This design comes from an exercise in tuning for small area and a short achievable clock period on the open sky130 flow, not from production work. At most, simulation tests tie the RTL to the original design; equivalence was not proved. Not every run is shown, and edits may drop behaviour that the tests do not exercise. For runs 1, 2 and 6 to 13, only the layout was checked, not whether the RTL still works. No activity file was given, so power comes from the tool's default toggle rates.

`design/flow/config.mk`:
```
export PLATFORM = sky130hd
export DESIGN_NAME = filter
export DESIGN_NICKNAME = filter
export VERILOG_FILES = /design/flow/design.v
export SDC_FILE = /design/flow/constraint.sdc
export NUM_CORES = 4
export LEC_CHECK = 0
export ABC_CLOCK_PERIOD_IN_PS = 3000
export CAP_MARGIN = 20
export CORE_MARGIN = 2
export CORE_UTILIZATION = 40
export CTS_BUF_LIST = sky130_fd_sc_hd__clkbuf_8
export CTS_CLUSTER_DIAMETER = 60
export CTS_CLUSTER_SIZE = 14
export SETUP_SLACK_MARGIN = 5
export SLEW_MARGIN = 20
export SYNTH_HIERARCHICAL = 1
```
`design/flow/constraint.sdc`:
```
create_clock -name core_clock -period 12.5 [get_ports {clock}]
set_input_delay 2.5000 -clock core_clock [delete_from_list [all_inputs] [get_ports {clock}]]
set_output_delay 2.5000 -clock core_clock [all_outputs]
set_load 0.01 [all_outputs]
```
`design/flow/design.v`:
```
`timescale 1ns / 1ps
module filter(
    clock,
    reset,
    Data_In,
    Data_Out
    );
    input clock,
          reset;
    input  [7:0] Data_In;
    output [16:0] Data_Out;
    reg  [7:0] x1;
    reg  [7:0] x2;
    reg  [7:0] x3;
    reg  [7:0] x4;
    reg  [7:0] x5;
    reg  [7:0] x6;
    reg  [7:0] x7;
    reg  [7:0] x8;
    reg  [7:0] x9;
    reg  [7:0] x10;
    reg  [7:0] x11;
    reg  [7:0] x12;
    reg  [7:0] x13;
    reg  [7:0] x14;
    reg  [7:0] x15;
    reg  [7:0] x16;
    reg  [7:0] x17;
    reg  [7:0] x18;
    reg  [7:0] x19;
    reg  [7:0] x20;
    reg  [7:0] x21;
    reg  [7:0] x22;
    reg  [7:0] x23;
    reg  [7:0] x24;
    reg  [7:0] x25;
    reg  [7:0] x26;
    reg  [7:0] x27;
    reg  [7:0] x28;
    reg  [7:0] x29;
    reg  [7:0] x30;
    reg  [4:0] age;      
    reg  [16:0] S;       
    always @(posedge clock) begin
        x1 <= reset ? 8'd0 : Data_In;
        x2 <= x1;
        x3 <= x2;
        x4 <= x3;
        x5 <= x4;
        x6 <= x5;
        x7 <= x6;
        x8 <= x7;
        x9 <= (reset || age < 5'd8) ? 8'd0 : x8;
        x10 <= reset ? 8'd0 : x9;
        x11 <= reset ? 8'd0 : x10;
        x12 <= reset ? 8'd0 : x11;
        x13 <= reset ? 8'd0 : x12;
        x14 <= reset ? 8'd0 : x13;
        x15 <= reset ? 8'd0 : x14;
        x16 <= reset ? 8'd0 : x15;
        x17 <= reset ? 8'd0 : x16;
        x18 <= reset ? 8'd0 : x17;
        x19 <= reset ? 8'd0 : x18;
        x20 <= reset ? 8'd0 : x19;
        x21 <= x20;
        x22 <= x21;
        x23 <= x22;
        x24 <= x23;
        x25 <= x24;
        x26 <= x25;
        x27 <= x26;
        x28 <= (reset || age < 5'd27) ? 8'd0 : x27;
        x29 <= reset ? 8'd0 : x28;
        x30 <= reset ? 8'd0 : x29;
        if (reset) age <= 5'd0;
        else if (age != 5'd31) age <= age + 5'd1;
    end
    wire s1;
    wire c2;
    wire s4;
    wire c5;
    wire s7;
    wire c8;
    wire s10;
    wire c11;
    wire s13;
    wire c14;
    wire s16;
    wire c17;
    wire s19;
    wire c20;
    wire s22;
    wire c23;
    wire s25;
    wire c26;
    wire s28;
    wire c29;
    wire s31;
    wire c32;
    wire s34;
    wire c35;
    wire s37;
    wire c38;
    wire s40;
    wire c41;
    wire s43;
    wire c44;
    wire s46;
    wire c47;
    wire s49;
    wire c50;
    wire s52;
    wire c53;
    wire s55;
    wire c56;
    wire s58;
    wire c59;
    wire n61;
    wire n62;
    wire n63;
    wire n64;
    wire n65;
    wire s66;
    wire c67;
    wire s69;
    wire c70;
    wire s72;
    wire c73;
    wire s75;
    wire c76;
    wire n78;
    wire n79;
    wire n80;
    wire n81;
    wire n82;
    wire s83;
    wire c84;
    wire s86;
    wire c87;
    wire s89;
    wire c90;
    wire s92;
    wire c93;
    wire s95;
    wire c96;
    wire s98;
    wire c99;
    wire s101;
    wire c102;
    wire s104;
    wire c105;
    wire s107;
    wire c108;
    wire s110;
    wire c111;
    wire s113;
    wire c114;
    wire s116;
    wire c117;
    wire s119;
    wire c120;
    wire s122;
    wire c123;
    wire s125;
    wire c126;
    wire s128;
    wire c129;
    wire s131;
    wire c132;
    wire s134;
    wire c135;
    wire s137;
    wire c138;
    wire s140;
    wire c141;
    wire s143;
    wire c144;
    wire s146;
    wire c147;
    wire s149;
    wire c150;
    wire s152;
    wire c153;
    wire s155;
    wire c156;
    wire s158;
    wire c159;
    wire s161;
    wire c162;
    wire s164;
    wire c165;
    wire s167;
    wire c168;
    wire s170;
    wire c171;
    wire s173;
    wire c174;
    wire s176;
    wire c177;
    wire s179;
    wire c180;
    wire s182;
    wire c183;
    wire s185;
    wire c186;
    wire s188;
    wire c189;
    wire s191;
    wire c192;
    wire s194;
    wire c195;
    wire s197;
    wire c198;
    wire s200;
    wire c201;
    wire s203;
    wire c204;
    wire s206;
    wire c207;
    wire s209;
    wire c210;
    wire s212;
    wire c213;
    wire s215;
    wire c216;
    wire s218;
    wire c219;
    wire s221;
    wire c222;
    wire s224;
    wire c225;
    wire s227;
    wire c228;
    wire s230;
    wire c231;
    wire s233;
    wire c234;
    wire s236;
    wire c237;
    wire s239;
    wire c240;
    wire s242;
    wire c243;
    wire s245;
    wire c246;
    wire s248;
    wire c249;
    wire s251;
    wire c252;
    wire s254;
    wire c255;
    wire s257;
    wire c258;
    wire s260;
    wire c261;
    wire s263;
    wire c264;
    wire s266;
    wire c267;
    wire s269;
    wire c270;
    wire s272;
    wire c273;
    wire s275;
    wire c276;
    wire s278;
    wire c279;
    wire s281;
    wire c282;
    wire s284;
    wire c285;
    wire s287;
    wire c288;
    wire s290;
    wire c291;
    wire s293;
    wire c294;
    wire s296;
    wire c297;
    wire s299;
    wire c300;
    wire s302;
    wire c303;
    wire s305;
    wire c306;
    wire s308;
    wire c309;
    wire s311;
    wire c312;
    wire s314;
    wire c315;
    wire s317;
    wire c318;
    wire s320;
    wire c321;
    wire s323;
    wire c324;
    wire s326;
    wire c327;
    wire s329;
    wire c330;
    wire s332;
    wire c333;
    wire s335;
    wire c336;
    wire s338;
    wire c339;
    wire s341;
    wire c342;
    wire s344;
    wire c345;
    wire s347;
    wire c348;
    wire s350;
    wire c351;
    wire s353;
    wire c354;
    wire s356;
    wire c357;
    wire s359;
    wire c360;
    wire s362;
    wire c363;
    wire s365;
    wire c366;
    wire s368;
    wire c369;
    wire s371;
    wire c372;
    wire s374;
    wire c375;
    wire s377;
    wire c378;
    wire s380;
    wire c381;
    wire s383;
    wire c384;
    wire s386;
    wire c387;
    wire s389;
    wire c390;
    wire s392;
    wire c393;
    wire s395;
    wire c396;
    wire s398;
    wire c399;
    wire s401;
    wire c402;
    wire s404;
    wire c405;
    wire s407;
    wire c408;
    wire s410;
    wire c411;
    wire s413;
    wire c414;
    wire s416;
    wire c417;
    wire s419;
    wire c420;
    wire s422;
    wire c423;
    wire s425;
    wire c426;
    wire s428;
    wire c429;
    wire s431;
    wire c432;
    wire s434;
    wire c435;
    wire s437;
    wire c438;
    wire s440;
    wire c441;
    wire s443;
    wire c444;
    wire s446;
    wire c447;
    wire s449;
    wire c450;
    wire s452;
    wire c453;
    wire s455;
    wire c456;
    wire s458;
    wire c459;
    wire s461;
    wire c462;
    wire s464;
    wire c465;
    wire s467;
    wire c468;
    wire s470;
    wire c471;
    wire s473;
    wire c474;
    wire s476;
    wire c477;
    wire s479;
    wire c480;
    wire s482;
    wire c483;
    wire s485;
    wire c486;
    wire s488;
    wire c489;
    wire s491;
    wire c492;
    wire s494;
    wire c495;
    wire s497;
    wire c498;
    wire s500;
    wire c501;
    wire s503;
    wire c504;
    wire s506;
    wire c507;
    wire s509;
    wire c510;
    wire s512;
    wire c513;
    wire s515;
    wire c516;
    wire s518;
    wire c519;
    wire s521;
    wire c522;
    wire s524;
    wire c525;
    wire s527;
    wire c528;
    wire s530;
    wire c531;
    wire s533;
    wire c534;
    wire s536;
    wire c537;
    wire s539;
    wire c540;
    wire s542;
    wire c543;
    wire s545;
    wire c546;
    wire s548;
    wire c549;
    wire s551;
    wire c552;
    wire s554;
    wire c555;
    wire s557;
    wire c558;
    wire s560;
    wire c561;
    wire s563;
    wire c564;
    wire s566;
    wire c567;
    wire s569;
    wire c570;
    wire s572;
    wire c573;
    wire s575;
    wire c576;
    wire s578;
    wire c579;
    wire s581;
    wire c582;
    wire s584;
    wire c585;
    wire s587;
    wire c588;
    wire s590;
    wire c591;
    wire s593;
    wire c594;
    wire s596;
    wire c597;
    wire s599;
    wire c600;
    wire s602;
    wire c603;
    wire s605;
    wire c606;
    wire s608;
    wire c609;
    wire s611;
    wire c612;
    wire s614;
    wire c615;
    wire s617;
    wire c618;
    wire s620;
    wire c621;
    wire s623;
    wire c624;
    wire s626;
    wire c627;
    wire s629;
    wire c630;
    wire s632;
    wire c633;
    wire s635;
    wire c636;
    wire s638;
    wire c639;
    wire s641;
    wire c642;
    wire s644;
    wire c645;
    wire s647;
    wire c648;
    wire s650;
    wire c651;
    wire s653;
    wire c654;
    wire s656;
    wire c657;
    wire s659;
    wire c660;
    wire s662;
    wire c663;
    wire s665;
    wire c666;
    wire s668;
    wire c669;
    fir_ha u3 (.a(x10[0]), .b(x19[0]), .s(s1), .co(c2));
    fir_fa u6 (.a(x10[1]), .b(x19[1]), .c(c2), .s(s4), .co(c5));
    fir_fa u9 (.a(x10[2]), .b(x19[2]), .c(c5), .s(s7), .co(c8));
    fir_fa u12 (.a(x10[3]), .b(x19[3]), .c(c8), .s(s10), .co(c11));
    fir_ha u15 (.a(x10[4]), .b(x19[4]), .s(s13), .co(c14));
    fir_fa u18 (.a(x10[5]), .b(x19[5]), .c(c14), .s(s16), .co(c17));
    fir_fa u21 (.a(x10[6]), .b(x19[6]), .c(c17), .s(s19), .co(c20));
    fir_fa u24 (.a(x10[7]), .b(x19[7]), .c(c20), .s(s22), .co(c23));
    fir_ha u27 (.a(x11[0]), .b(x18[0]), .s(s25), .co(c26));
    fir_fa u30 (.a(x11[1]), .b(x18[1]), .c(c26), .s(s28), .co(c29));
    fir_fa u33 (.a(x11[2]), .b(x18[2]), .c(c29), .s(s31), .co(c32));
    fir_fa u36 (.a(x11[3]), .b(x18[3]), .c(c32), .s(s34), .co(c35));
    fir_ha u39 (.a(x11[4]), .b(x18[4]), .s(s37), .co(c38));
    fir_fa u42 (.a(x11[5]), .b(x18[5]), .c(c38), .s(s40), .co(c41));
    fir_fa u45 (.a(x11[6]), .b(x18[6]), .c(c41), .s(s43), .co(c44));
    fir_fa u48 (.a(x11[7]), .b(x18[7]), .c(c44), .s(s46), .co(c47));
    fir_ha u51 (.a(x12[0]), .b(x17[0]), .s(s49), .co(c50));
    fir_fa u54 (.a(x12[1]), .b(x17[1]), .c(c50), .s(s52), .co(c53));
    fir_fa u57 (.a(x12[2]), .b(x17[2]), .c(c53), .s(s55), .co(c56));
    fir_fa u60 (.a(x12[3]), .b(x17[3]), .c(c56), .s(s58), .co(c59));
    assign n61 = ~s49;
    assign n62 = ~s52;
    assign n63 = ~s55;
    assign n64 = ~s58;
    assign n65 = ~c59;
    fir_ha u68 (.a(x12[4]), .b(x17[4]), .s(s66), .co(c67));
    fir_fa u71 (.a(x12[5]), .b(x17[5]), .c(c67), .s(s69), .co(c70));
    fir_fa u74 (.a(x12[6]), .b(x17[6]), .c(c70), .s(s72), .co(c73));
    fir_fa u77 (.a(x12[7]), .b(x17[7]), .c(c73), .s(s75), .co(c76));
    assign n78 = ~s66;
    assign n79 = ~s69;
    assign n80 = ~s72;
    assign n81 = ~s75;
    assign n82 = ~c76;
    fir_ha u85 (.a(x13[0]), .b(x16[0]), .s(s83), .co(c84));
    fir_fa u88 (.a(x13[1]), .b(x16[1]), .c(c84), .s(s86), .co(c87));
    fir_fa u91 (.a(x13[2]), .b(x16[2]), .c(c87), .s(s89), .co(c90));
    fir_fa u94 (.a(x13[3]), .b(x16[3]), .c(c90), .s(s92), .co(c93));
    fir_ha u97 (.a(x13[4]), .b(x16[4]), .s(s95), .co(c96));
    fir_fa u100 (.a(x13[5]), .b(x16[5]), .c(c96), .s(s98), .co(c99));
    fir_fa u103 (.a(x13[6]), .b(x16[6]), .c(c99), .s(s101), .co(c102));
    fir_fa u106 (.a(x13[7]), .b(x16[7]), .c(c102), .s(s104), .co(c105));
    fir_ha u109 (.a(x14[0]), .b(x15[0]), .s(s107), .co(c108));
    fir_fa u112 (.a(x14[1]), .b(x15[1]), .c(c108), .s(s110), .co(c111));
    fir_fa u115 (.a(x14[2]), .b(x15[2]), .c(c111), .s(s113), .co(c114));
    fir_fa u118 (.a(x14[3]), .b(x15[3]), .c(c114), .s(s116), .co(c117));
    fir_ha u121 (.a(x14[4]), .b(x15[4]), .s(s119), .co(c120));
    fir_fa u124 (.a(x14[5]), .b(x15[5]), .c(c120), .s(s122), .co(c123));
    fir_fa u127 (.a(x14[6]), .b(x15[6]), .c(c123), .s(s125), .co(c126));
    fir_fa u130 (.a(x14[7]), .b(x15[7]), .c(c126), .s(s128), .co(c129));
    fir_fa u133 (.a(x1[0]), .b(x28[0]), .c(x30[0]), .s(s131), .co(c132));
    fir_fa u136 (.a(s25), .b(s83), .c(s107), .s(s134), .co(c135));
    fir_fa u139 (.a(1'b1), .b(x1[1]), .c(x28[1]), .s(s137), .co(c138));
    fir_fa u142 (.a(x29[0]), .b(x30[1]), .c(x30[0]), .s(s140), .co(c141));
    fir_fa u145 (.a(n61), .b(c132), .c(s137), .s(s143), .co(c144));
    fir_fa u148 (.a(s140), .b(s28), .c(s86), .s(s146), .co(c147));
    fir_fa u151 (.a(s110), .b(c135), .c(s143), .s(s149), .co(c150));
    fir_fa u154 (.a(s146), .b(s149), .c(Data_In[0]), .s(s152), .co(c153));
    fir_fa u157 (.a(x1[2]), .b(x9[0]), .c(x20[0]), .s(s155), .co(c156));
    fir_fa u160 (.a(x28[2]), .b(x29[1]), .c(x30[2]), .s(s158), .co(c159));
    fir_fa u163 (.a(x30[1]), .b(s1), .c(s25), .s(s161), .co(c162));
    fir_fa u166 (.a(s83), .b(c138), .c(c141), .s(s164), .co(c165));
    fir_fa u169 (.a(s155), .b(s158), .c(s161), .s(s167), .co(c168));
    fir_fa u172 (.a(n62), .b(c144), .c(s164), .s(s170), .co(c171));
    fir_fa u175 (.a(c147), .b(s31), .c(s89), .s(s173), .co(c174));
    fir_fa u178 (.a(s113), .b(s167), .c(c150), .s(s176), .co(c177));
    fir_fa u181 (.a(s170), .b(s173), .c(s176), .s(s179), .co(c180));
    fir_fa u184 (.a(s179), .b(Data_In[1]), .c(c153), .s(s182), .co(c183));
    fir_fa u187 (.a(x1[3]), .b(x9[1]), .c(x20[1]), .s(s185), .co(c186));
    fir_fa u190 (.a(x28[3]), .b(x29[2]), .c(x30[3]), .s(s188), .co(c189));
    fir_fa u193 (.a(x30[2]), .b(s1), .c(s107), .s(s191), .co(c192));
    fir_fa u196 (.a(c156), .b(c159), .c(s185), .s(s194), .co(c195));
    fir_fa u199 (.a(s188), .b(s4), .c(s28), .s(s197), .co(c198));
    fir_fa u202 (.a(s86), .b(c162), .c(s191), .s(s200), .co(c201));
    fir_fa u205 (.a(c165), .b(s194), .c(s197), .s(s203), .co(c204));
    fir_fa u208 (.a(c168), .b(s200), .c(n63), .s(s206), .co(c207));
    fir_fa u211 (.a(c171), .b(s34), .c(s92), .s(s209), .co(c210));
    fir_fa u214 (.a(s116), .b(c174), .c(s203), .s(s212), .co(c213));
    fir_fa u217 (.a(s206), .b(c177), .c(s209), .s(s215), .co(c216));
    fir_fa u220 (.a(s212), .b(c180), .c(s215), .s(s218), .co(c219));
    fir_fa u223 (.a(Data_In[2]), .b(s218), .c(c183), .s(s221), .co(c222));
    fir_fa u226 (.a(x1[4]), .b(x9[2]), .c(x20[2]), .s(s224), .co(c225));
    fir_fa u229 (.a(x28[4]), .b(x29[3]), .c(x30[4]), .s(s227), .co(c228));
    fir_fa u232 (.a(x30[3]), .b(s25), .c(s37), .s(s230), .co(c231));
    fir_fa u235 (.a(s95), .b(s119), .c(c186), .s(s233), .co(c234));
    fir_fa u238 (.a(c189), .b(s224), .c(s227), .s(s236), .co(c237));
    fir_fa u241 (.a(s4), .b(s110), .c(c192), .s(s239), .co(c240));
    fir_fa u244 (.a(s230), .b(c195), .c(s233), .s(s242), .co(c243));
    fir_fa u247 (.a(s236), .b(c198), .c(s7), .s(s245), .co(c246));
    fir_fa u250 (.a(s31), .b(s89), .c(s239), .s(s248), .co(c249));
    fir_fa u253 (.a(c201), .b(s242), .c(c35), .s(s251), .co(c252));
    fir_fa u256 (.a(c93), .b(c117), .c(c204), .s(s254), .co(c255));
    fir_fa u259 (.a(s245), .b(n64), .c(s248), .s(s257), .co(c258));
    fir_fa u262 (.a(c207), .b(c210), .c(s251), .s(s260), .co(c261));
    fir_fa u265 (.a(c213), .b(s254), .c(s257), .s(s263), .co(c264));
    fir_fa u268 (.a(c216), .b(s260), .c(Data_In[3]), .s(s266), .co(c267));
    fir_fa u271 (.a(s263), .b(c219), .c(s266), .s(s269), .co(c270));
    fir_fa u274 (.a(1'b1), .b(x1[5]), .c(x9[3]), .s(s272), .co(c273));
    fir_fa u277 (.a(x20[3]), .b(x28[5]), .c(x29[4]), .s(s275), .co(c276));
    fir_fa u280 (.a(x30[5]), .b(x30[4]), .c(s49), .s(s278), .co(c279));
    fir_fa u283 (.a(s83), .b(s107), .c(n78), .s(s281), .co(c282));
    fir_fa u286 (.a(c225), .b(c228), .c(s272), .s(s284), .co(c285));
    fir_fa u289 (.a(s275), .b(s28), .c(s40), .s(s287), .co(c288));
    fir_fa u292 (.a(s98), .b(s122), .c(c231), .s(s290), .co(c291));
    fir_fa u295 (.a(s278), .b(c234), .c(c237), .s(s293), .co(c294));
    fir_fa u298 (.a(s281), .b(s284), .c(c240), .s(s296), .co(c297));
    fir_fa u301 (.a(s7), .b(s113), .c(s287), .s(s299), .co(c300));
    fir_fa u304 (.a(s290), .b(c243), .c(s293), .s(s302), .co(c303));
    fir_fa u307 (.a(s10), .b(s34), .c(s92), .s(s305), .co(c306));
    fir_fa u310 (.a(c246), .b(s296), .c(n65), .s(s308), .co(c309));
    fir_fa u313 (.a(c249), .b(s299), .c(s302), .s(s311), .co(c312));
    fir_fa u316 (.a(c252), .b(c255), .c(s305), .s(s314), .co(c315));
    fir_fa u319 (.a(c258), .b(s308), .c(s311), .s(s317), .co(c318));
    fir_fa u322 (.a(c261), .b(s314), .c(Data_In[4]), .s(s320), .co(c321));
    fir_fa u325 (.a(c264), .b(s317), .c(c267), .s(s323), .co(c324));
    fir_fa u328 (.a(s320), .b(c270), .c(s323), .s(s326), .co(c327));
    fir_fa u331 (.a(1'b1), .b(x1[6]), .c(x9[4]), .s(s329), .co(c330));
    fir_fa u334 (.a(x20[4]), .b(x28[6]), .c(x29[5]), .s(s332), .co(c333));
    fir_fa u337 (.a(x30[6]), .b(x30[5]), .c(s13), .s(s335), .co(c336));
    fir_fa u340 (.a(s37), .b(s95), .c(c273), .s(s338), .co(c339));
    fir_fa u343 (.a(c276), .b(s329), .c(s332), .s(s341), .co(c342));
    fir_fa u346 (.a(s52), .b(s86), .c(s110), .s(s344), .co(c345));
    fir_fa u349 (.a(c279), .b(s335), .c(n79), .s(s347), .co(c348));
    fir_fa u352 (.a(c282), .b(c285), .c(s338), .s(s350), .co(c351));
    fir_fa u355 (.a(s341), .b(c288), .c(c291), .s(s353), .co(c354));
    fir_fa u358 (.a(s31), .b(s43), .c(s101), .s(s356), .co(c357));
    fir_fa u361 (.a(s125), .b(s344), .c(s347), .s(s359), .co(c360));
    fir_fa u364 (.a(c294), .b(s350), .c(c11), .s(s362), .co(c363));
    fir_fa u367 (.a(c35), .b(c93), .c(c297), .s(s365), .co(c366));
    fir_fa u370 (.a(s10), .b(s116), .c(s353), .s(s368), .co(c369));
    fir_fa u373 (.a(c300), .b(s356), .c(c303), .s(s371), .co(c372));
    fir_fa u376 (.a(s359), .b(c306), .c(s362), .s(s374), .co(c375));
    fir_fa u379 (.a(c309), .b(s365), .c(s368), .s(s377), .co(c378));
    fir_fa u382 (.a(c312), .b(s371), .c(c315), .s(s380), .co(c381));
    fir_fa u385 (.a(s374), .b(Data_In[5]), .c(s377), .s(s383), .co(c384));
    fir_fa u388 (.a(c318), .b(s380), .c(c321), .s(s386), .co(c387));
    fir_fa u391 (.a(s383), .b(c324), .c(s386), .s(s389), .co(c390));
    fir_fa u394 (.a(1'b1), .b(x1[7]), .c(x9[5]), .s(s392), .co(c393));
    fir_fa u397 (.a(x20[5]), .b(x28[7]), .c(x29[6]), .s(s395), .co(c396));
    fir_fa u400 (.a(x30[7]), .b(x30[6]), .c(s13), .s(s398), .co(c399));
    fir_fa u403 (.a(s119), .b(c330), .c(c333), .s(s401), .co(c402));
    fir_fa u406 (.a(s392), .b(s395), .c(s16), .s(s404), .co(c405));
    fir_fa u409 (.a(s40), .b(s98), .c(c336), .s(s407), .co(c408));
    fir_fa u412 (.a(s398), .b(c339), .c(c342), .s(s410), .co(c411));
    fir_fa u415 (.a(s401), .b(c345), .c(s55), .s(s413), .co(c414));
    fir_fa u418 (.a(s89), .b(s113), .c(s404), .s(s416), .co(c417));
    fir_fa u421 (.a(s407), .b(c348), .c(n80), .s(s419), .co(c420));
    fir_fa u424 (.a(c351), .b(s410), .c(c11), .s(s422), .co(c423));
    fir_fa u427 (.a(c117), .b(c354), .c(s34), .s(s425), .co(c426));
    fir_fa u430 (.a(s46), .b(s104), .c(s128), .s(s428), .co(c429));
    fir_fa u433 (.a(c357), .b(s413), .c(s416), .s(s431), .co(c432));
    fir_fa u436 (.a(c360), .b(s419), .c(c363), .s(s434), .co(c435));
    fir_fa u439 (.a(c366), .b(s422), .c(c369), .s(s437), .co(c438));
    fir_fa u442 (.a(s425), .b(s428), .c(s431), .s(s440), .co(c441));
    fir_fa u445 (.a(c372), .b(c375), .c(s434), .s(s443), .co(c444));
    fir_fa u448 (.a(c378), .b(s437), .c(Data_In[6]), .s(s446), .co(c447));
    fir_fa u451 (.a(s440), .b(c381), .c(s443), .s(s449), .co(c450));
    fir_fa u454 (.a(c384), .b(s446), .c(s449), .s(s452), .co(c453));
    fir_fa u457 (.a(c387), .b(s452), .c(c390), .s(s455), .co(c456));
    fir_fa u460 (.a(1'b1), .b(x9[6]), .c(x20[6]), .s(s458), .co(c459));
    fir_fa u463 (.a(x29[7]), .b(x30[7]), .c(s37), .s(s461), .co(c462));
    fir_fa u466 (.a(c393), .b(c396), .c(s458), .s(s464), .co(c465));
    fir_fa u469 (.a(s16), .b(s122), .c(c399), .s(s467), .co(c468));
    fir_fa u472 (.a(s461), .b(c402), .c(s464), .s(s470), .co(c471));
    fir_fa u475 (.a(c405), .b(c408), .c(s19), .s(s473), .co(c474));
    fir_fa u478 (.a(s43), .b(s101), .c(s467), .s(s476), .co(c477));
    fir_fa u481 (.a(c411), .b(s470), .c(c35), .s(s479), .co(c480));
    fir_fa u484 (.a(c47), .b(c105), .c(c129), .s(s482), .co(c483));
    fir_fa u487 (.a(s58), .b(s92), .c(s116), .s(s485), .co(c486));
    fir_fa u490 (.a(c414), .b(c417), .c(s473), .s(s488), .co(c489));
    fir_fa u493 (.a(n81), .b(s476), .c(c420), .s(s491), .co(c492));
    fir_fa u496 (.a(c423), .b(c426), .c(c429), .s(s494), .co(c495));
    fir_fa u499 (.a(s479), .b(s482), .c(s485), .s(s497), .co(c498));
    fir_fa u502 (.a(c432), .b(s488), .c(s491), .s(s500), .co(c501));
    fir_fa u505 (.a(c435), .b(c438), .c(s494), .s(s503), .co(c504));
    fir_fa u508 (.a(s497), .b(Data_In[7]), .c(c441), .s(s506), .co(c507));
    fir_fa u511 (.a(s500), .b(c444), .c(s503), .s(s509), .co(c510));
    fir_fa u514 (.a(c447), .b(s506), .c(c450), .s(s512), .co(c513));
    fir_fa u517 (.a(s509), .b(s512), .c(c453), .s(s515), .co(c516));
    fir_fa u520 (.a(1'b1), .b(x9[7]), .c(x20[7]), .s(s518), .co(c519));
    fir_fa u523 (.a(s66), .b(s95), .c(s119), .s(s521), .co(c522));
    fir_fa u526 (.a(c459), .b(s518), .c(s40), .s(s524), .co(c525));
    fir_fa u529 (.a(c462), .b(s521), .c(c465), .s(s527), .co(c528));
    fir_fa u532 (.a(c468), .b(s19), .c(s125), .s(s530), .co(c531));
    fir_fa u535 (.a(s524), .b(c471), .c(s527), .s(s533), .co(c534));
    fir_fa u538 (.a(c59), .b(c93), .c(c117), .s(s536), .co(c537));
    fir_fa u541 (.a(s22), .b(s46), .c(s104), .s(s539), .co(c540));
    fir_fa u544 (.a(c474), .b(n82), .c(c477), .s(s542), .co(c543));
    fir_fa u547 (.a(s530), .b(s533), .c(c480), .s(s545), .co(c546));
    fir_fa u550 (.a(c483), .b(c486), .c(s536), .s(s548), .co(c549));
    fir_fa u553 (.a(c489), .b(s539), .c(c492), .s(s551), .co(c552));
    fir_fa u556 (.a(s542), .b(c495), .c(s545), .s(s554), .co(c555));
    fir_fa u559 (.a(c498), .b(s548), .c(c501), .s(s557), .co(c558));
    fir_fa u562 (.a(s551), .b(c504), .c(s554), .s(s560), .co(c561));
    fir_fa u565 (.a(c507), .b(s557), .c(c510), .s(s563), .co(c564));
    fir_fa u568 (.a(s560), .b(c513), .c(s563), .s(s566), .co(c567));
    fir_fa u571 (.a(c519), .b(s69), .c(s98), .s(s569), .co(c570));
    fir_fa u574 (.a(s122), .b(c522), .c(c525), .s(s572), .co(c573));
    fir_fa u577 (.a(s43), .b(s569), .c(c528), .s(s575), .co(c576));
    fir_fa u580 (.a(c23), .b(c47), .c(c105), .s(s578), .co(c579));
    fir_fa u583 (.a(s22), .b(s128), .c(c531), .s(s581), .co(c582));
    fir_fa u586 (.a(s572), .b(c534), .c(s575), .s(s584), .co(c585));
    fir_fa u589 (.a(c537), .b(c540), .c(s578), .s(s587), .co(c588));
    fir_fa u592 (.a(c543), .b(s581), .c(s584), .s(s590), .co(c591));
    fir_fa u595 (.a(c546), .b(c549), .c(s587), .s(s593), .co(c594));
    fir_fa u598 (.a(c552), .b(s590), .c(c555), .s(s596), .co(c597));
    fir_fa u601 (.a(s593), .b(c558), .c(c561), .s(s599), .co(c600));
    fir_fa u604 (.a(s596), .b(s599), .c(c564), .s(s602), .co(c603));
    fir_fa u607 (.a(1'b1), .b(c570), .c(s72), .s(s605), .co(c606));
    fir_fa u610 (.a(s101), .b(s125), .c(c23), .s(s608), .co(c609));
    fir_fa u613 (.a(c129), .b(c573), .c(s46), .s(s611), .co(c612));
    fir_fa u616 (.a(s605), .b(c576), .c(c579), .s(s614), .co(c615));
    fir_fa u619 (.a(c582), .b(s608), .c(s611), .s(s617), .co(c618));
    fir_fa u622 (.a(c585), .b(c588), .c(s614), .s(s620), .co(c621));
    fir_fa u625 (.a(s617), .b(c591), .c(c594), .s(s623), .co(c624));
    fir_fa u628 (.a(s620), .b(c597), .c(s623), .s(s626), .co(c627));
    fir_fa u631 (.a(c600), .b(s626), .c(c603), .s(s629), .co(c630));
    fir_fa u634 (.a(1'b1), .b(c47), .c(s75), .s(s632), .co(c633));
    fir_fa u637 (.a(s104), .b(s128), .c(c606), .s(s635), .co(c636));
    fir_fa u640 (.a(c609), .b(c612), .c(s632), .s(s638), .co(c639));
    fir_fa u643 (.a(s635), .b(c615), .c(c618), .s(s641), .co(c642));
    fir_fa u646 (.a(s638), .b(c621), .c(s641), .s(s644), .co(c645));
    fir_fa u649 (.a(c624), .b(s644), .c(c627), .s(s647), .co(c648));
    fir_fa u652 (.a(1'b1), .b(c76), .c(c105), .s(s650), .co(c651));
    fir_fa u655 (.a(c129), .b(c633), .c(c636), .s(s653), .co(c654));
    fir_fa u658 (.a(s650), .b(c639), .c(s653), .s(s656), .co(c657));
    fir_fa u661 (.a(c642), .b(s656), .c(c645), .s(s659), .co(c660));
    fir_fa u664 (.a(1'b1), .b(c651), .c(c654), .s(s662), .co(c663));
    fir_fa u667 (.a(c657), .b(s662), .c(c660), .s(s665), .co(c666));
    fir_fa u670 (.a(1'b1), .b(c663), .c(c666), .s(s668), .co(c669));
    wire [16:0] rowA = {1'b1, s668, s665, c648, c630, s629, c567, c516, c456, s455, c327, s326, c222, s221, s182, s152, s131};
    wire [16:0] rowB = {c669, 1'b0, 1'b0, s659, s647, 1'b0, s602, s566, s515, 1'b0, s389, 1'b0, s269, 1'b0, 1'b0, 1'b0, s134};
    wire [16:0] S_next = rowA + rowB;
    always @(posedge clock) begin
        if (reset) S <= 17'd0;
        else       S <= S_next;
    end
    fir_out u_out (.s(S), .d(Data_In), .y(Data_Out));
endmodule
module fir_out(input [16:0] s, input [7:0] d, output [16:0] y);
    wire [9:0] oa, ob;
    assign oa[0] = s[0] ^ d[0];
    assign ob[0] = 1'b0;
    assign ob[1] = s[0] & d[0];
    genvar gi;
    generate for (gi = 1; gi < 8; gi = gi + 1) begin : csa
        assign oa[gi] = s[gi] ^ d[gi] ^ d[gi-1];
        assign ob[gi+1] = (s[gi] & d[gi]) | (s[gi] & d[gi-1]) | (d[gi] & d[gi-1]);
    end endgenerate
    assign oa[8] = s[8] ^ d[7];
    assign oa[9] = s[9];
    assign ob[9] = s[8] & d[7];
    wire [9:0] g = oa & ob;
    wire [9:0] p = oa ^ ob;
    wire G0_2 = g[2] | (p[2] & g[1]);
    wire P0_2 = p[2] & p[1];
    wire G0_4 = g[4] | (p[4] & g[3]);
    wire P0_4 = p[4] & p[3];
    wire G0_6 = g[6] | (p[6] & g[5]);
    wire P0_6 = p[6] & p[5];
    wire G0_8 = g[8] | (p[8] & g[7]);
    wire P0_8 = p[8] & p[7];
    wire G1_3 = g[3] | (p[3] & G0_2);
    wire P1_3 = p[3] & P0_2;
    wire G1_4 = G0_4 | (P0_4 & G0_2);
    wire P1_4 = P0_4 & P0_2;
    wire G1_7 = g[7] | (p[7] & G0_6);
    wire P1_7 = p[7] & P0_6;
    wire G1_8 = G0_8 | (P0_8 & G0_6);
    wire P1_8 = P0_8 & P0_6;
    wire G2_5 = g[5] | (p[5] & G1_4);
    wire P2_5 = p[5] & P1_4;
    wire G2_6 = G0_6 | (P0_6 & G1_4);
    wire P2_6 = P0_6 & P1_4;
    wire G2_7 = G1_7 | (P1_7 & G1_4);
    wire P2_7 = P1_7 & P1_4;
    wire G2_8 = G1_8 | (P1_8 & G1_4);
    wire P2_8 = P1_8 & P1_4;
    wire G3_9 = g[9] | (p[9] & G2_8);
    wire P3_9 = p[9] & P2_8;
    wire [10:0] cy;   
    assign cy[1:0] = 2'b00;
    assign cy[2] = g[1];
    assign cy[3] = G0_2;
    assign cy[4] = G1_3;
    assign cy[5] = G1_4;
    assign cy[6] = G2_5;
    assign cy[7] = G2_6;
    assign cy[8] = G2_7;
    assign cy[9] = G2_8;
    assign cy[10] = G3_9;
    assign y[0] = oa[0];
    assign y[9:1] = p[9:1] ^ cy[9:1];
    wire [6:0] hi_inc = s[16:10] + 7'd1;
    assign y[16:10] = cy[10] ? hi_inc : s[16:10];
endmodule
module fir_fa(input a, input b, input c, output s, output co);
    assign s = a ^ b ^ c;
    assign co = (a & b) | (a & c) | (b & c);
endmodule
module fir_ha(input a, input b, output s, output co);
    assign s = a ^ b;
    assign co = a & b;
endmodule
```
`design/flow/flow/run.sh`:
```
#!/bin/bash
# The standard layout (standard.sh) with two changes: synthesis runs
# flow/synth.tcl (synth_recipe.tcl, but no adder-cell extraction in the output
# adder module), and the port buffers are sky130_fd_sc_hd__buf_2 cells.
# Logs: standard.log here; ORFS's own logs under orfs/logs.
set -euo pipefail
export BUFFER_PORTS_ARGS="-buffer_cell sky130_fd_sc_hd__buf_2"
sed "s#SYNTH_SCRIPT=[^ ]*#SYNTH_SCRIPT=$PWD/flow/synth.tcl#" standard.sh > own_standard.sh
grep -q "SYNTH_SCRIPT=$PWD/flow/synth.tcl" own_standard.sh
bash own_standard.sh > standard.log 2>&1
```
`design/flow/flow/synth.tcl`:
```
# synth_recipe.tcl (the standard synthesis), except that full and half adders
# are not extracted from the output adder module fir_out, which is left to ABC.
proc synth {args} { yosys synth -nofsm -noshare {*}$args }
proc extract_fa {args} { yosys extract_fa {*}$args filter fir_fa fir_ha }
source $::env(SCRIPTS_DIR)/synth.tcl
# left out here: clear keep_hierarchy, flatten, clean up, hide names made inside functions, write 1_2_yosys.v
```
`design/flow/standard.sh`:
```
#!/bin/bash
# synth_recipe.tcl (not shown) runs the flow's synth.tcl, then flattens the netlist and writes it again
# the make line also repeats each setting of config.mk as NAME=value (left out here)
make -C /OpenROAD-flow-scripts/flow DESIGN_CONFIG=/design/flow/config.mk WORK_HOME=/design/flow/orfs CLKGATE_MAP_FILE= SYNTH_SCRIPT=/design/flow/synth_recipe.tcl "${@:-finish}"
```
==> qor.log, run 1 <==
[final_layout] end-of-flow core utilization 43.8%
[logic_synthesis] synth cell count leaders dfxtp_1 (262), fa_1 (210), nor2b_1 (123), nor2_1 (35), nand2_1 (32)
[cts] buffer cell driving the clock tree root clkbuf_8
[floorplan] area of the die 32,600 µm²
[placed_design] Post-Place Cell Area 13,000 µm²
[final_layout] commonest non-fill, non-tap cell in the layout dfxtp_1
[sta] worst-case clock skew 0.0222 ns
[route] count of vias placed by the detailed router 6,460
[placed_design] number of buffer cells added on primary ports 26
[sta] post-layout worst setup margin 5.27 ns
[flow_run] max-cap viol count 0
[power] Leakage 5.91 nW
[logic_synthesis] number of flops mapped to enable cells by yosys 0
[final_layout] non-filler cells, final 1,370
[logic_synthesis] xor-xnor portion of the synthesized cell area 3.01%
[setup_path] signal arrival time at the worst endpoint 4.73 ns
[grt] Top Usage Layer GRT met1
[final_layout] total of plain and repair buffers excluding clock buffers 28
[floorplan] I/O pin cnt 27
[power] IR Drop Worst-Case VDD 96.4 µV
[logic_synthesis] Top FF cell, synth dfxtp_1
[grt] total global routing track utilization 13.9%
[final_layout] number of flip-flops under the largest register name 17
[floorplan] num rows 64
[grt] global route total overflow 0
[logic_synthesis] post-synthesis sequential element count 262
[logic_synthesis] fraction of synthesized area in multiplexers 0.884%
[logic_synthesis] FFs w/ async S/R, synth 0%
[final_layout] number of nets in the layout 1,210
[sta] RSZ-0062 raised after global routing no
[final_layout] most frequent cells in the layout dfxtp_1 (262), fa_1 (210), nor2b_1 (123)
[route] metal2 WL 9360 µm
[setup_path] CP top delay family compound AO/OA/AOI/OAI gates
[grt] vias in the first global route 6,777
[grt] initial antenna violation count 0
[setup_path] sort of element at the end of the critical path output port
[route] WL met3 656 µm
[sta] minimum hold slack 0.323 ns
[logic_synthesis] number of instances in the synthesized netlist 937
[placed_design] Cell Count Post-Placement 1,339
[final_layout] Inverters, non-clock 19
[placed_design] Post-Place Worst Slack 5.30 ns
[setup_path] Slowest-stage cell, CP a32oi_1
[setup_path] count of buffer and inverter cells on the critical path 2
[power] power density of the placed cells 127 nW/µm²
[logic_synthesis] number of warnings printed during yosys synthesis 7
[final_layout] share of the final layout cell area in multi-input gates 52.6%
[worst_hold_path] Worst Hold Class flop to flop
[placed_design] Final GP Congestion 0.813
[grt] routing usage on met1 21.1%
[sta] Final setup viols 0
[route] Pre-antenna DRT Iters 4
[logic_synthesis] cell type with the highest aggregate area in the netlist dfxtp_1
[setup_path] critical path class primary input to output port
[floorplan] effective utilization at floorplan 40.7%
[logic_synthesis] sequential-to-total area share from yosys stat 42.1%
[cts] maximum count of clock buffers along a single path 3
[floorplan] y dimension of the die 180 µm
[sta] peak clock frequency supported by timing 138 MHz
[route] uppermost metal layer occupied by signal nets met4
[setup_path] crit-path cells buf_2 -> o21ai_0 -> a32oi_1 -> o21ai_0 -> a21oi_1 -> o221ai_1 -> a21o_1 -> a21oi_1 -> xor2_1 -> buf_2
[floorplan] Core Footprint 30,600 µm²
[logic_synthesis] share of Yosys cell area claimed by the top area cell type 42.1%
[cts] # hold bufs at CTS 0
[final_layout] sequential cell area 5250 µm²
[final_layout] Layout clock buffers 25
[route] DRT antenna net count 0
[route] count of unresolved DRC violations after routing 0
[logic_synthesis] most area-consuming cells after synthesis dfxtp_1 (42%), fa_1 (34%), nor2b_1 (6.2%)
[sta] final slew viol count 0
[sta] total negative slack for setup checks 0 ns
[final_layout] Synth-to-Final Area Change 7.52%
[cts] Clk Latency, worst-skew pair 0.57 ns
[floorplan] # Taps 396
[logic_synthesis] main combinational cell family by area after synthesis adder cells
[logic_synthesis] adder-cell share of the synthesized area 35.9%
[final_layout] post-layout instance area 13,400 µm²
[grt] global-route met2 utilization 20.6%
[final_layout] footprint of the multi-input gates 7040 µm²
[setup_path] largest stage delay on the critical path 0.41 ns
[final_layout] largest class multi-input gates
[logic_synthesis] simple-gate share of the synthesized area 11.3%
[power] Final Power 1.70 mW
[final_layout] most flop-heavy register S
[final_layout] clock network area share 2.91%
[final_layout] count of antenna diodes in the layout 1
[logic_synthesis] most common cell in the netlist dfxtp_1
[sta] fraction of the cycle the final worst path needs 57.8%
[outcome] status complete, no violations
[floorplan] overall die width 180 µm
[sta] relative slew slack 39.7%
[route] number of violations reported at the end of detailed-routing iteration 0 273
[logic_synthesis] synth unique cells 63
[sta] Final Hold Vio Count 0
[cts] count of instances resized after the clock tree is built 0
[final_layout] share of cells above drive strength 1 7.71%
[logic_synthesis] mean post-synth cell area 13.3 µm²
[logic_synthesis] post-synthesis compound-gate area fraction 5.06%
[route] detailed-route vias per instance 4.72
[grt] met3 track demand over resource 2.18%
[cts] clock tree from TritonCTS built
-- run 1: path summary, 6_finish.rpt --
path | from | endpoint | slack, ns | cells past startpoint
setup / recovery | Data_In[1] | Data_Out[8] | 5.27 | 10
hold / removal | x25[0] | x26[0] | 0.32 | 0
setup reg to reg | x11[4] | S[15] | 6.09 | 16
hold reg to reg | x25[0] | x26[0] | 0.32 | 0
-- run 1: worst reg2reg max path: cells and delay by family, from the launching register on --
kind                       cells  cell delay (ns)
AOI/OAI and AO/OA              4             0.88
muxes                          1             0.35
DFF                            1             0.33
adders and majority gates     11             4.73
-- run 1: where the power goes --
| part | total, mW | switching, mW | internal (mW) | leakage (nW) |
|---|---|---|---|---|
| combinational | 0.354 | 0.198 | 0.156 | 3.58 |
| sequential | 0.890 | 0.0298 | 0.860 | 2.13 |
| clock | 0.460 | 0.275 | 0.185 | 0.195 |
-- run 1: Yosys stat by module, one instance, submodules excluded --
module   times used  cell area [µm²]  cells  flops+latches
fir_fa          210             20.0      1              0
filter            1             6880    521            262
fir_ha           10             12.5      1              0
fir_out           1             1240    196              0
Figure 1. M1 wires (run 1).
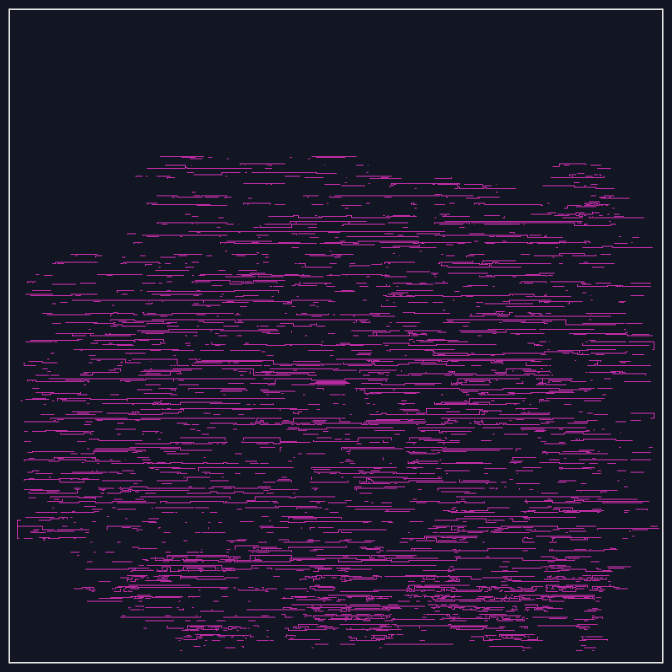
main direction	horizontal
nets with wire on the layer	1,127
share of all routed wire	50%
wire length on this layer	10,700 µm
longest straight run	70.8 µm

Figure 2. Clock distribution (run 1).
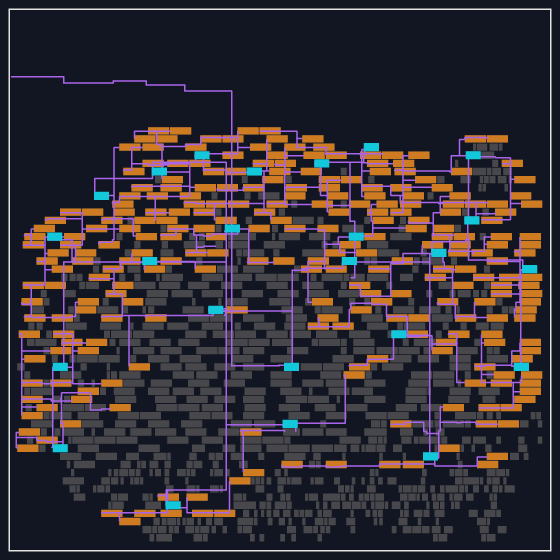
[flip-flops] orange | count: 262
[clock drivers] cyan | count: 24
[clock wires] purple | length: 3,100 µm
routed clock nets	25

Figure 3. Routing view (run 1).
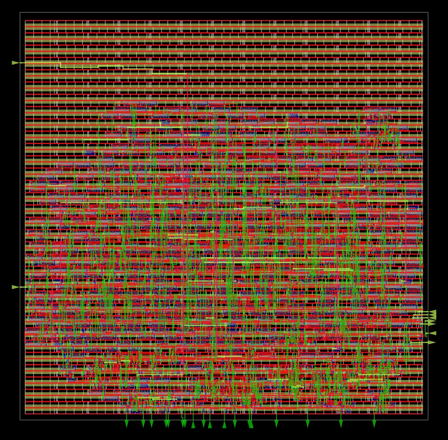
Routed wire per std cell: 15.6 µm
final routed wirelength across all metal layers: 21,300 µm
wire length the detailed router placed on met1: 10,700 µm

Figure 4. Clock tree after CTS (run 1).
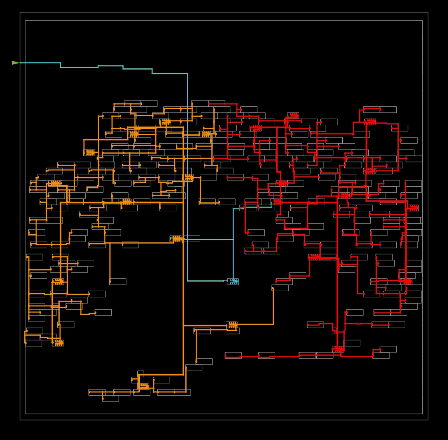
CTS H-Tree Depth: 1
sequential cell count: 262
number of buffers created by CTS: 24

Figure 5. Routed metal, one color a layer (run 1).
Only two layers are drawn.
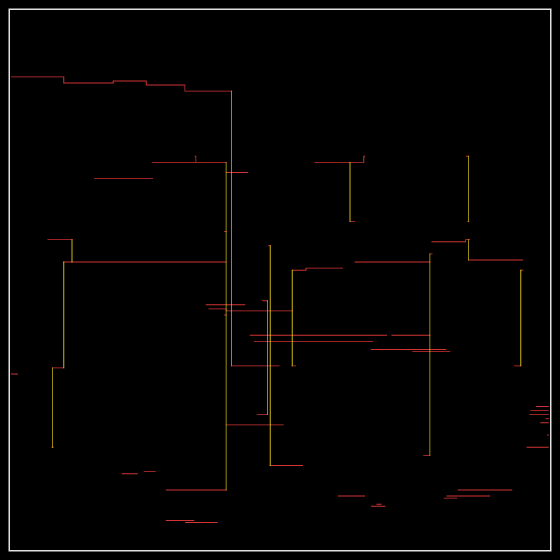

==> run 2, diff against run 1 <==
--- a/design/flow/design.v
+++ b/design/flow/design.v
@@ -763,19 +763,16 @@
         else       S <= S_next;
     end
-    fir_out u_out (.s(S), .d(Data_In), .y(Data_Out));
-endmodule
-module fir_out(input [16:0] s, input [7:0] d, output [16:0] y);
     wire [9:0] oa, ob;
-    assign oa[0] = s[0] ^ d[0];
+    assign oa[0] = S[0] ^ Data_In[0];
     assign ob[0] = 1'b0;
-    assign ob[1] = s[0] & d[0];
+    assign ob[1] = S[0] & Data_In[0];
     genvar gi;
     generate for (gi = 1; gi < 8; gi = gi + 1) begin : csa
-        assign oa[gi] = s[gi] ^ d[gi] ^ d[gi-1];
-        assign ob[gi+1] = (s[gi] & d[gi]) | (s[gi] & d[gi-1]) | (d[gi] & d[gi-1]);
+        assign oa[gi] = S[gi] ^ Data_In[gi] ^ Data_In[gi-1];
+        assign ob[gi+1] = (S[gi] & Data_In[gi]) | (S[gi] & Data_In[gi-1]) | (Data_In[gi] & Data_In[gi-1]);
     end endgenerate
-    assign oa[8] = s[8] ^ d[7];
-    assign oa[9] = s[9];
-    assign ob[9] = s[8] & d[7];
+    assign oa[8] = S[8] ^ Data_In[7];
+    assign oa[9] = S[9];
+    assign ob[9] = S[8] & Data_In[7];
     wire [9:0] g = oa & ob;
     wire [9:0] p = oa ^ ob;
@@ -817,8 +814,8 @@
     assign cy[9] = G2_8;
     assign cy[10] = G3_9;
-    assign y[0] = oa[0];
-    assign y[9:1] = p[9:1] ^ cy[9:1];
-    wire [6:0] hi_inc = s[16:10] + 7'd1;
-    assign y[16:10] = cy[10] ? hi_inc : s[16:10];
+    assign Data_Out[0] = oa[0];
+    assign Data_Out[9:1] = p[9:1] ^ cy[9:1];
+    wire [6:0] hi_inc = S[16:10] + 7'd1;
+    assign Data_Out[16:10] = cy[10] ? hi_inc : S[16:10];
 endmodule
 module fir_fa(input a, input b, input c, output s, output co);
==> design/flow/run.sh (new file) <==
#!/bin/bash
# synth_recipe.tcl (not shown) runs the flow's synth.tcl, then flattens the netlist and writes it again
# the make line also repeats each setting of config.mk as NAME=value (left out here)
make -C /OpenROAD-flow-scripts/flow DESIGN_CONFIG=/design/flow/config.mk WORK_HOME=/design/flow/orfs CLKGATE_MAP_FILE= SYNTH_SCRIPT=/design/flow/synth_recipe.tcl finish
==> design/flow/config.mk (replaced) <==
export PLATFORM = sky130hd
export DESIGN_NAME = filter
export DESIGN_NICKNAME = filter
export VERILOG_FILES = /design/flow/design.v
export SDC_FILE = /design/flow/constraint.sdc
export NUM_CORES = 4
export LEC_CHECK = 0
export CAP_MARGIN = 20
export CORE_MARGIN = 2
export CORE_UTILIZATION = 40
export CTS_BUF_LIST = sky130_fd_sc_hd__clkbuf_4
export SETUP_SLACK_MARGIN = 5
export SLEW_MARGIN = 20
export SYNTH_HIERARCHICAL = 1
removed: design/flow/flow/run.sh
removed: design/flow/flow/synth.tcl
removed: design/flow/standard.sh
Figure 6. Routed metal, one color a layer (run 2).
Only two layers are drawn.
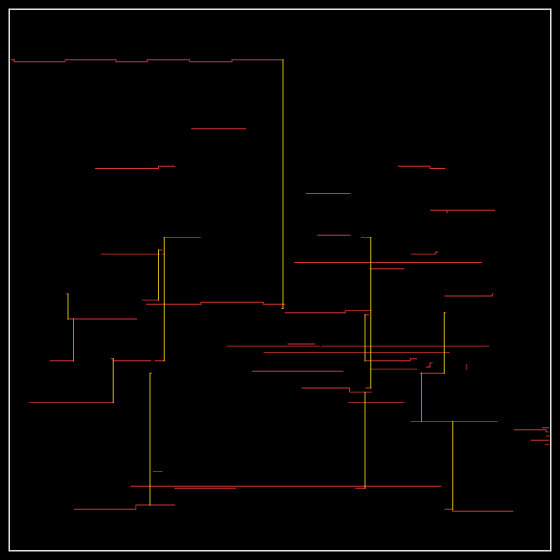
layer	color	wire length
metal 3	red	990 µm
metal 4	yellow	375 µm

Figure 7. M1 wires (run 2).
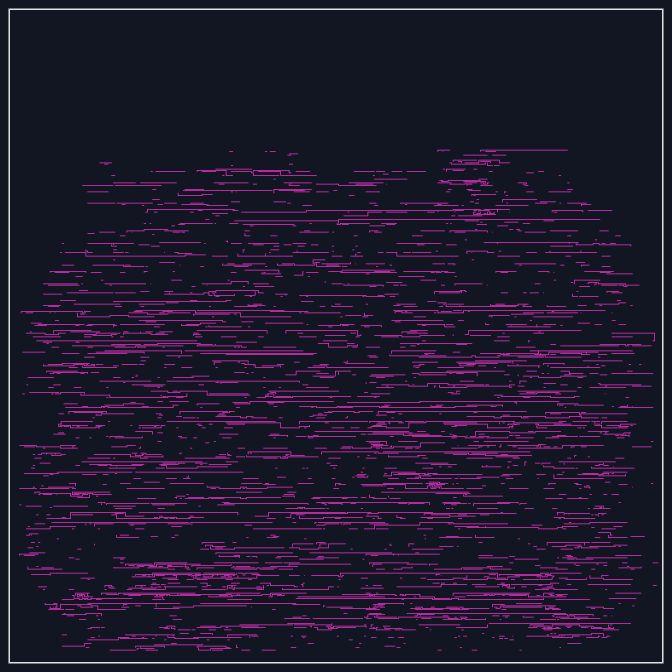
nets with wire on the layer	1,080
longest straight run	70.4 µm
share of all routed wire	46%
wire length on this layer	9,560 µm
main direction	horizontal
final routed wirelength across all metal layers: 20,700 µm
count of vias placed by the detailed router: 5,827
routing usage on met1: 20.8%

==> run 2 against run 1 <==
Against the previous run: via count down 9.8%; clock skew up 0.037 ns; sequential share of layout area about the same; routed wire length down 3.0%; final cell count down 2.8%; non-clock buffer count up 3; synthesized area down 5.4%.
==> qor.log, run 2 <==
[placed_design] Final GP Congestion 0.775 [-4.7%]
[route] uppermost metal layer occupied by signal nets met4
[logic_synthesis] share of Yosys cell area claimed by the top area cell type 44.5% [+2.4 points]
[worst_hold_path] Worst Hold Class flop to flop
[grt] first-pass GRT wire length 34,700 µm
[cts] number of buffers created by CTS 66 [+180%]
[setup_path] timing startpoint of the critical path Data_In[0]
[cts] maximum count of clock buffers along a single path 3 [unchanged]
[final_layout] commonest non-fill, non-tap cell in the layout dfxtp_1
[logic_synthesis] synth unique cells 41 [-35%]
[final_layout] sequential cell area 5250 µm² [unchanged]
[floorplan] Core Footprint 28,900 µm² [-5.7%]
[cts] count of instances resized after the clock tree is built 62 [+62]
[sta] final slew viol count 0 [unchanged]
[placed_design] Cell Count Post-Placement 1,207 [-9.9%]
[grt] global route total overflow 0 [unchanged]
[route] number of violations reported at the end of detailed-routing iteration 0 255 [-6.6%]
[grt] global-route met2 utilization 22.2% [+1.7 points]
[final_layout] footprint of the multi-input gates 6470 µm² [-8.1%]
[logic_synthesis] main combinational cell family by area after synthesis adder cells
[logic_synthesis] simple-gate share of the synthesized area 9.29% [-2.0 points]
[cts] # hold bufs at CTS 0 [unchanged]
[grt] vias in the first global route 6,666 [-1.6%]
[logic_synthesis] xor-xnor portion of the synthesized cell area 1.64% [-1.4 points]
[route] count of unresolved DRC violations after routing 0 [unchanged]
[final_layout] end-of-flow core utilization 46.4% [+2.7 points]
[grt] Top Usage Layer GRT met2
[sta] relative slew slack 43.4% [+3.7 points]
[final_layout] share of cells above drive strength 1 15.2% [+7.5 points]
[outcome] status complete, no violations
[setup_path] crit path max fanout 4
[logic_synthesis] post-synthesis sequential element count 262 [unchanged]
[placed_design] Post-Place Cell Area 12,500 µm² [-3.6%]
[cts] CTS H-Tree Depth 3 [+2]
[sta] post-layout worst setup margin 4.54 ns [-0.733 ns]
[logic_synthesis] number of warnings printed during yosys synthesis 7 [unchanged]
[route] Pre-antenna DRT Iters 4 [unchanged]
[setup_path] nature of the critical path startpoint primary input
[sta] Final Hold Vio Count 0 [unchanged]
[floorplan] area of the die 30,800 µm² [-5.3%]
[grt] met3 track demand over resource 3.85% [+1.7 points]
[sta] Final Critical Period 7.96 ns
[setup_path] logic depth of the worst path, buffers included 14 [+4]
[power] power group with the highest consumption registers
[final_layout] Synth-to-Final Area Change 13.7%
[grt] total global routing track utilization 14.8% [+0.86 points]
[logic_synthesis] FFs w/ async S/R, synth 0% [unchanged]
[power] sequential group power 876 µW [-2%]
[floorplan] num rows 62 [-3.1%]
[setup_path] FF-to-FF setup slack 6.04 ns [-0.05 ns]
[sta] Final setup viols 0 [unchanged]
[power] power of the combinational group 359 µW [+1%]
[final_layout] number of nets in the layout 1,157 [-4.4%]
[sta] fraction of the cycle the final worst path needs 63.7% [+5.9 points]
[logic_synthesis] cell type with the highest aggregate area in the netlist dfxtp_1
[final_layout] most flop-heavy register S
[setup_path] crit-path cells buf_8 -> fa_1 -> ha_2 -> fa_2 -> a21o_1 -> a22o_1 -> o31a_1 -> o21ai_1 -> nand2b_1 -> fa_2 -> and3_4 -> nand4_1 -> xnor2_2 -> buf_2
[cts] Clk Latency, worst-skew pair 0.66 ns [+0.09 ns]
[logic_synthesis] post-synthesis compound-gate area fraction 2.03% [-3.0 points]
[power] Psw 536 µW [+6.7%]
[logic_synthesis] synth cell count leaders dfxtp_1 (262), fa_1 (221), nor2b_1 (115), ha_1 (31), nor2_1 (25)
[cts] clock transition time at the flip-flop clock pins of the worst setup and hold paths 0.07 ns
[power] Leakage 6.13 nW [+3.7%]
[power] Flop pwr share 44.8% [-7.4 points]
[setup_path] CP top delay family adder cells
[final_layout] most frequent cells in the layout dfxtp_1 (262), fa_1 (219), nor2b_1 (115)
[placed_design] Post-Place Worst Slack 3.62 ns [-1.68 ns]
[final_layout] post-layout instance area 13,400 µm² [about the same]
[setup_path] worst flop-to-flop path endpoint S[16]
[flow_run] max-cap viol count 0 [unchanged]
[final_layout] filler cell count in the final layout 2,646
[sta] minimum hold slack 0.304 ns [-0.0198 ns]
[logic_synthesis] sequential-to-total area share from yosys stat 44.5% [+2.4 points]
[setup_path] end point of the critical path Data_Out[16]
[final_layout] number of flip-flops under the largest register name 17 [unchanged]
[floorplan] y dimension of the die 176 µm [-2.7%]
[route] DRT antenna net count 0 [unchanged]
[setup_path] signal arrival time at the worst endpoint 5.46 ns [+0.73 ns]
[power] power density of the placed cells 146 nW/µm² [+15%]
[cts] clock tree from TritonCTS built
[route] metal2 WL 9740 µm [+4.0%]
[setup_path] critical path class primary input to output port
[setup_path] worst r2r path cells 17 [+1]
[floorplan] effective utilization at floorplan 40.8% [+0.11 points]
[setup_path] count of buffer and inverter cells on the critical path 2 [unchanged]
[setup_path] sort of element at the end of the critical path output port
[floorplan] overall die width 176 µm [-2.7%]
[grt] initial antenna violation count 2 [+2]
[logic_synthesis] adder-cell share of the synthesized area 40.8% [+4.9 points]
[sta] slew of the pin with the lowest slew margin 0.849 ns
[power] Final Power 1.95 mW [+15%]
[setup_path] Slowest-stage cell, CP fa_1
[sta] total negative slack for setup checks 0 ns [unchanged]
[sta] peak clock frequency supported by timing 126 MHz [-9.2%]
[logic_synthesis] mean post-synth cell area 14.7 µm² [+11%]
[logic_synthesis] Top FF cell, synth dfxtp_1
[cts] buffer cell driving the clock tree root clkbuf_4
[floorplan] I/O pin cnt 27 [unchanged]
[power] Sw Ratio 27.4% [-2.1 points]
[final_layout] non-filler cells, final 1,332 [-2.8%]
[setup_path] CP required 10.00 ns
[setup_path] largest stage delay on the critical path 0.47 ns [+0.06 ns]
[power] IR Drop Worst-Case VDD 77.4 µV [-20%]
[setup_path] reg-to-reg critical path startpoint x11[0]
[power] proportion of power drawn by combinational gates 18.4% [-2.4 points]
[logic_synthesis] number of instances in the synthesized netlist 802 [-14%]
[logic_synthesis] number of flops mapped to enable cells by yosys 0 [unchanged]
[power] internal power contribution 1.42 mW [+18%]
[logic_synthesis] most common cell in the netlist dfxtp_1
[logic_synthesis] Post-Synthesis Cell Area 11,800 µm²
[sta] RSZ-0062 raised after global routing yes
[logic_synthesis] fraction of synthesized area in multiplexers 0.361% [-0.52 points]
[placed_design] post-DP HPWL 15,900 µm
[placed_design] number of buffer cells added on primary ports 26 [unchanged]
[logic_synthesis] most area-consuming cells after synthesis dfxtp_1 (45%), fa_1 (38%), nor2b_1 (6.1%)
[route] detailed-route vias per instance 4.37 [-7.2%]
Figure 8. Clock distribution (run 2).
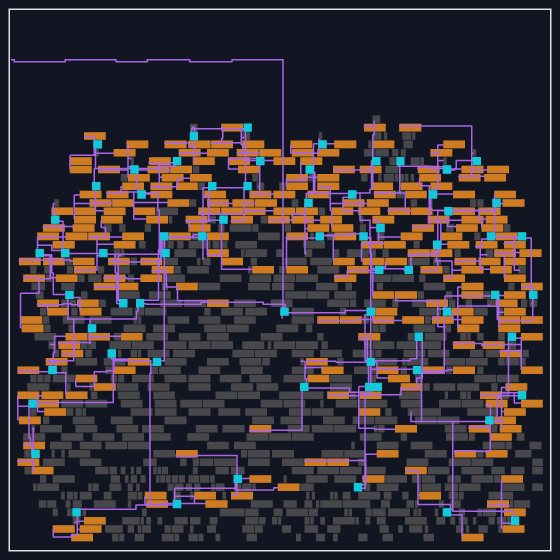
[clock drivers] cyan | count: 66
[clock wires] purple | length: 3,550 µm
[flip-flops] orange | count: 262
routed clock nets	67
total clock network power: 719 µW
worst-case clock skew: 0.0591 ns
clock power share: 36.8%

Figure 9. Routing view (run 2).
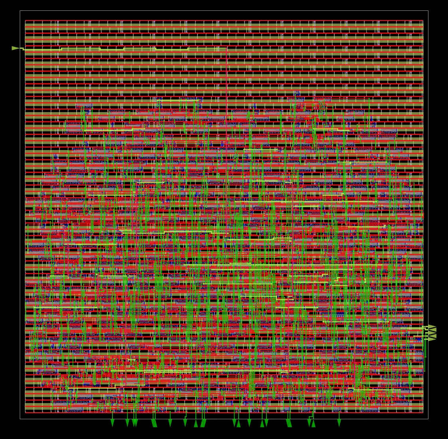
WL met3: 990 µm
wire length the detailed router placed on met1: 9560 µm
Routed wire per std cell: 15.5 µm

run 2: cell count changes in the layout (fill, tap and decap cells not counted), moves of 14 or more:
cell / change
nand2_1: -24
a21oi_1: -15
clkbuf_4: +98
o21ai_0: -14
clkbuf_8: -25
buf_2: -15
run 2: how the worst min path moves through the flow:
stage	slack [ns]	to	startpoint	cells past startpoint
2_1_floorplan	0.31	x22[0]	x21[0]	0
3_3_place_gp	0.31	x24[5]	x23[5]	0
3_5_place_dp	0.31	x3[6]	x2[6]	0
4_1_cts	0.31	x22[1]	x21[1]	0
5_1_grt	0.32	x22[1]	x21[1]	0
6_report	0.30	x8[0]	x7[0]	0
run 2: cell families (layout without fill, tap and decap cells):
group | Yosys count | in the layout
fa+ha+maj | 252 | 252
flops | 262 | 262
other cells | 1 | 13
mux | 4 | 4
compound gates | 33 | 33
buf+inv | 40 | 174
simple gates | 188 | 188
xor+xnor | 22 | 22
run 2: final cells by class:
type	count	share of cell area (%)
Multi-Input combinational cell	510	48.3
Clock buffer	98	5.49
Timing Repair Buffer	31	1.87
Inverter	24	0.672
Clock inverter	21	0.924
Antenna cell	2	0.0374
Sequential cell	262	39.1
Tap cell	384	3.59
Figure 10. PDN straps and rails (run 2).
Bar = 50 µm. Pins as bars on the die edge.
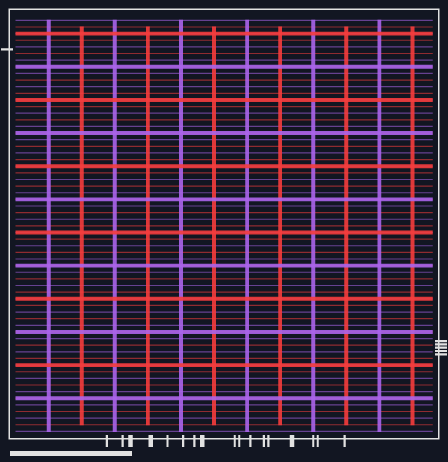

==> run 3, diff against run 2 <==
--- a/design/flow/design.v
+++ b/design/flow/design.v
@@ -763,47 +763,92 @@
         else       S <= S_next;
     end
-    wire [9:0] oa, ob;
-    assign oa[0] = S[0] ^ Data_In[0];
-    assign ob[0] = 1'b0;
-    assign ob[1] = S[0] & Data_In[0];
-    genvar gi;
-    generate for (gi = 1; gi < 8; gi = gi + 1) begin : csa
-        assign oa[gi] = S[gi] ^ Data_In[gi] ^ Data_In[gi-1];
-        assign ob[gi+1] = (S[gi] & Data_In[gi]) | (S[gi] & Data_In[gi-1]) | (Data_In[gi] & Data_In[gi-1]);
-    end endgenerate
-    assign oa[8] = S[8] ^ Data_In[7];
+    wire [9:0] oa, ob, og, op;
+    wire [7:1] oe;
+    fir_xor2 u_a0 (.a(S[0]), .b(Data_In[0]), .y(oa[0]));
+    fir_and2 u_b1 (.a(S[0]), .b(Data_In[0]), .y(ob[1]));
+    fir_xor2 u_e1 (.a(Data_In[1]), .b(Data_In[0]), .y(oe[1]));
+    fir_xor2 u_a1 (.a(S[1]), .b(oe[1]), .y(oa[1]));
+    fir_maj3 u_b2 (.a(S[1]), .b(Data_In[1]), .c(Data_In[0]), .y(ob[2]));
+    fir_xor2 u_e2 (.a(Data_In[2]), .b(Data_In[1]), .y(oe[2]));
+    fir_xor2 u_a2 (.a(S[2]), .b(oe[2]), .y(oa[2]));
+    fir_maj3 u_b3 (.a(S[2]), .b(Data_In[2]), .c(Data_In[1]), .y(ob[3]));
+    fir_xor2 u_e3 (.a(Data_In[3]), .b(Data_In[2]), .y(oe[3]));
+    fir_xor2 u_a3 (.a(S[3]), .b(oe[3]), .y(oa[3]));
+    fir_maj3 u_b4 (.a(S[3]), .b(Data_In[3]), .c(Data_In[2]), .y(ob[4]));
+    fir_xor2 u_e4 (.a(Data_In[4]), .b(Data_In[3]), .y(oe[4]));
+    fir_xor2 u_a4 (.a(S[4]), .b(oe[4]), .y(oa[4]));
+    fir_maj3 u_b5 (.a(S[4]), .b(Data_In[4]), .c(Data_In[3]), .y(ob[5]));
+    fir_xor2 u_e5 (.a(Data_In[5]), .b(Data_In[4]), .y(oe[5]));
+    fir_xor2 u_a5 (.a(S[5]), .b(oe[5]), .y(oa[5]));
+    fir_maj3 u_b6 (.a(S[5]), .b(Data_In[5]), .c(Data_In[4]), .y(ob[6]));
+    fir_xor2 u_e6 (.a(Data_In[6]), .b(Data_In[5]), .y(oe[6]));
+    fir_xor2 u_a6 (.a(S[6]), .b(oe[6]), .y(oa[6]));
+    fir_maj3 u_b7 (.a(S[6]), .b(Data_In[6]), .c(Data_In[5]), .y(ob[7]));
+    fir_xor2 u_e7 (.a(Data_In[7]), .b(Data_In[6]), .y(oe[7]));
+    fir_xor2 u_a7 (.a(S[7]), .b(oe[7]), .y(oa[7]));
+    fir_maj3 u_b8 (.a(S[7]), .b(Data_In[7]), .c(Data_In[6]), .y(ob[8]));
+    fir_xor2 u_a8 (.a(S[8]), .b(Data_In[7]), .y(oa[8]));
+    fir_and2 u_b9 (.a(S[8]), .b(Data_In[7]), .y(ob[9]));
     assign oa[9] = S[9];
-    assign ob[9] = S[8] & Data_In[7];
-    wire [9:0] g = oa & ob;
-    wire [9:0] p = oa ^ ob;
-    wire G0_2 = g[2] | (p[2] & g[1]);
-    wire P0_2 = p[2] & p[1];
-    wire G0_4 = g[4] | (p[4] & g[3]);
-    wire P0_4 = p[4] & p[3];
-    wire G0_6 = g[6] | (p[6] & g[5]);
-    wire P0_6 = p[6] & p[5];
-    wire G0_8 = g[8] | (p[8] & g[7]);
-    wire P0_8 = p[8] & p[7];
-    wire G1_3 = g[3] | (p[3] & G0_2);
-    wire P1_3 = p[3] & P0_2;
-    wire G1_4 = G0_4 | (P0_4 & G0_2);
-    wire P1_4 = P0_4 & P0_2;
-    wire G1_7 = g[7] | (p[7] & G0_6);
-    wire P1_7 = p[7] & P0_6;
-    wire G1_8 = G0_8 | (P0_8 & G0_6);
-    wire P1_8 = P0_8 & P0_6;
-    wire G2_5 = g[5] | (p[5] & G1_4);
-    wire P2_5 = p[5] & P1_4;
-    wire G2_6 = G0_6 | (P0_6 & G1_4);
-    wire P2_6 = P0_6 & P1_4;
-    wire G2_7 = G1_7 | (P1_7 & G1_4);
-    wire P2_7 = P1_7 & P1_4;
-    wire G2_8 = G1_8 | (P1_8 & G1_4);
-    wire P2_8 = P1_8 & P1_4;
-    wire G3_9 = g[9] | (p[9] & G2_8);
-    wire P3_9 = p[9] & P2_8;
-    wire [10:0] cy;   
-    assign cy[1:0] = 2'b00;
-    assign cy[2] = g[1];
+    assign ob[0] = 1'b0;
+    assign og[0] = 1'b0;
+    assign op[0] = 1'b0;
+    fir_and2 u_g1 (.a(oa[1]), .b(ob[1]), .y(og[1]));
+    fir_xor2 u_p1 (.a(oa[1]), .b(ob[1]), .y(op[1]));
+    fir_and2 u_g2 (.a(oa[2]), .b(ob[2]), .y(og[2]));
+    fir_xor2 u_p2 (.a(oa[2]), .b(ob[2]), .y(op[2]));
+    fir_and2 u_g3 (.a(oa[3]), .b(ob[3]), .y(og[3]));
+    fir_xor2 u_p3 (.a(oa[3]), .b(ob[3]), .y(op[3]));
+    fir_and2 u_g4 (.a(oa[4]), .b(ob[4]), .y(og[4]));
+    fir_xor2 u_p4 (.a(oa[4]), .b(ob[4]), .y(op[4]));
+    fir_and2 u_g5 (.a(oa[5]), .b(ob[5]), .y(og[5]));
+    fir_xor2 u_p5 (.a(oa[5]), .b(ob[5]), .y(op[5]));
+    fir_and2 u_g6 (.a(oa[6]), .b(ob[6]), .y(og[6]));
+    fir_xor2 u_p6 (.a(oa[6]), .b(ob[6]), .y(op[6]));
+    fir_and2 u_g7 (.a(oa[7]), .b(ob[7]), .y(og[7]));
+    fir_xor2 u_p7 (.a(oa[7]), .b(ob[7]), .y(op[7]));
+    fir_and2 u_g8 (.a(oa[8]), .b(ob[8]), .y(og[8]));
+    fir_xor2 u_p8 (.a(oa[8]), .b(ob[8]), .y(op[8]));
+    fir_and2 u_g9 (.a(oa[9]), .b(ob[9]), .y(og[9]));
+    fir_xor2 u_p9 (.a(oa[9]), .b(ob[9]), .y(op[9]));
+    wire G0_2;
+    fir_ao21 u_G0_2 (.a(og[2]), .b(op[2]), .c(og[1]), .y(G0_2));
+    wire G0_4;
+    fir_ao21 u_G0_4 (.a(og[4]), .b(op[4]), .c(og[3]), .y(G0_4));
+    wire P0_4;
+    fir_and2 u_P0_4 (.a(op[4]), .b(op[3]), .y(P0_4));
+    wire G0_6;
+    fir_ao21 u_G0_6 (.a(og[6]), .b(op[6]), .c(og[5]), .y(G0_6));
+    wire P0_6;
+    fir_and2 u_P0_6 (.a(op[6]), .b(op[5]), .y(P0_6));
+    wire G0_8;
+    fir_ao21 u_G0_8 (.a(og[8]), .b(op[8]), .c(og[7]), .y(G0_8));
+    wire P0_8;
+    fir_and2 u_P0_8 (.a(op[8]), .b(op[7]), .y(P0_8));
+    wire G1_3;
+    fir_ao21 u_G1_3 (.a(og[3]), .b(op[3]), .c(G0_2), .y(G1_3));
+    wire G1_4;
+    fir_ao21 u_G1_4 (.a(G0_4), .b(P0_4), .c(G0_2), .y(G1_4));
+    wire G1_7;
+    fir_ao21 u_G1_7 (.a(og[7]), .b(op[7]), .c(G0_6), .y(G1_7));
+    wire P1_7;
+    fir_and2 u_P1_7 (.a(op[7]), .b(P0_6), .y(P1_7));
+    wire G1_8;
+    fir_ao21 u_G1_8 (.a(G0_8), .b(P0_8), .c(G0_6), .y(G1_8));
+    wire P1_8;
+    fir_and2 u_P1_8 (.a(P0_8), .b(P0_6), .y(P1_8));
+    wire G2_5;
+    fir_ao21 u_G2_5 (.a(og[5]), .b(op[5]), .c(G1_4), .y(G2_5));
+    wire G2_6;
+    fir_ao21 u_G2_6 (.a(G0_6), .b(P0_6), .c(G1_4), .y(G2_6));
+    wire G2_7;
+    fir_ao21 u_G2_7 (.a(G1_7), .b(P1_7), .c(G1_4), .y(G2_7));
+    wire G2_8;
+    fir_ao21 u_G2_8 (.a(G1_8), .b(P1_8), .c(G1_4), .y(G2_8));
+    wire G3_9;
+    fir_ao21 u_G3_9 (.a(og[9]), .b(op[9]), .c(G2_8), .y(G3_9));
+    wire [10:1] cy;   
+    assign cy[1] = 1'b0;
+    assign cy[2] = og[1];
     assign cy[3] = G0_2;
     assign cy[4] = G1_3;
@@ -815,7 +860,36 @@
     assign cy[10] = G3_9;
     assign Data_Out[0] = oa[0];
-    assign Data_Out[9:1] = p[9:1] ^ cy[9:1];
+    assign Data_Out[1] = op[1];
+    fir_xor2 u_y2 (.a(op[2]), .b(cy[2]), .y(Data_Out[2]));
+    fir_xor2 u_y3 (.a(op[3]), .b(cy[3]), .y(Data_Out[3]));
+    fir_xor2 u_y4 (.a(op[4]), .b(cy[4]), .y(Data_Out[4]));
+    fir_xor2 u_y5 (.a(op[5]), .b(cy[5]), .y(Data_Out[5]));
+    fir_xor2 u_y6 (.a(op[6]), .b(cy[6]), .y(Data_Out[6]));
+    fir_xor2 u_y7 (.a(op[7]), .b(cy[7]), .y(Data_Out[7]));
+    fir_xor2 u_y8 (.a(op[8]), .b(cy[8]), .y(Data_Out[8]));
+    fir_xor2 u_y9 (.a(op[9]), .b(cy[9]), .y(Data_Out[9]));
     wire [6:0] hi_inc = S[16:10] + 7'd1;
-    assign Data_Out[16:10] = cy[10] ? hi_inc : S[16:10];
+    fir_mux2 u_y10 (.a(S[10]), .b(hi_inc[0]), .s(cy[10]), .y(Data_Out[10]));
+    fir_mux2 u_y11 (.a(S[11]), .b(hi_inc[1]), .s(cy[10]), .y(Data_Out[11]));
+    fir_mux2 u_y12 (.a(S[12]), .b(hi_inc[2]), .s(cy[10]), .y(Data_Out[12]));
+    fir_mux2 u_y13 (.a(S[13]), .b(hi_inc[3]), .s(cy[10]), .y(Data_Out[13]));
+    fir_mux2 u_y14 (.a(S[14]), .b(hi_inc[4]), .s(cy[10]), .y(Data_Out[14]));
+    fir_mux2 u_y15 (.a(S[15]), .b(hi_inc[5]), .s(cy[10]), .y(Data_Out[15]));
+    fir_mux2 u_y16 (.a(S[16]), .b(hi_inc[6]), .s(cy[10]), .y(Data_Out[16]));
+endmodule
+module fir_xor2(input a, input b, output y);
+    assign y = a ^ b;
+endmodule
+module fir_and2(input a, input b, output y);
+    assign y = a & b;
+endmodule
+module fir_maj3(input a, input b, input c, output y);
+    assign y = (a & b) | (a & c) | (b & c);
+endmodule
+module fir_ao21(input a, input b, input c, output y);
+    assign y = a | (b & c);
+endmodule
+module fir_mux2(input a, input b, input s, output y);
+    assign y = s ? b : a;
 endmodule
 module fir_fa(input a, input b, input c, output s, output co);
==> design/flow/flow/run.sh (new file) <==
#!/bin/bash
# The standard layout (standard.sh), except that the port buffers are
# sky130_fd_sc_hd__buf_2 cells instead of the flow's default choice of buffer.
# standard.sh's output goes to standard.log; ORFS's own logs are under orfs/logs.
set -euo pipefail
export BUFFER_PORTS_ARGS="-buffer_cell sky130_fd_sc_hd__buf_2"
bash standard.sh > standard.log 2>&1
==> design/flow/standard.sh (new file) <==
#!/bin/bash
# synth_recipe.tcl (not shown) runs the flow's synth.tcl, then flattens the netlist and writes it again
# the make line also repeats each setting of config.mk as NAME=value (left out here)
make -C /OpenROAD-flow-scripts/flow DESIGN_CONFIG=/design/flow/config.mk WORK_HOME=/design/flow/orfs CLKGATE_MAP_FILE= SYNTH_SCRIPT=/design/flow/synth_recipe.tcl "${@:-finish}"
--- a/design/flow/config.mk
+++ b/design/flow/config.mk
@@ -6,8 +6,11 @@
 export NUM_CORES = 4
 export LEC_CHECK = 0
+export ABC_CLOCK_PERIOD_IN_PS = 3000
 export CAP_MARGIN = 20
 export CORE_MARGIN = 2
 export CORE_UTILIZATION = 40
-export CTS_BUF_LIST = sky130_fd_sc_hd__clkbuf_4
+export CTS_BUF_LIST = sky130_fd_sc_hd__clkbuf_8
+export CTS_CLUSTER_DIAMETER = 60
+export CTS_CLUSTER_SIZE = 14
 export SETUP_SLACK_MARGIN = 5
 export SLEW_MARGIN = 20
removed: design/flow/run.sh
Figure 11. PDN straps and rails (run 3).
Bar = 50 µm. Pins as bars on the die edge.
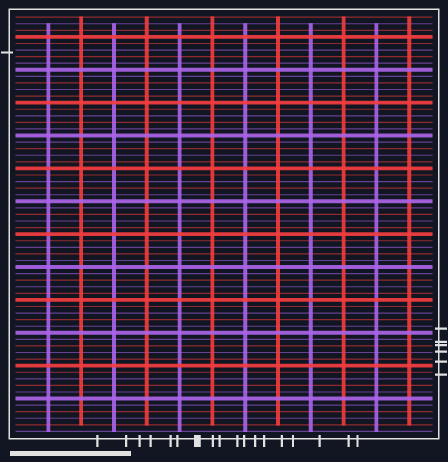
net	color
VDD	red
VSS	purple
rows	63
met5 straps	12
y dimension of the die: 177 µm
Core Footprint: 29,600 µm²
overall die width: 177 µm
IR Drop Worst-Case VDD: 79.7 µV

Figure 12. M1 wires (run 3).
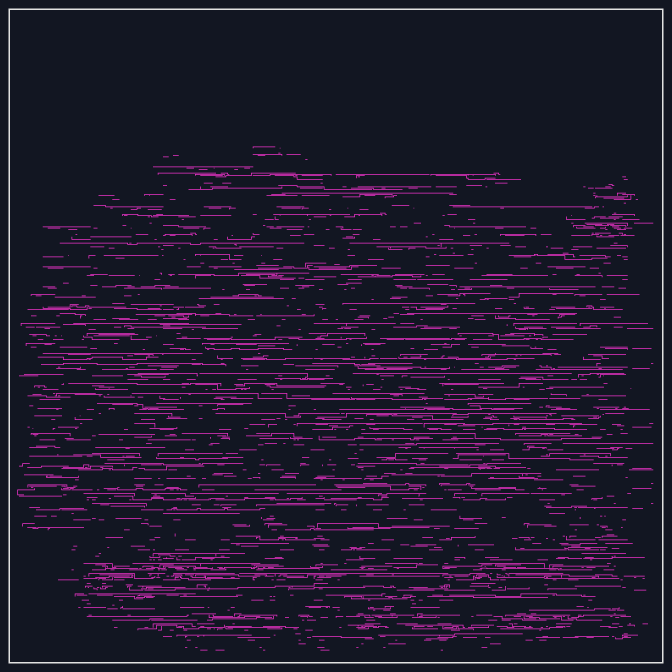
routing usage on met1: 20.5%
count of vias placed by the detailed router: 5,606
final routed wirelength across all metal layers: 19,800 µm

Figure 13. Clock distribution (run 3).
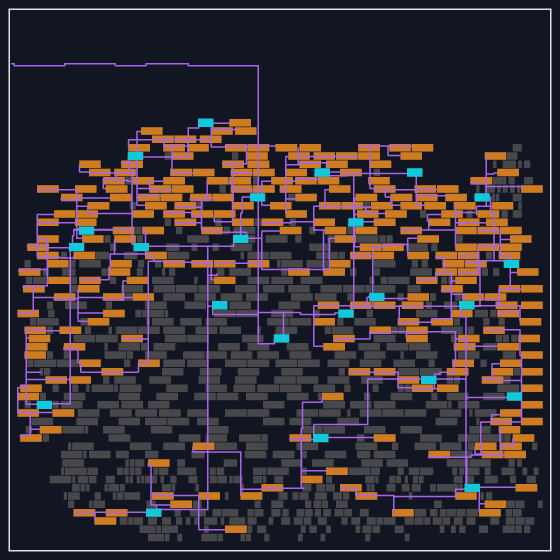
[clock wires] purple | length: 3,090 µm
[clock drivers] cyan | count: 23
[flip-flops] orange | count: 262
routed clock nets	24
total clock network power: 445 µW
clock power share: 26.5%
Clk Latency, worst-skew pair: 0.55 ns
worst-case clock skew: 0.0167 ns

Figure 14. Routed metal, one color a layer (run 3).
Only two layers are drawn.
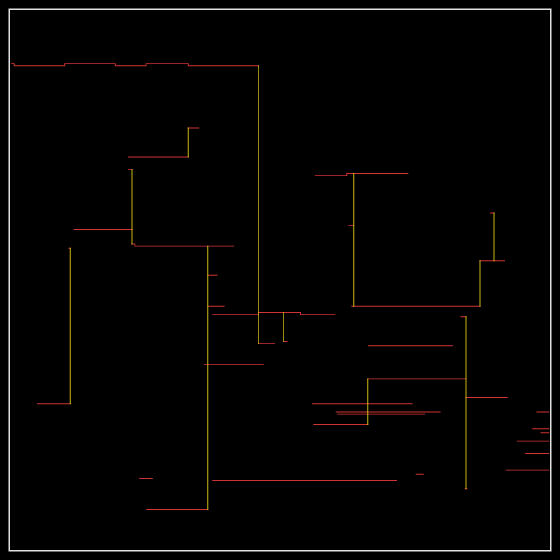
layer	color	wire length
metal 4	yellow	418 µm
metal 3	red	651 µm
total global routing track utilization: 13.8%
Routed wire per std cell: 15.6 µm

==> run 3 against run 2 <==
Against the previous run: register-to-register slack lost 0.10 ns; sequential share of layout area rose by 1.4 points; final cell count is 4.7% lower; fmax grew 11%; clock skew is 0.042 ns lower; total power fell by 14%; global-route usage shrank 0.95 points; clock power is 38% lower; combinational power shrank 2%; design area decreased by 3.4%; still clean; critical path depth decreased by 4.
==> qor.log, run 3 <==
[logic_synthesis] Post-Synthesis Cell Area 12,000 µm² [+1.7%]
[outcome] status complete, no violations
[setup_path] end point of the critical path Data_Out[13]
[placed_design] Post-Place Worst Slack 5.16 ns [+1.54 ns]
[setup_path] sort of element at the end of the critical path output port
[power] Psw 472 µW [-12%]
[floorplan] I/O pin cnt 27 [unchanged]
[setup_path] Slowest-stage cell, CP mux2_4
[setup_path] largest stage delay on the critical path 0.32 ns [-0.15 ns]
[final_layout] Synth-to-Final Area Change 8.01%
[sta] Final Hold Vio Count 0 [unchanged]
[route] Pre-antenna DRT Iters 4 [unchanged]
[logic_synthesis] xor-xnor portion of the synthesized cell area 3.73% [+2.1 points]
[logic_synthesis] mean post-synth cell area 14.4 µm² [-1.9%]
[placed_design] Post-Place Cell Area 12,600 µm² [+0.33%]
[power] Final Power 1.67 mW [-14%]
[final_layout] post-layout instance area 12,900 µm² [-3.4%]
[logic_synthesis] most common cell in the netlist dfxtp_1
[final_layout] most frequent cells in the layout dfxtp_1 (262), fa_1 (210), nor2b_1 (119)
[floorplan] effective utilization at floorplan 40.5% [-0.30 points]
[final_layout] most flop-heavy register S
[setup_path] reg-to-reg critical path startpoint x18[0]
[placed_design] number of buffer cells added on primary ports 26 [unchanged]
[sta] post-layout worst setup margin 5.32 ns [+0.773 ns]
[grt] vias in the first global route 6,203 [-6.9%]
[final_layout] count of antenna diodes in the layout 0 [-2]
[cts] # hold bufs at CTS 0 [unchanged]
[cts] count of instances resized after the clock tree is built 0 [-100%]
[logic_synthesis] most area-consuming cells after synthesis dfxtp_1 (44%), fa_1 (35%), nor2b_1 (6.2%)
[power] Sw Ratio 28.2% [+0.74 points]
[placed_design] post-DP HPWL 15,600 µm [-1.8%]
[placed_design] Cell Count Post-Placement 1,241 [+2.8%]
[final_layout] non-filler cells, final 1,270 [-4.7%]
[final_layout] footprint of the multi-input gates 6660 µm² [+2.9%]
[setup_path] CP required 10.00 ns [about the same]
[grt] global route total overflow 0 [unchanged]
[logic_synthesis] number of flops mapped to enable cells by yosys 0 [unchanged]
[power] power group with the highest consumption registers
[grt] first-pass GRT wire length 33,300 µm [-4.3%]
[worst_hold_path] Hold Crit Depth 0 [unchanged]
[floorplan] num rows 63 [+1.6%]
[logic_synthesis] fraction of synthesized area in multiplexers 1.44% [+1.1 points]
[sta] minimum hold slack 0.321 ns [+0.0178 ns]
[sta] RSZ-0062 raised after global routing no
[setup_path] worst flop-to-flop path endpoint S[16]
[final_layout] sequential cell area 5250 µm² [unchanged]
[cts] maximum count of clock buffers along a single path 3 [unchanged]
[logic_synthesis] synth cell count leaders dfxtp_1 (262), fa_1 (210), nor2b_1 (119), xor2_1 (43), and2_1 (32)
[route] detailed-route vias per instance 4.41 [+0.90%]
[power] internal power contribution 1.20 mW [-15%]
[power] Leakage 5.93 nW [-3.2%]
[sta] Final Critical Period 7.18 ns [-0.773 ns]
[logic_synthesis] main combinational cell family by area after synthesis adder cells
[sta] relative slew slack 37.5% [-5.9 points]
[logic_synthesis] simple-gate share of the synthesized area 9.96% [+0.66 points]
[logic_synthesis] Top FF cell, synth dfxtp_1
[final_layout] filler cell count in the final layout 2,709 [+2.4%]
[route] number of violations reported at the end of detailed-routing iteration 0 223 [-13%]
[sta] total negative slack for setup checks 0 ns [unchanged]
[cts] clock tree from TritonCTS built
[logic_synthesis] post-synthesis sequential element count 262 [unchanged]
[setup_path] timing startpoint of the critical path Data_In[1]
[setup_path] FF-to-FF setup slack 5.94 ns [-0.10 ns]
[run 3: changes by cell type in the layout (fill, tap and decap cells not counted), sizes merged, moves of 11 or more]
cell / delta
fa: -11
inv: -12
and2: +15
clkbuf: -75
clkinv: -13
xor2: +33
a21o: +13
[run 3: worst register-to-register path, cell delays in order (launching register included)]
cell and delay, ns:
dfxtp_1 0.33, ha_1 0.20, fa_1 0.60, fa_1 0.47, fa_1 0.45, fa_1 0.43
fa_1 0.48, fa_1 0.40, fa_1 0.42, fa_1 0.47, fa_1 0.41, fa_1 0.37
ha_1 0.35, nand2_1 0.08, o21ai_0 0.41, nand3_1 0.13, o31ai_1 0.08, mux2_2 0.36
[run 3: cell type report]
cell class / count / share of cell area [%]
Clock buffer: 24 / 2.55
Tap cell: 390 / 3.77
Multi-Input combinational cell: 550 / 51.4
Clock inverter: 5 / 0.261
Inverter: 12 / 0.348
Sequential cell: 262 / 40.5
Timing Repair Buffer: 27 / 1.08
[run 3: metal layers]
layer | global-route usage (%) | up-vias | share of wire (%)
met3 | 2.41 | 28 | 3.3
met2 | 21.0 | 53 | 45
met4 | 3.51 | 0 | 2.1
met1 | 20.5 | 2852 | 49
met5 | 0 | - | 0
li1 | - | 2673 | -
==> run 4, diff against run 3 <==
==> design/flow/flow/run.sh (replaced) <==
#!/bin/bash
# The standard layout (standard.sh), except that the port buffers are
# sky130_fd_sc_hd__buf_2 cells instead of the flow's default choice of buffer,
# and timing repair aims for more setup slack than config.mk may ask for.
# standard.sh's output goes to standard.log; ORFS's own logs are under orfs/logs.
set -euo pipefail
export SETUP_SLACK_MARGIN=5.8
export BUFFER_PORTS_ARGS="-buffer_cell sky130_fd_sc_hd__buf_2"
bash standard.sh > standard.log 2>&1
--- a/design/flow/config.mk
+++ b/design/flow/config.mk
@@ -13,5 +13,4 @@
 export CTS_CLUSTER_DIAMETER = 60
 export CTS_CLUSTER_SIZE = 14
-export SETUP_SLACK_MARGIN = 5
 export SLEW_MARGIN = 20
 export SYNTH_HIERARCHICAL = 1
Figure 15. Routing view (run 4).
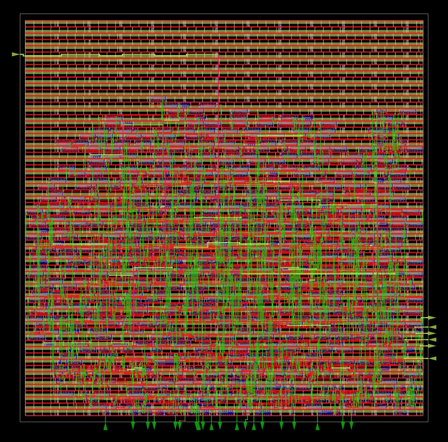
uppermost metal layer occupied by signal nets: met4
Routed wire per std cell: 15.8 µm
WL met3: 513 µm

Figure 16. Clock distribution (run 4).
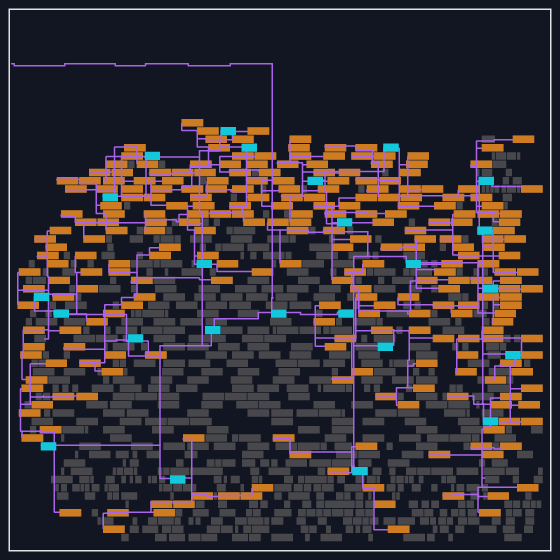
[clock wires] purple | length: 2,910 µm
[clock drivers] cyan | count: 24
[flip-flops] orange | count: 262
routed clock nets	25

==> run 4 against run 3 <==
Against the previous run: global-route usage up 0.29 points; register-to-register slack improved by 0.15 ns; design area grew 3.3%; sequential power about the same; utilization increased by 1.5 points; via count rose by 2.4%; fmax up 3.7%; critical path type unchanged; largest power group unchanged; highest routed layer unchanged.
==> qor.log, run 4 <==
[logic_synthesis] simple-gate share of the synthesized area 9.96% [unchanged]
[sta] slew of the pin with the lowest slew margin 0.874 ns
[sta] Final Critical Period 6.93 ns [-0.258 ns]
[final_layout] filler cell count in the final layout 2,660 [-1.8%]
[route] Pre-antenna DRT Iters 4 [unchanged]
[placed_design] Cell Count Post-Placement 1,241 [unchanged]
[setup_path] sort of element at the end of the critical path output port
[logic_synthesis] most common cell in the netlist dfxtp_1
[sta] Final Hold Vio Count 0 [unchanged]
[final_layout] footprint of the multi-input gates 6750 µm² [+1.5%]
[worst_hold_path] Worst Hold Class flop to flop
[route] detailed-route vias per instance 4.45 [+0.72%]
[final_layout] commonest non-fill, non-tap cell in the layout dfxtp_1
[logic_synthesis] post-synthesis compound-gate area fraction 2.03%
[power] sequential group power 878 µW
[logic_synthesis] Post-Synthesis Cell Area 12,000 µm² [unchanged]
[cts] Clk Latency, worst-skew pair 0.54 ns [about the same]
[logic_synthesis] number of flops mapped to enable cells by yosys 0 [unchanged]
[setup_path] worst r2r path cells 16
[setup_path] Slowest-stage cell, CP mux2_4
[setup_path] critical path class primary input to output port
[setup_path] reg-to-reg critical path startpoint x11[0]
[logic_synthesis] number of instances in the synthesized netlist 831
[cts] number of clock sinks 262
[setup_path] worst flop-to-flop path endpoint S[13]
[floorplan] y dimension of the die 177 µm [unchanged]
[worst_hold_path] end point of the worst hold path x27[3]
[flow_run] max-cap viol count 0
[placed_design] number of buffer cells added on primary ports 26 [unchanged]
[worst_hold_path] worst hold start x26[3]
[logic_synthesis] synth unique cells 41
[logic_synthesis] fraction of synthesized area in multiplexers 1.44% [unchanged]
[route] count of vias placed by the detailed router 5,740 [+2.4%]
[logic_synthesis] xor-xnor portion of the synthesized cell area 3.73% [unchanged]
[grt] first-pass GRT wire length 34,100 µm [+2.5%]
[worst_hold_path] Hold Crit Depth 0 [unchanged]
[logic_synthesis] sequential-to-total area share from yosys stat 43.8%
[power] Psw 495 µW [+4.8%]
[power] Final Power 1.79 mW [+6.8%]
[final_layout] number of flip-flops under the largest register name 17
[floorplan] I/O pin cnt 27 [unchanged]
[grt] total global routing track utilization 14.1% [+0.29 points]
[final_layout] most flop-heavy register S
[power] Sw Ratio 27.6% [-0.54 points]
[cts] clock tree from TritonCTS built
[grt] global route total overflow 0 [unchanged]
[final_layout] post-layout instance area 13,400 µm² [+3.3%]
[sta] total negative slack for setup checks 0 ns [unchanged]
[logic_synthesis] most area-consuming cells after synthesis dfxtp_1 (44%), fa_1 (35%), nor2b_1 (6.2%)
[setup_path] FF-to-FF setup slack 6.09 ns [+0.15 ns]
[final_layout] most frequent cells in the layout dfxtp_1 (262), fa_1 (210), nor2b_1 (119)
[setup_path] CP required 10.00 ns [about the same]
[logic_synthesis] Top FF cell, synth dfxtp_1
[final_layout] sequential cell area 5250 µm² [unchanged]
[placed_design] Post-Place Worst Slack 5.28 ns [+0.117 ns]
[logic_synthesis] mean post-synth cell area 14.4 µm² [unchanged]
[route] number of violations reported at the end of detailed-routing iteration 0 230 [+3.1%]
[floorplan] Core Footprint 29,600 µm² [unchanged]
[floorplan] overall die width 177 µm [unchanged]
[logic_synthesis] FFs w/ async S/R, synth 0%
[placed_design] Final GP Congestion 0.808
[final_layout] end-of-flow core utilization 45.2%
[route] count of unresolved DRC violations after routing 0
[route] DRT antenna net count 0
[cts] # hold bufs at CTS 0 [unchanged]
[power] total clock network power 483 µW [+8.5%]
[cts] buffer cell driving the clock tree root clkbuf_8
[setup_path] CP top delay family compound AO/OA/AOI/OAI gates
[logic_synthesis] synth cell count leaders dfxtp_1 (262), fa_1 (210), nor2b_1 (119), xor2_1 (43), and2_1 (32)
[cts] count of instances resized after the clock tree is built 24 [+24]
[logic_synthesis] cell type with the highest aggregate area in the netlist dfxtp_1
[logic_synthesis] main combinational cell family by area after synthesis adder cells
[sta] worst-case clock skew 0.0185 ns [+0.00176 ns]
[sta] RSZ-0062 raised after global routing yes
[final_layout] non-filler cells, final 1,291 [+1.7%]
[setup_path] largest stage delay on the critical path 0.31 ns [about the same]
[cts] maximum count of clock buffers along a single path 3 [unchanged]
[power] clock power share 27.0% [+0.5 points]
[outcome] status complete, no violations
[placed_design] post-DP HPWL 16,000 µm [+2.0%]
[setup_path] timing startpoint of the critical path Data_In[6]
[floorplan] num rows 63 [unchanged]
[sta] post-layout worst setup margin 5.57 ns [+0.258 ns]
[grt] vias in the first global route 6,320 [+1.9%]
[power] power density of the placed cells 134 nW/µm²
[sta] relative slew slack 41.3% [+3.8 points]
[setup_path] crit-path cells buf_12 -> xor2_4 -> xor2_2 -> xor2_2 -> a21o_1 -> a21o_1 -> a21o_1 -> a21o_4 -> mux2_4 -> buf_6
[logic_synthesis] post-synthesis sequential element count 262 [unchanged]
[placed_design] Post-Place Cell Area 12,600 µm² [about the same]
[sta] minimum hold slack 0.327 ns [+0.00529 ns]
[setup_path] crit path max fanout 7
[final_layout] Synth-to-Final Area Change 11.6%
[power] proportion of power drawn by combinational gates 23.9%
[final_layout] count of antenna diodes in the layout 0 [unchanged]
[power] power group with the highest consumption registers
[power] internal power contribution 1.29 mW [+7.7%]
[power] Leakage 6.11 nW [+3.0%]
[floorplan] effective utilization at floorplan 40.5% [unchanged]
Figure 17. M1 wires (run 4).
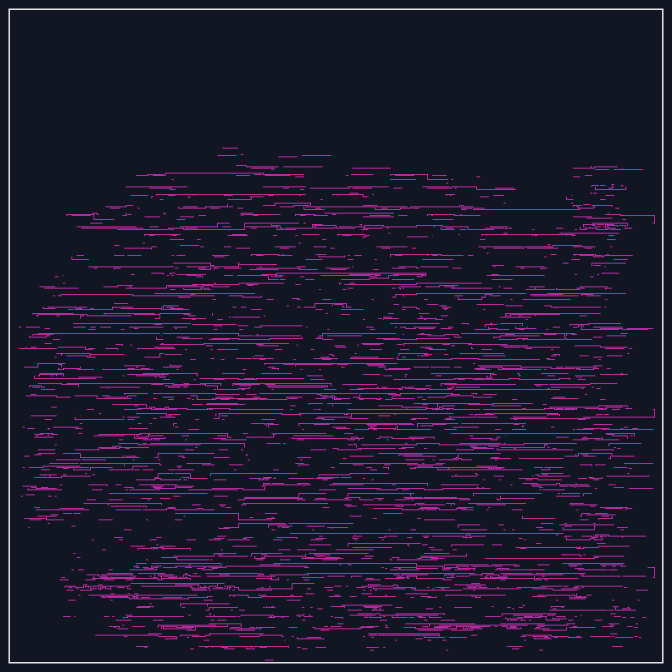
final routed wirelength across all metal layers: 20,400 µm
routing usage on met1: 20.9%

Figure 18. PDN straps and rails (run 4).
Bar = 50 µm. Pins as bars on the die edge.
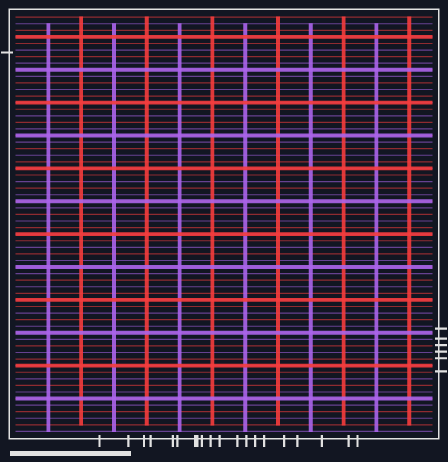
net	color
VDD	red
VSS	purple
met5 straps	12
met4 straps	12
rows	63
met1 rails	64
signal pins	27
IR Drop Worst-Case VDD: 82.2 µV

## run 4: cell types whose count changed in the layout (fill, tap and decap cells not counted), sizes merged
cell	before	now
buf	27	46
clkinv	3	0
clkbuf	24	26
bufinv	0	1
clkinvlp	1	2
inv	13	14
## run 4: routing by layer
metal  vias up  track usage [%]  routed length [µm]  share of wire [%]
li1       2704                -                   -                  -
met1      2960             20.9                9860                 48
met2        49             21.9                9630                 47
met3        27             2.17                 513                2.5
met4         0             3.17                 368                1.8
met5         -                0                   0                  0
## run 4: worst max path at each step
stage / endpoint / slack, ns / cells past startpoint
3_5_place_dp: Data_Out[12] / 5.28 / 10
6_report: Data_Out[11] / 5.57 / 10
4_1_cts: Data_Out[12] / 5.56 / 10
5_1_grt: Data_Out[11] / 5.49 / 10
2_1_floorplan: Data_Out[10] / 5.83 / 7
3_3_place_gp: Data_Out[11] / 5.36 / 10
## run 4: area by class of cell
| cell class | count | area share [%] |
|---|---|---|
| Multi-Input combinational cell | 550 | 50.5 |
| Inverter | 12 | 0.337 |
| Clock inverter | 5 | 0.487 |
| Clock buffer | 26 | 2.68 |
| Tap cell | 390 | 3.65 |
| Timing Repair Buffer | 46 | 3.11 |
| Sequential cell | 262 | 39.2 |
==> run 5, diff against run 4 <==
--- a/design/flow/flow/run.sh
+++ b/design/flow/flow/run.sh
@@ -5,5 +5,5 @@
 # standard.sh's output goes to standard.log; ORFS's own logs are under orfs/logs.
 set -euo pipefail
-export SETUP_SLACK_MARGIN=5.8
+export SETUP_SLACK_MARGIN=5.5
 export BUFFER_PORTS_ARGS="-buffer_cell sky130_fd_sc_hd__buf_2"
 bash standard.sh > standard.log 2>&1
Figure 19. Clock distribution (run 5).
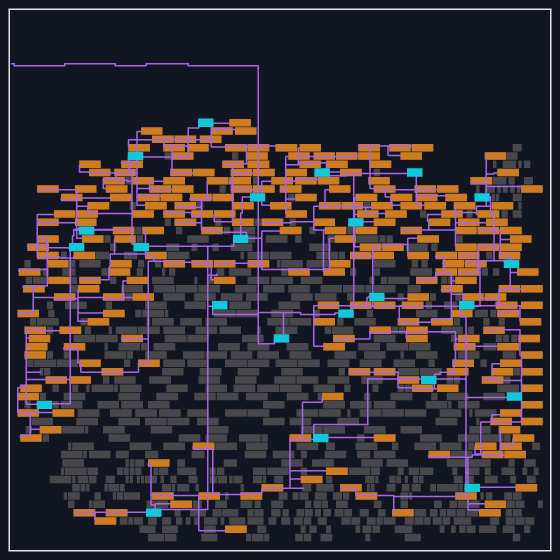
[clock drivers] cyan | count: 23
[flip-flops] orange | count: 262
[clock wires] purple | length: 3,100 µm
routed clock nets	24

Figure 20. M1 wires (run 5).
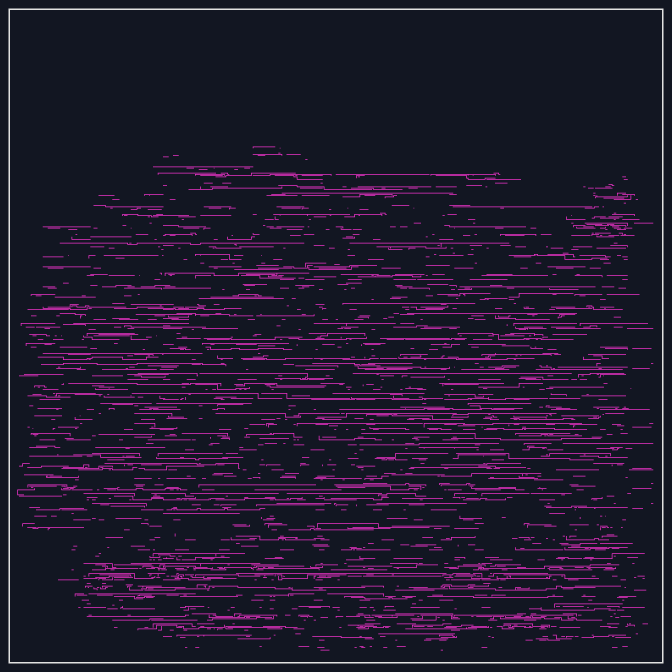
main direction	horizontal
wire length on this layer	9,740 µm
final routed wirelength across all metal layers: 20,000 µm
count of vias placed by the detailed router: 5,632
routing usage on met1: 20.6%

==> run 5 against run 4 <==
Against the previous run: sequential share of layout area rose by 0.73 points; synthesized area did not move; design area fell by 1.8%; register-to-register slack got worse by 0.15 ns; via count fell by 1.9%; critical endpoint is now Data_Out[14]; largest power group unchanged.
==> qor.log, run 5 <==
[sta] fraction of the cycle the final worst path needs 55.7%
[power] Flop pwr share 51.3%
[power] total clock network power 445 µW [-7.9%]
[final_layout] post-layout instance area 13,100 µm² [-1.8%]
[setup_path] critical path class primary input to output port
[worst_hold_path] Hold Crit Depth 0 [unchanged]
[placed_design] post-DP HPWL 15,600 µm [-2.0%]
[flow_run] max-cap viol count 0 [unchanged]
[placed_design] Cell Count Post-Placement 1,241 [unchanged]
[setup_path] Slowest-stage cell, CP mux2_4
[sta] minimum hold slack 0.321 ns [-0.00525 ns]
[final_layout] total of plain and repair buffers excluding clock buffers 35 [-24%]
[setup_path] worst flop-to-flop path endpoint S[16]
[route] Pre-antenna DRT Iters 4 [unchanged]
[final_layout] sequential cell count 262 [unchanged]
[final_layout] Inverters, non-clock 12 [unchanged]
[power] sequential group power 878 µW [about the same]
[logic_synthesis] simple-gate share of the synthesized area 9.96% [unchanged]
[setup_path] most repeated library cell on the critical path a21o_1
[floorplan] # Taps 390 [unchanged]
[logic_synthesis] synth cell count leaders dfxtp_1 (262), fa_1 (210), nor2b_1 (119), xor2_1 (43), and2_1 (32)
[power] Psw 481 µW [-2.7%]
[route] detailed-route vias per instance 4.41 [-0.88%]
[final_layout] Layout clock buffers 24 [-7.7%]
[logic_synthesis] Top FF cell, synth dfxtp_1
[final_layout] clock network area share 2.77% [-0.39 points]
[final_layout] number of flip-flops under the largest register name 17 [unchanged]
[setup_path] worst r2r path cells 17 [+1]
[setup_path] sort of element at the end of the critical path output port
[grt] initial antenna violation count 0
[setup_path] signal arrival time at the worst endpoint 4.46 ns
[logic_synthesis] most area-consuming cells after synthesis dfxtp_1 (44%), fa_1 (35%), nor2b_1 (6.2%)
[route] DRT antenna net count 0 [unchanged]
[setup_path] crit path max fanout 7 [unchanged]
[floorplan] I/O pin cnt 27 [unchanged]
[logic_synthesis] sequential-to-total area share from yosys stat 43.8% [unchanged]
[logic_synthesis] most common cell in the netlist dfxtp_1
[setup_path] nature of the critical path startpoint primary input
[setup_path] FF-to-FF setup slack 5.94 ns [-0.15 ns]
[power] IR Drop Worst-Case VDD 79.6 µV [-3.2%]
[logic_synthesis] post-synthesis sequential element count 262 [unchanged]
[logic_synthesis] adder-cell share of the synthesized area 38.1%
[floorplan] Core Footprint 29,600 µm² [unchanged]
[power] power density of the placed cells 130 nW/µm² [-2.6%]
[placed_design] Post-Place Cell Area 12,600 µm² [about the same]
[logic_synthesis] number of flops mapped to enable cells by yosys 0 [unchanged]
[logic_synthesis] xor-xnor portion of the synthesized cell area 3.73% [unchanged]
[sta] slew of the pin with the lowest slew margin 0.933 ns [+0.0589 ns]
[sta] final slew viol count 0
[power] internal power contribution 1.23 mW [-5.0%]
[cts] CTS H-Tree Depth 1
[power] clock power share 26.0% [-1.0 points]
[final_layout] footprint of the multi-input gates 6700 µm² [-0.85%]
[grt] global-route met2 utilization 21.4% [-0.52 points]
[final_layout] Synth-to-Final Area Change 9.60%
[cts] count of instances resized after the clock tree is built 15 [-38%]
[outcome] status complete, no violations
[cts] Clk Latency, worst-skew pair 0.55 ns [about the same]
[final_layout] most flop-heavy register S
[sta] Final setup viols 0
[grt] met3 track demand over resource 2.38% [+0.21 points]
[sta] total negative slack for setup checks 0 ns [unchanged]
[grt] vias in the first global route 6,259 [-0.97%]
[sta] post-layout worst setup margin 5.54 ns [-0.0329 ns]
[floorplan] overall die width 177 µm [unchanged]
[cts] clock transition time at the flip-flop clock pins of the worst setup and hold paths 0.09 ns
[route] number of violations reported at the end of detailed-routing iteration 0 187 [-19%]
[logic_synthesis] cell type with the highest aggregate area in the netlist dfxtp_1
[final_layout] share of cells above drive strength 1 10.4%
[placed_design] Post-Place Worst Slack 5.16 ns [-0.117 ns]
[worst_hold_path] Worst Hold Class flop to flop
[floorplan] effective utilization at floorplan 40.5% [unchanged]
[floorplan] y dimension of the die 177 µm [unchanged]
[worst_hold_path] end point of the worst hold path x27[7]
[logic_synthesis] number of instances in the synthesized netlist 831 [unchanged]
[logic_synthesis] synth unique cells 41 [unchanged]
[sta] peak clock frequency supported by timing 144 MHz
[cts] number of setup buffers added after CTS 5
[final_layout] share of the final layout cell area in multi-input gates 51.0% [+0.50 points]
[grt] Top Usage Layer GRT met2
[sta] RSZ-0062 raised after global routing yes
[power] power group with the highest consumption registers
[route] count of unresolved DRC violations after routing 0 [unchanged]
[grt] global route total overflow 0 [unchanged]
[sta] Final Critical Period 6.96 ns [+0.0329 ns]
[floorplan] num rows 63 [unchanged]
[cts] clock tree from TritonCTS built
[final_layout] non-filler cells, final 1,278 [-1.0%]
[setup_path] reg-to-reg critical path startpoint x18[0]
[final_layout] sequential cell area 5250 µm² [unchanged]
[logic_synthesis] mean post-synth cell area 14.4 µm² [unchanged]
[grt] largest net degree at the start of global routing 75
[power] Final Power 1.71 mW [-4.3%]
[logic_synthesis] Post-Synthesis Cell Area 12,000 µm² [unchanged]
[worst_hold_path] worst hold start x26[7]
[logic_synthesis] post-synthesis compound-gate area fraction 2.03% [unchanged]
[power] power of the combinational group 389 µW
[final_layout] most frequent cells in the layout dfxtp_1 (262), fa_1 (210), nor2b_1 (119)
[logic_synthesis] share of Yosys cell area claimed by the top area cell type 43.8%
[placed_design] Final GP Congestion 0.813 [+0.53%]
[cts] maximum count of clock buffers along a single path 3 [unchanged]
[logic_synthesis] FFs w/ async S/R, synth 0% [unchanged]
[setup_path] CP top delay family compound AO/OA/AOI/OAI gates
[sta] worst-case clock skew 0.0162 ns [-0.00230 ns]
[final_layout] largest class multi-input gates
[final_layout] commonest non-fill, non-tap cell in the layout dfxtp_1
[final_layout] count of antenna diodes in the layout 0 [unchanged]
[logic_synthesis] main combinational cell family by area after synthesis adder cells
[grt] first-pass GRT wire length 33,600 µm [-1.3%]
[route] uppermost metal layer occupied by signal nets met4
[sta] Final Hold Vio Count 0 [unchanged]
[logic_synthesis] fraction of synthesized area in multiplexers 1.44% [unchanged]
[logic_synthesis] number of warnings printed during yosys synthesis 7
[final_layout] number of nets in the layout 1,126
[final_layout] total number of multi-input combinational cells 550 [unchanged]
[setup_path] largest stage delay on the critical path 0.31 ns [about the same]
[final_layout] Non-clock buffer share 2.20% [-0.91 points]
[power] Sw Ratio 28.1% [+0.48 points]
[setup_path] crit-path cells buf_4 -> xor2_2 -> xor2_1 -> xor2_1 -> a21o_1 -> a21o_1 -> a21o_1 -> a21o_4 -> mux2_4 -> buf_6
[placed_design] number of buffer cells added on primary ports 26 [unchanged]
[setup_path] CP required 10.00 ns [about the same]
[cts] # hold bufs at CTS 0 [unchanged]
[final_layout] sequential portion of the cell area 40.0% [+0.73 points]
[floorplan] area of the die 31,300 µm²
[power] Leakage 6.00 nW [-1.7%]
[final_layout] filler cell count in the final layout 2,695 [+1.3%]
[final_layout] end-of-flow core utilization 44.4% [-0.82 points]
[setup_path] count of buffer and inverter cells on the critical path 2
[sta] relative slew slack 37.3% [-4.0 points]
[power] proportion of power drawn by combinational gates 22.7% [-1.2 points]
Figure 21. Clock tree after CTS (run 5).
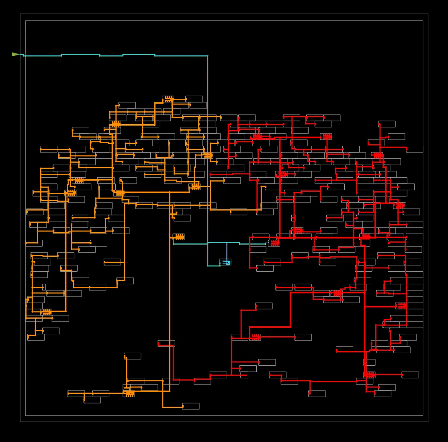
number of buffers created by CTS: 23
number of clock sinks: 262
buffer cell driving the clock tree root: clkbuf_8

Figure 22. Routing view (run 5).
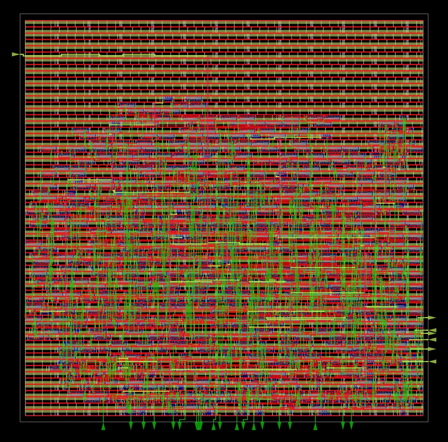
metal2 WL: 9170 µm
WL met3: 707 µm
wire length the detailed router placed on met1: 9740 µm
total global routing track utilization: 14.0%
Routed wire per std cell: 15.7 µm

## run 5: cell types whose count changed in the layout (fill, tap and decap cells not counted), moves of 2 or more
cell and delta:
clkinv_4 +2, xor2_1 +5, xor2_2 -4, buf_12 -3, and2_1 +2, and2_4 -2
clkbuf_8 -2, buf_4 -9
## run 5: how the worst max path moves through the flow
stage                           from           end  slack, ns  cells after the start
final                     Data_In[6]  Data_Out[14]       5.54                     10
after global routing      Data_In[6]  Data_Out[16]       5.41                     10
after CTS                 Data_In[1]  Data_Out[12]       5.50                     10
after detailed placement  Data_In[1]  Data_Out[12]       5.16                     10
after global placement    Data_In[1]  Data_Out[11]       5.25                     10
after floorplan           Data_In[1]  Data_Out[10]       5.76                      8
## run 5: modules after synthesis (local to each module, per instance), a selection
module / cells inside / copies in the design / flip-flops and latches / cell area (µm²)
filter: 535 / 1 / 262 / 6980
fir_fa: 1 / 210 / 0 / 20.0
fir_mux2: 1 / 7 / 0 / 15.0
fir_ha: 1 / 10 / 0 / 12.5
fir_xor2: 1 / 33 / 0 / 8.76
fir_ao21: 1 / 13 / 0 / 7.51
fir_and2: 1 / 16 / 0 / 6.26
==> run 6, diff against run 5 <==
--- a/design/flow/design.v
+++ b/design/flow/design.v
@@ -766,50 +766,13 @@
     wire [7:1] oe;
     fir_xor2 u_a0 (.a(S[0]), .b(Data_In[0]), .y(oa[0]));
-    fir_and2 u_b1 (.a(S[0]), .b(Data_In[0]), .y(ob[1]));
-    fir_xor2 u_e1 (.a(Data_In[1]), .b(Data_In[0]), .y(oe[1]));
-    fir_xor2 u_a1 (.a(S[1]), .b(oe[1]), .y(oa[1]));
-    fir_maj3 u_b2 (.a(S[1]), .b(Data_In[1]), .c(Data_In[0]), .y(ob[2]));
-    fir_xor2 u_e2 (.a(Data_In[2]), .b(Data_In[1]), .y(oe[2]));
-    fir_xor2 u_a2 (.a(S[2]), .b(oe[2]), .y(oa[2]));
-    fir_maj3 u_b3 (.a(S[2]), .b(Data_In[2]), .c(Data_In[1]), .y(ob[3]));
-    fir_xor2 u_e3 (.a(Data_In[3]), .b(Data_In[2]), .y(oe[3]));
-    fir_xor2 u_a3 (.a(S[3]), .b(oe[3]), .y(oa[3]));
-    fir_maj3 u_b4 (.a(S[3]), .b(Data_In[3]), .c(Data_In[2]), .y(ob[4]));
-    fir_xor2 u_e4 (.a(Data_In[4]), .b(Data_In[3]), .y(oe[4]));
-    fir_xor2 u_a4 (.a(S[4]), .b(oe[4]), .y(oa[4]));
-    fir_maj3 u_b5 (.a(S[4]), .b(Data_In[4]), .c(Data_In[3]), .y(ob[5]));
-    fir_xor2 u_e5 (.a(Data_In[5]), .b(Data_In[4]), .y(oe[5]));
-    fir_xor2 u_a5 (.a(S[5]), .b(oe[5]), .y(oa[5]));
-    fir_maj3 u_b6 (.a(S[5]), .b(Data_In[5]), .c(Data_In[4]), .y(ob[6]));
-    fir_xor2 u_e6 (.a(Data_In[6]), .b(Data_In[5]), .y(oe[6]));
-    fir_xor2 u_a6 (.a(S[6]), .b(oe[6]), .y(oa[6]));
-    fir_maj3 u_b7 (.a(S[6]), .b(Data_In[6]), .c(Data_In[5]), .y(ob[7]));
-    fir_xor2 u_e7 (.a(Data_In[7]), .b(Data_In[6]), .y(oe[7]));
-    fir_xor2 u_a7 (.a(S[7]), .b(oe[7]), .y(oa[7]));
-    fir_maj3 u_b8 (.a(S[7]), .b(Data_In[7]), .c(Data_In[6]), .y(ob[8]));
-    fir_xor2 u_a8 (.a(S[8]), .b(Data_In[7]), .y(oa[8]));
-    fir_and2 u_b9 (.a(S[8]), .b(Data_In[7]), .y(ob[9]));
-    assign oa[9] = S[9];
-    assign ob[0] = 1'b0;
-    assign og[0] = 1'b0;
-    assign op[0] = 1'b0;
-    fir_and2 u_g1 (.a(oa[1]), .b(ob[1]), .y(og[1]));
-    fir_xor2 u_p1 (.a(oa[1]), .b(ob[1]), .y(op[1]));
-    fir_and2 u_g2 (.a(oa[2]), .b(ob[2]), .y(og[2]));
-    fir_xor2 u_p2 (.a(oa[2]), .b(ob[2]), .y(op[2]));
-    fir_and2 u_g3 (.a(oa[3]), .b(ob[3]), .y(og[3]));
-    fir_xor2 u_p3 (.a(oa[3]), .b(ob[3]), .y(op[3]));
-    fir_and2 u_g4 (.a(oa[4]), .b(ob[4]), .y(og[4]));
-    fir_xor2 u_p4 (.a(oa[4]), .b(ob[4]), .y(op[4]));
-    fir_and2 u_g5 (.a(oa[5]), .b(ob[5]), .y(og[5]));
-    fir_xor2 u_p5 (.a(oa[5]), .b(ob[5]), .y(op[5]));
-    fir_and2 u_g6 (.a(oa[6]), .b(ob[6]), .y(og[6]));
-    fir_xor2 u_p6 (.a(oa[6]), .b(ob[6]), .y(op[6]));
-    fir_and2 u_g7 (.a(oa[7]), .b(ob[7]), .y(og[7]));
-    fir_xor2 u_p7 (.a(oa[7]), .b(ob[7]), .y(op[7]));
-    fir_and2 u_g8 (.a(oa[8]), .b(ob[8]), .y(og[8]));
-    fir_xor2 u_p8 (.a(oa[8]), .b(ob[8]), .y(op[8]));
-    fir_and2 u_g9 (.a(oa[9]), .b(ob[9]), .y(og[9]));
-    fir_xor2 u_p9 (.a(oa[9]), .b(ob[9]), .y(op[9]));
+    fir_pg1 u_pg1 (.s1(S[1]), .s0(S[0]), .d1(Data_In[1]), .d0(Data_In[0]), .p(op[1]), .g(og[1]));
+    fir_pg u_pg2 (.s1(S[2]), .s0(S[1]), .d2(Data_In[2]), .d1(Data_In[1]), .d0(Data_In[0]), .p(op[2]), .g(og[2]));
+    fir_pg u_pg3 (.s1(S[3]), .s0(S[2]), .d2(Data_In[3]), .d1(Data_In[2]), .d0(Data_In[1]), .p(op[3]), .g(og[3]));
+    fir_pg u_pg4 (.s1(S[4]), .s0(S[3]), .d2(Data_In[4]), .d1(Data_In[3]), .d0(Data_In[2]), .p(op[4]), .g(og[4]));
+    fir_pg u_pg5 (.s1(S[5]), .s0(S[4]), .d2(Data_In[5]), .d1(Data_In[4]), .d0(Data_In[3]), .p(op[5]), .g(og[5]));
+    fir_pg u_pg6 (.s1(S[6]), .s0(S[5]), .d2(Data_In[6]), .d1(Data_In[5]), .d0(Data_In[4]), .p(op[6]), .g(og[6]));
+    fir_pg u_pg7 (.s1(S[7]), .s0(S[6]), .d2(Data_In[7]), .d1(Data_In[6]), .d0(Data_In[5]), .p(op[7]), .g(og[7]));
+    fir_pg8 u_pg8 (.s1(S[8]), .s0(S[7]), .d1(Data_In[7]), .d0(Data_In[6]), .p(op[8]), .g(og[8]));
+    fir_pg9 u_pg9 (.s1(S[9]), .s0(S[8]), .d0(Data_In[7]), .p(op[9]), .g(og[9]));
     wire G0_2;
     fir_ao21 u_G0_2 (.a(og[2]), .b(op[2]), .c(og[1]), .y(G0_2));
@@ -878,4 +841,27 @@
     fir_mux2 u_y16 (.a(S[16]), .b(hi_inc[6]), .s(cy[10]), .y(Data_Out[16]));
 endmodule
+module fir_pg(input s1, input s0, input d2, input d1, input d0, output p, output g);
+    wire a = s1 ^ d2 ^ d1;
+    wire b = (s0 & d1) | (s0 & d0) | (d1 & d0);
+    assign p = a ^ b;
+    assign g = a & b;
+endmodule
+module fir_pg1(input s1, input s0, input d1, input d0, output p, output g);
+    wire a = s1 ^ d1 ^ d0;
+    wire b = s0 & d0;
+    assign p = a ^ b;
+    assign g = a & b;
+endmodule
+module fir_pg8(input s1, input s0, input d1, input d0, output p, output g);
+    wire a = s1 ^ d1;
+    wire b = (s0 & d1) | (s0 & d0) | (d1 & d0);
+    assign p = a ^ b;
+    assign g = a & b;
+endmodule
+module fir_pg9(input s1, input s0, input d0, output p, output g);
+    wire b = s0 & d0;
+    assign p = s1 ^ b;
+    assign g = s1 & b;
+endmodule
 module fir_xor2(input a, input b, output y);
     assign y = a ^ b;
Figure 23. Routing view (run 6).
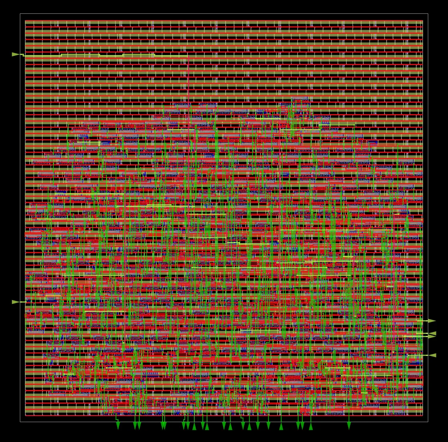
Routed wire per std cell: 15.9 µm
count of vias placed by the detailed router: 5,619
final routed wirelength across all metal layers: 20,000 µm
wire length the detailed router placed on met1: 9750 µm
WL met3: 654 µm

Figure 24. M1 wires (run 6).
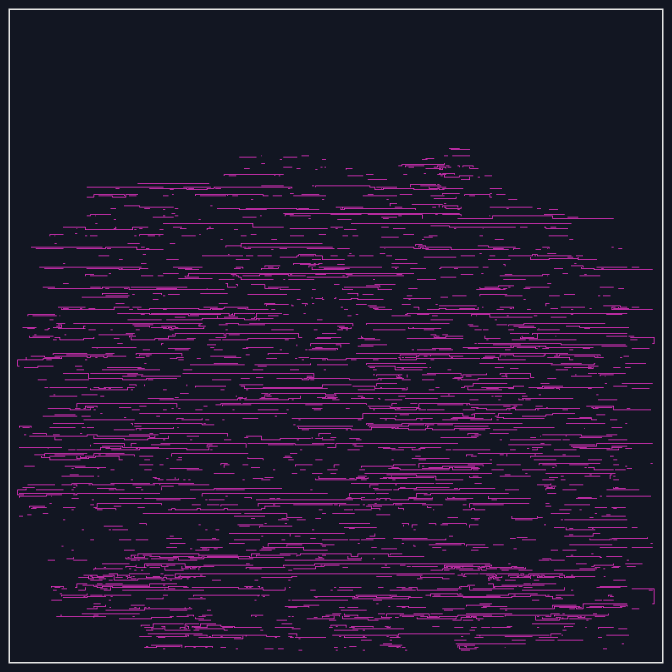
wire length on this layer	9,750 µm
nets with wire on the layer	1,038
share of all routed wire	49%
longest straight run	75.9 µm
main direction	horizontal
routing usage on met1: 20.3%

Figure 25. Clock tree after CTS (run 6).
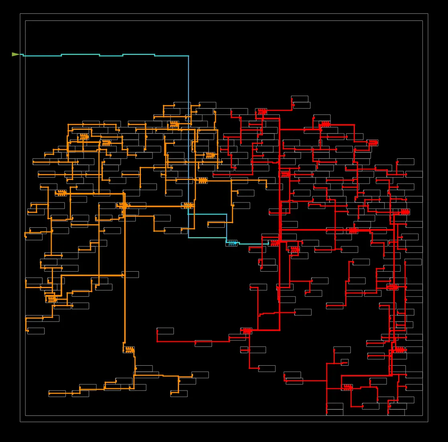

Figure 26. Routed metal, one color a layer (run 6).
Only two layers are drawn.
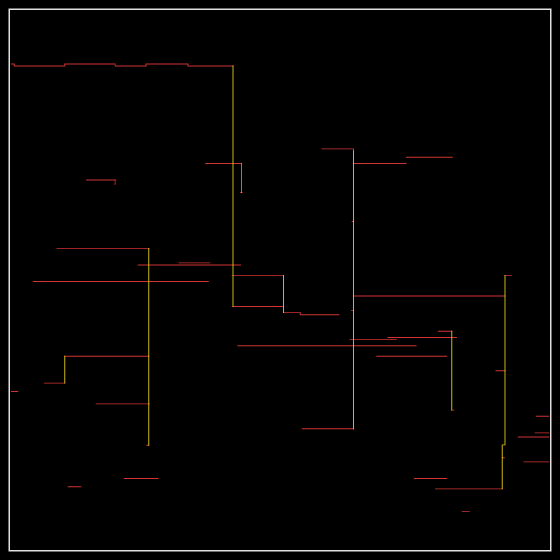
layer	color	wire length
metal 3	red	655 µm
metal 4	yellow	362 µm

==> run 6 against run 5 <==
Against the previous run: count of clock-buffer cells in the layout shrank 1; combinational power increased by 3%; die area is 0.12% higher; first-iteration DRC count is 14% higher; largest cell class unchanged; utilization about the same; critical endpoint unchanged; sequential cell count did not move; sequential power hardly changed; worst hold slack got worse by 0.00057 ns; total power grew 1.3%; still clean.
==> qor.log, run 6 <==
[power] Final Power 1.73 mW [+1.3%]
[placed_design] Post-Place Cell Area 12,600 µm² [+0.12%]
[setup_path] largest stage delay on the critical path 0.37 ns [+0.06 ns]
[logic_synthesis] sequential-to-total area share from yosys stat 43.7% [-0.055 points]
[final_layout] sequential portion of the cell area 39.9% [about the same]
[placed_design] Cell Count Post-Placement 1,225 [-1.3%]
[setup_path] crit-path cells buf_2 -> maj3_1 -> ha_1 -> and2_1 -> and2_1 -> a21o_1 -> a21o_4 -> mux2_4 -> buf_6
[final_layout] Synth-to-Final Area Change 9.50% [about the same]
[grt] global-route met2 utilization 21.4% [+0.049 points]
[logic_synthesis] most area-consuming cells after synthesis dfxtp_1 (44%), fa_1 (35%), nor2b_1 (6.2%)
[final_layout] share of cells above drive strength 1 9.66% [-0.71 points]
[setup_path] logic depth of the worst path, buffers included 9 [-1]
[logic_synthesis] Post-Synthesis Cell Area 12,000 µm² [+0.13%]
[cts] clock tree from TritonCTS built
[floorplan] Core Footprint 29,600 µm² [unchanged]
[floorplan] area of the die 31,400 µm² [+0.12%]
[final_layout] number of nets in the layout 1,118 [-0.71%]
[final_layout] sequential cell area 5250 µm² [unchanged]
[power] Psw 474 µW [-1.5%]
[final_layout] Layout clock buffers 23 [-4.2%]
[setup_path] worst r2r path cells 17 [unchanged]
[worst_hold_path] Worst Hold Class flop to flop
[logic_synthesis] most common cell in the netlist dfxtp_1
[sta] relative slew slack 34.9% [-2.5 points]
[outcome] status complete, no violations
[cts] Clk Latency, worst-skew pair 0.55 ns [about the same]
[sta] RSZ-0062 raised after global routing yes
[sta] final slew viol count 0 [unchanged]
[logic_synthesis] mean post-synth cell area 14.7 µm² [+2.1%]
[floorplan] y dimension of the die 177 µm [about the same]
[final_layout] total of plain and repair buffers excluding clock buffers 34 [-2.9%]
[final_layout] most flop-heavy register S
[final_layout] largest class multi-input gates
[sta] minimum hold slack 0.321 ns [-0.000571 ns]
[grt] global route total overflow 0 [unchanged]
[cts] CTS H-Tree Depth 1 [unchanged]
[grt] vias in the first global route 6,166 [-1.5%]
[final_layout] filler cell count in the final layout 2,657 [-1.4%]
[power] Leakage 6.01 nW [about the same]
[final_layout] Non-clock buffer share 1.99% [-0.21 points]
[final_layout] total number of multi-input combinational cells 534 [-2.9%]
[setup_path] CP required 10.00 ns [about the same]
[final_layout] non-filler cells, final 1,260 [-1.4%]
[sta] Final setup viols 0 [unchanged]
[final_layout] Inverters, non-clock 12 [unchanged]
[final_layout] footprint of the multi-input gates 6720 µm² [+0.32%]
[power] internal power contribution 1.26 mW [+2.3%]
[cts] clock transition time at the flip-flop clock pins of the worst setup and hold paths 0.08 ns [about the same]
[logic_synthesis] synth unique cells 44 [+7.3%]
[final_layout] sequential cell count 262 [unchanged]
[cts] number of buffers created by CTS 23 [unchanged]
[logic_synthesis] number of flops mapped to enable cells by yosys 0 [unchanged]
[setup_path] crit path max fanout 7 [unchanged]
[power] IR Drop Worst-Case VDD 82.5 µV [+3.6%]
[final_layout] end-of-flow core utilization 44.4% [about the same]
[final_layout] number of flip-flops under the largest register name 17 [unchanged]
[grt] Top Usage Layer GRT met2
[setup_path] nature of the critical path startpoint primary input
[final_layout] most frequent cells in the layout dfxtp_1 (262), fa_1 (210), nor2b_1 (119)
[setup_path] sort of element at the end of the critical path output port
[route] DRT antenna net count 0 [unchanged]
[setup_path] timing startpoint of the critical path Data_In[4]
[setup_path] critical path class primary input to output port
[logic_synthesis] post-synthesis sequential element count 262 [unchanged]
[grt] met3 track demand over resource 2.08% [-0.30 points]
[grt] largest net degree at the start of global routing 75 [unchanged]
[sta] worst-case clock skew 0.0171 ns [+0.000870 ns]
[floorplan] # Taps 390 [unchanged]
[flow_run] max-cap viol count 0 [unchanged]
[logic_synthesis] Top FF cell, synth dfxtp_1
[route] Pre-antenna DRT Iters 4 [unchanged]
[logic_synthesis] number of instances in the synthesized netlist 815 [-1.9%]
[placed_design] number of buffer cells added on primary ports 26 [unchanged]
[power] power group with the highest consumption registers
[final_layout] commonest non-fill, non-tap cell in the layout dfxtp_1
[grt] total global routing track utilization 13.8% [-0.18 points]
[setup_path] reg-to-reg critical path startpoint x11[0]
[power] Flop pwr share 50.6% [-0.7 points]
[setup_path] most repeated library cell on the critical path and2_1
[sta] slew of the pin with the lowest slew margin 0.970 ns [+0.0368 ns]
[power] power density of the placed cells 132 nW/µm² [+1.2%]
[sta] peak clock frequency supported by timing 141 MHz [-1.6%]
[route] detailed-route vias per instance 4.46 [+1.2%]
[route] uppermost metal layer occupied by signal nets met4
[logic_synthesis] cell type with the highest aggregate area in the netlist dfxtp_1
[worst_hold_path] Hold Crit Depth 0 [unchanged]
[power] total clock network power 455 µW [+2%]
[floorplan] effective utilization at floorplan 40.6% [+0.051 points]
[final_layout] post-layout instance area 13,100 µm² [about the same]
[route] metal2 WL 9240 µm [+0.74%]
[final_layout] clock network area share 2.86% [+0.085 points]
[setup_path] CP top delay family adder cells
[final_layout] share of the final layout cell area in multi-input gates 51.2% [+0.14 points]
[setup_path] signal arrival time at the worst endpoint 4.57 ns [+0.11 ns]
[cts] maximum count of clock buffers along a single path 3 [unchanged]
[floorplan] overall die width 177 µm [about the same]
[placed_design] Final GP Congestion 0.796 [-2.1%]
[cts] number of clock sinks 262 [unchanged]
[sta] Final Hold Vio Count 0 [unchanged]
[logic_synthesis] FFs w/ async S/R, synth 0% [unchanged]
[power] clock power share 26.3% [+0.3 points]
[cts] buffer cell driving the clock tree root clkbuf_8
[floorplan] num rows 63 [unchanged]
[placed_design] Post-Place Worst Slack 5.11 ns [-0.0565 ns]
[sta] post-layout worst setup margin 5.43 ns [-0.114 ns]
[route] count of unresolved DRC violations after routing 0 [unchanged]
[placed_design] post-DP HPWL 15,900 µm [+1.5%]
[final_layout] count of antenna diodes in the layout 0 [unchanged]
[power] proportion of power drawn by combinational gates 23.1% [+0.4 points]
[setup_path] Slowest-stage cell, CP maj3_1
[power] power of the combinational group 400 µW [+3%]
[route] number of violations reported at the end of detailed-routing iteration 0 214 [+14%]
[grt] initial antenna violation count 0 [unchanged]
[sta] fraction of the cycle the final worst path needs 56.6% [+0.91 points]
[logic_synthesis] number of warnings printed during yosys synthesis 7 [unchanged]
[sta] total negative slack for setup checks 0 ns [unchanged]
[grt] first-pass GRT wire length 33,300 µm [-0.92%]
[power] Sw Ratio 27.4% [-0.76 points]
[sta] Final Critical Period 7.07 ns [+0.114 ns]
[logic_synthesis] synth cell count leaders dfxtp_1 (262), fa_1 (210), nor2b_1 (119), ha_1 (31)
[worst_hold_path] worst hold start x25[4]
[setup_path] count of buffer and inverter cells on the critical path 2 [unchanged]
[power] sequential group power 878 µW [about the same]
[run 6: changes by cell type in the layout (fill, tap and decap cells not counted), moves of 2 or more]
cell    before  now
buf_6        9    7
buf_2       11   13
and2_1      30   22
maj3_2       7    2
and2_4       2    0
maj3_1       0    5
xor2_2       4    0
ha_1        22   27
xor3_1       0    7
xor2_1      39   20
ha_4         0    3
[run 6: worst paths after layout]
| kind | end | slack (ns) |
|---|---|---|
| setup reg to reg | S[16] | 5.94 |
| hold / removal | x26[4] | 0.32 |
| setup / recovery | Data_Out[14] | 5.43 |
| hold reg to reg | x26[4] | 0.32 |
[run 6: what timing repair did]
action | 4_1_cts | 5_1_grt
resized for setup | 22 | 0
buffers inserted | 6 | 1
hold buffers | 0 | 0
pin swaps | 13 | 5
setup endpoints to repair | 7 | 7
[run 6: kinds of logic (layout without fill, tap and decap cells)]
kind of cell	Yosys count	in the layout	synth area share, %
flops	262	262	43.7
simple gates	194	194	9.48
compound gates	33	33	2.02
mux	13	13	1.44
other cells	1	11	0.0313
fa+ha+maj	248	248	38.9
xor+xnor	35	35	3.43
buf+inv	29	74	0.970
==> run 7, diff against run 6 <==
==> design/flow/flow/run.sh (replaced) <==
#!/bin/bash
# The standard layout (standard.sh) with three changes: synthesis runs
# flow/synth.tcl (synth_recipe.tcl without adder-cell extraction in the output
# adder's small modules), the port buffers are sky130_fd_sc_hd__buf_2 cells,
# and timing repair aims for more setup slack than config.mk may ask for.
# Logs: standard.log here; ORFS's own logs under orfs/logs.
set -euo pipefail
export SETUP_SLACK_MARGIN=5.5
export BUFFER_PORTS_ARGS="-buffer_cell sky130_fd_sc_hd__buf_2"
sed "s#SYNTH_SCRIPT=[^ ]*#SYNTH_SCRIPT=$PWD/flow/synth.tcl#" standard.sh > own_standard.sh
grep -q "SYNTH_SCRIPT=$PWD/flow/synth.tcl" own_standard.sh
bash own_standard.sh > standard.log 2>&1
==> design/flow/flow/synth.tcl (new file) <==
# synth_recipe.tcl (the standard synthesis), except that full and half adder
# cells are extracted only in filter, fir_fa and fir_ha: the one-cell modules
# of the output adder and its fir_pg* modules are left to ABC as they are.
proc synth {args} { yosys synth -nofsm -noshare {*}$args }
proc extract_fa {args} { yosys extract_fa {*}$args filter fir_fa fir_ha }
source $::env(SCRIPTS_DIR)/synth.tcl
# left out here: clear keep_hierarchy, flatten, clean up, hide names made inside functions, write 1_2_yosys.v
==> run 7 against run 6 <==
Against the previous run: first-iteration DRC count up 14%; combinational power down 8.5%; fmax up 2.0%; clock skew up 0.0023 ns; design area up 0.55%; via count up 3.5%; utilization about the same; synthesized cell count up 3.6%; sequential share of layout area down 0.22 points; setup slack better by 0.14 ns; critical endpoint is now Data_Out[12]; highest routed layer unchanged; die area up 0.68%; synthesized area up 0.70%.
==> qor.log, run 7 <==
[logic_synthesis] most area-consuming cells after synthesis dfxtp_1 (43%), fa_1 (35%), nor2b_1 (6.2%)
[setup_path] FF-to-FF setup slack 5.98 ns [+0.04 ns]
[route] uppermost metal layer occupied by signal nets met4
[placed_design] Post-Place Cell Area 12,700 µm² [+0.73%]
[placed_design] number of buffer cells added on primary ports 26 [unchanged]
[placed_design] Final GP Congestion 0.793 [-0.29%]
[setup_path] sort of element at the end of the critical path output port
[logic_synthesis] most common cell in the netlist dfxtp_1
[setup_path] signal arrival time at the worst endpoint 4.44 ns [-0.13 ns]
[setup_path] CP required 10.00 ns [about the same]
[sta] RSZ-0062 raised after global routing no
[power] power density of the placed cells 129 nW/µm² [-2.1%]
[logic_synthesis] number of instances in the synthesized netlist 844 [+3.6%]
[sta] total negative slack for setup checks 0 ns [unchanged]
[grt] global route total overflow 0 [unchanged]
[final_layout] number of nets in the layout 1,137 [+1.7%]
[power] proportion of power drawn by combinational gates 21.4% [-1.7 points]
[route] Pre-antenna DRT Iters 4 [unchanged]
[setup_path] logic depth of the worst path, buffers included 10 [+1]
[power] power group with the highest consumption registers
[logic_synthesis] number of warnings printed during yosys synthesis 7 [unchanged]
[cts] clock transition time at the flip-flop clock pins of the worst setup and hold paths 0.08 ns [about the same]
[setup_path] largest stage delay on the critical path 0.30 ns [-0.07 ns]
[final_layout] share of cells above drive strength 1 11.5% [+1.8 points]
[placed_design] post-DP HPWL 16,100 µm [+1.5%]
[floorplan] num rows 63 [unchanged]
[route] count of unresolved DRC violations after routing 0 [unchanged]
[power] power of the combinational group 366 µW [-8.5%]
[setup_path] Slowest-stage cell, CP mux2_4
[setup_path] reg-to-reg critical path startpoint x11[0]
[route] DRT antenna net count 0 [unchanged]
[setup_path] CP top delay family compound AO/OA/AOI/OAI gates
[cts] buffer cell driving the clock tree root clkbuf_8
[final_layout] most frequent cells in the layout dfxtp_1 (262), fa_1 (210), nor2b_1 (120)
[outcome] status complete, no violations
[route] WL met3 585 µm [-11%]
[power] Psw 480 µW [+1.2%]
[logic_synthesis] cell type with the highest aggregate area in the netlist dfxtp_1
[logic_synthesis] sequential-to-total area share from yosys stat 43.4% [-0.30 points]
[placed_design] Cell Count Post-Placement 1,255 [+2.4%]
[power] Leakage 5.99 nW [-0.37%]
[final_layout] count of antenna diodes in the layout 0 [unchanged]
[sta] Final Hold Vio Count 0 [unchanged]
[placed_design] Post-Place Worst Slack 5.34 ns [+0.234 ns]
[grt] global-route met2 utilization 21.7% [+0.30 points]
[cts] CTS H-Tree Depth 1 [unchanged]
[grt] Top Usage Layer GRT met2
[logic_synthesis] synth cell count leaders dfxtp_1 (262), fa_1 (210), nor2b_1 (120), ha_1 (22), nor2_1 (22)
[worst_hold_path] worst hold start x25[2]
[route] metal2 WL 9360 µm [+1.3%]
[cts] clock tree from TritonCTS built
[power] Final Power 1.71 mW [-1.6%]
[sta] peak clock frequency supported by timing 144 MHz [+2.0%]
[power] internal power contribution 1.23 mW [-2.6%]
[worst_hold_path] end point of the worst hold path x26[2]
[flow_run] max-cap viol count 0 [unchanged]
[worst_hold_path] Worst Hold Class flop to flop
[logic_synthesis] synth unique cells 45 [+2.3%]
[setup_path] worst flop-to-flop path endpoint S[16]
[route] number of violations reported at the end of detailed-routing iteration 0 243 [+14%]
[setup_path] worst r2r path cells 17 [unchanged]
[grt] met3 track demand over resource 2.19% [+0.10 points]
[setup_path] nature of the critical path startpoint primary input
[route] Routed wire per std cell 15.6 µm [-1.7%]
[setup_path] timing startpoint of the critical path Data_In[1]
[sta] slew of the pin with the lowest slew margin 0.886 ns [-0.0834 ns]
[cts] Clk Latency, worst-skew pair 0.54 ns [about the same]
[final_layout] end-of-flow core utilization 44.4% [about the same]
[sta] Final Critical Period 6.94 ns [-0.138 ns]
[sta] minimum hold slack 0.326 ns [+0.00496 ns]
[setup_path] end point of the critical path Data_Out[12]
[final_layout] non-filler cells, final 1,288 [+2.2%]
[final_layout] filler cell count in the final layout 2,701 [+1.7%]
[route] detailed-route vias per instance 4.51 [+1.2%]
[final_layout] number of flip-flops under the largest register name 17 [unchanged]
[sta] fraction of the cycle the final worst path needs 55.5% [-1.1 points]
[sta] Final setup viols 0 [unchanged]
[power] sequential group power 885 µW [+0.8%]
[sta] worst-case clock skew 0.0194 ns [+0.00229 ns]
[cts] maximum count of clock buffers along a single path 3 [unchanged]
[logic_synthesis] number of flops mapped to enable cells by yosys 0 [unchanged]
[logic_synthesis] FFs w/ async S/R, synth 0% [unchanged]
[power] Flop pwr share 51.9% [+1.3 points]
[logic_synthesis] mean post-synth cell area 14.3 µm² [-2.8%]
[floorplan] area of the die 31,600 µm² [+0.68%]
[grt] total global routing track utilization 13.8% [about the same]
[setup_path] crit-path cells buf_4 -> nand3b_1 -> o21ai_2 -> xnor2_2 -> a21o_1 -> a21o_4 -> a21o_1 -> a21o_4 -> mux2_4 -> buf_2
[final_layout] Synth-to-Final Area Change 9.35%
[setup_path] critical path class primary input to output port
==> run 7: cell types whose count changed after synthesis, sizes merged, moves of 2 or more <==
cell    change
xnor2      +15
o21ai      +14
ha          -9
maj3        -7
nand2b      +7
nand3b      +7
xor3        -7
o211ai      +6
and2        -2
and3        +2
==> run 7: what timing repair did <==
action                                  in CTS  in global routing
buffers inserted                             0                  4
hold buffers                                 0                  0
endpoints found under the setup margin       7                  7
resized for setup                            2                 20
pin swaps                                    0                  8
gates cloned                                 0                  0
==> run 7: cell families after synthesis <==
kind of cell | count (synthesis) | share of synthesized area [%]
AO/OA/AOI/OAI | 53 | 3.18
flip-flops | 262 | 43.4
AND/OR/NAND/NOR | 210 | 10.3
multiplexers | 14 | 1.51
adder cells (fa/ha/maj) | 232 | 37.1
buffers and inverters | 29 | 0.963
other | 1 | 0.0311
XOR/XNOR | 43 | 3.49
==> run 7: area by class of cell <==
class | count | area [µm²] | area share [%]
clock inverters | 4 | 38.8 | 0.294
repair buffers | 32 | 188 | 1.42
clock buffers | 25 | 344 | 2.61
multi-input cells | 563 | 6860 | 51.9
flip-flops and latches | 262 | 5250 | 39.7
well taps | 390 | 488 | 3.70
inverters | 12 | 45.0 | 0.341
Figure 27. Routing view (run 7).
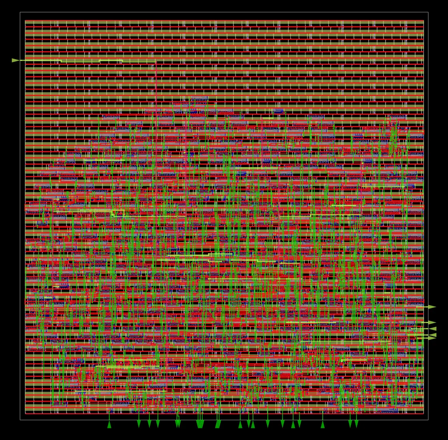
count of vias placed by the detailed router: 5,814
wire length the detailed router placed on met1: 9790 µm

Figure 28. M1 wires (run 7).
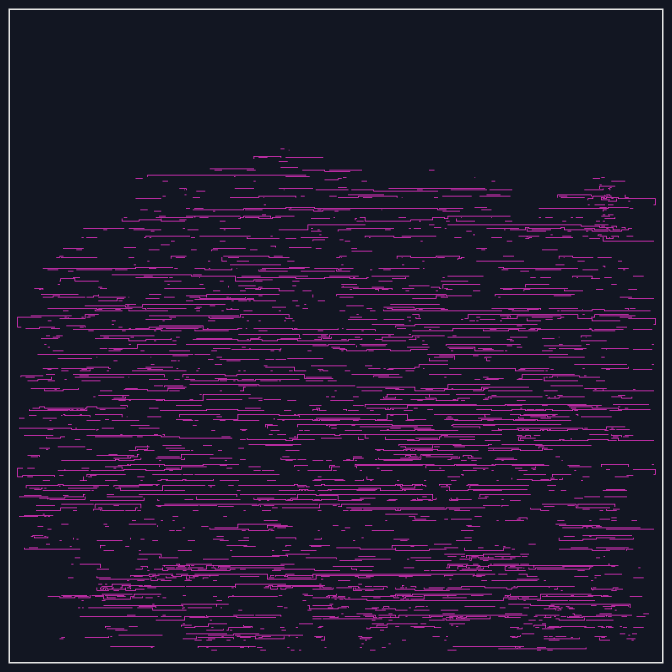
main direction	horizontal
wire length on this layer	9,790 µm
longest straight run	44.2 µm
share of all routed wire	49%
nets with wire on the layer	1,040
final routed wirelength across all metal layers: 20,100 µm
routing usage on met1: 20.1%

Figure 29. PDN straps and rails (run 7).
Bar = 50 µm. Pins as bars on the die edge.
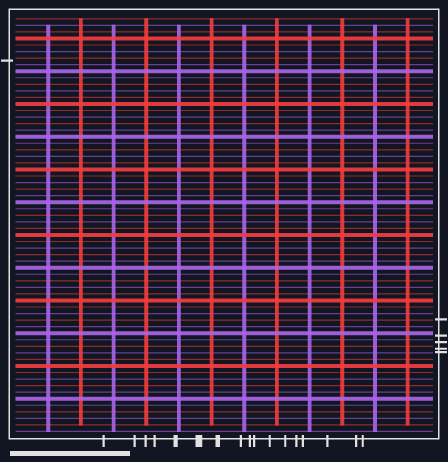
net	color
VSS	purple
VDD	red
signal pins	27
met4 straps	12
met1 rails	64
overall die width: 178 µm
IR Drop Worst-Case VDD: 77.2 µV
Core Footprint: 29,700 µm²
y dimension of the die: 178 µm

Figure 30. Clock tree after CTS (run 7).
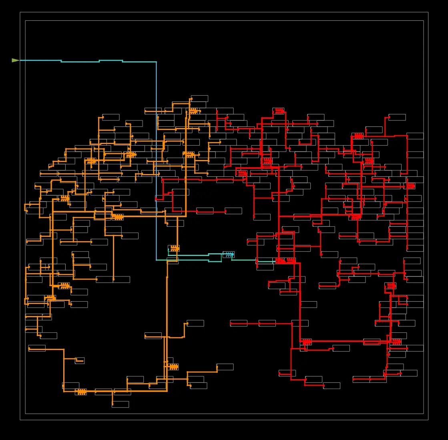
number of buffers created by CTS: 24

==> run 8, diff against run 7 <==
--- a/design/flow/design.v
+++ b/design/flow/design.v
@@ -578,5 +578,5 @@
     fir_fa u133 (.a(x1[0]), .b(x28[0]), .c(x30[0]), .s(s131), .co(c132));
     fir_fa u136 (.a(s25), .b(s83), .c(s107), .s(s134), .co(c135));
-    fir_fa u139 (.a(1'b1), .b(x1[1]), .c(x28[1]), .s(s137), .co(c138));
+    fir_fa1 u139 (.a(x1[1]), .b(x28[1]), .s(s137), .co(c138));
     fir_fa u142 (.a(x29[0]), .b(x30[1]), .c(x30[0]), .s(s140), .co(c141));
     fir_fa u145 (.a(n61), .b(c132), .c(s137), .s(s143), .co(c144));
@@ -623,5 +623,5 @@
     fir_fa u268 (.a(c216), .b(s260), .c(Data_In[3]), .s(s266), .co(c267));
     fir_fa u271 (.a(s263), .b(c219), .c(s266), .s(s269), .co(c270));
-    fir_fa u274 (.a(1'b1), .b(x1[5]), .c(x9[3]), .s(s272), .co(c273));
+    fir_fa1 u274 (.a(x1[5]), .b(x9[3]), .s(s272), .co(c273));
     fir_fa u277 (.a(x20[3]), .b(x28[5]), .c(x29[4]), .s(s275), .co(c276));
     fir_fa u280 (.a(x30[5]), .b(x30[4]), .c(s49), .s(s278), .co(c279));
@@ -642,5 +642,5 @@
     fir_fa u325 (.a(c264), .b(s317), .c(c267), .s(s323), .co(c324));
     fir_fa u328 (.a(s320), .b(c270), .c(s323), .s(s326), .co(c327));
-    fir_fa u331 (.a(1'b1), .b(x1[6]), .c(x9[4]), .s(s329), .co(c330));
+    fir_fa1 u331 (.a(x1[6]), .b(x9[4]), .s(s329), .co(c330));
     fir_fa u334 (.a(x20[4]), .b(x28[6]), .c(x29[5]), .s(s332), .co(c333));
     fir_fa u337 (.a(x30[6]), .b(x30[5]), .c(s13), .s(s335), .co(c336));
@@ -663,5 +663,5 @@
     fir_fa u388 (.a(c318), .b(s380), .c(c321), .s(s386), .co(c387));
     fir_fa u391 (.a(s383), .b(c324), .c(s386), .s(s389), .co(c390));
-    fir_fa u394 (.a(1'b1), .b(x1[7]), .c(x9[5]), .s(s392), .co(c393));
+    fir_fa1 u394 (.a(x1[7]), .b(x9[5]), .s(s392), .co(c393));
     fir_fa u397 (.a(x20[5]), .b(x28[7]), .c(x29[6]), .s(s395), .co(c396));
     fir_fa u400 (.a(x30[7]), .b(x30[6]), .c(s13), .s(s398), .co(c399));
@@ -685,5 +685,5 @@
     fir_fa u454 (.a(c384), .b(s446), .c(s449), .s(s452), .co(c453));
     fir_fa u457 (.a(c387), .b(s452), .c(c390), .s(s455), .co(c456));
-    fir_fa u460 (.a(1'b1), .b(x9[6]), .c(x20[6]), .s(s458), .co(c459));
+    fir_fa1 u460 (.a(x9[6]), .b(x20[6]), .s(s458), .co(c459));
     fir_fa u463 (.a(x29[7]), .b(x30[7]), .c(s37), .s(s461), .co(c462));
     fir_fa u466 (.a(c393), .b(c396), .c(s458), .s(s464), .co(c465));
@@ -705,5 +705,5 @@
     fir_fa u514 (.a(c447), .b(s506), .c(c450), .s(s512), .co(c513));
     fir_fa u517 (.a(s509), .b(s512), .c(c453), .s(s515), .co(c516));
-    fir_fa u520 (.a(1'b1), .b(x9[7]), .c(x20[7]), .s(s518), .co(c519));
+    fir_fa1 u520 (.a(x9[7]), .b(x20[7]), .s(s518), .co(c519));
     fir_fa u523 (.a(s66), .b(s95), .c(s119), .s(s521), .co(c522));
     fir_fa u526 (.a(c459), .b(s518), .c(s40), .s(s524), .co(c525));
@@ -734,5 +734,5 @@
     fir_fa u601 (.a(s593), .b(c558), .c(c561), .s(s599), .co(c600));
     fir_fa u604 (.a(s596), .b(s599), .c(c564), .s(s602), .co(c603));
-    fir_fa u607 (.a(1'b1), .b(c570), .c(s72), .s(s605), .co(c606));
+    fir_fa1 u607 (.a(c570), .b(s72), .s(s605), .co(c606));
     fir_fa u610 (.a(s101), .b(s125), .c(c23), .s(s608), .co(c609));
     fir_fa u613 (.a(c129), .b(c573), .c(s46), .s(s611), .co(c612));
@@ -743,5 +743,5 @@
     fir_fa u628 (.a(s620), .b(c597), .c(s623), .s(s626), .co(c627));
     fir_fa u631 (.a(c600), .b(s626), .c(c603), .s(s629), .co(c630));
-    fir_fa u634 (.a(1'b1), .b(c47), .c(s75), .s(s632), .co(c633));
+    fir_fa1 u634 (.a(c47), .b(s75), .s(s632), .co(c633));
     fir_fa u637 (.a(s104), .b(s128), .c(c606), .s(s635), .co(c636));
     fir_fa u640 (.a(c609), .b(c612), .c(s632), .s(s638), .co(c639));
@@ -749,11 +749,11 @@
     fir_fa u646 (.a(s638), .b(c621), .c(s641), .s(s644), .co(c645));
     fir_fa u649 (.a(c624), .b(s644), .c(c627), .s(s647), .co(c648));
-    fir_fa u652 (.a(1'b1), .b(c76), .c(c105), .s(s650), .co(c651));
+    fir_fa1 u652 (.a(c76), .b(c105), .s(s650), .co(c651));
     fir_fa u655 (.a(c129), .b(c633), .c(c636), .s(s653), .co(c654));
     fir_fa u658 (.a(s650), .b(c639), .c(s653), .s(s656), .co(c657));
     fir_fa u661 (.a(c642), .b(s656), .c(c645), .s(s659), .co(c660));
-    fir_fa u664 (.a(1'b1), .b(c651), .c(c654), .s(s662), .co(c663));
+    fir_fa1 u664 (.a(c651), .b(c654), .s(s662), .co(c663));
     fir_fa u667 (.a(c657), .b(s662), .c(c660), .s(s665), .co(c666));
-    fir_fa u670 (.a(1'b1), .b(c663), .c(c666), .s(s668), .co(c669));
+    fir_fa1 u670 (.a(c663), .b(c666), .s(s668), .co(c669));
     wire [16:0] rowA = {1'b1, s668, s665, c648, c630, s629, c567, c516, c456, s455, c327, s326, c222, s221, s182, s152, s131};
     wire [16:0] rowB = {c669, 1'b0, 1'b0, s659, s647, 1'b0, s602, s566, s515, 1'b0, s389, 1'b0, s269, 1'b0, 1'b0, 1'b0, s134};
@@ -776,68 +776,84 @@
     fir_pg9 u_pg9 (.s1(S[9]), .s0(S[8]), .d0(Data_In[7]), .p(op[9]), .g(og[9]));
     wire G0_2;
-    fir_ao21 u_G0_2 (.a(og[2]), .b(op[2]), .c(og[1]), .y(G0_2));
+    fir_aoi21 u_G0_2 (.a(og[2]), .b(op[2]), .c(og[1]), .y(G0_2));
     wire G0_4;
-    fir_ao21 u_G0_4 (.a(og[4]), .b(op[4]), .c(og[3]), .y(G0_4));
+    fir_aoi21 u_G0_4 (.a(og[4]), .b(op[4]), .c(og[3]), .y(G0_4));
     wire P0_4;
-    fir_and2 u_P0_4 (.a(op[4]), .b(op[3]), .y(P0_4));
+    fir_nand2 u_P0_4 (.a(op[4]), .b(op[3]), .y(P0_4));
     wire G0_6;
-    fir_ao21 u_G0_6 (.a(og[6]), .b(op[6]), .c(og[5]), .y(G0_6));
+    fir_aoi21 u_G0_6 (.a(og[6]), .b(op[6]), .c(og[5]), .y(G0_6));
     wire P0_6;
-    fir_and2 u_P0_6 (.a(op[6]), .b(op[5]), .y(P0_6));
+    fir_nand2 u_P0_6 (.a(op[6]), .b(op[5]), .y(P0_6));
     wire G0_8;
-    fir_ao21 u_G0_8 (.a(og[8]), .b(op[8]), .c(og[7]), .y(G0_8));
+    fir_aoi21 u_G0_8 (.a(og[8]), .b(op[8]), .c(og[7]), .y(G0_8));
     wire P0_8;
-    fir_and2 u_P0_8 (.a(op[8]), .b(op[7]), .y(P0_8));
+    fir_nand2 u_P0_8 (.a(op[8]), .b(op[7]), .y(P0_8));
+    wire n_og3;
+    fir_inv u_n_og3 (.a(og[3]), .y(n_og3));
+    wire n_op3;
+    fir_inv u_n_op3 (.a(op[3]), .y(n_op3));
     wire G1_3;
-    fir_ao21 u_G1_3 (.a(og[3]), .b(op[3]), .c(G0_2), .y(G1_3));
+    fir_oai21 u_G1_3 (.a(n_og3), .b(n_op3), .c(G0_2), .y(G1_3));
     wire G1_4;
-    fir_ao21 u_G1_4 (.a(G0_4), .b(P0_4), .c(G0_2), .y(G1_4));
+    fir_oai21 u_G1_4 (.a(G0_4), .b(P0_4), .c(G0_2), .y(G1_4));
+    wire n_og7;
+    fir_inv u_n_og7 (.a(og[7]), .y(n_og7));
+    wire n_op7;
+    fir_inv u_n_op7 (.a(op[7]), .y(n_op7));
     wire G1_7;
-    fir_ao21 u_G1_7 (.a(og[7]), .b(op[7]), .c(G0_6), .y(G1_7));
+    fir_oai21 u_G1_7 (.a(n_og7), .b(n_op7), .c(G0_6), .y(G1_7));
     wire P1_7;
-    fir_and2 u_P1_7 (.a(op[7]), .b(P0_6), .y(P1_7));
+    fir_nor2 u_P1_7 (.a(n_op7), .b(P0_6), .y(P1_7));
     wire G1_8;
-    fir_ao21 u_G1_8 (.a(G0_8), .b(P0_8), .c(G0_6), .y(G1_8));
+    fir_oai21 u_G1_8 (.a(G0_8), .b(P0_8), .c(G0_6), .y(G1_8));
     wire P1_8;
-    fir_and2 u_P1_8 (.a(P0_8), .b(P0_6), .y(P1_8));
+    fir_nor2 u_P1_8 (.a(P0_8), .b(P0_6), .y(P1_8));
     wire G2_5;
-    fir_ao21 u_G2_5 (.a(og[5]), .b(op[5]), .c(G1_4), .y(G2_5));
+    fir_aoi21 u_G2_5 (.a(og[5]), .b(op[5]), .c(G1_4), .y(G2_5));
+    wire n_G0_6;
+    fir_inv u_n_G0_6 (.a(G0_6), .y(n_G0_6));
+    wire n_P0_6;
+    fir_inv u_n_P0_6 (.a(P0_6), .y(n_P0_6));
     wire G2_6;
-    fir_ao21 u_G2_6 (.a(G0_6), .b(P0_6), .c(G1_4), .y(G2_6));
+    fir_aoi21 u_G2_6 (.a(n_G0_6), .b(n_P0_6), .c(G1_4), .y(G2_6));
     wire G2_7;
-    fir_ao21 u_G2_7 (.a(G1_7), .b(P1_7), .c(G1_4), .y(G2_7));
+    fir_aoi21 u_G2_7 (.a(G1_7), .b(P1_7), .c(G1_4), .y(G2_7));
     wire G2_8;
-    fir_ao21 u_G2_8 (.a(G1_8), .b(P1_8), .c(G1_4), .y(G2_8));
-    wire G3_9;
-    fir_ao21 u_G3_9 (.a(og[9]), .b(op[9]), .c(G2_8), .y(G3_9));
-    wire [10:1] cy;   
-    assign cy[1] = 1'b0;
-    assign cy[2] = og[1];
-    assign cy[3] = G0_2;
-    assign cy[4] = G1_3;
-    assign cy[5] = G1_4;
-    assign cy[6] = G2_5;
-    assign cy[7] = G2_6;
-    assign cy[8] = G2_7;
-    assign cy[9] = G2_8;
-    assign cy[10] = G3_9;
+    fir_aoi21 u_G2_8 (.a(G1_8), .b(P1_8), .c(G1_4), .y(G2_8));
+    wire n_og9;
+    fir_inv u_n_og9 (.a(og[9]), .y(n_og9));
+    wire n_op9;
+    fir_inv u_n_op9 (.a(op[9]), .y(n_op9));
     assign Data_Out[0] = oa[0];
     assign Data_Out[1] = op[1];
-    fir_xor2 u_y2 (.a(op[2]), .b(cy[2]), .y(Data_Out[2]));
-    fir_xor2 u_y3 (.a(op[3]), .b(cy[3]), .y(Data_Out[3]));
-    fir_xor2 u_y4 (.a(op[4]), .b(cy[4]), .y(Data_Out[4]));
-    fir_xor2 u_y5 (.a(op[5]), .b(cy[5]), .y(Data_Out[5]));
-    fir_xor2 u_y6 (.a(op[6]), .b(cy[6]), .y(Data_Out[6]));
-    fir_xor2 u_y7 (.a(op[7]), .b(cy[7]), .y(Data_Out[7]));
-    fir_xor2 u_y8 (.a(op[8]), .b(cy[8]), .y(Data_Out[8]));
-    fir_xor2 u_y9 (.a(op[9]), .b(cy[9]), .y(Data_Out[9]));
-    wire [6:0] hi_inc = S[16:10] + 7'd1;
-    fir_mux2 u_y10 (.a(S[10]), .b(hi_inc[0]), .s(cy[10]), .y(Data_Out[10]));
-    fir_mux2 u_y11 (.a(S[11]), .b(hi_inc[1]), .s(cy[10]), .y(Data_Out[11]));
-    fir_mux2 u_y12 (.a(S[12]), .b(hi_inc[2]), .s(cy[10]), .y(Data_Out[12]));
-    fir_mux2 u_y13 (.a(S[13]), .b(hi_inc[3]), .s(cy[10]), .y(Data_Out[13]));
-    fir_mux2 u_y14 (.a(S[14]), .b(hi_inc[4]), .s(cy[10]), .y(Data_Out[14]));
-    fir_mux2 u_y15 (.a(S[15]), .b(hi_inc[5]), .s(cy[10]), .y(Data_Out[15]));
-    fir_mux2 u_y16 (.a(S[16]), .b(hi_inc[6]), .s(cy[10]), .y(Data_Out[16]));
+    fir_xor2 u_y2 (.a(op[2]), .b(og[1]), .y(Data_Out[2]));
+    fir_xnor2 u_y3 (.a(op[3]), .b(G0_2), .y(Data_Out[3]));
+    fir_xor2 u_y4 (.a(op[4]), .b(G1_3), .y(Data_Out[4]));
+    fir_xor2 u_y5 (.a(op[5]), .b(G1_4), .y(Data_Out[5]));
+    fir_xnor2 u_y6 (.a(op[6]), .b(G2_5), .y(Data_Out[6]));
+    fir_xnor2 u_y7 (.a(op[7]), .b(G2_6), .y(Data_Out[7]));
+    fir_xnor2 u_y8 (.a(op[8]), .b(G2_7), .y(Data_Out[8]));
+    fir_xnor2 u_y9 (.a(op[9]), .b(G2_8), .y(Data_Out[9]));
+    wire [6:0] hi_t;   
+    assign hi_t[0] = 1'b1;   
+    assign hi_t[1] = &S[10:10];
+    assign hi_t[2] = &S[11:10];
+    assign hi_t[3] = &S[12:10];
+    assign hi_t[4] = &S[13:10];
+    assign hi_t[5] = &S[14:10];
+    assign hi_t[6] = &S[15:10];
+    wire G3_9_d0;
+    fir_oai21 u_G3_9_d0 (.a(n_og9), .b(n_op9), .c(G2_8), .y(G3_9_d0));
+    fir_xor2 u_y10 (.a(S[10]), .b(G3_9_d0), .y(Data_Out[10]));
+    fir_flip u_y11 (.s(S[11]), .c(G3_9_d0), .t(hi_t[1]), .y(Data_Out[11]));
+    wire G3_9_d1;
+    fir_oai21 u_G3_9_d1 (.a(n_og9), .b(n_op9), .c(G2_8), .y(G3_9_d1));
+    fir_flip u_y12 (.s(S[12]), .c(G3_9_d1), .t(hi_t[2]), .y(Data_Out[12]));
+    fir_flip u_y13 (.s(S[13]), .c(G3_9_d1), .t(hi_t[3]), .y(Data_Out[13]));
+    wire G3_9_d2;
+    fir_oai21 u_G3_9_d2 (.a(n_og9), .b(n_op9), .c(G2_8), .y(G3_9_d2));
+    fir_flip u_y14 (.s(S[14]), .c(G3_9_d2), .t(hi_t[4]), .y(Data_Out[14]));
+    fir_flip u_y15 (.s(S[15]), .c(G3_9_d2), .t(hi_t[5]), .y(Data_Out[15]));
+    fir_flip u_y16 (.s(S[16]), .c(G3_9_d2), .t(hi_t[6]), .y(Data_Out[16]));
 endmodule
 module fir_pg(input s1, input s0, input d2, input d1, input d0, output p, output g);
@@ -867,15 +883,28 @@
     assign y = a ^ b;
 endmodule
-module fir_and2(input a, input b, output y);
-    assign y = a & b;
+module fir_xnor2(input a, input b, output y);
+    assign y = ~(a ^ b);
 endmodule
-module fir_maj3(input a, input b, input c, output y);
-    assign y = (a & b) | (a & c) | (b & c);
+module fir_aoi21(input a, input b, input c, output y);
+    assign y = ~(a | (b & c));
 endmodule
-module fir_ao21(input a, input b, input c, output y);
-    assign y = a | (b & c);
+module fir_oai21(input a, input b, input c, output y);
+    assign y = ~(a & (b | c));
 endmodule
-module fir_mux2(input a, input b, input s, output y);
-    assign y = s ? b : a;
+module fir_nand2(input a, input b, output y);
+    assign y = ~(a & b);
+endmodule
+module fir_nor2(input a, input b, output y);
+    assign y = ~(a | b);
+endmodule
+module fir_inv(input a, output y);
+    assign y = ~a;
+endmodule
+module fir_flip(input s, input c, input t, output y);
+    assign y = s ^ (c & t);
+endmodule
+module fir_fa1(input a, input b, output s, output co);
+    assign s = ~(a ^ b);
+    assign co = a | b;
 endmodule
 module fir_fa(input a, input b, input c, output s, output co);
==> design/flow/flow/run.sh (replaced) <==
#!/bin/bash
# The standard layout (standard.sh) with four changes:
#  - synthesis runs flow/synth.tcl: synth_recipe.tcl, except that adder cells
#    are not extracted inside the output adder's small modules;
#  - the port buffers are sky130_fd_sc_hd__buf_2 cells;
#  - timing repair aims for more setup slack than config.mk may ask for;
#  - clock tree synthesis uses clkbuf_16 clusters of up to 30 sinks and
#    inserts no dummy loads.
# Logs: standard.log here; ORFS's own logs under orfs/logs.
set -euo pipefail
export SETUP_SLACK_MARGIN=5.5
export CTS_ARGS="-sink_clustering_enable -repair_clock_nets -dont_use_dummy_load -sink_clustering_size 30 -sink_clustering_max_diameter 80 -buf_list sky130_fd_sc_hd__clkbuf_16"
export BUFFER_PORTS_ARGS="-buffer_cell sky130_fd_sc_hd__buf_2"
sed "s#SYNTH_SCRIPT=[^ ]*#SYNTH_SCRIPT=$PWD/flow/synth.tcl#" standard.sh > own_standard.sh
grep -q "SYNTH_SCRIPT=$PWD/flow/synth.tcl" own_standard.sh
bash own_standard.sh > standard.log 2>&1
--- a/design/flow/flow/synth.tcl
+++ b/design/flow/flow/synth.tcl
@@ -1,4 +1,4 @@
 # synth_recipe.tcl (the standard synthesis), except that full and half adder
-# cells are extracted only in filter, fir_fa and fir_ha: the one-cell modules
+# cells are extracted only in filter, fir_fa and fir_ha: the one-cell modules,
 # of the output adder and its fir_pg* modules are left to ABC as they are.
 proc synth {args} { yosys synth -nofsm -noshare {*}$args }
--- a/design/flow/config.mk
+++ b/design/flow/config.mk
@@ -9,8 +9,6 @@
 export CAP_MARGIN = 20
 export CORE_MARGIN = 2
-export CORE_UTILIZATION = 40
-export CTS_BUF_LIST = sky130_fd_sc_hd__clkbuf_8
-export CTS_CLUSTER_DIAMETER = 60
-export CTS_CLUSTER_SIZE = 14
+export CORE_UTILIZATION = 75
+export PLACE_DENSITY = 0.85
 export SLEW_MARGIN = 20
 export SYNTH_HIERARCHICAL = 1
Figure 31. M1 wires (run 8).
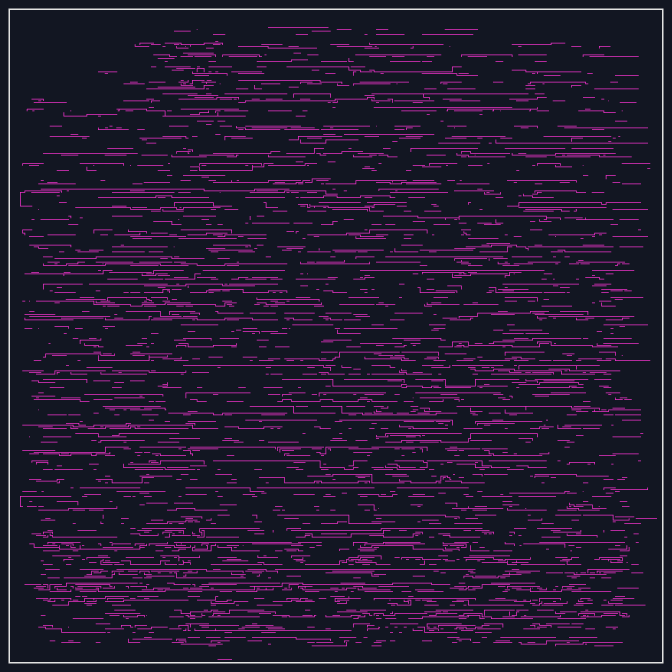
routing usage on met1: 36.0%
count of vias placed by the detailed router: 6,258
final routed wirelength across all metal layers: 22,600 µm

Figure 32. Routed metal, one color a layer (run 8).
Only two layers are drawn.
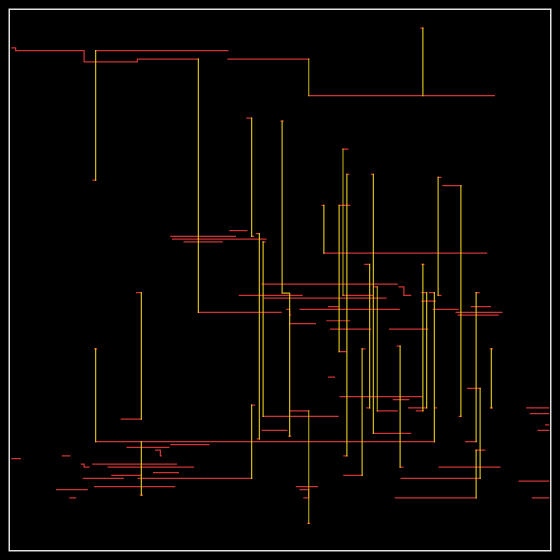
total global routing track utilization: 28.9%
Routed wire per std cell: 20.2 µm

Figure 33. Routing view (run 8).
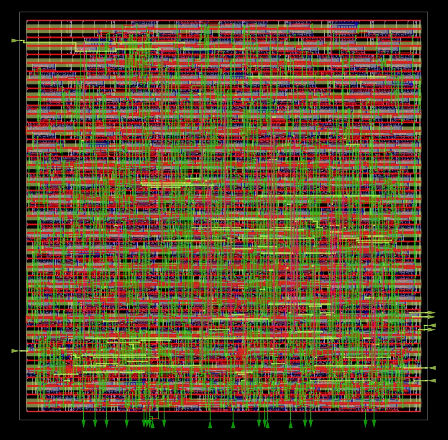
metal2 WL: 12,000 µm
WL met3: 873 µm
wire length the detailed router placed on met1: 8630 µm

Figure 34. Clock distribution (run 8).
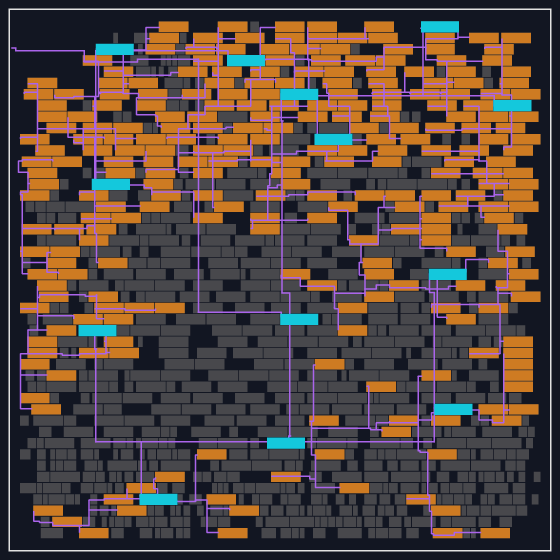
[clock drivers] cyan | count: 13
[flip-flops] orange | count: 262
[clock wires] purple | length: 2,340 µm
routed clock nets	14
flops lie	all over the die

==> run 8 against run 7 <==
Against the previous run: final cell count decreased by 14%; design area is 3.3% lower; register-to-register slack lost 0.16 ns; count of clock-buffer cells in the layout down 12; via count rose by 7.6%; combinational power fell by 2%; setup slack improved by 0.052 ns; critical path depth rose by 1; critical endpoint is now Data_Out[15]; synthesized area is 0.56% lower.
==> qor.log, run 8 <==
[final_layout] most flop-heavy register S
[logic_synthesis] main combinational cell family by area after synthesis adder cells
[logic_synthesis] most area-consuming cells after synthesis dfxtp_1 (44%), fa_1 (33%), nor2b_1 (6.3%)
[sta] fraction of the cycle the final worst path needs 55.1% [-0.42 points]
[power] Psw 467 µW [-2.6%]
[logic_synthesis] number of warnings printed during yosys synthesis 7 [unchanged]
[grt] largest net degree at the start of global routing 84
[setup_path] worst flop-to-flop path endpoint S[16]
[floorplan] num rows 46 [-27%]
[power] sequential group power 887 µW [about the same]
[worst_hold_path] worst hold start x24[0]
[final_layout] most frequent cells in the layout dfxtp_1 (262), fa_1 (199), nor2b_1 (120)
[sta] minimum hold slack 0.335 ns [+0.00940 ns]
[cts] clock tree from TritonCTS built
[sta] final slew viol count 0
[route] number of violations reported at the end of detailed-routing iteration 0 268 [+10%]
[placed_design] Final GP Congestion 0.851 [+7.3%]
[sta] worst-case clock skew 0.0546 ns [+0.0352 ns]
[logic_synthesis] share of Yosys cell area claimed by the top area cell type 43.7%
[setup_path] reg-to-reg critical path startpoint x11[4]
[route] Pre-antenna DRT Iters 4 [unchanged]
[power] Sw Ratio 28.0%
[power] internal power contribution 1.20 mW [-1.8%]
[logic_synthesis] mean post-synth cell area 13.8 µm² [-3.6%]
[setup_path] signal arrival time at the worst endpoint 4.38 ns [-0.06 ns]
[logic_synthesis] number of flops mapped to enable cells by yosys 0 [unchanged]
[logic_synthesis] synth unique cells 46 [+2.2%]
[power] Flop pwr share 53.1% [+1.2 points]
[logic_synthesis] FFs w/ async S/R, synth 0% [unchanged]
[logic_synthesis] adder-cell share of the synthesized area 35.4% [-1.7 points]
[placed_design] Post-Place Worst Slack 5.21 ns [-0.125 ns]
[logic_synthesis] cell type with the highest aggregate area in the netlist dfxtp_1
[logic_synthesis] simple-gate share of the synthesized area 11.3% [+1.0 points]
[power] Leakage 5.66 nW [-5.5%]
[route] uppermost metal layer occupied by signal nets met4
[sta] total negative slack for setup checks 0 ns [unchanged]
[logic_synthesis] synth cell count leaders dfxtp_1 (262), fa_1 (199), nor2b_1 (120), xnor2_1 (36), nor2_1 (25)
[power] total clock network power 427 µW
[route] DRT antenna net count 0 [unchanged]
[setup_path] worst r2r path cells 17 [unchanged]
[sta] RSZ-0062 raised after global routing yes
[sta] slew of the pin with the lowest slew margin 0.858 ns [-0.0286 ns]
[setup_path] critical path class primary input to output port
[worst_hold_path] Worst Hold Class flop to flop
[placed_design] Cell Count Post-Placement 1,096 [-13%]
[final_layout] number of nets in the layout 1,130 [-0.62%]
[setup_path] sort of element at the end of the critical path output port
[final_layout] share of cells above drive strength 1 9.47% [-2.0 points]
[logic_synthesis] Post-Synthesis Cell Area 12,000 µm²
[setup_path] timing startpoint of the critical path Data_In[2]
[logic_synthesis] fraction of synthesized area in multiplexers 0.469% [-1.0 points]
[power] clock power share 25.6%
[placed_design] Post-Place Cell Area 12,300 µm² [-2.6%]
[logic_synthesis] number of instances in the synthesized netlist 871 [+3.2%]
[setup_path] largest stage delay on the critical path 0.31 ns [about the same]
[final_layout] number of flip-flops under the largest register name 17 [unchanged]
[placed_design] post-DP HPWL 17,200 µm [+6.6%]
[power] proportion of power drawn by combinational gates 21.4% [about the same]
[sta] Final setup viols 0 [unchanged]
[final_layout] count of antenna diodes in the layout 0 [unchanged]
[sta] peak clock frequency supported by timing 145 MHz [+0.76%]
[worst_hold_path] end point of the worst hold path x25[0]
[setup_path] CP top delay family compound AO/OA/AOI/OAI gates
[floorplan] area of the die 17,000 µm² [-46%]
[setup_path] end point of the critical path Data_Out[15]
[cts] maximum count of clock buffers along a single path 3 [unchanged]
[placed_design] number of buffer cells added on primary ports 26 [unchanged]
[power] power density of the placed cells 131 nW/µm² [+1.3%]
[logic_synthesis] most common cell in the netlist dfxtp_1
[final_layout] Synth-to-Final Area Change 6.31%
[cts] clock transition time at the flip-flop clock pins of the worst setup and hold paths 0.10 ns [+0.02 ns]
[setup_path] FF-to-FF setup slack 5.82 ns [-0.16 ns]
[setup_path] CP required 10.00 ns [about the same]
[grt] vias in the first global route 7,169
[setup_path] logic depth of the worst path, buffers included 11 [+1]
[power] IR Drop Worst-Case VDD 117 µV [+52%]
[logic_synthesis] xor-xnor portion of the synthesized cell area 4.53% [+1.0 points]
[floorplan] overall die width 131 µm [-27%]
[sta] Final Hold Vio Count 0 [unchanged]
[route] count of unresolved DRC violations after routing 0 [unchanged]
[grt] global route total overflow 0 [unchanged]
[sta] post-layout worst setup margin 5.62 ns
[setup_path] Slowest-stage cell, CP o21ai_4
[cts] Clk Latency, worst-skew pair 0.49 ns [-0.05 ns]
[sta] Final Critical Period 6.88 ns [-0.0520 ns]
[floorplan] Core Footprint 15,800 µm² [-47%]
[final_layout] non-filler cells, final 1,114 [-14%]
[outcome] status complete, no violations
[setup_path] crit-path cells buf_2 -> nand3b_1 -> o21ai_2 -> xnor2_2 -> nand2_1 -> o21ai_4 -> a21oi_4 -> o21ai_2 -> nand2_1 -> xnor2_1 -> buf_2
[cts] CTS H-Tree Depth 1 [unchanged]
[grt] global-route met2 utilization 51.1% [+29 points]
[route] detailed-route vias per instance 5.62 [+24%]
[final_layout] end-of-flow core utilization 81.0% [+37 points]
[power] power of the combinational group 357 µW [-2%]
[grt] met3 track demand over resource 3.79% [+1.6 points]
[cts] number of clock sinks 262
[logic_synthesis] sequential-to-total area share from yosys stat 43.7% [+0.24 points]
[power] power group with the highest consumption registers
[power] Final Power 1.67 mW [-2.0%]
[setup_path] nature of the critical path startpoint primary input
[logic_synthesis] post-synthesis compound-gate area fraction 3.38% [+0.20 points]
[floorplan] y dimension of the die 131 µm [-27%]
[flow_run] max-cap viol count 0 [unchanged]
[cts] buffer cell driving the clock tree root clkbuf_16
[cts] number of buffers created by CTS 13 [-46%]
[grt] Top Usage Layer GRT met2
run 8: kinds of logic (layout without fill, tap and decap cells):
group                    after synthesis  count (layout)
adder cells (fa/ha/maj)              220             220
multiplexers                           5               5
AND/OR/NAND/NOR                      232             232
XOR/XNOR                              57              57
flip-flops                           262             262
AO/OA/AOI/OAI                         56              56
buffers and inverters                 39              66
run 8: layout make-up:
type / instances / area, µm²
multi-input combinational: 570 / 6670
timing repair buffer: 32 / 178
sequential: 262 / 5250
inverter: 21 / 78.8
fill: 879 / 3000
clock buffer: 13 / 325
tap: 216 / 270
run 8: what timing repair did:
item,CTS,global route
hold buffers,0,0
cloned,0,0
pin swaps,0,3
resized for setup,4,7
setup endpoints to repair,7,8
buffers inserted,0,5
run 8: Yosys stat by module, one instance, submodules excluded, excerpt:
module,flip-flops and latches,cells,copies in the design
fir_pg1,0,4,1
fir_xnor2,0,1,5
fir_fa1,0,2,11
filter,262,535,1
fir_ha,0,1,10
fir_pg9,0,3,1
fir_nor2,0,1,2
fir_pg,0,7,6
fir_fa,0,1,199
fir_nand2,0,1,3
fir_inv,0,1,8
fir_pg8,0,6,1
fir_xor2,0,1,5
fir_flip,0,2,6
fir_oai21,0,1,7
Figure 35. PDN straps and rails (run 8).
Bar = 50 µm. Pins as bars on the die edge.
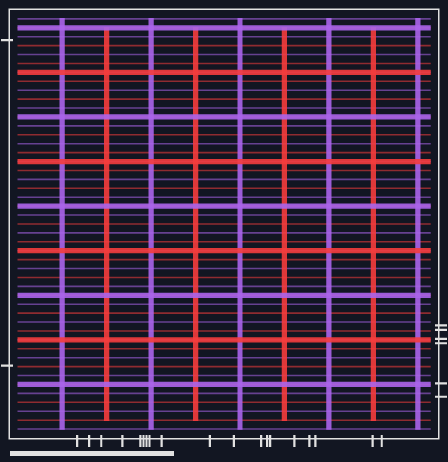

==> run 9: a larger rewrite; changed files in full <==
==> design/flow/design.v <==
`timescale 1ns / 1ps
module filter(
    clock,
    reset,
    Data_In,
    Data_Out
    );
    input clock,
          reset;
    input  [7:0] Data_In;
    output [16:0] Data_Out;
    reg  [7:0] x1;
    reg  [7:0] x2;
    reg  [7:0] x3;
    reg  [7:0] x4;
    reg  [7:0] x5;
    reg  [7:0] x6;
    reg  [7:0] x7;
    reg  [7:0] x8;
    reg  [7:0] x9;
    reg  [7:0] x10;
    reg  [7:0] x11;
    reg  [7:0] x12;
    reg  [7:0] x13;
    reg  [7:0] x14;
    reg  [7:0] x15;
    reg  [7:0] x16;
    reg  [7:0] x17;
    reg  [7:0] x18;
    reg  [7:0] x19;
    reg  [7:0] x20;
    reg  [7:0] x21;
    reg  [7:0] x22;
    reg  [7:0] x23;
    reg  [7:0] x24;
    reg  [7:0] x25;
    reg  [7:0] x26;
    reg  [7:0] x27;
    reg  [7:0] x28;
    reg  [7:0] x29;
    reg  [7:0] x30;
    reg  [4:0] age;      
    reg  [16:0] S;       
    always @(posedge clock) begin
        x1 <= reset ? 8'd0 : Data_In;
        x2 <= x1;
        x3 <= x2;
        x4 <= x3;
        x5 <= x4;
        x6 <= x5;
        x7 <= x6;
        x8 <= x7;
        x9 <= (reset || age < 5'd8) ? 8'd0 : x8;
        x10 <= reset ? 8'd0 : x9;
        x11 <= reset ? 8'd0 : x10;
        x12 <= reset ? 8'd0 : x11;
        x13 <= reset ? 8'd0 : x12;
        x14 <= reset ? 8'd0 : x13;
        x15 <= reset ? 8'd0 : x14;
        x16 <= reset ? 8'd0 : x15;
        x17 <= reset ? 8'd0 : x16;
        x18 <= reset ? 8'd0 : x17;
        x19 <= reset ? 8'd0 : x18;
        x20 <= reset ? 8'd0 : x19;
        x21 <= x20;
        x22 <= x21;
        x23 <= x22;
        x24 <= x23;
        x25 <= x24;
        x26 <= x25;
        x27 <= x26;
        x28 <= (reset || age < 5'd27) ? 8'd0 : x27;
        x29 <= reset ? 8'd0 : x28;
        x30 <= reset ? 8'd0 : x29;
        if (reset) age <= 5'd0;
        else if (age != 5'd31) age <= age + 5'd1;
    end
    wire s1;
    wire c2;
    wire s4;
    wire c5;
    wire s7;
    wire c8;
    wire s10;
    wire c11;
    wire s13;
    wire c14;
    wire s16;
    wire c17;
    wire s19;
    wire c20;
    wire s22;
    wire c23;
    wire s25;
    wire c26;
    wire s28;
    wire c29;
    wire s31;
    wire c32;
    wire s34;
    wire c35;
    wire s37;
    wire c38;
    wire s40;
    wire c41;
    wire s43;
    wire c44;
    wire s46;
    wire c47;
    wire s49;
    wire c50;
    wire s52;
    wire c53;
    wire s55;
    wire c56;
    wire s58;
    wire c59;
    wire n61;
    wire n62;
    wire n63;
    wire n64;
    wire n65;
    wire s66;
    wire c67;
    wire s69;
    wire c70;
    wire s72;
    wire c73;
    wire s75;
    wire c76;
    wire n78;
    wire n79;
    wire n80;
    wire n81;
    wire n82;
    wire s83;
    wire c84;
    wire s86;
    wire c87;
    wire s89;
    wire c90;
    wire s92;
    wire c93;
    wire s95;
    wire c96;
    wire s98;
    wire c99;
    wire s101;
    wire c102;
    wire s104;
    wire c105;
    wire s107;
    wire c108;
    wire s110;
    wire c111;
    wire s113;
    wire c114;
    wire s116;
    wire c117;
    wire s119;
    wire c120;
    wire s122;
    wire c123;
    wire s125;
    wire c126;
    wire s128;
    wire c129;
    wire s131;
    wire c132;
    wire s134;
    wire c135;
    wire s137;
    wire c138;
    wire s140;
    wire c141;
    wire s143;
    wire c144;
    wire s146;
    wire c147;
    wire s149;
    wire c150;
    wire s152;
    wire c153;
    wire s155;
    wire c156;
    wire s158;
    wire c159;
    wire s161;
    wire c162;
    wire s164;
    wire c165;
    wire s167;
    wire c168;
    wire s170;
    wire c171;
    wire s173;
    wire c174;
    wire s176;
    wire c177;
    wire s179;
    wire c180;
    wire s182;
    wire c183;
    wire s185;
    wire c186;
    wire s188;
    wire c189;
    wire s191;
    wire c192;
    wire s194;
    wire c195;
    wire s197;
    wire c198;
    wire s200;
    wire c201;
    wire s203;
    wire c204;
    wire s206;
    wire c207;
    wire s209;
    wire c210;
    wire s212;
    wire c213;
    wire s215;
    wire c216;
    wire s218;
    wire c219;
    wire s221;
    wire c222;
    wire s224;
    wire c225;
    wire s227;
    wire c228;
    wire s230;
    wire c231;
    wire s233;
    wire c234;
    wire s236;
    wire c237;
    wire s239;
    wire c240;
    wire s242;
    wire c243;
    wire s245;
    wire c246;
    wire s248;
    wire c249;
    wire s251;
    wire c252;
    wire s254;
    wire c255;
    wire s257;
    wire c258;
    wire s260;
    wire c261;
    wire s263;
    wire c264;
    wire s266;
    wire c267;
    wire s269;
    wire c270;
    wire s272;
    wire c273;
    wire s275;
    wire c276;
    wire s278;
    wire c279;
    wire s281;
    wire c282;
    wire s284;
    wire c285;
    wire s287;
    wire c288;
    wire s290;
    wire c291;
    wire s293;
    wire c294;
    wire s296;
    wire c297;
    wire s299;
    wire c300;
    wire s302;
    wire c303;
    wire s305;
    wire c306;
    wire s308;
    wire c309;
    wire s311;
    wire c312;
    wire s314;
    wire c315;
    wire s317;
    wire c318;
    wire s320;
    wire c321;
    wire s323;
    wire c324;
    wire s326;
    wire c327;
    wire s329;
    wire c330;
    wire s332;
    wire c333;
    wire s335;
    wire c336;
    wire s338;
    wire c339;
    wire s341;
    wire c342;
    wire s344;
    wire c345;
    wire s347;
    wire c348;
    wire s350;
    wire c351;
    wire s353;
    wire c354;
    wire s356;
    wire c357;
    wire s359;
    wire c360;
    wire s362;
    wire c363;
    wire s365;
    wire c366;
    wire s368;
    wire c369;
    wire s371;
    wire c372;
    wire s374;
    wire c375;
    wire s377;
    wire c378;
    wire s380;
    wire c381;
    wire s383;
    wire c384;
    wire s386;
    wire c387;
    wire s389;
    wire c390;
    wire s392;
    wire c393;
    wire s395;
    wire c396;
    wire s398;
    wire c399;
    wire s401;
    wire c402;
    wire s404;
    wire c405;
    wire s407;
    wire c408;
    wire s410;
    wire c411;
    wire s413;
    wire c414;
    wire s416;
    wire c417;
    wire s419;
    wire c420;
    wire s422;
    wire c423;
    wire s425;
    wire c426;
    wire s428;
    wire c429;
    wire s431;
    wire c432;
    wire s434;
    wire c435;
    wire s437;
    wire c438;
    wire s440;
    wire c441;
    wire s443;
    wire c444;
    wire s446;
    wire c447;
    wire s449;
    wire c450;
    wire s452;
    wire c453;
    wire s455;
    wire c456;
    wire s458;
    wire c459;
    wire s461;
    wire c462;
    wire s464;
    wire c465;
    wire s467;
    wire c468;
    wire s470;
    wire c471;
    wire s473;
    wire c474;
    wire s476;
    wire c477;
    wire s479;
    wire c480;
    wire s482;
    wire c483;
    wire s485;
    wire c486;
    wire s488;
    wire c489;
    wire s491;
    wire c492;
    wire s494;
    wire c495;
    wire s497;
    wire c498;
    wire s500;
    wire c501;
    wire s503;
    wire c504;
    wire s506;
    wire c507;
    wire s509;
    wire c510;
    wire s512;
    wire c513;
    wire s515;
    wire c516;
    wire s518;
    wire c519;
    wire s521;
    wire c522;
    wire s524;
    wire c525;
    wire s527;
    wire c528;
    wire s530;
    wire c531;
    wire s533;
    wire c534;
    wire s536;
    wire c537;
    wire s539;
    wire c540;
    wire s542;
    wire c543;
    wire s545;
    wire c546;
    wire s548;
    wire c549;
    wire s551;
    wire c552;
    wire s554;
    wire c555;
    wire s557;
    wire c558;
    wire s560;
    wire c561;
    wire s563;
    wire c564;
    wire s566;
    wire c567;
    wire s569;
    wire c570;
    wire s572;
    wire c573;
    wire s575;
    wire c576;
    wire s578;
    wire c579;
    wire s581;
    wire c582;
    wire s584;
    wire c585;
    wire s587;
    wire c588;
    wire s590;
    wire c591;
    wire s593;
    wire c594;
    wire s596;
    wire c597;
    wire s599;
    wire c600;
    wire s602;
    wire c603;
    wire s605;
    wire c606;
    wire s608;
    wire c609;
    wire s611;
    wire c612;
    wire s614;
    wire c615;
    wire s617;
    wire c618;
    wire s620;
    wire c621;
    wire s623;
    wire c624;
    wire s626;
    wire c627;
    wire s629;
    wire c630;
    wire s632;
    wire c633;
    wire s635;
    wire c636;
    wire s638;
    wire c639;
    wire s641;
    wire c642;
    wire s644;
    wire c645;
    wire s647;
    wire c648;
    wire s650;
    wire c651;
    wire s653;
    wire c654;
    wire s656;
    wire c657;
    wire s659;
    wire c660;
    wire s662;
    wire c663;
    wire s665;
    wire c666;
    wire s668;
    wire c669;
    wire s671;
    wire c672;
    wire s674;
    wire c675;
    wire s677;
    wire c678;
    wire s680;
    wire c681;
    wire s683;
    wire c684;
    fir_ha u3 (.a(x10[0]), .b(x19[0]), .s(s1), .co(c2));
    fir_fa u6 (.a(x10[1]), .b(x19[1]), .c(c2), .s(s4), .co(c5));
    fir_fa u9 (.a(x10[2]), .b(x19[2]), .c(c5), .s(s7), .co(c8));
    fir_ha u12 (.a(x10[3]), .b(x19[3]), .s(s10), .co(c11));
    fir_fa u15 (.a(x10[4]), .b(x19[4]), .c(c11), .s(s13), .co(c14));
    fir_fa u18 (.a(x10[5]), .b(x19[5]), .c(c14), .s(s16), .co(c17));
    fir_ha u21 (.a(x10[6]), .b(x19[6]), .s(s19), .co(c20));
    fir_fa u24 (.a(x10[7]), .b(x19[7]), .c(c20), .s(s22), .co(c23));
    fir_ha u27 (.a(x11[0]), .b(x18[0]), .s(s25), .co(c26));
    fir_fa u30 (.a(x11[1]), .b(x18[1]), .c(c26), .s(s28), .co(c29));
    fir_fa u33 (.a(x11[2]), .b(x18[2]), .c(c29), .s(s31), .co(c32));
    fir_ha u36 (.a(x11[3]), .b(x18[3]), .s(s34), .co(c35));
    fir_fa u39 (.a(x11[4]), .b(x18[4]), .c(c35), .s(s37), .co(c38));
    fir_fa u42 (.a(x11[5]), .b(x18[5]), .c(c38), .s(s40), .co(c41));
    fir_ha u45 (.a(x11[6]), .b(x18[6]), .s(s43), .co(c44));
    fir_fa u48 (.a(x11[7]), .b(x18[7]), .c(c44), .s(s46), .co(c47));
    fir_ha u51 (.a(x12[0]), .b(x17[0]), .s(s49), .co(c50));
    fir_fa u54 (.a(x12[1]), .b(x17[1]), .c(c50), .s(s52), .co(c53));
    fir_fa u57 (.a(x12[2]), .b(x17[2]), .c(c53), .s(s55), .co(c56));
    fir_fa u60 (.a(x12[3]), .b(x17[3]), .c(c56), .s(s58), .co(c59));
    assign n61 = ~s49;
    assign n62 = ~s52;
    assign n63 = ~s55;
    assign n64 = ~s58;
    assign n65 = ~c59;
    fir_ha u68 (.a(x12[4]), .b(x17[4]), .s(s66), .co(c67));
    fir_fa u71 (.a(x12[5]), .b(x17[5]), .c(c67), .s(s69), .co(c70));
    fir_fa u74 (.a(x12[6]), .b(x17[6]), .c(c70), .s(s72), .co(c73));
    fir_fa u77 (.a(x12[7]), .b(x17[7]), .c(c73), .s(s75), .co(c76));
    assign n78 = ~s66;
    assign n79 = ~s69;
    assign n80 = ~s72;
    assign n81 = ~s75;
    assign n82 = ~c76;
    fir_ha u85 (.a(x13[0]), .b(x16[0]), .s(s83), .co(c84));
    fir_fa u88 (.a(x13[1]), .b(x16[1]), .c(c84), .s(s86), .co(c87));
    fir_fa u91 (.a(x13[2]), .b(x16[2]), .c(c87), .s(s89), .co(c90));
    fir_fa u94 (.a(x13[3]), .b(x16[3]), .c(c90), .s(s92), .co(c93));
    fir_ha u97 (.a(x13[4]), .b(x16[4]), .s(s95), .co(c96));
    fir_fa u100 (.a(x13[5]), .b(x16[5]), .c(c96), .s(s98), .co(c99));
    fir_fa u103 (.a(x13[6]), .b(x16[6]), .c(c99), .s(s101), .co(c102));
    fir_fa u106 (.a(x13[7]), .b(x16[7]), .c(c102), .s(s104), .co(c105));
    fir_ha u109 (.a(x14[0]), .b(x15[0]), .s(s107), .co(c108));
    fir_fa u112 (.a(x14[1]), .b(x15[1]), .c(c108), .s(s110), .co(c111));
    fir_fa u115 (.a(x14[2]), .b(x15[2]), .c(c111), .s(s113), .co(c114));
    fir_fa u118 (.a(x14[3]), .b(x15[3]), .c(c114), .s(s116), .co(c117));
    fir_ha u121 (.a(x14[4]), .b(x15[4]), .s(s119), .co(c120));
    fir_fa u124 (.a(x14[5]), .b(x15[5]), .c(c120), .s(s122), .co(c123));
    fir_fa u127 (.a(x14[6]), .b(x15[6]), .c(c123), .s(s125), .co(c126));
    fir_fa u130 (.a(x14[7]), .b(x15[7]), .c(c126), .s(s128), .co(c129));
    fir_fa u133 (.a(x1[0]), .b(x28[0]), .c(x30[0]), .s(s131), .co(c132));
    fir_fa u136 (.a(s25), .b(s83), .c(s107), .s(s134), .co(c135));
    fir_fa u139 (.a(1'b1), .b(x1[1]), .c(x28[1]), .s(s137), .co(c138));
    fir_fa u142 (.a(x29[0]), .b(x30[1]), .c(x30[0]), .s(s140), .co(c141));
    fir_fa u145 (.a(n61), .b(c132), .c(s137), .s(s143), .co(c144));
    fir_fa u148 (.a(s140), .b(s28), .c(s86), .s(s146), .co(c147));
    fir_fa u151 (.a(s110), .b(c135), .c(s143), .s(s149), .co(c150));
    fir_fa u154 (.a(s146), .b(s149), .c(Data_In[0]), .s(s152), .co(c153));
    fir_fa u157 (.a(x1[2]), .b(x9[0]), .c(x20[0]), .s(s155), .co(c156));
    fir_fa u160 (.a(x28[2]), .b(x29[1]), .c(x30[2]), .s(s158), .co(c159));
    fir_fa u163 (.a(x30[1]), .b(s1), .c(s25), .s(s161), .co(c162));
    fir_fa u166 (.a(s83), .b(c138), .c(c141), .s(s164), .co(c165));
    fir_fa u169 (.a(s155), .b(s158), .c(s161), .s(s167), .co(c168));
    fir_fa u172 (.a(n62), .b(c144), .c(s164), .s(s170), .co(c171));
    fir_fa u175 (.a(c147), .b(s31), .c(s89), .s(s173), .co(c174));
    fir_fa u178 (.a(s113), .b(s167), .c(c150), .s(s176), .co(c177));
    fir_fa u181 (.a(s170), .b(s173), .c(s176), .s(s179), .co(c180));
    fir_fa u184 (.a(s179), .b(Data_In[1]), .c(c153), .s(s182), .co(c183));
    fir_fa u187 (.a(x1[3]), .b(x9[1]), .c(x20[1]), .s(s185), .co(c186));
    fir_fa u190 (.a(x28[3]), .b(x29[2]), .c(x30[3]), .s(s188), .co(c189));
    fir_fa u193 (.a(x30[2]), .b(s1), .c(s34), .s(s191), .co(c192));
    fir_fa u196 (.a(s107), .b(c156), .c(c159), .s(s194), .co(c195));
    fir_fa u199 (.a(s185), .b(s188), .c(s4), .s(s197), .co(c198));
    fir_fa u202 (.a(s28), .b(s86), .c(c162), .s(s200), .co(c201));
    fir_fa u205 (.a(s191), .b(c165), .c(s194), .s(s203), .co(c204));
    fir_fa u208 (.a(c32), .b(s197), .c(s200), .s(s206), .co(c207));
    fir_fa u211 (.a(c168), .b(n63), .c(c171), .s(s209), .co(c210));
    fir_fa u214 (.a(s203), .b(s92), .c(s116), .s(s212), .co(c213));
    fir_fa u217 (.a(c174), .b(s206), .c(c177), .s(s215), .co(c216));
    fir_fa u220 (.a(s209), .b(s212), .c(c180), .s(s218), .co(c219));
    fir_fa u223 (.a(s215), .b(Data_In[2]), .c(s218), .s(s221), .co(c222));
    fir_fa u226 (.a(x1[4]), .b(x9[2]), .c(x20[2]), .s(s224), .co(c225));
    fir_fa u229 (.a(x28[4]), .b(x29[3]), .c(x30[4]), .s(s227), .co(c228));
    fir_fa u232 (.a(x30[3]), .b(s25), .c(s95), .s(s230), .co(c231));
    fir_fa u235 (.a(s119), .b(c186), .c(c189), .s(s233), .co(c234));
    fir_fa u238 (.a(s224), .b(s227), .c(s4), .s(s236), .co(c237));
    fir_fa u241 (.a(s37), .b(s110), .c(c192), .s(s239), .co(c240));
    fir_fa u244 (.a(s230), .b(c195), .c(s233), .s(s242), .co(c243));
    fir_fa u247 (.a(c198), .b(c201), .c(s7), .s(s245), .co(c246));
    fir_fa u250 (.a(s31), .b(s89), .c(s236), .s(s248), .co(c249));
    fir_fa u253 (.a(s239), .b(c204), .c(s242), .s(s251), .co(c252));
    fir_fa u256 (.a(c93), .b(c117), .c(c207), .s(s254), .co(c255));
    fir_fa u259 (.a(s245), .b(n64), .c(s248), .s(s257), .co(c258));
    fir_fa u262 (.a(c210), .b(s251), .c(c213), .s(s260), .co(c261));
    fir_fa u265 (.a(s254), .b(s257), .c(c216), .s(s263), .co(c264));
    fir_fa u268 (.a(s260), .b(Data_In[3]), .c(c219), .s(s266), .co(c267));
    fir_fa u271 (.a(s263), .b(c222), .c(s266), .s(s269), .co(c270));
    fir_fa u274 (.a(1'b1), .b(x1[5]), .c(x9[3]), .s(s272), .co(c273));
    fir_fa u277 (.a(x20[3]), .b(x28[5]), .c(x29[4]), .s(s275), .co(c276));
    fir_fa u280 (.a(x30[5]), .b(x30[4]), .c(s10), .s(s278), .co(c279));
    fir_fa u283 (.a(s34), .b(s49), .c(s83), .s(s281), .co(c282));
    fir_fa u286 (.a(s107), .b(n78), .c(c225), .s(s284), .co(c285));
    fir_fa u289 (.a(c228), .b(s272), .c(s275), .s(s287), .co(c288));
    fir_fa u292 (.a(s28), .b(s98), .c(s122), .s(s290), .co(c291));
    fir_fa u295 (.a(c231), .b(s278), .c(s281), .s(s293), .co(c294));
    fir_fa u298 (.a(c234), .b(s284), .c(s287), .s(s296), .co(c297));
    fir_fa u301 (.a(c8), .b(c32), .c(c237), .s(s299), .co(c300));
    fir_fa u304 (.a(c240), .b(s7), .c(s40), .s(s302), .co(c303));
    fir_fa u307 (.a(s113), .b(s290), .c(s293), .s(s305), .co(c306));
    fir_fa u310 (.a(c243), .b(s296), .c(s92), .s(s308), .co(c309));
    fir_fa u313 (.a(c246), .b(s299), .c(n65), .s(s311), .co(c312));
    fir_fa u316 (.a(c249), .b(s302), .c(s305), .s(s314), .co(c315));
    fir_fa u319 (.a(c252), .b(c255), .c(s308), .s(s317), .co(c318));
    fir_fa u322 (.a(c258), .b(s311), .c(s314), .s(s320), .co(c321));
    fir_fa u325 (.a(c261), .b(s317), .c(Data_In[4]), .s(s323), .co(c324));
    fir_fa u328 (.a(c264), .b(s320), .c(s323), .s(s326), .co(c327));
    fir_fa u331 (.a(c267), .b(s326), .c(c270), .s(s329), .co(c330));
    fir_fa u334 (.a(1'b1), .b(x1[6]), .c(x9[4]), .s(s332), .co(c333));
    fir_fa u337 (.a(x20[4]), .b(x28[6]), .c(x29[5]), .s(s335), .co(c336));
    fir_fa u340 (.a(x30[6]), .b(x30[5]), .c(s10), .s(s338), .co(c339));
    fir_fa u343 (.a(s43), .b(s95), .c(c273), .s(s341), .co(c342));
    fir_fa u346 (.a(c276), .b(s332), .c(s335), .s(s344), .co(c345));
    fir_fa u349 (.a(s13), .b(s37), .c(s52), .s(s347), .co(c348));
    fir_fa u352 (.a(s86), .b(s110), .c(c279), .s(s350), .co(c351));
    fir_fa u355 (.a(c282), .b(s338), .c(n79), .s(s353), .co(c354));
    fir_fa u358 (.a(c285), .b(c288), .c(s341), .s(s356), .co(c357));
    fir_fa u361 (.a(s344), .b(c8), .c(c41), .s(s359), .co(c360));
    fir_fa u364 (.a(c291), .b(s31), .c(s101), .s(s362), .co(c363));
    fir_fa u367 (.a(s125), .b(s347), .c(s350), .s(s365), .co(c366));
    fir_fa u370 (.a(c294), .b(s353), .c(c297), .s(s368), .co(c369));
    fir_fa u373 (.a(s356), .b(c93), .c(c300), .s(s371), .co(c372));
    fir_fa u376 (.a(s116), .b(s359), .c(c303), .s(s374), .co(c375));
    fir_fa u379 (.a(s362), .b(c306), .c(s365), .s(s377), .co(c378));
    fir_fa u382 (.a(s368), .b(c309), .c(c312), .s(s380), .co(c381));
    fir_fa u385 (.a(s371), .b(s374), .c(c315), .s(s383), .co(c384));
    fir_fa u388 (.a(s377), .b(c318), .c(s380), .s(s386), .co(c387));
    fir_fa u391 (.a(Data_In[5]), .b(c321), .c(s383), .s(s389), .co(c390));
    fir_fa u394 (.a(c324), .b(s386), .c(s389), .s(s392), .co(c393));
    fir_fa u397 (.a(c327), .b(s392), .c(c330), .s(s395), .co(c396));
    fir_fa u400 (.a(1'b1), .b(x1[7]), .c(x9[5]), .s(s398), .co(c399));
    fir_fa u403 (.a(x20[5]), .b(x28[7]), .c(x29[6]), .s(s401), .co(c402));
    fir_fa u406 (.a(x30[7]), .b(x30[6]), .c(s34), .s(s404), .co(c405));
    fir_fa u409 (.a(s119), .b(c333), .c(c336), .s(s407), .co(c408));
    fir_fa u412 (.a(s398), .b(s401), .c(s13), .s(s410), .co(c411));
    fir_fa u415 (.a(s46), .b(s98), .c(c339), .s(s413), .co(c414));
    fir_fa u418 (.a(s404), .b(c342), .c(c345), .s(s416), .co(c417));
    fir_fa u421 (.a(s407), .b(c32), .c(c348), .s(s419), .co(c420));
    fir_fa u424 (.a(c351), .b(s16), .c(s40), .s(s422), .co(c423));
    fir_fa u427 (.a(s55), .b(s89), .c(s113), .s(s425), .co(c426));
    fir_fa u430 (.a(s410), .b(s413), .c(c354), .s(s428), .co(c429));
    fir_fa u433 (.a(n80), .b(c357), .c(s416), .s(s431), .co(c432));
    fir_fa u436 (.a(c117), .b(c360), .c(s104), .s(s434), .co(c435));
    fir_fa u439 (.a(s128), .b(c363), .c(s419), .s(s437), .co(c438));
    fir_fa u442 (.a(c366), .b(s422), .c(s425), .s(s440), .co(c441));
    fir_fa u445 (.a(s428), .b(c369), .c(s431), .s(s443), .co(c444));
    fir_fa u448 (.a(c372), .b(c375), .c(s434), .s(s446), .co(c447));
    fir_fa u451 (.a(c378), .b(s437), .c(s440), .s(s449), .co(c450));
    fir_fa u454 (.a(s443), .b(c381), .c(s446), .s(s452), .co(c453));
    fir_fa u457 (.a(Data_In[6]), .b(c384), .c(s449), .s(s455), .co(c456));
    fir_fa u460 (.a(c387), .b(s452), .c(c390), .s(s458), .co(c459));
    fir_fa u463 (.a(s455), .b(c393), .c(s458), .s(s461), .co(c462));
    fir_fa u466 (.a(1'b1), .b(x9[6]), .c(x20[6]), .s(s464), .co(c465));
    fir_fa u469 (.a(x29[7]), .b(x30[7]), .c(s19), .s(s467), .co(c468));
    fir_fa u472 (.a(s43), .b(c399), .c(c402), .s(s470), .co(c471));
    fir_fa u475 (.a(s464), .b(c47), .c(s37), .s(s473), .co(c474));
    fir_fa u478 (.a(s122), .b(c405), .c(s467), .s(s476), .co(c477));
    fir_fa u481 (.a(c408), .b(s470), .c(c17), .s(s479), .co(c480));
    fir_fa u484 (.a(c41), .b(c411), .c(c414), .s(s482), .co(c483));
    fir_fa u487 (.a(s16), .b(s101), .c(s473), .s(s485), .co(c486));
    fir_fa u490 (.a(s476), .b(c417), .c(c105), .s(s488), .co(c489));
    fir_fa u493 (.a(c129), .b(c420), .c(s58), .s(s491), .co(c492));
    fir_fa u496 (.a(s92), .b(s116), .c(s479), .s(s494), .co(c495));
    fir_fa u499 (.a(c423), .b(c426), .c(s482), .s(s497), .co(c498));
    fir_fa u502 (.a(n81), .b(c429), .c(s485), .s(s500), .co(c501));
    fir_fa u505 (.a(c432), .b(c435), .c(s488), .s(s503), .co(c504));
    fir_fa u508 (.a(c438), .b(c441), .c(s491), .s(s506), .co(c507));
    fir_fa u511 (.a(s494), .b(s497), .c(s500), .s(s509), .co(c510));
    fir_fa u514 (.a(c444), .b(c447), .c(s503), .s(s512), .co(c513));
    fir_fa u517 (.a(c450), .b(s506), .c(Data_In[7]), .s(s515), .co(c516));
    fir_fa u520 (.a(s509), .b(c453), .c(s512), .s(s518), .co(c519));
    fir_fa u523 (.a(c456), .b(s515), .c(s518), .s(s521), .co(c522));
    fir_fa u526 (.a(c459), .b(s521), .c(c462), .s(s524), .co(c525));
    fir_fa u529 (.a(1'b1), .b(x9[7]), .c(x20[7]), .s(s527), .co(c528));
    fir_fa u532 (.a(s19), .b(s66), .c(s95), .s(s530), .co(c531));
    fir_fa u535 (.a(s119), .b(c465), .c(s527), .s(s533), .co(c534));
    fir_fa u538 (.a(s22), .b(s46), .c(c468), .s(s536), .co(c537));
    fir_fa u541 (.a(s530), .b(c471), .c(s533), .s(s539), .co(c540));
    fir_fa u544 (.a(c17), .b(c474), .c(s40), .s(s542), .co(c543));
    fir_fa u547 (.a(s125), .b(s536), .c(c477), .s(s545), .co(c546));
    fir_fa u550 (.a(s539), .b(c59), .c(c93), .s(s548), .co(c549));
    fir_fa u553 (.a(c117), .b(c480), .c(c483), .s(s551), .co(c552));
    fir_fa u556 (.a(s104), .b(n82), .c(c486), .s(s554), .co(c555));
    fir_fa u559 (.a(s542), .b(s545), .c(c489), .s(s557), .co(c558));
    fir_fa u562 (.a(c492), .b(c495), .c(s548), .s(s560), .co(c561));
    fir_fa u565 (.a(c498), .b(s551), .c(c501), .s(s563), .co(c564));
    fir_fa u568 (.a(s554), .b(c504), .c(s557), .s(s566), .co(c567));
    fir_fa u571 (.a(c507), .b(s560), .c(c510), .s(s569), .co(c570));
    fir_fa u574 (.a(s563), .b(c513), .c(s566), .s(s572), .co(c573));
    fir_fa u577 (.a(c516), .b(s569), .c(c519), .s(s575), .co(c576));
    fir_fa u580 (.a(s572), .b(c522), .c(s575), .s(s578), .co(c579));
    fir_fa u583 (.a(s43), .b(c528), .c(c23), .s(s581), .co(c582));
    fir_fa u586 (.a(c47), .b(s22), .c(s69), .s(s584), .co(c585));
    fir_fa u589 (.a(s98), .b(s122), .c(c531), .s(s587), .co(c588));
    fir_fa u592 (.a(c534), .b(c41), .c(c537), .s(s590), .co(c591));
    fir_fa u595 (.a(s581), .b(s584), .c(s587), .s(s593), .co(c594));
    fir_fa u598 (.a(c540), .b(c105), .c(s128), .s(s596), .co(c597));
    fir_fa u601 (.a(c543), .b(s590), .c(c546), .s(s599), .co(c600));
    fir_fa u604 (.a(s593), .b(c549), .c(c552), .s(s602), .co(c603));
    fir_fa u607 (.a(c555), .b(s596), .c(s599), .s(s605), .co(c606));
    fir_fa u610 (.a(c558), .b(c561), .c(s602), .s(s608), .co(c609));
    fir_fa u613 (.a(c564), .b(s605), .c(c567), .s(s611), .co(c612));
    fir_fa u616 (.a(s608), .b(c570), .c(c573), .s(s614), .co(c615));
    fir_fa u619 (.a(s611), .b(s614), .c(c576), .s(s617), .co(c618));
    fir_fa u622 (.a(1'b1), .b(c23), .c(s46), .s(s620), .co(c621));
    fir_fa u625 (.a(c582), .b(c585), .c(c588), .s(s623), .co(c624));
    fir_fa u628 (.a(s72), .b(s101), .c(s125), .s(s626), .co(c627));
    fir_fa u631 (.a(s620), .b(c129), .c(c591), .s(s629), .co(c630));
    fir_fa u634 (.a(s623), .b(c594), .c(s626), .s(s632), .co(c633));
    fir_fa u637 (.a(c597), .b(c600), .c(s629), .s(s635), .co(c636));
    fir_fa u640 (.a(s632), .b(c603), .c(c606), .s(s638), .co(c639));
    fir_fa u643 (.a(s635), .b(c609), .c(s638), .s(s641), .co(c642));
    fir_fa u646 (.a(c612), .b(s641), .c(c615), .s(s644), .co(c645));
    fir_fa u649 (.a(1'b1), .b(c47), .c(c621), .s(s647), .co(c648));
    fir_fa u652 (.a(c624), .b(s75), .c(s104), .s(s650), .co(c651));
    fir_fa u655 (.a(s128), .b(c627), .c(s647), .s(s653), .co(c654));
    fir_fa u658 (.a(c630), .b(c633), .c(s650), .s(s656), .co(c657));
    fir_fa u661 (.a(s653), .b(c636), .c(s656), .s(s659), .co(c660));
    fir_fa u664 (.a(c639), .b(s659), .c(c642), .s(s662), .co(c663));
    fir_fa u667 (.a(1'b1), .b(c76), .c(c105), .s(s665), .co(c666));
    fir_fa u670 (.a(c129), .b(c648), .c(c651), .s(s668), .co(c669));
    fir_fa u673 (.a(s665), .b(c654), .c(c657), .s(s671), .co(c672));
    fir_fa u676 (.a(s668), .b(c660), .c(s671), .s(s674), .co(c675));
    fir_fa u679 (.a(1'b1), .b(c666), .c(c669), .s(s677), .co(c678));
    fir_fa u682 (.a(c672), .b(s677), .c(c675), .s(s680), .co(c681));
    fir_fa u685 (.a(1'b1), .b(c678), .c(c681), .s(s683), .co(c684));
    wire [16:0] rowA = {1'b1, s683, s680, c663, c645, c618, c579, c525, s524, c396, s395, s329, s269, c183, s182, s152, s131};
    wire [16:0] rowB = {c684, 1'b0, 1'b0, s674, s662, s644, s617, s578, 1'b0, s461, 1'b0, 1'b0, 1'b0, s221, 1'b0, 1'b0, s134};
    wire [16:0] S_next = rowA + rowB;
    always @(posedge clock) begin
        if (reset) S <= 17'd0;
        else       S <= S_next;
    end
    wire [9:0] oa, ob, og, op;
    wire [7:1] oe;
    fir_xor2 u_a0 (.a(S[0]), .b(Data_In[0]), .y(oa[0]));
    fir_pg1 u_pg1 (.s1(S[1]), .s0(S[0]), .d1(Data_In[1]), .d0(Data_In[0]), .p(op[1]), .g(og[1]));
    fir_pg u_pg2 (.s1(S[2]), .s0(S[1]), .d2(Data_In[2]), .d1(Data_In[1]), .d0(Data_In[0]), .p(op[2]), .g(og[2]));
    fir_pg u_pg3 (.s1(S[3]), .s0(S[2]), .d2(Data_In[3]), .d1(Data_In[2]), .d0(Data_In[1]), .p(op[3]), .g(og[3]));
    fir_pg u_pg4 (.s1(S[4]), .s0(S[3]), .d2(Data_In[4]), .d1(Data_In[3]), .d0(Data_In[2]), .p(op[4]), .g(og[4]));
    fir_pg u_pg5 (.s1(S[5]), .s0(S[4]), .d2(Data_In[5]), .d1(Data_In[4]), .d0(Data_In[3]), .p(op[5]), .g(og[5]));
    fir_pg u_pg6 (.s1(S[6]), .s0(S[5]), .d2(Data_In[6]), .d1(Data_In[5]), .d0(Data_In[4]), .p(op[6]), .g(og[6]));
    fir_pg u_pg7 (.s1(S[7]), .s0(S[6]), .d2(Data_In[7]), .d1(Data_In[6]), .d0(Data_In[5]), .p(op[7]), .g(og[7]));
    fir_pg8 u_pg8 (.s1(S[8]), .s0(S[7]), .d1(Data_In[7]), .d0(Data_In[6]), .p(op[8]), .g(og[8]));
    fir_pg9 u_pg9 (.s1(S[9]), .s0(S[8]), .d0(Data_In[7]), .p(op[9]), .g(og[9]));
    wire G0_2;
    fir_ao21 u_G0_2 (.a(og[2]), .b(op[2]), .c(og[1]), .y(G0_2));
    wire G0_4;
    fir_ao21 u_G0_4 (.a(og[4]), .b(op[4]), .c(og[3]), .y(G0_4));
    wire P0_4;
    fir_and2 u_P0_4 (.a(op[4]), .b(op[3]), .y(P0_4));
    wire G0_6;
    fir_ao21 u_G0_6 (.a(og[6]), .b(op[6]), .c(og[5]), .y(G0_6));
    wire P0_6;
    fir_and2 u_P0_6 (.a(op[6]), .b(op[5]), .y(P0_6));
    wire G0_8;
    fir_ao21 u_G0_8 (.a(og[8]), .b(op[8]), .c(og[7]), .y(G0_8));
    wire P0_8;
    fir_and2 u_P0_8 (.a(op[8]), .b(op[7]), .y(P0_8));
    wire G1_3;
    fir_ao21 u_G1_3 (.a(og[3]), .b(op[3]), .c(G0_2), .y(G1_3));
    wire G1_4;
    fir_ao21 u_G1_4 (.a(G0_4), .b(P0_4), .c(G0_2), .y(G1_4));
    wire G1_7;
    fir_ao21 u_G1_7 (.a(og[7]), .b(op[7]), .c(G0_6), .y(G1_7));
    wire P1_7;
    fir_and2 u_P1_7 (.a(op[7]), .b(P0_6), .y(P1_7));
    wire G1_8;
    fir_ao21 u_G1_8 (.a(G0_8), .b(P0_8), .c(G0_6), .y(G1_8));
    wire P1_8;
    fir_and2 u_P1_8 (.a(P0_8), .b(P0_6), .y(P1_8));
    wire G2_5;
    fir_ao21 u_G2_5 (.a(og[5]), .b(op[5]), .c(G1_4), .y(G2_5));
    wire G2_6;
    fir_ao21 u_G2_6 (.a(G0_6), .b(P0_6), .c(G1_4), .y(G2_6));
    wire G2_7;
    fir_ao21 u_G2_7 (.a(G1_7), .b(P1_7), .c(G1_4), .y(G2_7));
    wire G2_8;
    fir_ao21 u_G2_8 (.a(G1_8), .b(P1_8), .c(G1_4), .y(G2_8));
    wire G3_9;
    fir_ao21 u_G3_9 (.a(og[9]), .b(op[9]), .c(G2_8), .y(G3_9));
    wire [10:1] cy;   
    assign cy[1] = 1'b0;
    assign cy[2] = og[1];
    assign cy[3] = G0_2;
    assign cy[4] = G1_3;
    assign cy[5] = G1_4;
    assign cy[6] = G2_5;
    assign cy[7] = G2_6;
    assign cy[8] = G2_7;
    assign cy[9] = G2_8;
    assign cy[10] = G3_9;
    assign Data_Out[0] = oa[0];
    assign Data_Out[1] = op[1];
    fir_xor2 u_y2 (.a(op[2]), .b(cy[2]), .y(Data_Out[2]));
    fir_xor2 u_y3 (.a(op[3]), .b(cy[3]), .y(Data_Out[3]));
    fir_xor2 u_y4 (.a(op[4]), .b(cy[4]), .y(Data_Out[4]));
    fir_xor2 u_y5 (.a(op[5]), .b(cy[5]), .y(Data_Out[5]));
    fir_xor2 u_y6 (.a(op[6]), .b(cy[6]), .y(Data_Out[6]));
    fir_xor2 u_y7 (.a(op[7]), .b(cy[7]), .y(Data_Out[7]));
    fir_xor2 u_y8 (.a(op[8]), .b(cy[8]), .y(Data_Out[8]));
    fir_xor2 u_y9 (.a(op[9]), .b(cy[9]), .y(Data_Out[9]));
    wire [6:0] hi_inc = S[16:10] + 7'd1;
    fir_mux2 u_y10 (.a(S[10]), .b(hi_inc[0]), .s(cy[10]), .y(Data_Out[10]));
    fir_mux2 u_y11 (.a(S[11]), .b(hi_inc[1]), .s(cy[10]), .y(Data_Out[11]));
    fir_mux2 u_y12 (.a(S[12]), .b(hi_inc[2]), .s(cy[10]), .y(Data_Out[12]));
    fir_mux2 u_y13 (.a(S[13]), .b(hi_inc[3]), .s(cy[10]), .y(Data_Out[13]));
    fir_mux2 u_y14 (.a(S[14]), .b(hi_inc[4]), .s(cy[10]), .y(Data_Out[14]));
    fir_mux2 u_y15 (.a(S[15]), .b(hi_inc[5]), .s(cy[10]), .y(Data_Out[15]));
    fir_mux2 u_y16 (.a(S[16]), .b(hi_inc[6]), .s(cy[10]), .y(Data_Out[16]));
endmodule
module fir_pg(input s1, input s0, input d2, input d1, input d0, output p, output g);
    wire a = s1 ^ d2 ^ d1;
    wire b = (s0 & d1) | (s0 & d0) | (d1 & d0);
    assign p = a ^ b;
    assign g = a & b;
endmodule
module fir_pg1(input s1, input s0, input d1, input d0, output p, output g);
    wire a = s1 ^ d1 ^ d0;
    wire b = s0 & d0;
    assign p = a ^ b;
    assign g = a & b;
endmodule
module fir_pg8(input s1, input s0, input d1, input d0, output p, output g);
    wire a = s1 ^ d1;
    wire b = (s0 & d1) | (s0 & d0) | (d1 & d0);
    assign p = a ^ b;
    assign g = a & b;
endmodule
module fir_pg9(input s1, input s0, input d0, output p, output g);
    wire b = s0 & d0;
    assign p = s1 ^ b;
    assign g = s1 & b;
endmodule
module fir_xor2(input a, input b, output y);
    assign y = a ^ b;
endmodule
module fir_and2(input a, input b, output y);
    assign y = a & b;
endmodule
module fir_maj3(input a, input b, input c, output y);
    assign y = (a & b) | (a & c) | (b & c);
endmodule
module fir_ao21(input a, input b, input c, output y);
    assign y = a | (b & c);
endmodule
module fir_mux2(input a, input b, input s, output y);
    assign y = s ? b : a;
endmodule
module fir_fa(input a, input b, input c, output s, output co);
    assign s = a ^ b ^ c;
    assign co = (a & b) | (a & c) | (b & c);
endmodule
module fir_ha(input a, input b, output s, output co);
    assign s = a ^ b;
    assign co = a & b;
endmodule
==> design/flow/flow/run.sh <==
#!/bin/bash
# The standard layout (standard.sh) with three changes: synthesis runs
# flow/synth.tcl (synth_recipe.tcl without adder-cell extraction in the output
# adder's small modules), the port buffers are sky130_fd_sc_hd__buf_2 cells,
# and timing repair aims for more setup slack than config.mk may ask for.
# Logs: standard.log here; ORFS's own logs under orfs/logs.
set -euo pipefail
export SETUP_SLACK_MARGIN=5.5
export BUFFER_PORTS_ARGS="-buffer_cell sky130_fd_sc_hd__buf_2"
sed "s#SYNTH_SCRIPT=[^ ]*#SYNTH_SCRIPT=$PWD/flow/synth.tcl#" standard.sh > own_standard.sh
grep -q "SYNTH_SCRIPT=$PWD/flow/synth.tcl" own_standard.sh
bash own_standard.sh > standard.log 2>&1
==> design/flow/flow/synth.tcl <==
# synth_recipe.tcl (the standard synthesis), except that full and half adder
# cells are extracted only in filter, fir_fa and fir_ha: the one-cell modules
# of the output adder and its fir_pg* modules are left to ABC as they are.
proc synth {args} { yosys synth -nofsm -noshare {*}$args }
proc extract_fa {args} { yosys extract_fa {*}$args filter fir_fa fir_ha }
source $::env(SCRIPTS_DIR)/synth.tcl
# left out here: clear keep_hierarchy, flatten, clean up, hide names made inside functions, write 1_2_yosys.v
==> design/flow/config.mk <==
export PLATFORM = sky130hd
export DESIGN_NAME = filter
export DESIGN_NICKNAME = filter
export VERILOG_FILES = /design/flow/design.v
export SDC_FILE = /design/flow/constraint.sdc
export NUM_CORES = 4
export LEC_CHECK = 0
export ABC_CLOCK_PERIOD_IN_PS = 3000
export CAP_MARGIN = 20
export CORE_MARGIN = 2
export CORE_UTILIZATION = 40
export CTS_BUF_LIST = sky130_fd_sc_hd__clkbuf_8
export CTS_CLUSTER_DIAMETER = 60
export CTS_CLUSTER_SIZE = 14
export SLEW_MARGIN = 20
export SYNTH_HIERARCHICAL = 1
Figure 36. PDN straps and rails (run 9).
Bar = 50 µm. Pins as bars on the die edge.
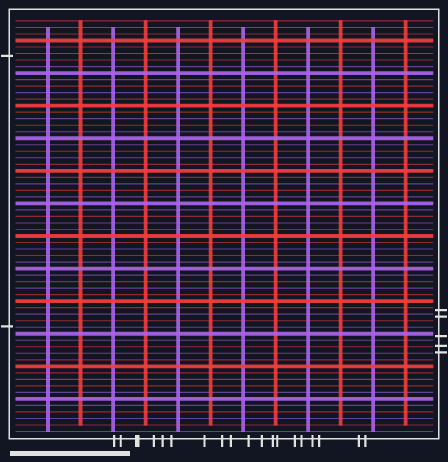
net	color
VSS	purple
VDD	red
met5 straps	12
met4 straps	12
rows	63
signal pins	27
met1 rails	64

Figure 37. Routed metal, one color a layer (run 9).
Only two layers are drawn.
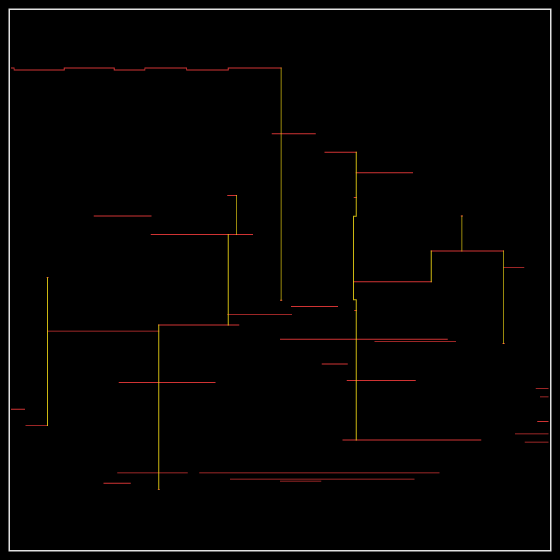
layer	color	wire length
metal 4	yellow	372 µm
metal 3	red	765 µm
total global routing track utilization: 14.2%
final routed wirelength across all metal layers: 21,000 µm
Routed wire per std cell: 16.3 µm

Figure 38. Clock distribution (run 9).
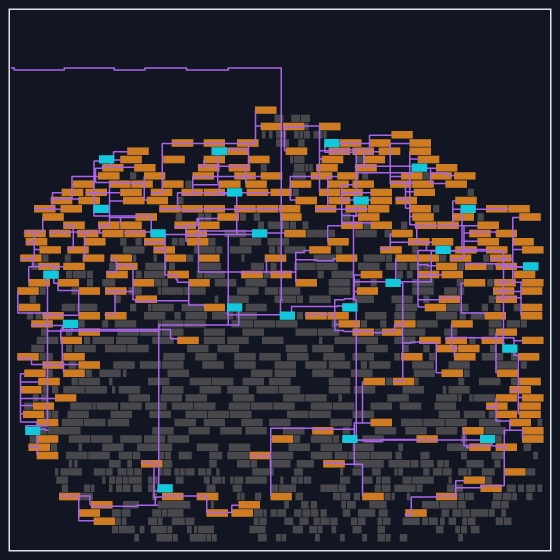
[clock wires] purple | length: 2,990 µm
[clock drivers] cyan | count: 23
[flip-flops] orange | count: 262
routed clock nets	24

Figure 39. Clock tree after CTS (run 9).
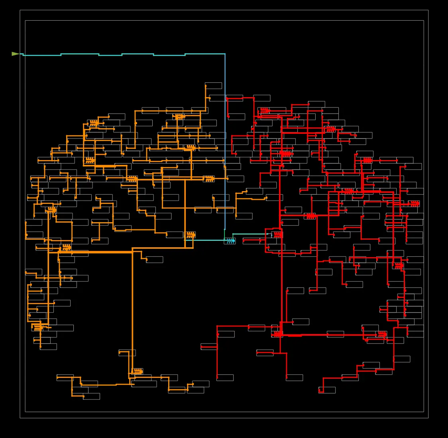
number of buffers created by CTS: 23

==> run 9 against run 8 <==
Against the previous run: via count fell by 5.9%; register-to-register slack improved by 0.12 ns; sequential cell count did not move; critical endpoint is now Data_Out[14]; largest cell class unchanged; largest power group unchanged; highest routed layer unchanged.
==> qor.log, run 9 <==
[power] power density of the placed cells 130 nW/µm² [-0.44%]
[setup_path] sort of element at the end of the critical path output port
[power] IR Drop Worst-Case VDD 133 µV [+13%]
[outcome] status complete, no violations
[logic_synthesis] adder-cell share of the synthesized area 37.4% [+2.1 points]
[cts] # hold bufs at CTS 0 [unchanged]
[route] count of unresolved DRC violations after routing 0 [unchanged]
[logic_synthesis] post-synthesis compound-gate area fraction 3.59% [+0.21 points]
[floorplan] y dimension of the die 179 µm [+37%]
[setup_path] nature of the critical path startpoint primary input
[placed_design] Cell Count Post-Placement 1,261 [+15%]
[placed_design] Post-Place Cell Area 12,800 µm² [+3.7%]
[logic_synthesis] most area-consuming cells after synthesis dfxtp_1 (43%), fa_1 (35%), nor2b_1 (6.2%)
[worst_hold_path] Worst Hold Class flop to flop
[route] detailed-route vias per instance 4.57 [-19%]
[setup_path] worst r2r path cells 15 [-2]
[setup_path] CP required 10.00 ns [about the same]
[cts] Clk Latency, worst-skew pair 0.54 ns [+0.05 ns]
[route] uppermost metal layer occupied by signal nets met4
[sta] minimum hold slack 0.327 ns [-0.00822 ns]
[flow_run] max-cap viol count 0 [unchanged]
[grt] global-route met2 utilization 21.7% [-29 points]
[sta] total negative slack for setup checks 0 ns [unchanged]
[sta] Final Critical Period 6.91 ns [+0.0235 ns]
[logic_synthesis] share of Yosys cell area claimed by the top area cell type 43.0% [-0.69 points]
[logic_synthesis] main combinational cell family by area after synthesis adder cells
[final_layout] number of flip-flops under the largest register name 17 [unchanged]
[logic_synthesis] synth unique cells 50 [+8.7%]
[placed_design] post-DP HPWL 16,900 µm [-1.5%]
[final_layout] most flop-heavy register S
[floorplan] num rows 63 [+37%]
[cts] number of clock sinks 262 [unchanged]
[final_layout] end-of-flow core utilization 44.4% [-37 points]
[setup_path] largest stage delay on the critical path 0.30 ns [about the same]
[setup_path] critical path class primary input to output port
[logic_synthesis] xor-xnor portion of the synthesized cell area 3.31% [-1.2 points]
[final_layout] Synth-to-Final Area Change 8.61%
[power] Final Power 1.73 mW [+3.3%]
[route] DRT antenna net count 0 [unchanged]
[power] Leakage 5.98 nW [+5.7%]
[final_layout] most frequent cells in the layout dfxtp_1 (262), fa_1 (213), nor2b_1 (120)
[grt] met3 track demand over resource 2.58% [-1.2 points]
[logic_synthesis] cell type with the highest aggregate area in the netlist dfxtp_1
[cts] clock transition time at the flip-flop clock pins of the worst setup and hold paths 0.09 ns [about the same]
[sta] post-layout worst setup margin 5.59 ns [-0.0235 ns]
[logic_synthesis] number of instances in the synthesized netlist 850 [-2.4%]
[route] metal2 WL 9690 µm [-19%]
[setup_path] reg-to-reg critical path startpoint x11[3]
[setup_path] Slowest-stage cell, CP mux2_4
[setup_path] CP top delay family compound AO/OA/AOI/OAI gates
[sta] slew of the pin with the lowest slew margin 0.914 ns [+0.0567 ns]
[logic_synthesis] FFs w/ async S/R, synth 0% [unchanged]
[route] Pre-antenna DRT Iters 4 [unchanged]
[route] number of violations reported at the end of detailed-routing iteration 0 236 [-12%]
[floorplan] overall die width 179 µm [+37%]
[sta] worst-case clock skew 0.0213 ns [-0.0333 ns]
[final_layout] share of cells above drive strength 1 9.80% [+0.33 points]
[final_layout] number of nets in the layout 1,143 [+1.2%]
[logic_synthesis] most common cell in the netlist dfxtp_1
[sta] Final Hold Vio Count 0 [unchanged]
[setup_path] worst flop-to-flop path endpoint S[15]
[route] wire length the detailed router placed on met1 10,200 µm [+18%]
[placed_design] number of buffer cells added on primary ports 26 [unchanged]
[sta] peak clock frequency supported by timing 145 MHz [-0.34%]
[cts] buffer cell driving the clock tree root clkbuf_8
[placed_design] Final GP Congestion 0.797 [-6.4%]
[cts] number of setup buffers added after CTS 0 [unchanged]
[floorplan] Core Footprint 29,900 µm² [+89%]
[floorplan] area of the die 31,900 µm² [+87%]
[setup_path] end point of the critical path Data_Out[14]
[grt] global route total overflow 0 [unchanged]
[cts] clock tree from TritonCTS built
[grt] routing usage on met1 21.0% [-15 points]
[setup_path] FF-to-FF setup slack 5.94 ns [+0.12 ns]
==> run 9: changes by cell type after synthesis, sizes merged, moves of 4 or more <==
cell   change
o21ai      -7
or2       -12
nand2     -15
mux2       +9
nor2       -4
fa        +14
a21o      +15
xnor2     -19
a21oi     -10
inv        -9
==> run 9: final cells by class <==
cell class,instances,area (µm²)
Clock buffer,23,317
Sequential cell,262,5250
Inverter,12,45.0
Clock inverter,4,75.1
Tap cell,390,488
Multi-Input combinational cell,569,6930
Timing Repair Buffer,28,155
Fill cell,2681,16600
==> run 9: how the worst min path moves through the flow <==
| stage | to | start | depth (start not counted) | slack (ns) |
|---|---|---|---|---|
| 3_5_place_dp | x22[0] | x21[0] | 0 | 0.31 |
| 4_1_cts | x8[5] | x7[5] | 0 | 0.33 |
| 6_report | x24[7] | x23[7] | 0 | 0.33 |
| 3_3_place_gp | x4[2] | x3[2] | 0 | 0.31 |
| 5_1_grt | x22[1] | x21[1] | 0 | 0.33 |
| 2_1_floorplan | x22[0] | x21[0] | 0 | 0.31 |
==> run 9: power by group <==
group,switching [mW],total [mW],internal (mW)
Combinational,0.198,0.374,0.175
Sequential,0.0240,0.884,0.860
Clock,0.261,0.470,0.209
Total,0.483,1.73,1.24
==> run 10, diff against run 9 <==
--- a/design/flow/flow/run.sh
+++ b/design/flow/flow/run.sh
@@ -6,5 +6,5 @@
 # Logs: standard.log here; ORFS's own logs under orfs/logs.
 set -euo pipefail
-export SETUP_SLACK_MARGIN=5.5
+export SETUP_SLACK_MARGIN=5.9
 export BUFFER_PORTS_ARGS="-buffer_cell sky130_fd_sc_hd__buf_2"
 sed "s#SYNTH_SCRIPT=[^ ]*#SYNTH_SCRIPT=$PWD/flow/synth.tcl#" standard.sh > own_standard.sh
Figure 40. Clock tree after CTS (run 10).
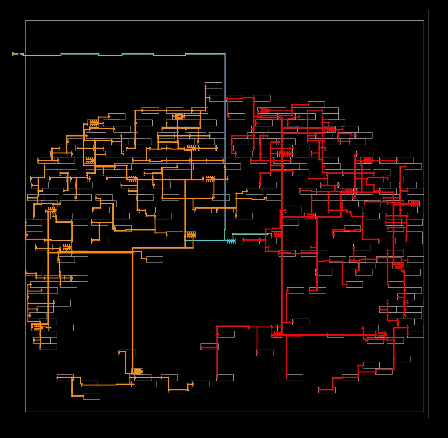

Figure 41. Routing view (run 10).
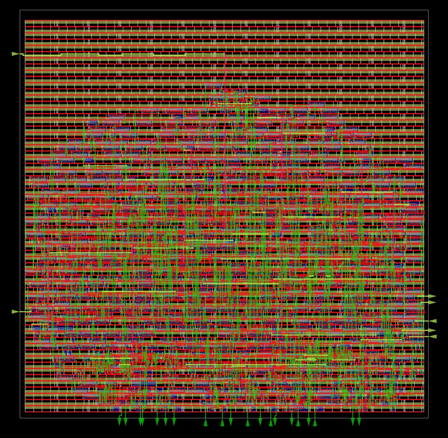
Routed wire per std cell: 16.4 µm
metal2 WL: 10,100 µm
count of vias placed by the detailed router: 6,001

==> run 10 against run 9 <==
Against the previous run: largest cell class unchanged; sequential power hardly changed; design area is 2.6% higher; count of clock-buffer cells in the layout stayed put; routed wire length is 2.1% higher; total power is 3.2% higher; highest routed layer unchanged; clock power hardly changed; critical path type unchanged; still clean; critical path depth is 1 higher; synthesized cell count stayed put; register-to-register slack better by 0.15 ns; largest power group unchanged.
==> qor.log, run 10 <==
[outcome] status complete, no violations
[cts] clock tree from TritonCTS built
[cts] count of instances resized after the clock tree is built 32
[placed_design] Cell Count Post-Placement 1,261 [unchanged]
[grt] initial antenna violation count 0
[power] Sw Ratio 27.9% [-0.072 points]
[logic_synthesis] adder-cell share of the synthesized area 37.4% [unchanged]
[power] Flop pwr share 49.7% [-1.5 points]
[logic_synthesis] post-synthesis compound-gate area fraction 3.59% [unchanged]
[worst_hold_path] Hold Crit Depth 0 [unchanged]
[cts] buffer cell driving the clock tree root clkbuf_8
[logic_synthesis] synth cell count leaders dfxtp_1 (262), fa_1 (213), nor2b_1 (120), ha_1 (24), and2_1 (22)
[logic_synthesis] Top FF cell, synth dfxtp_1
[cts] maximum count of clock buffers along a single path 3
[route] Pre-antenna DRT Iters 4 [unchanged]
[setup_path] reg-to-reg critical path startpoint x18[3]
[flow_run] max-cap viol count 0 [unchanged]
[sta] fraction of the cycle the final worst path needs 54.5%
[logic_synthesis] number of instances in the synthesized netlist 850 [unchanged]
[setup_path] signal arrival time at the worst endpoint 4.31 ns
[route] uppermost metal layer occupied by signal nets met4
[route] number of violations reported at the end of detailed-routing iteration 0 253 [+7.2%]
[floorplan] overall die width 179 µm [unchanged]
[floorplan] num rows 63 [unchanged]
[sta] slew of the pin with the lowest slew margin 0.921 ns [+0.00649 ns]
[logic_synthesis] post-synthesis sequential element count 262
[power] internal power contribution 1.29 mW [+3.3%]
[setup_path] worst r2r path cells 16 [+1]
[logic_synthesis] most area-consuming cells after synthesis dfxtp_1 (43%), fa_1 (35%), nor2b_1 (6.2%)
[grt] Top Usage Layer GRT met2
[setup_path] end point of the critical path Data_Out[15]
[grt] met3 track demand over resource 2.58% [unchanged]
[sta] relative slew slack 38.6%
[cts] number of setup buffers added after CTS 7 [+7]
[placed_design] Post-Place Worst Slack 5.33 ns
[grt] first-pass GRT wire length 35,000 µm
[setup_path] most repeated library cell on the critical path a21o_1
[final_layout] non-filler cells, final 1,306
[final_layout] share of cells above drive strength 1 13.1% [+3.3 points]
[logic_synthesis] most common cell in the netlist dfxtp_1
[setup_path] CP required 10.00 ns [about the same]
[logic_synthesis] Post-Synthesis Cell Area 12,200 µm²
[floorplan] Core Footprint 29,900 µm² [unchanged]
[logic_synthesis] FFs w/ async S/R, synth 0% [unchanged]
[setup_path] Slowest-stage cell, CP mux2_4
[setup_path] crit path max fanout 8
[floorplan] area of the die 31,900 µm² [unchanged]
[sta] Final Hold Vio Count 0 [unchanged]
[route] count of unresolved DRC violations after routing 0 [unchanged]
[logic_synthesis] fraction of synthesized area in multiplexers 1.48%
[logic_synthesis] share of Yosys cell area claimed by the top area cell type 43.0% [unchanged]
[cts] # hold bufs at CTS 0 [unchanged]
[grt] routing usage on met1 21.2% [+0.17 points]
[grt] largest net degree at the start of global routing 95
[final_layout] number of nets in the layout 1,161 [+1.6%]
[setup_path] largest stage delay on the critical path 0.31 ns [about the same]
[placed_design] number of buffer cells added on primary ports 26 [unchanged]
[cts] clock transition time at the flip-flop clock pins of the worst setup and hold paths 0.09 ns [about the same]
[cts] number of clock sinks 262 [unchanged]
[setup_path] nature of the critical path startpoint primary input
[final_layout] most frequent cells in the layout dfxtp_1 (261), fa_1 (209), nor2b_1 (120)
[route] wire length the detailed router placed on met1 10,300 µm [+0.55%]
[floorplan] effective utilization at floorplan 40.8%
[sta] post-layout worst setup margin 5.69 ns [+0.0990 ns]
[sta] peak clock frequency supported by timing 147 MHz [+1.5%]
[setup_path] logic depth of the worst path, buffers included 10
[cts] number of buffers created by CTS 23 [unchanged]
[setup_path] critical path class primary input to output port
[logic_synthesis] number of warnings printed during yosys synthesis 7
[power] clock power share 26.3% [-0.9 points]
[route] detailed-route vias per instance 4.59 [+0.50%]
[worst_hold_path] worst hold start x23[7]
[power] Psw 497 µW [+3.0%]
[final_layout] Synth-to-Final Area Change 11.4%
[sta] worst-case clock skew 0.0181 ns [-0.00321 ns]
[power] Leakage 6.12 nW [+2.2%]
[floorplan] y dimension of the die 179 µm [unchanged]
[sta] total negative slack for setup checks 0 ns [unchanged]
[setup_path] FF-to-FF setup slack 6.09 ns [+0.15 ns]
[setup_path] timing startpoint of the critical path Data_In[1]
[power] total clock network power 469 µW [about the same]
[sta] Final setup viols 0
[power] proportion of power drawn by combinational gates 24.0% [+2.4 points]
[logic_synthesis] xor-xnor portion of the synthesized cell area 3.31% [unchanged]
[sta] final slew viol count 0
[sta] RSZ-0062 raised after global routing yes
[final_layout] post-layout instance area 13,600 µm²
[sta] Final Critical Period 6.81 ns [-0.0990 ns]
[worst_hold_path] Worst Hold Class flop to flop
[setup_path] CP top delay family compound AO/OA/AOI/OAI gates
[power] power of the combinational group 429 µW [+15%]
[placed_design] Final GP Congestion 0.797 [unchanged]
[power] IR Drop Worst-Case VDD 133 µV [about the same]
[final_layout] commonest non-fill, non-tap cell in the layout dfxtp_1
[logic_synthesis] simple-gate share of the synthesized area 10.2%
[power] power density of the placed cells 131 nW/µm² [+0.63%]
[route] WL met3 748 µm
[cts] Clk Latency, worst-skew pair 0.53 ns [about the same]
[placed_design] post-DP HPWL 16,900 µm [unchanged]
[setup_path] sort of element at the end of the critical path output port
[cts] CTS H-Tree Depth 1
[logic_synthesis] synth unique cells 50 [unchanged]
[grt] vias in the first global route 6,464
[final_layout] number of flip-flops under the largest register name 17 [unchanged]
[route] DRT antenna net count 0 [unchanged]
[placed_design] Post-Place Cell Area 12,800 µm² [unchanged]
[setup_path] count of buffer and inverter cells on the critical path 2
[setup_path] crit-path cells buf_12 -> nand3b_1 -> o21ai_4 -> xnor2_2 -> a21o_1 -> a21o_1 -> a21o_1 -> a21o_4 -> mux2_4 -> buf_6
[logic_synthesis] sequential-to-total area share from yosys stat 43.0%
[final_layout] count of antenna diodes in the layout 0
[worst_hold_path] end point of the worst hold path x24[7]
[final_layout] end-of-flow core utilization 45.5% [+1.1 points]
[final_layout] filler cell count in the final layout 2,652 [-1.1%]
[grt] global route total overflow 0 [unchanged]
[final_layout] most flop-heavy register S
[logic_synthesis] number of flops mapped to enable cells by yosys 0
[logic_synthesis] main combinational cell family by area after synthesis adder cells
[logic_synthesis] cell type with the highest aggregate area in the netlist dfxtp_1
[power] power group with the highest consumption registers
[power] sequential group power 886 µW [about the same]
[logic_synthesis] mean post-synth cell area 14.4 µm²
[setup_path] worst flop-to-flop path endpoint S[15]
[grt] global-route met2 utilization 22.5% [+0.76 points]
[floorplan] I/O pin cnt 27
Figure 42. Clock distribution (run 10).
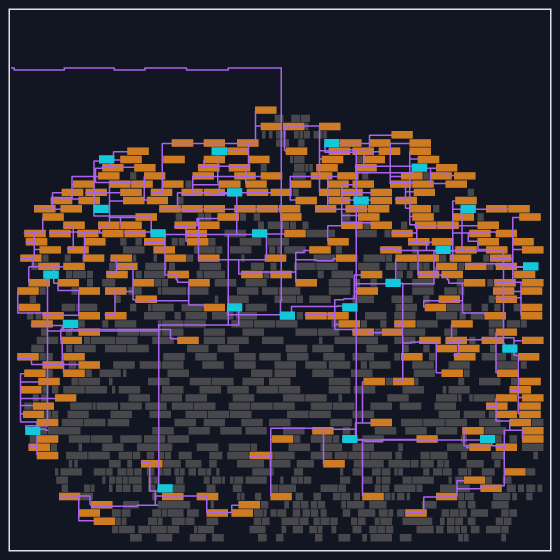
[flip-flops] orange | count: 262
[clock wires] purple | length: 2,980 µm
[clock drivers] cyan | count: 23
routed clock nets	24

Figure 43. Routed metal, one color a layer (run 10).
Only two layers are drawn.
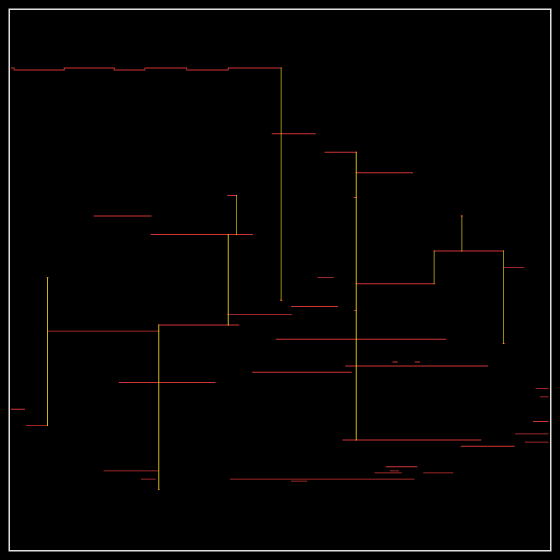
total global routing track utilization: 14.4%
final routed wirelength across all metal layers: 21,500 µm

[run 10: cell counts after synthesis]
Identical to the previous run, type by type.
[run 10: kinds of logic after synthesis]
group / after synthesis
AO/OA/AOI/OAI: 57
XOR/XNOR: 41
adder cells (fa/ha/maj): 237
buffers and inverters: 29
flip-flops: 262
multiplexers: 14
other: 1
AND/OR/NAND/NOR: 209
[run 10: per-module statistics from Yosys, one instance, submodules excluded, a selection]
module    copies in the design  area [µm²]  flops+latches
fir_fa                     213        20.0              0
fir_ha                      12        12.5              0
fir_pg                       6        60.1              0
fir_pg8                      1        46.3              0
fir_pg9                      1        20.0              0
fir_xor2                     9        8.76              0
[run 10: final cells by class]
class / instances / area, µm² / area share (%)
clock buffer: 23 / 317 / 2.33
clock inverter: 4 / 75.1 / 0.552
inverter: 12 / 45.0 / 0.331
multi-input combinational: 569 / 7040 / 51.8
sequential: 262 / 5250 / 38.6
tap: 390 / 488 / 3.59
timing repair buffer: 46 / 387 / 2.84
[run 10: stage by stage]
step / hold WS, ns / total power, mW
CTS: 0.329 / 1.78
global route: 0.334 / 1.88
floorplan: 0.310 / 1.17
detailed placement: 0.312 / 1.27
finish: 0.326 / 1.78
global placement: 0.310 / 1.26
==> run 11, diff against run 10 <==
--- a/design/flow/design.v
+++ b/design/flow/design.v
@@ -588,5 +588,5 @@
     fir_fa u133 (.a(x1[0]), .b(x28[0]), .c(x30[0]), .s(s131), .co(c132));
     fir_fa u136 (.a(s25), .b(s83), .c(s107), .s(s134), .co(c135));
-    fir_fa u139 (.a(1'b1), .b(x1[1]), .c(x28[1]), .s(s137), .co(c138));
+    fir_fa1 u139 (.a(x1[1]), .b(x28[1]), .s(s137), .co(c138));
     fir_fa u142 (.a(x29[0]), .b(x30[1]), .c(x30[0]), .s(s140), .co(c141));
     fir_fa u145 (.a(n61), .b(c132), .c(s137), .s(s143), .co(c144));
@@ -633,5 +633,5 @@
     fir_fa u268 (.a(s260), .b(Data_In[3]), .c(c219), .s(s266), .co(c267));
     fir_fa u271 (.a(s263), .b(c222), .c(s266), .s(s269), .co(c270));
-    fir_fa u274 (.a(1'b1), .b(x1[5]), .c(x9[3]), .s(s272), .co(c273));
+    fir_fa1 u274 (.a(x1[5]), .b(x9[3]), .s(s272), .co(c273));
     fir_fa u277 (.a(x20[3]), .b(x28[5]), .c(x29[4]), .s(s275), .co(c276));
     fir_fa u280 (.a(x30[5]), .b(x30[4]), .c(s10), .s(s278), .co(c279));
@@ -653,5 +653,5 @@
     fir_fa u328 (.a(c264), .b(s320), .c(s323), .s(s326), .co(c327));
     fir_fa u331 (.a(c267), .b(s326), .c(c270), .s(s329), .co(c330));
-    fir_fa u334 (.a(1'b1), .b(x1[6]), .c(x9[4]), .s(s332), .co(c333));
+    fir_fa1 u334 (.a(x1[6]), .b(x9[4]), .s(s332), .co(c333));
     fir_fa u337 (.a(x20[4]), .b(x28[6]), .c(x29[5]), .s(s335), .co(c336));
     fir_fa u340 (.a(x30[6]), .b(x30[5]), .c(s10), .s(s338), .co(c339));
@@ -675,5 +675,5 @@
     fir_fa u394 (.a(c324), .b(s386), .c(s389), .s(s392), .co(c393));
     fir_fa u397 (.a(c327), .b(s392), .c(c330), .s(s395), .co(c396));
-    fir_fa u400 (.a(1'b1), .b(x1[7]), .c(x9[5]), .s(s398), .co(c399));
+    fir_fa1 u400 (.a(x1[7]), .b(x9[5]), .s(s398), .co(c399));
     fir_fa u403 (.a(x20[5]), .b(x28[7]), .c(x29[6]), .s(s401), .co(c402));
     fir_fa u406 (.a(x30[7]), .b(x30[6]), .c(s34), .s(s404), .co(c405));
@@ -697,5 +697,5 @@
     fir_fa u460 (.a(c387), .b(s452), .c(c390), .s(s458), .co(c459));
     fir_fa u463 (.a(s455), .b(c393), .c(s458), .s(s461), .co(c462));
-    fir_fa u466 (.a(1'b1), .b(x9[6]), .c(x20[6]), .s(s464), .co(c465));
+    fir_fa1 u466 (.a(x9[6]), .b(x20[6]), .s(s464), .co(c465));
     fir_fa u469 (.a(x29[7]), .b(x30[7]), .c(s19), .s(s467), .co(c468));
     fir_fa u472 (.a(s43), .b(c399), .c(c402), .s(s470), .co(c471));
@@ -718,5 +718,5 @@
     fir_fa u523 (.a(c456), .b(s515), .c(s518), .s(s521), .co(c522));
     fir_fa u526 (.a(c459), .b(s521), .c(c462), .s(s524), .co(c525));
-    fir_fa u529 (.a(1'b1), .b(x9[7]), .c(x20[7]), .s(s527), .co(c528));
+    fir_fa1 u529 (.a(x9[7]), .b(x20[7]), .s(s527), .co(c528));
     fir_fa u532 (.a(s19), .b(s66), .c(s95), .s(s530), .co(c531));
     fir_fa u535 (.a(s119), .b(c465), .c(s527), .s(s533), .co(c534));
@@ -749,5 +749,5 @@
     fir_fa u616 (.a(s608), .b(c570), .c(c573), .s(s614), .co(c615));
     fir_fa u619 (.a(s611), .b(s614), .c(c576), .s(s617), .co(c618));
-    fir_fa u622 (.a(1'b1), .b(c23), .c(s46), .s(s620), .co(c621));
+    fir_fa1 u622 (.a(c23), .b(s46), .s(s620), .co(c621));
     fir_fa u625 (.a(c582), .b(c585), .c(c588), .s(s623), .co(c624));
     fir_fa u628 (.a(s72), .b(s101), .c(s125), .s(s626), .co(c627));
@@ -758,5 +758,5 @@
     fir_fa u643 (.a(s635), .b(c609), .c(s638), .s(s641), .co(c642));
     fir_fa u646 (.a(c612), .b(s641), .c(c615), .s(s644), .co(c645));
-    fir_fa u649 (.a(1'b1), .b(c47), .c(c621), .s(s647), .co(c648));
+    fir_fa1 u649 (.a(c47), .b(c621), .s(s647), .co(c648));
     fir_fa u652 (.a(c624), .b(s75), .c(s104), .s(s650), .co(c651));
     fir_fa u655 (.a(s128), .b(c627), .c(s647), .s(s653), .co(c654));
@@ -764,11 +764,11 @@
     fir_fa u661 (.a(s653), .b(c636), .c(s656), .s(s659), .co(c660));
     fir_fa u664 (.a(c639), .b(s659), .c(c642), .s(s662), .co(c663));
-    fir_fa u667 (.a(1'b1), .b(c76), .c(c105), .s(s665), .co(c666));
+    fir_fa1 u667 (.a(c76), .b(c105), .s(s665), .co(c666));
     fir_fa u670 (.a(c129), .b(c648), .c(c651), .s(s668), .co(c669));
     fir_fa u673 (.a(s665), .b(c654), .c(c657), .s(s671), .co(c672));
     fir_fa u676 (.a(s668), .b(c660), .c(s671), .s(s674), .co(c675));
-    fir_fa u679 (.a(1'b1), .b(c666), .c(c669), .s(s677), .co(c678));
+    fir_fa1 u679 (.a(c666), .b(c669), .s(s677), .co(c678));
     fir_fa u682 (.a(c672), .b(s677), .c(c675), .s(s680), .co(c681));
-    fir_fa u685 (.a(1'b1), .b(c678), .c(c681), .s(s683), .co(c684));
+    fir_fa1 u685 (.a(c678), .b(c681), .s(s683), .co(c684));
     wire [16:0] rowA = {1'b1, s683, s680, c663, c645, c618, c579, c525, s524, c396, s395, s329, s269, c183, s182, s152, s131};
     wire [16:0] rowB = {c684, 1'b0, 1'b0, s674, s662, s644, s617, s578, 1'b0, s461, 1'b0, 1'b0, 1'b0, s221, 1'b0, 1'b0, s134};
@@ -894,4 +894,8 @@
     assign y = s ? b : a;
 endmodule
+module fir_fa1(input a, input b, output s, output co);
+    assign s = ~(a ^ b);
+    assign co = a | b;
+endmodule
 module fir_fa(input a, input b, input c, output s, output co);
     assign s = a ^ b ^ c;
--- a/design/flow/flow/run.sh
+++ b/design/flow/flow/run.sh
@@ -6,5 +6,5 @@
 # Logs: standard.log here; ORFS's own logs under orfs/logs.
 set -euo pipefail
-export SETUP_SLACK_MARGIN=5.9
+export SETUP_SLACK_MARGIN=5.5
 export BUFFER_PORTS_ARGS="-buffer_cell sky130_fd_sc_hd__buf_2"
 sed "s#SYNTH_SCRIPT=[^ ]*#SYNTH_SCRIPT=$PWD/flow/synth.tcl#" standard.sh > own_standard.sh
--- a/design/flow/flow/synth.tcl
+++ b/design/flow/flow/synth.tcl
@@ -1,4 +1,4 @@
 # synth_recipe.tcl (the standard synthesis), except that full and half adder
-# cells are extracted only in filter, fir_fa and fir_ha: the one-cell modules
+# cells are extracted only in filter, fir_fa and fir_ha: the one-cell modules,
 # of the output adder and its fir_pg* modules are left to ABC as they are.
 proc synth {args} { yosys synth -nofsm -noshare {*}$args }
Figure 44. Clock tree after CTS (run 11).
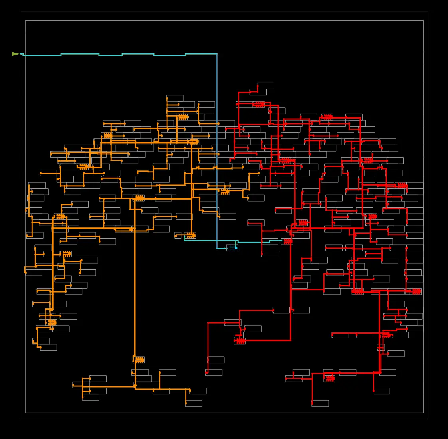
number of buffers created by CTS: 25

Figure 45. PDN straps and rails (run 11).
Bar = 50 µm. Pins as bars on the die edge.
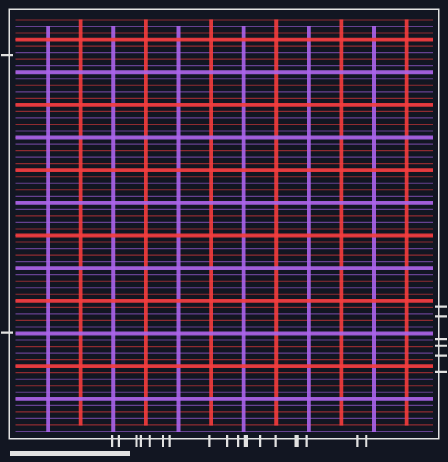
IR Drop Worst-Case VDD: 87.5 µV
y dimension of the die: 178 µm

Figure 46. Routing view (run 11).
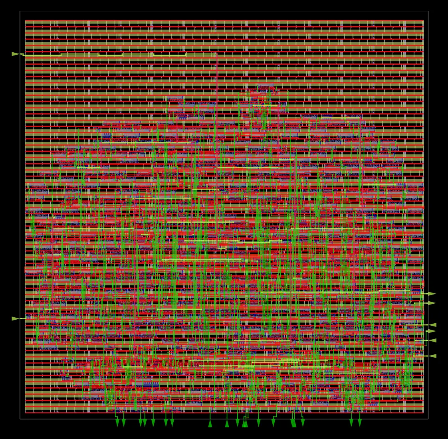
wire length the detailed router placed on met1: 10,200 µm
count of vias placed by the detailed router: 5,986
total global routing track utilization: 14.3%
metal2 WL: 9660 µm
WL met3: 819 µm

Figure 47. M1 wires (run 11).
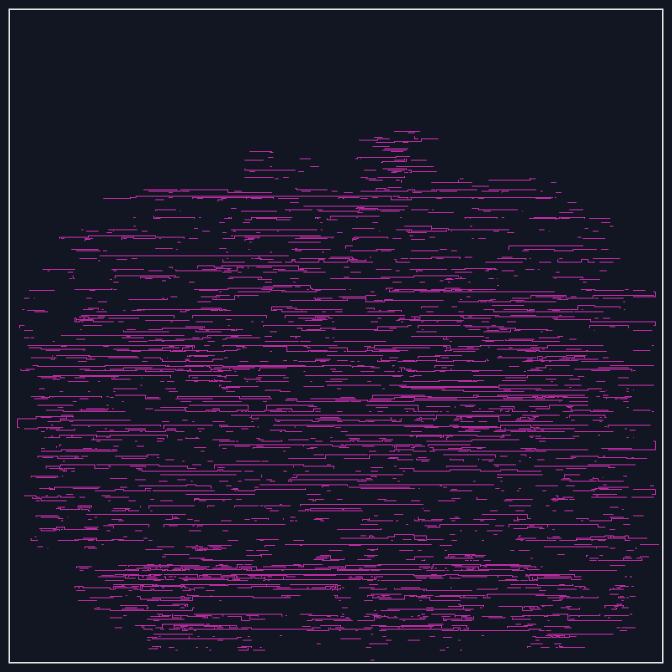
wire length on this layer	10,200 µm
share of all routed wire	48%

==> run 11 against run 10 <==
Against the previous run: sequential cell count stayed put; worst hold slack got worse by 0.012 ns; synthesized area fell by 0.48%; critical path type unchanged; via count down 0.25%; clock power increased by 6.0%; count of clock-buffer cells in the layout is 2 higher; final cell count shrank 0.38%; design area shrank 2.5%; non-clock buffer count shrank 13; die area down 0.47%; first-iteration DRC count increased by 4.3%; global-route usage decreased by 0.14 points.
==> qor.log, run 11 <==
[outcome] status complete, no violations
[worst_hold_path] Worst Hold Class flop to flop
[logic_synthesis] Post-Synthesis Cell Area 12,100 µm² [-0.48%]
[final_layout] non-filler cells, final 1,301 [-0.38%]
[power] Final Power 1.69 mW [-5.5%]
[final_layout] sequential cell area 5250 µm² [about the same]
[setup_path] end point of the critical path Data_Out[16]
[final_layout] Inverters, non-clock 12 [unchanged]
[final_layout] clock network area share 3.32% [+0.44 points]
[cts] buffer cell driving the clock tree root clkbuf_8
[grt] first-pass GRT wire length 34,600 µm [-1.1%]
[grt] vias in the first global route 6,474 [+0.15%]
[sta] peak clock frequency supported by timing 145 MHz [-1.5%]
[cts] maximum count of clock buffers along a single path 3 [unchanged]
[floorplan] num rows 63 [unchanged]
[final_layout] largest class multi-input gates
[sta] fraction of the cycle the final worst path needs 55.3% [+0.84 points]
[logic_synthesis] synth unique cells 50 [unchanged]
[power] internal power contribution 1.22 mW [-5.3%]
[final_layout] number of flip-flops under the largest register name 17 [unchanged]
[final_layout] footprint of the multi-input gates 6840 µm² [-2.8%]
[logic_synthesis] Top FF cell, synth dfxtp_1
[logic_synthesis] fraction of synthesized area in multiplexers 1.48% [+0.0072 points]
[floorplan] overall die width 178 µm [-0.24%]
[final_layout] sequential portion of the cell area 39.6% [+0.97 points]
[sta] worst-case clock skew 0.0212 ns [+0.00310 ns]
[route] count of unresolved DRC violations after routing 0 [unchanged]
[power] power density of the placed cells 127 nW/µm² [-3.1%]
[sta] Final Critical Period 6.91 ns [+0.105 ns]
[placed_design] Final GP Congestion 0.822 [+3.1%]
[cts] count of instances resized after the clock tree is built 2 [-94%]
[cts] number of setup buffers added after CTS 1 [-6]
[final_layout] end-of-flow core utilization 44.5% [-1.0 points]
[route] number of violations reported at the end of detailed-routing iteration 0 264 [+4.3%]
[logic_synthesis] most common cell in the netlist dfxtp_1
[logic_synthesis] number of flops mapped to enable cells by yosys 0 [unchanged]
[sta] relative slew slack 34.2% [-4.5 points]
[final_layout] Non-clock buffer share 1.48% [-1.4 points]
[power] total clock network power 497 µW [+6.0%]
[logic_synthesis] post-synthesis sequential element count 262 [unchanged]
[logic_synthesis] mean post-synth cell area 14.1 µm² [-1.6%]
[logic_synthesis] number of instances in the synthesized netlist 860 [+1.2%]
[final_layout] most frequent cells in the layout dfxtp_1 (262), fa_1 (202), nor2b_1 (120)
[final_layout] number of nets in the layout 1,139 [-1.9%]
[floorplan] effective utilization at floorplan 40.7% [-0.089 points]
[flow_run] max-cap viol count 0 [unchanged]
[worst_hold_path] worst hold start x21[3]
[final_layout] Layout clock buffers 25 [+8.7%]
[logic_synthesis] most area-consuming cells after synthesis dfxtp_1 (43%), fa_1 (33%), nor2b_1 (6.2%)
[cts] clock tree from TritonCTS built
[power] Sw Ratio 27.7% [-0.16 points]
[logic_synthesis] number of warnings printed during yosys synthesis 7 [unchanged]
[setup_path] largest stage delay on the critical path 0.30 ns [about the same]
[final_layout] commonest non-fill, non-tap cell in the layout dfxtp_1
[final_layout] filler cell count in the final layout 2,699 [+1.8%]
[power] power of the combinational group 309 µW [-28%]
[sta] total negative slack for setup checks 0 ns [unchanged]
[power] sequential group power 880 µW [-0.7%]
[sta] post-layout worst setup margin 5.59 ns [-0.105 ns]
[placed_design] Post-Place Cell Area 12,700 µm² [-0.75%]
[logic_synthesis] share of Yosys cell area claimed by the top area cell type 43.2% [+0.21 points]
[sta] Final setup viols 0 [unchanged]
[setup_path] crit path max fanout 8 [unchanged]
[setup_path] reg-to-reg critical path startpoint x11[3]
[power] Psw 468 µW [-6.0%]
[final_layout] Synth-to-Final Area Change 9.17%
[route] DRT antenna net count 0 [unchanged]
[worst_hold_path] end point of the worst hold path x22[3]
[logic_synthesis] sequential-to-total area share from yosys stat 43.2% [+0.21 points]
[setup_path] nature of the critical path startpoint primary input
[cts] Clk Latency, worst-skew pair 0.56 ns [+0.03 ns]
[final_layout] total of plain and repair buffers excluding clock buffers 33 [-28%]
[logic_synthesis] post-synthesis compound-gate area fraction 3.61% [+0.017 points]
[sta] minimum hold slack 0.314 ns [-0.0120 ns]
[logic_synthesis] FFs w/ async S/R, synth 0% [unchanged]
[power] proportion of power drawn by combinational gates 18.3% [-5.7 points]
[grt] largest net degree at the start of global routing 82 [-14%]
[final_layout] count of antenna diodes in the layout 0 [unchanged]
[setup_path] crit-path cells buf_2 -> nand2b_4 -> o21ai_2 -> xnor2_2 -> a21o_1 -> a21o_1 -> a21o_1 -> a21o_4 -> mux2_4 -> buf_2
[setup_path] worst flop-to-flop path endpoint S[15]
[placed_design] Cell Count Post-Placement 1,261 [unchanged]
[sta] slew of the pin with the lowest slew margin 0.980 ns [+0.0593 ns]
[setup_path] CP top delay family compound AO/OA/AOI/OAI gates
[logic_synthesis] main combinational cell family by area after synthesis adder cells
[setup_path] worst r2r path cells 15 [-1]
[final_layout] total number of multi-input combinational cells 569 [unchanged]
[final_layout] post-layout instance area 13,300 µm² [-2.5%]
[setup_path] signal arrival time at the worst endpoint 4.41 ns [+0.10 ns]
[setup_path] Slowest-stage cell, CP mux2_4
[power] Flop pwr share 52.2% [+2.5 points]
[logic_synthesis] adder-cell share of the synthesized area 35.8% [-1.6 points]
[setup_path] critical path class primary input to output port
[grt] initial antenna violation count 0 [unchanged]
[route] final routed wirelength across all metal layers 21,100 µm [-1.7%]
[sta] RSZ-0062 raised after global routing no
[logic_synthesis] xor-xnor portion of the synthesized cell area 4.12% [+0.81 points]
[cts] CTS H-Tree Depth 1 [unchanged]
[cts] number of clock sinks 262 [unchanged]
[logic_synthesis] simple-gate share of the synthesized area 10.9% [+0.62 points]
[setup_path] timing startpoint of the critical path Data_In[0]
[placed_design] number of buffer cells added on primary ports 26 [unchanged]
[power] clock power share 29.5% [+3.2 points]
[route] Routed wire per std cell 16.2 µm [-1.3%]
[logic_synthesis] synth cell count leaders dfxtp_1 (262), fa_1 (202), nor2b_1 (120), xnor2_1 (28), ha_1 (24)
[floorplan] I/O pin cnt 27 [unchanged]
[placed_design] Post-Place Worst Slack 5.30 ns [-0.0322 ns]
[setup_path] sort of element at the end of the critical path output port
[final_layout] share of the final layout cell area in multi-input gates 51.6% [-0.15 points]
[setup_path] count of buffer and inverter cells on the critical path 2 [unchanged]
[final_layout] share of cells above drive strength 1 11.1% [-2.0 points]
[grt] global route total overflow 0 [unchanged]
[setup_path] CP required 10.00 ns [about the same]
[cts] # hold bufs at CTS 0 [unchanged]
[floorplan] # Taps 390 [unchanged]
[sta] final slew viol count 0 [unchanged]
[floorplan] area of the die 31,800 µm² [-0.47%]
[setup_path] most repeated library cell on the critical path a21o_1
[route] Pre-antenna DRT Iters 4 [unchanged]
[route] detailed-route vias per instance 4.60 [+0.13%]
[power] power group with the highest consumption registers
[setup_path] logic depth of the worst path, buffers included 10 [unchanged]
[floorplan] Core Footprint 29,800 µm² [-0.26%]
[sta] Final Hold Vio Count 0 [unchanged]
[worst_hold_path] Hold Crit Depth 0 [unchanged]
[power] Leakage 5.92 nW [-3.2%]
[setup_path] FF-to-FF setup slack 5.95 ns [-0.14 ns]
[placed_design] post-DP HPWL 16,800 µm [-0.99%]
[cts] clock transition time at the flip-flop clock pins of the worst setup and hold paths 0.09 ns [about the same]
[logic_synthesis] cell type with the highest aggregate area in the netlist dfxtp_1
[final_layout] sequential cell count 262 [unchanged]
[final_layout] most flop-heavy register S
==> run 11: cell types whose count changed after synthesis <==
cell     before  now
fa_1        213  202
conb_1        1    0
xnor2_1      17   28
or2_1         0   11
==> run 11: layer usage <==
metal	vias up	share of wire, %	track usage [%]
li1	2835	-	-
met1	3047	48	21.2
met2	72	46	22.2
met3	32	3.9	2.05
met4	0	2.2	3.39
met5	-	0	0
==> run 11: per-module statistics from Yosys (local to each module, per instance) <==
| module | cells inside | cell area (µm²) | flops+latches | copies in the design |
|---|---|---|---|---|
| filter | 535 | 7010 | 262 | 1 |
| fir_pg1 | 4 | 30.0 | 0 | 1 |
| fir_pg | 7 | 60.1 | 0 | 6 |
| fir_ha | 1 | 12.5 | 0 | 12 |
| fir_xor2 | 1 | 8.76 | 0 | 9 |
| fir_and2 | 1 | 6.26 | 0 | 5 |
| fir_pg9 | 3 | 20.0 | 0 | 1 |
| fir_pg8 | 6 | 46.3 | 0 | 1 |
| fir_ao21 | 1 | 7.51 | 0 | 13 |
| fir_mux2 | 1 | 15.0 | 0 | 7 |
| fir_fa | 1 | 20.0 | 0 | 202 |
| fir_fa1 | 2 | 15.0 | 0 | 11 |
==> run 12, diff against run 11 <==
--- a/design/flow/flow/run.sh
+++ b/design/flow/flow/run.sh
@@ -6,5 +6,5 @@
 # Logs: standard.log here; ORFS's own logs under orfs/logs.
 set -euo pipefail
-export SETUP_SLACK_MARGIN=5.5
+export SETUP_SLACK_MARGIN=5.2
 export BUFFER_PORTS_ARGS="-buffer_cell sky130_fd_sc_hd__buf_2"
 sed "s#SYNTH_SCRIPT=[^ ]*#SYNTH_SCRIPT=$PWD/flow/synth.tcl#" standard.sh > own_standard.sh
==> run 12 against run 11 <==
Against the previous run: still clean; synthesized area stayed put; fmax shrank 2.4%; final cell count decreased by 0.38%; combinational power fell by 4%; first-iteration DRC count is 1.5% higher; clock skew rose by 0.0033 ns; routed wire length shrank 0.48%; global-route usage about the same; utilization down 0.36 points; count of clock-buffer cells in the layout stayed put; non-clock buffer count down 5; highest routed layer unchanged.
==> qor.log, run 12 <==
[outcome] status complete, no violations
[route] Pre-antenna DRT Iters 4 [unchanged]
[placed_design] post-DP HPWL 16,800 µm [unchanged]
[final_layout] post-layout instance area 13,100 µm² [-0.81%]
[cts] number of buffers created by CTS 25 [unchanged]
[logic_synthesis] post-synthesis sequential element count 262 [unchanged]
[grt] first-pass GRT wire length 34,600 µm [about the same]
[placed_design] Post-Place Cell Area 12,700 µm² [unchanged]
[sta] Final Hold Vio Count 0 [unchanged]
[placed_design] number of buffer cells added on primary ports 26 [unchanged]
[sta] Final Critical Period 7.09 ns [+0.172 ns]
[logic_synthesis] main combinational cell family by area after synthesis adder cells
[floorplan] area of the die 31,800 µm² [unchanged]
[final_layout] most flop-heavy register S
[route] DRT antenna net count 0 [unchanged]
[final_layout] Synth-to-Final Area Change 8.29%
[power] Flop pwr share 52.6% [+0.4 points]
[final_layout] number of nets in the layout 1,134 [-0.44%]
[logic_synthesis] most area-consuming cells after synthesis dfxtp_1 (43%), fa_1 (33%), nor2b_1 (6.2%)
[final_layout] footprint of the multi-input gates 6780 µm² [-0.86%]
[grt] global route total overflow 0 [unchanged]
[final_layout] filler cell count in the final layout 2,709 [+0.37%]
[setup_path] sort of element at the end of the critical path output port
[power] Leakage 5.85 nW [-1.1%]
[sta] slew of the pin with the lowest slew margin 0.980 ns [+0.000260 ns]
[floorplan] Core Footprint 29,800 µm² [unchanged]
[setup_path] CP required 10.00 ns [about the same]
[cts] number of clock sinks 262 [unchanged]
[logic_synthesis] simple-gate share of the synthesized area 10.9% [unchanged]
[final_layout] commonest non-fill, non-tap cell in the layout dfxtp_1
[worst_hold_path] Worst Hold Class flop to flop
[logic_synthesis] Top FF cell, synth dfxtp_1
[setup_path] nature of the critical path startpoint primary input
[logic_synthesis] share of Yosys cell area claimed by the top area cell type 43.2% [unchanged]
[sta] relative slew slack 34.1% [about the same]
[cts] maximum count of clock buffers along a single path 3 [unchanged]
[setup_path] critical path class primary input to output port
[sta] peak clock frequency supported by timing 141 MHz [-2.4%]
[power] internal power contribution 1.21 mW [-0.75%]
[logic_synthesis] adder-cell share of the synthesized area 35.8% [unchanged]
[logic_synthesis] synth cell count leaders dfxtp_1 (262), fa_1 (202), nor2b_1 (120), xnor2_1 (28), ha_1 (24)
[sta] Final setup viols 0 [unchanged]
[power] sequential group power 880 µW [about the same]
[power] IR Drop Worst-Case VDD 87.5 µV [about the same]
[setup_path] largest stage delay on the critical path 0.32 ns [+0.02 ns]
[route] Routed wire per std cell 16.2 µm [about the same]
[floorplan] y dimension of the die 178 µm [unchanged]
[final_layout] share of cells above drive strength 1 9.82% [-1.3 points]
[floorplan] effective utilization at floorplan 40.7% [unchanged]
[route] detailed-route vias per instance 4.60 [about the same]
[cts] clock tree from TritonCTS built
[logic_synthesis] number of warnings printed during yosys synthesis 7 [unchanged]
[route] count of unresolved DRC violations after routing 0 [unchanged]
[setup_path] CP top delay family compound AO/OA/AOI/OAI gates
[power] power of the combinational group 296 µW [-4%]
[setup_path] signal arrival time at the worst endpoint 4.59 ns [+0.18 ns]
[sta] RSZ-0062 raised after global routing no
[floorplan] overall die width 178 µm [unchanged]
[logic_synthesis] cell type with the highest aggregate area in the netlist dfxtp_1
[cts] CTS H-Tree Depth 1 [unchanged]
[grt] total global routing track utilization 14.3% [about the same]
[logic_synthesis] sequential-to-total area share from yosys stat 43.2% [unchanged]
[route] number of violations reported at the end of detailed-routing iteration 0 268 [+1.5%]
[placed_design] Final GP Congestion 0.822 [unchanged]
[logic_synthesis] FFs w/ async S/R, synth 0% [unchanged]
[grt] vias in the first global route 6,471 [-0.046%]
[power] Psw 464 µW [-0.76%]
[grt] largest net degree at the start of global routing 82 [unchanged]
[logic_synthesis] number of instances in the synthesized netlist 860 [unchanged]
[logic_synthesis] mean post-synth cell area 14.1 µm² [unchanged]
[setup_path] count of buffer and inverter cells on the critical path 2 [unchanged]
[logic_synthesis] number of flops mapped to enable cells by yosys 0 [unchanged]
[cts] buffer cell driving the clock tree root clkbuf_8
[power] proportion of power drawn by combinational gates 17.7% [-0.6 points]
[setup_path] crit path max fanout 9 [+1]
[power] power group with the highest consumption registers
[grt] initial antenna violation count 0 [unchanged]
[final_layout] most frequent cells in the layout dfxtp_1 (262), fa_1 (202), nor2b_1 (120)
[logic_synthesis] most common cell in the netlist dfxtp_1
[logic_synthesis] fraction of synthesized area in multiplexers 1.48% [unchanged]
[final_layout] count of antenna diodes in the layout 0 [unchanged]
[cts] count of instances resized after the clock tree is built 0 [-2]
[power] Sw Ratio 27.7% [about the same]
[sta] final slew viol count 0 [unchanged]
[cts] number of setup buffers added after CTS 0 [-1]
[power] power density of the placed cells 127 nW/µm² [about the same]
[floorplan] I/O pin cnt 27 [unchanged]
[placed_design] Post-Place Worst Slack 5.30 ns [unchanged]
[setup_path] crit-path cells buf_2 -> nand3b_1 -> o21ai_2 -> xnor2_1 -> and2_1 -> a21o_1 -> a21o_1 -> a21o_2 -> mux2_4 -> buf_2
[final_layout] number of flip-flops under the largest register name 17 [unchanged]
[sta] total negative slack for setup checks 0 ns [unchanged]
[sta] post-layout worst setup margin 5.41 ns [-0.172 ns]
[flow_run] max-cap viol count 0 [unchanged]
[final_layout] sequential cell area 5250 µm² [unchanged]
[logic_synthesis] post-synthesis compound-gate area fraction 3.61% [unchanged]
[cts] # hold bufs at CTS 0 [unchanged]
[cts] clock transition time at the flip-flop clock pins of the worst setup and hold paths 0.09 ns [about the same]
[sta] fraction of the cycle the final worst path needs 56.7% [+1.4 points]
[logic_synthesis] Post-Synthesis Cell Area 12,100 µm² [unchanged]
[floorplan] num rows 63 [unchanged]
[logic_synthesis] synth unique cells 50 [unchanged]
[logic_synthesis] xor-xnor portion of the synthesized cell area 4.12% [unchanged]
[setup_path] Slowest-stage cell, CP mux2_4
-- run 12: cell counts after synthesis --
Identical to the previous run, type by type.
-- run 12: final timing paths --
check / slack (ns) / from / end / cells after the start
worst max-delay path: 5.41 / Data_In[2] / Data_Out[16] / 10
worst min-delay path: 0.31 / x21[3] / x22[3] / 0
worst max register to register: 5.93 / x18[3] / S[15] / 15
worst min register to register: 0.31 / x21[3] / x22[3] / 0
-- run 12: layout make-up --
cell class / count / area share, %
inverter: 12 / 0.343
tap: 390 / 3.71
clock buffer: 25 / 2.62
timing repair buffer: 28 / 1.12
clock inverter: 10 / 0.733
sequential: 262 / 39.9
multi-input combinational: 569 / 51.6
-- run 12: stage by stage --
step,hold WS (ns),instances,utilization (%),power [mW]
after floorplan,0.310,860,-,1.12
after global placement,0.310,1261,42.6,1.19
after detailed placement,0.312,1261,42.6,1.20
after CTS,0.309,1296,44.1,1.69
after global routing,0.313,1296,44.1,1.76
final,0.311,1296,44.1,1.67
-- run 12: per-layer routing --
layer,part of all wire [%],track usage [%]
met1,49,21.1
met4,2.2,3.39
met3,2.8,2.05
met2,46,22.2
met5,0,0
Figure 48. M1 wires (run 12).
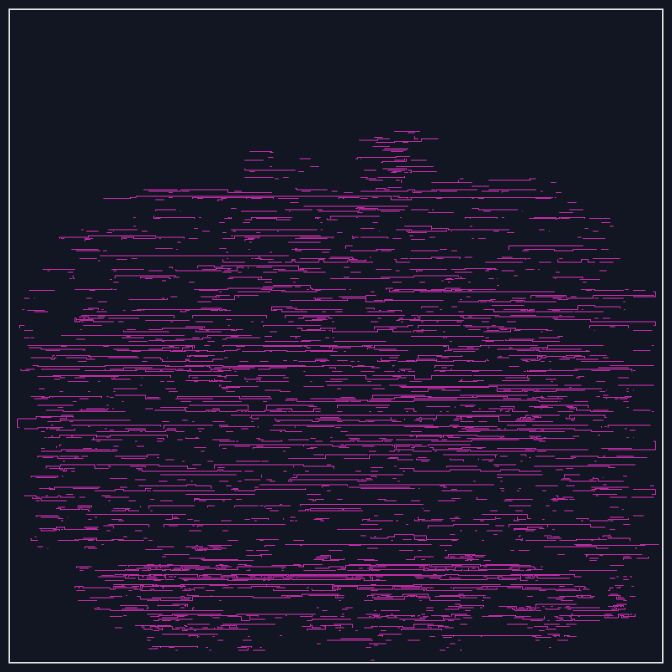
routing usage on met1: 21.1%
final routed wirelength across all metal layers: 21,000 µm

Figure 49. Clock tree after CTS (run 12).
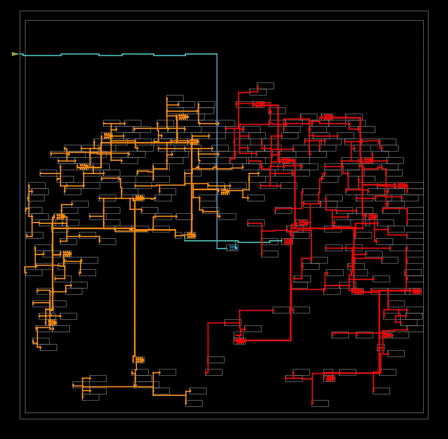

Figure 50. Routing view (run 12).
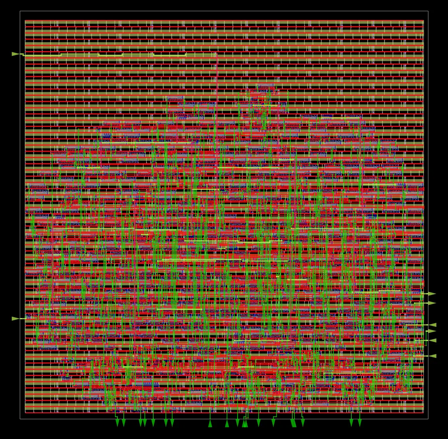
count of vias placed by the detailed router: 5,960
wire length the detailed router placed on met1: 10,400 µm

Figure 51. Clock distribution (run 12).
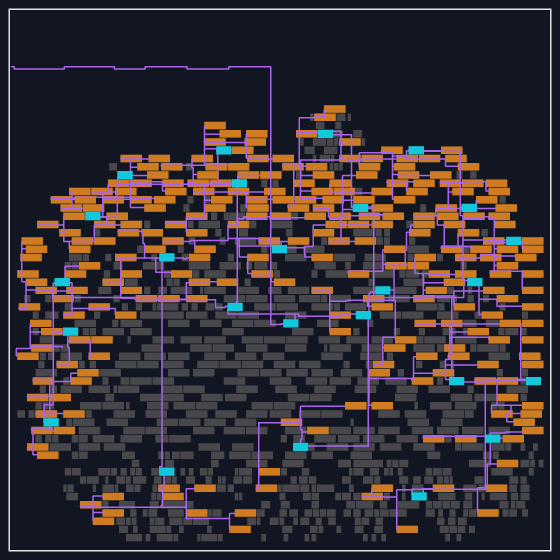
[clock drivers] cyan | count: 25
[clock wires] purple | length: 3,010 µm
[flip-flops] orange | count: 262
routed clock nets	26
Clk Latency, worst-skew pair: 0.56 ns
worst-case clock skew: 0.0245 ns
total clock network power: 497 µW
clock power share: 29.7%

Figure 52. Routed metal, one color a layer (run 12).
Only two layers are drawn.
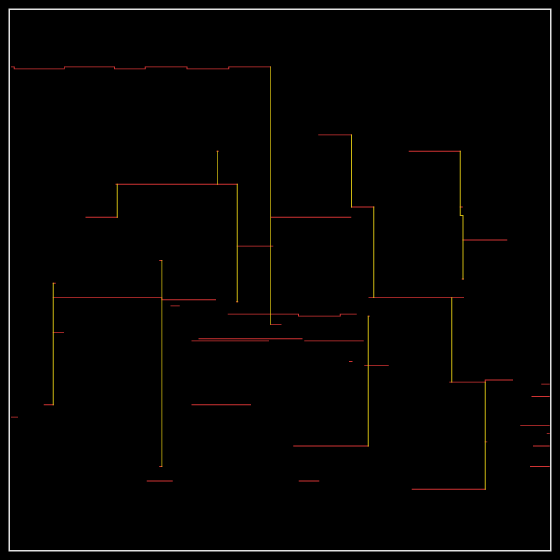

==> run 13, diff against run 12 <==
==> design/flow/flow/run.sh (replaced) <==
#!/bin/bash
# The standard layout (standard.sh) with three changes: synthesis runs
# flow/synth.tcl (synth_recipe.tcl without adder-cell extraction in the output
# adder's small modules), the port buffers are sky130_fd_sc_hd__buf_2 cells,
# timing repair aims for more setup slack than config.mk may ask for, and
# clock tree synthesis inserts no dummy loads.
# Logs: standard.log here; ORFS's own logs under orfs/logs.
set -euo pipefail
export SETUP_SLACK_MARGIN=5.5
export CTS_ARGS="-sink_clustering_enable -repair_clock_nets -dont_use_dummy_load -sink_clustering_size 14 -sink_clustering_max_diameter 60 -buf_list sky130_fd_sc_hd__clkbuf_8"
export BUFFER_PORTS_ARGS="-buffer_cell sky130_fd_sc_hd__buf_2"
sed "s#SYNTH_SCRIPT=[^ ]*#SYNTH_SCRIPT=$PWD/flow/synth.tcl#" standard.sh > own_standard.sh
grep -q "SYNTH_SCRIPT=$PWD/flow/synth.tcl" own_standard.sh
bash own_standard.sh > standard.log 2>&1
Figure 53. Routed metal, one color a layer (run 13).
Only two layers are drawn.
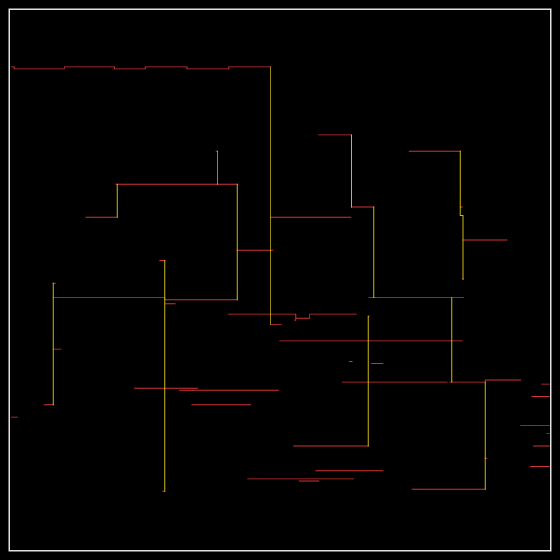
layer	color	wire length
metal 3	red	723 µm
metal 4	yellow	464 µm

Figure 54. Clock distribution (run 13).
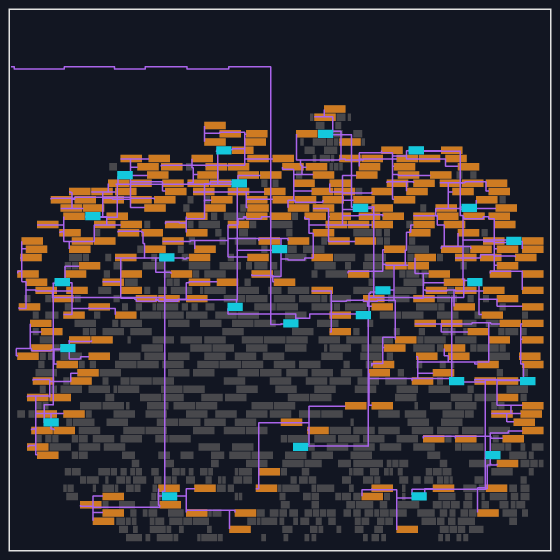
Clk Latency, worst-skew pair: 0.57 ns
worst-case clock skew: 0.0472 ns

Figure 55. Routing view (run 13).
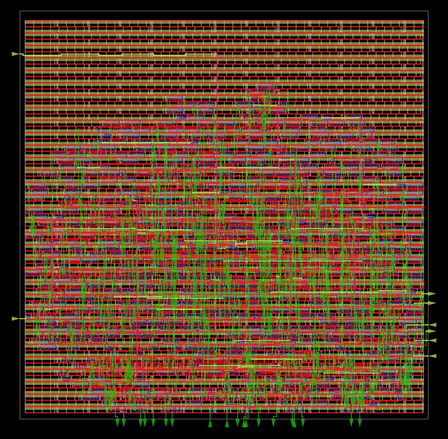
Routed wire per std cell: 16.3 µm
metal2 WL: 9640 µm
total global routing track utilization: 14.2%
count of vias placed by the detailed router: 5,967
wire length the detailed router placed on met1: 10,200 µm

Figure 56. Clock tree after CTS (run 13).
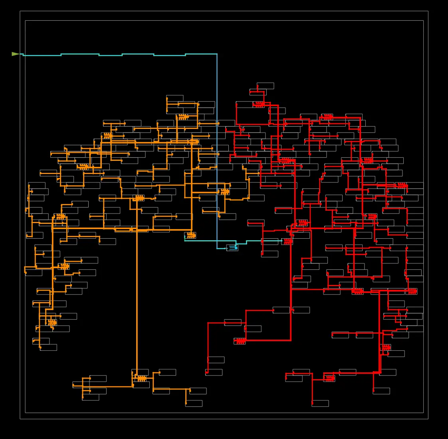

==> run 13 against run 12 <==
Against the previous run: register-to-register slack worse by 0.03 ns; via count up 0.12%; total power down 2.8%; fmax up 2.5%; routed wire length about the same; sequential power about the same; clock skew up 0.023 ns; count of clock-buffer cells in the layout unchanged.
==> qor.log, run 13 <==
[cts] maximum count of clock buffers along a single path 3 [unchanged]
[placed_design] Cell Count Post-Placement 1,261 [unchanged]
[final_layout] largest class multi-input gates
[floorplan] overall die width 178 µm [unchanged]
[logic_synthesis] Post-Synthesis Cell Area 12,100 µm² [unchanged]
[power] power of the combinational group 309 µW [+4%]
[final_layout] end-of-flow core utilization 44.2% [about the same]
[final_layout] clock network area share 2.61% [-0.74 points]
[power] proportion of power drawn by combinational gates 19.0% [+1.3 points]
[outcome] status complete, no violations
[final_layout] Inverters, non-clock 12 [unchanged]
[logic_synthesis] number of flops mapped to enable cells by yosys 0 [unchanged]
[power] Flop pwr share 54.1% [+1.5 points]
[final_layout] sequential cell count 262 [unchanged]
[setup_path] crit-path cells buf_2 -> nand2b_4 -> o21ai_2 -> xnor2_2 -> a21o_1 -> a21o_1 -> a21o_1 -> a21o_4 -> mux2_4 -> buf_2
[sta] post-layout worst setup margin 5.59 ns [+0.173 ns]
[logic_synthesis] fraction of synthesized area in multiplexers 1.48% [unchanged]
[logic_synthesis] number of instances in the synthesized netlist 860 [unchanged]
[route] DRT antenna net count 0 [unchanged]
[power] internal power contribution 1.19 mW [-2.0%]
[route] count of unresolved DRC violations after routing 0 [unchanged]
[final_layout] commonest non-fill, non-tap cell in the layout dfxtp_1
[flow_run] max-cap viol count 0 [unchanged]
[power] power density of the placed cells 124 nW/µm² [-2.9%]
[logic_synthesis] Top FF cell, synth dfxtp_1
-- run 13: cell counts after synthesis --
No cell type changed its count.
-- run 13: logic make-up after synthesis --
family                     after synthesis
muxes                                   14
and+or+nand+nor                        220
AOI/OAI and AO/OA                       57
adders and majority gates              226
xor gates and xnor gates                52
buffers and inverters                   29
DFF                                    262
-- run 13: what timing repair did --
item                       CTS  global route
setup buffers                1             4
setup endpoints to repair    7             7
pin swaps                    1             8
gates resized for setup      2            14
hold endpoints to repair     0             0
-- run 13: worst paths after layout --
check / start / to / slack (ns) / cells past startpoint
max: Data_In[0] / Data_Out[16] / 5.59 / 10
max reg2reg: x18[3] / S[15] / 5.90 / 15
min reg2reg: x21[3] / x22[3] / 0.30 / 0
min: x21[3] / x22[3] / 0.30 / 0
-- run 13: metal layers --
layer	wire (µm)	part of all wire (%)	global-route usage [%]
met5	0	0	0
met4	464	2.2	3.42
met3	722	3.4	2.05
met2	9640	46	22.2
met1	10200	48	21.1

port drivers added, routing unchanged:
Ports are ideal in the flow. The routed layouts listed here were re-timed in OpenROAD. Step 1: set_driving_cell puts a clkbuf_16 on clock and a buf_2 on each other input, an assumption about the parent block. Step 2, shift: input delay + t, output delay - t, t = (earliest + latest rising clock arrival at the registers) / 2. This alone moves slack from input paths to output paths. a / b / c = ideal ports / drivers / drivers and shift; a / b = the first two.
| run | shift t [ns] | setup WS [ns] |
|---|---|---|
| run 1 | 0.597 | 5.275 / 5.251 / 5.251 |
| run 2 | 0.674 | 4.542 / 4.497 / 4.497 |
| run 3 | 0.585 | 5.315 / 5.286 / 5.286 |
| run 4 | 0.574 | 5.573 / 5.527 / 5.527 |
| run 5 | 0.585 | 5.540 / 5.501 / 5.501 |
| run 6 | 0.581 | 5.427 / 5.369 / 5.369 |
| run 7 | 0.580 | 5.565 / 5.535 / 5.535 |
| run 8 | 0.508 | 5.617 / 5.596 / 5.596 |
| run 9 | 0.567 | 5.593 / 5.571 / 5.571 |
| run 10 | 0.565 | 5.692 / 5.644 / 5.644 |
| run 11 | 0.599 | 5.587 / 5.562 / 5.562 |
| run 12 | 0.600 | 5.415 / 5.391 / 5.391 |
| run 13 | 0.585 | 5.588 / 5.563 / 5.563 |
After both steps setup and hold are still met in every run listed.
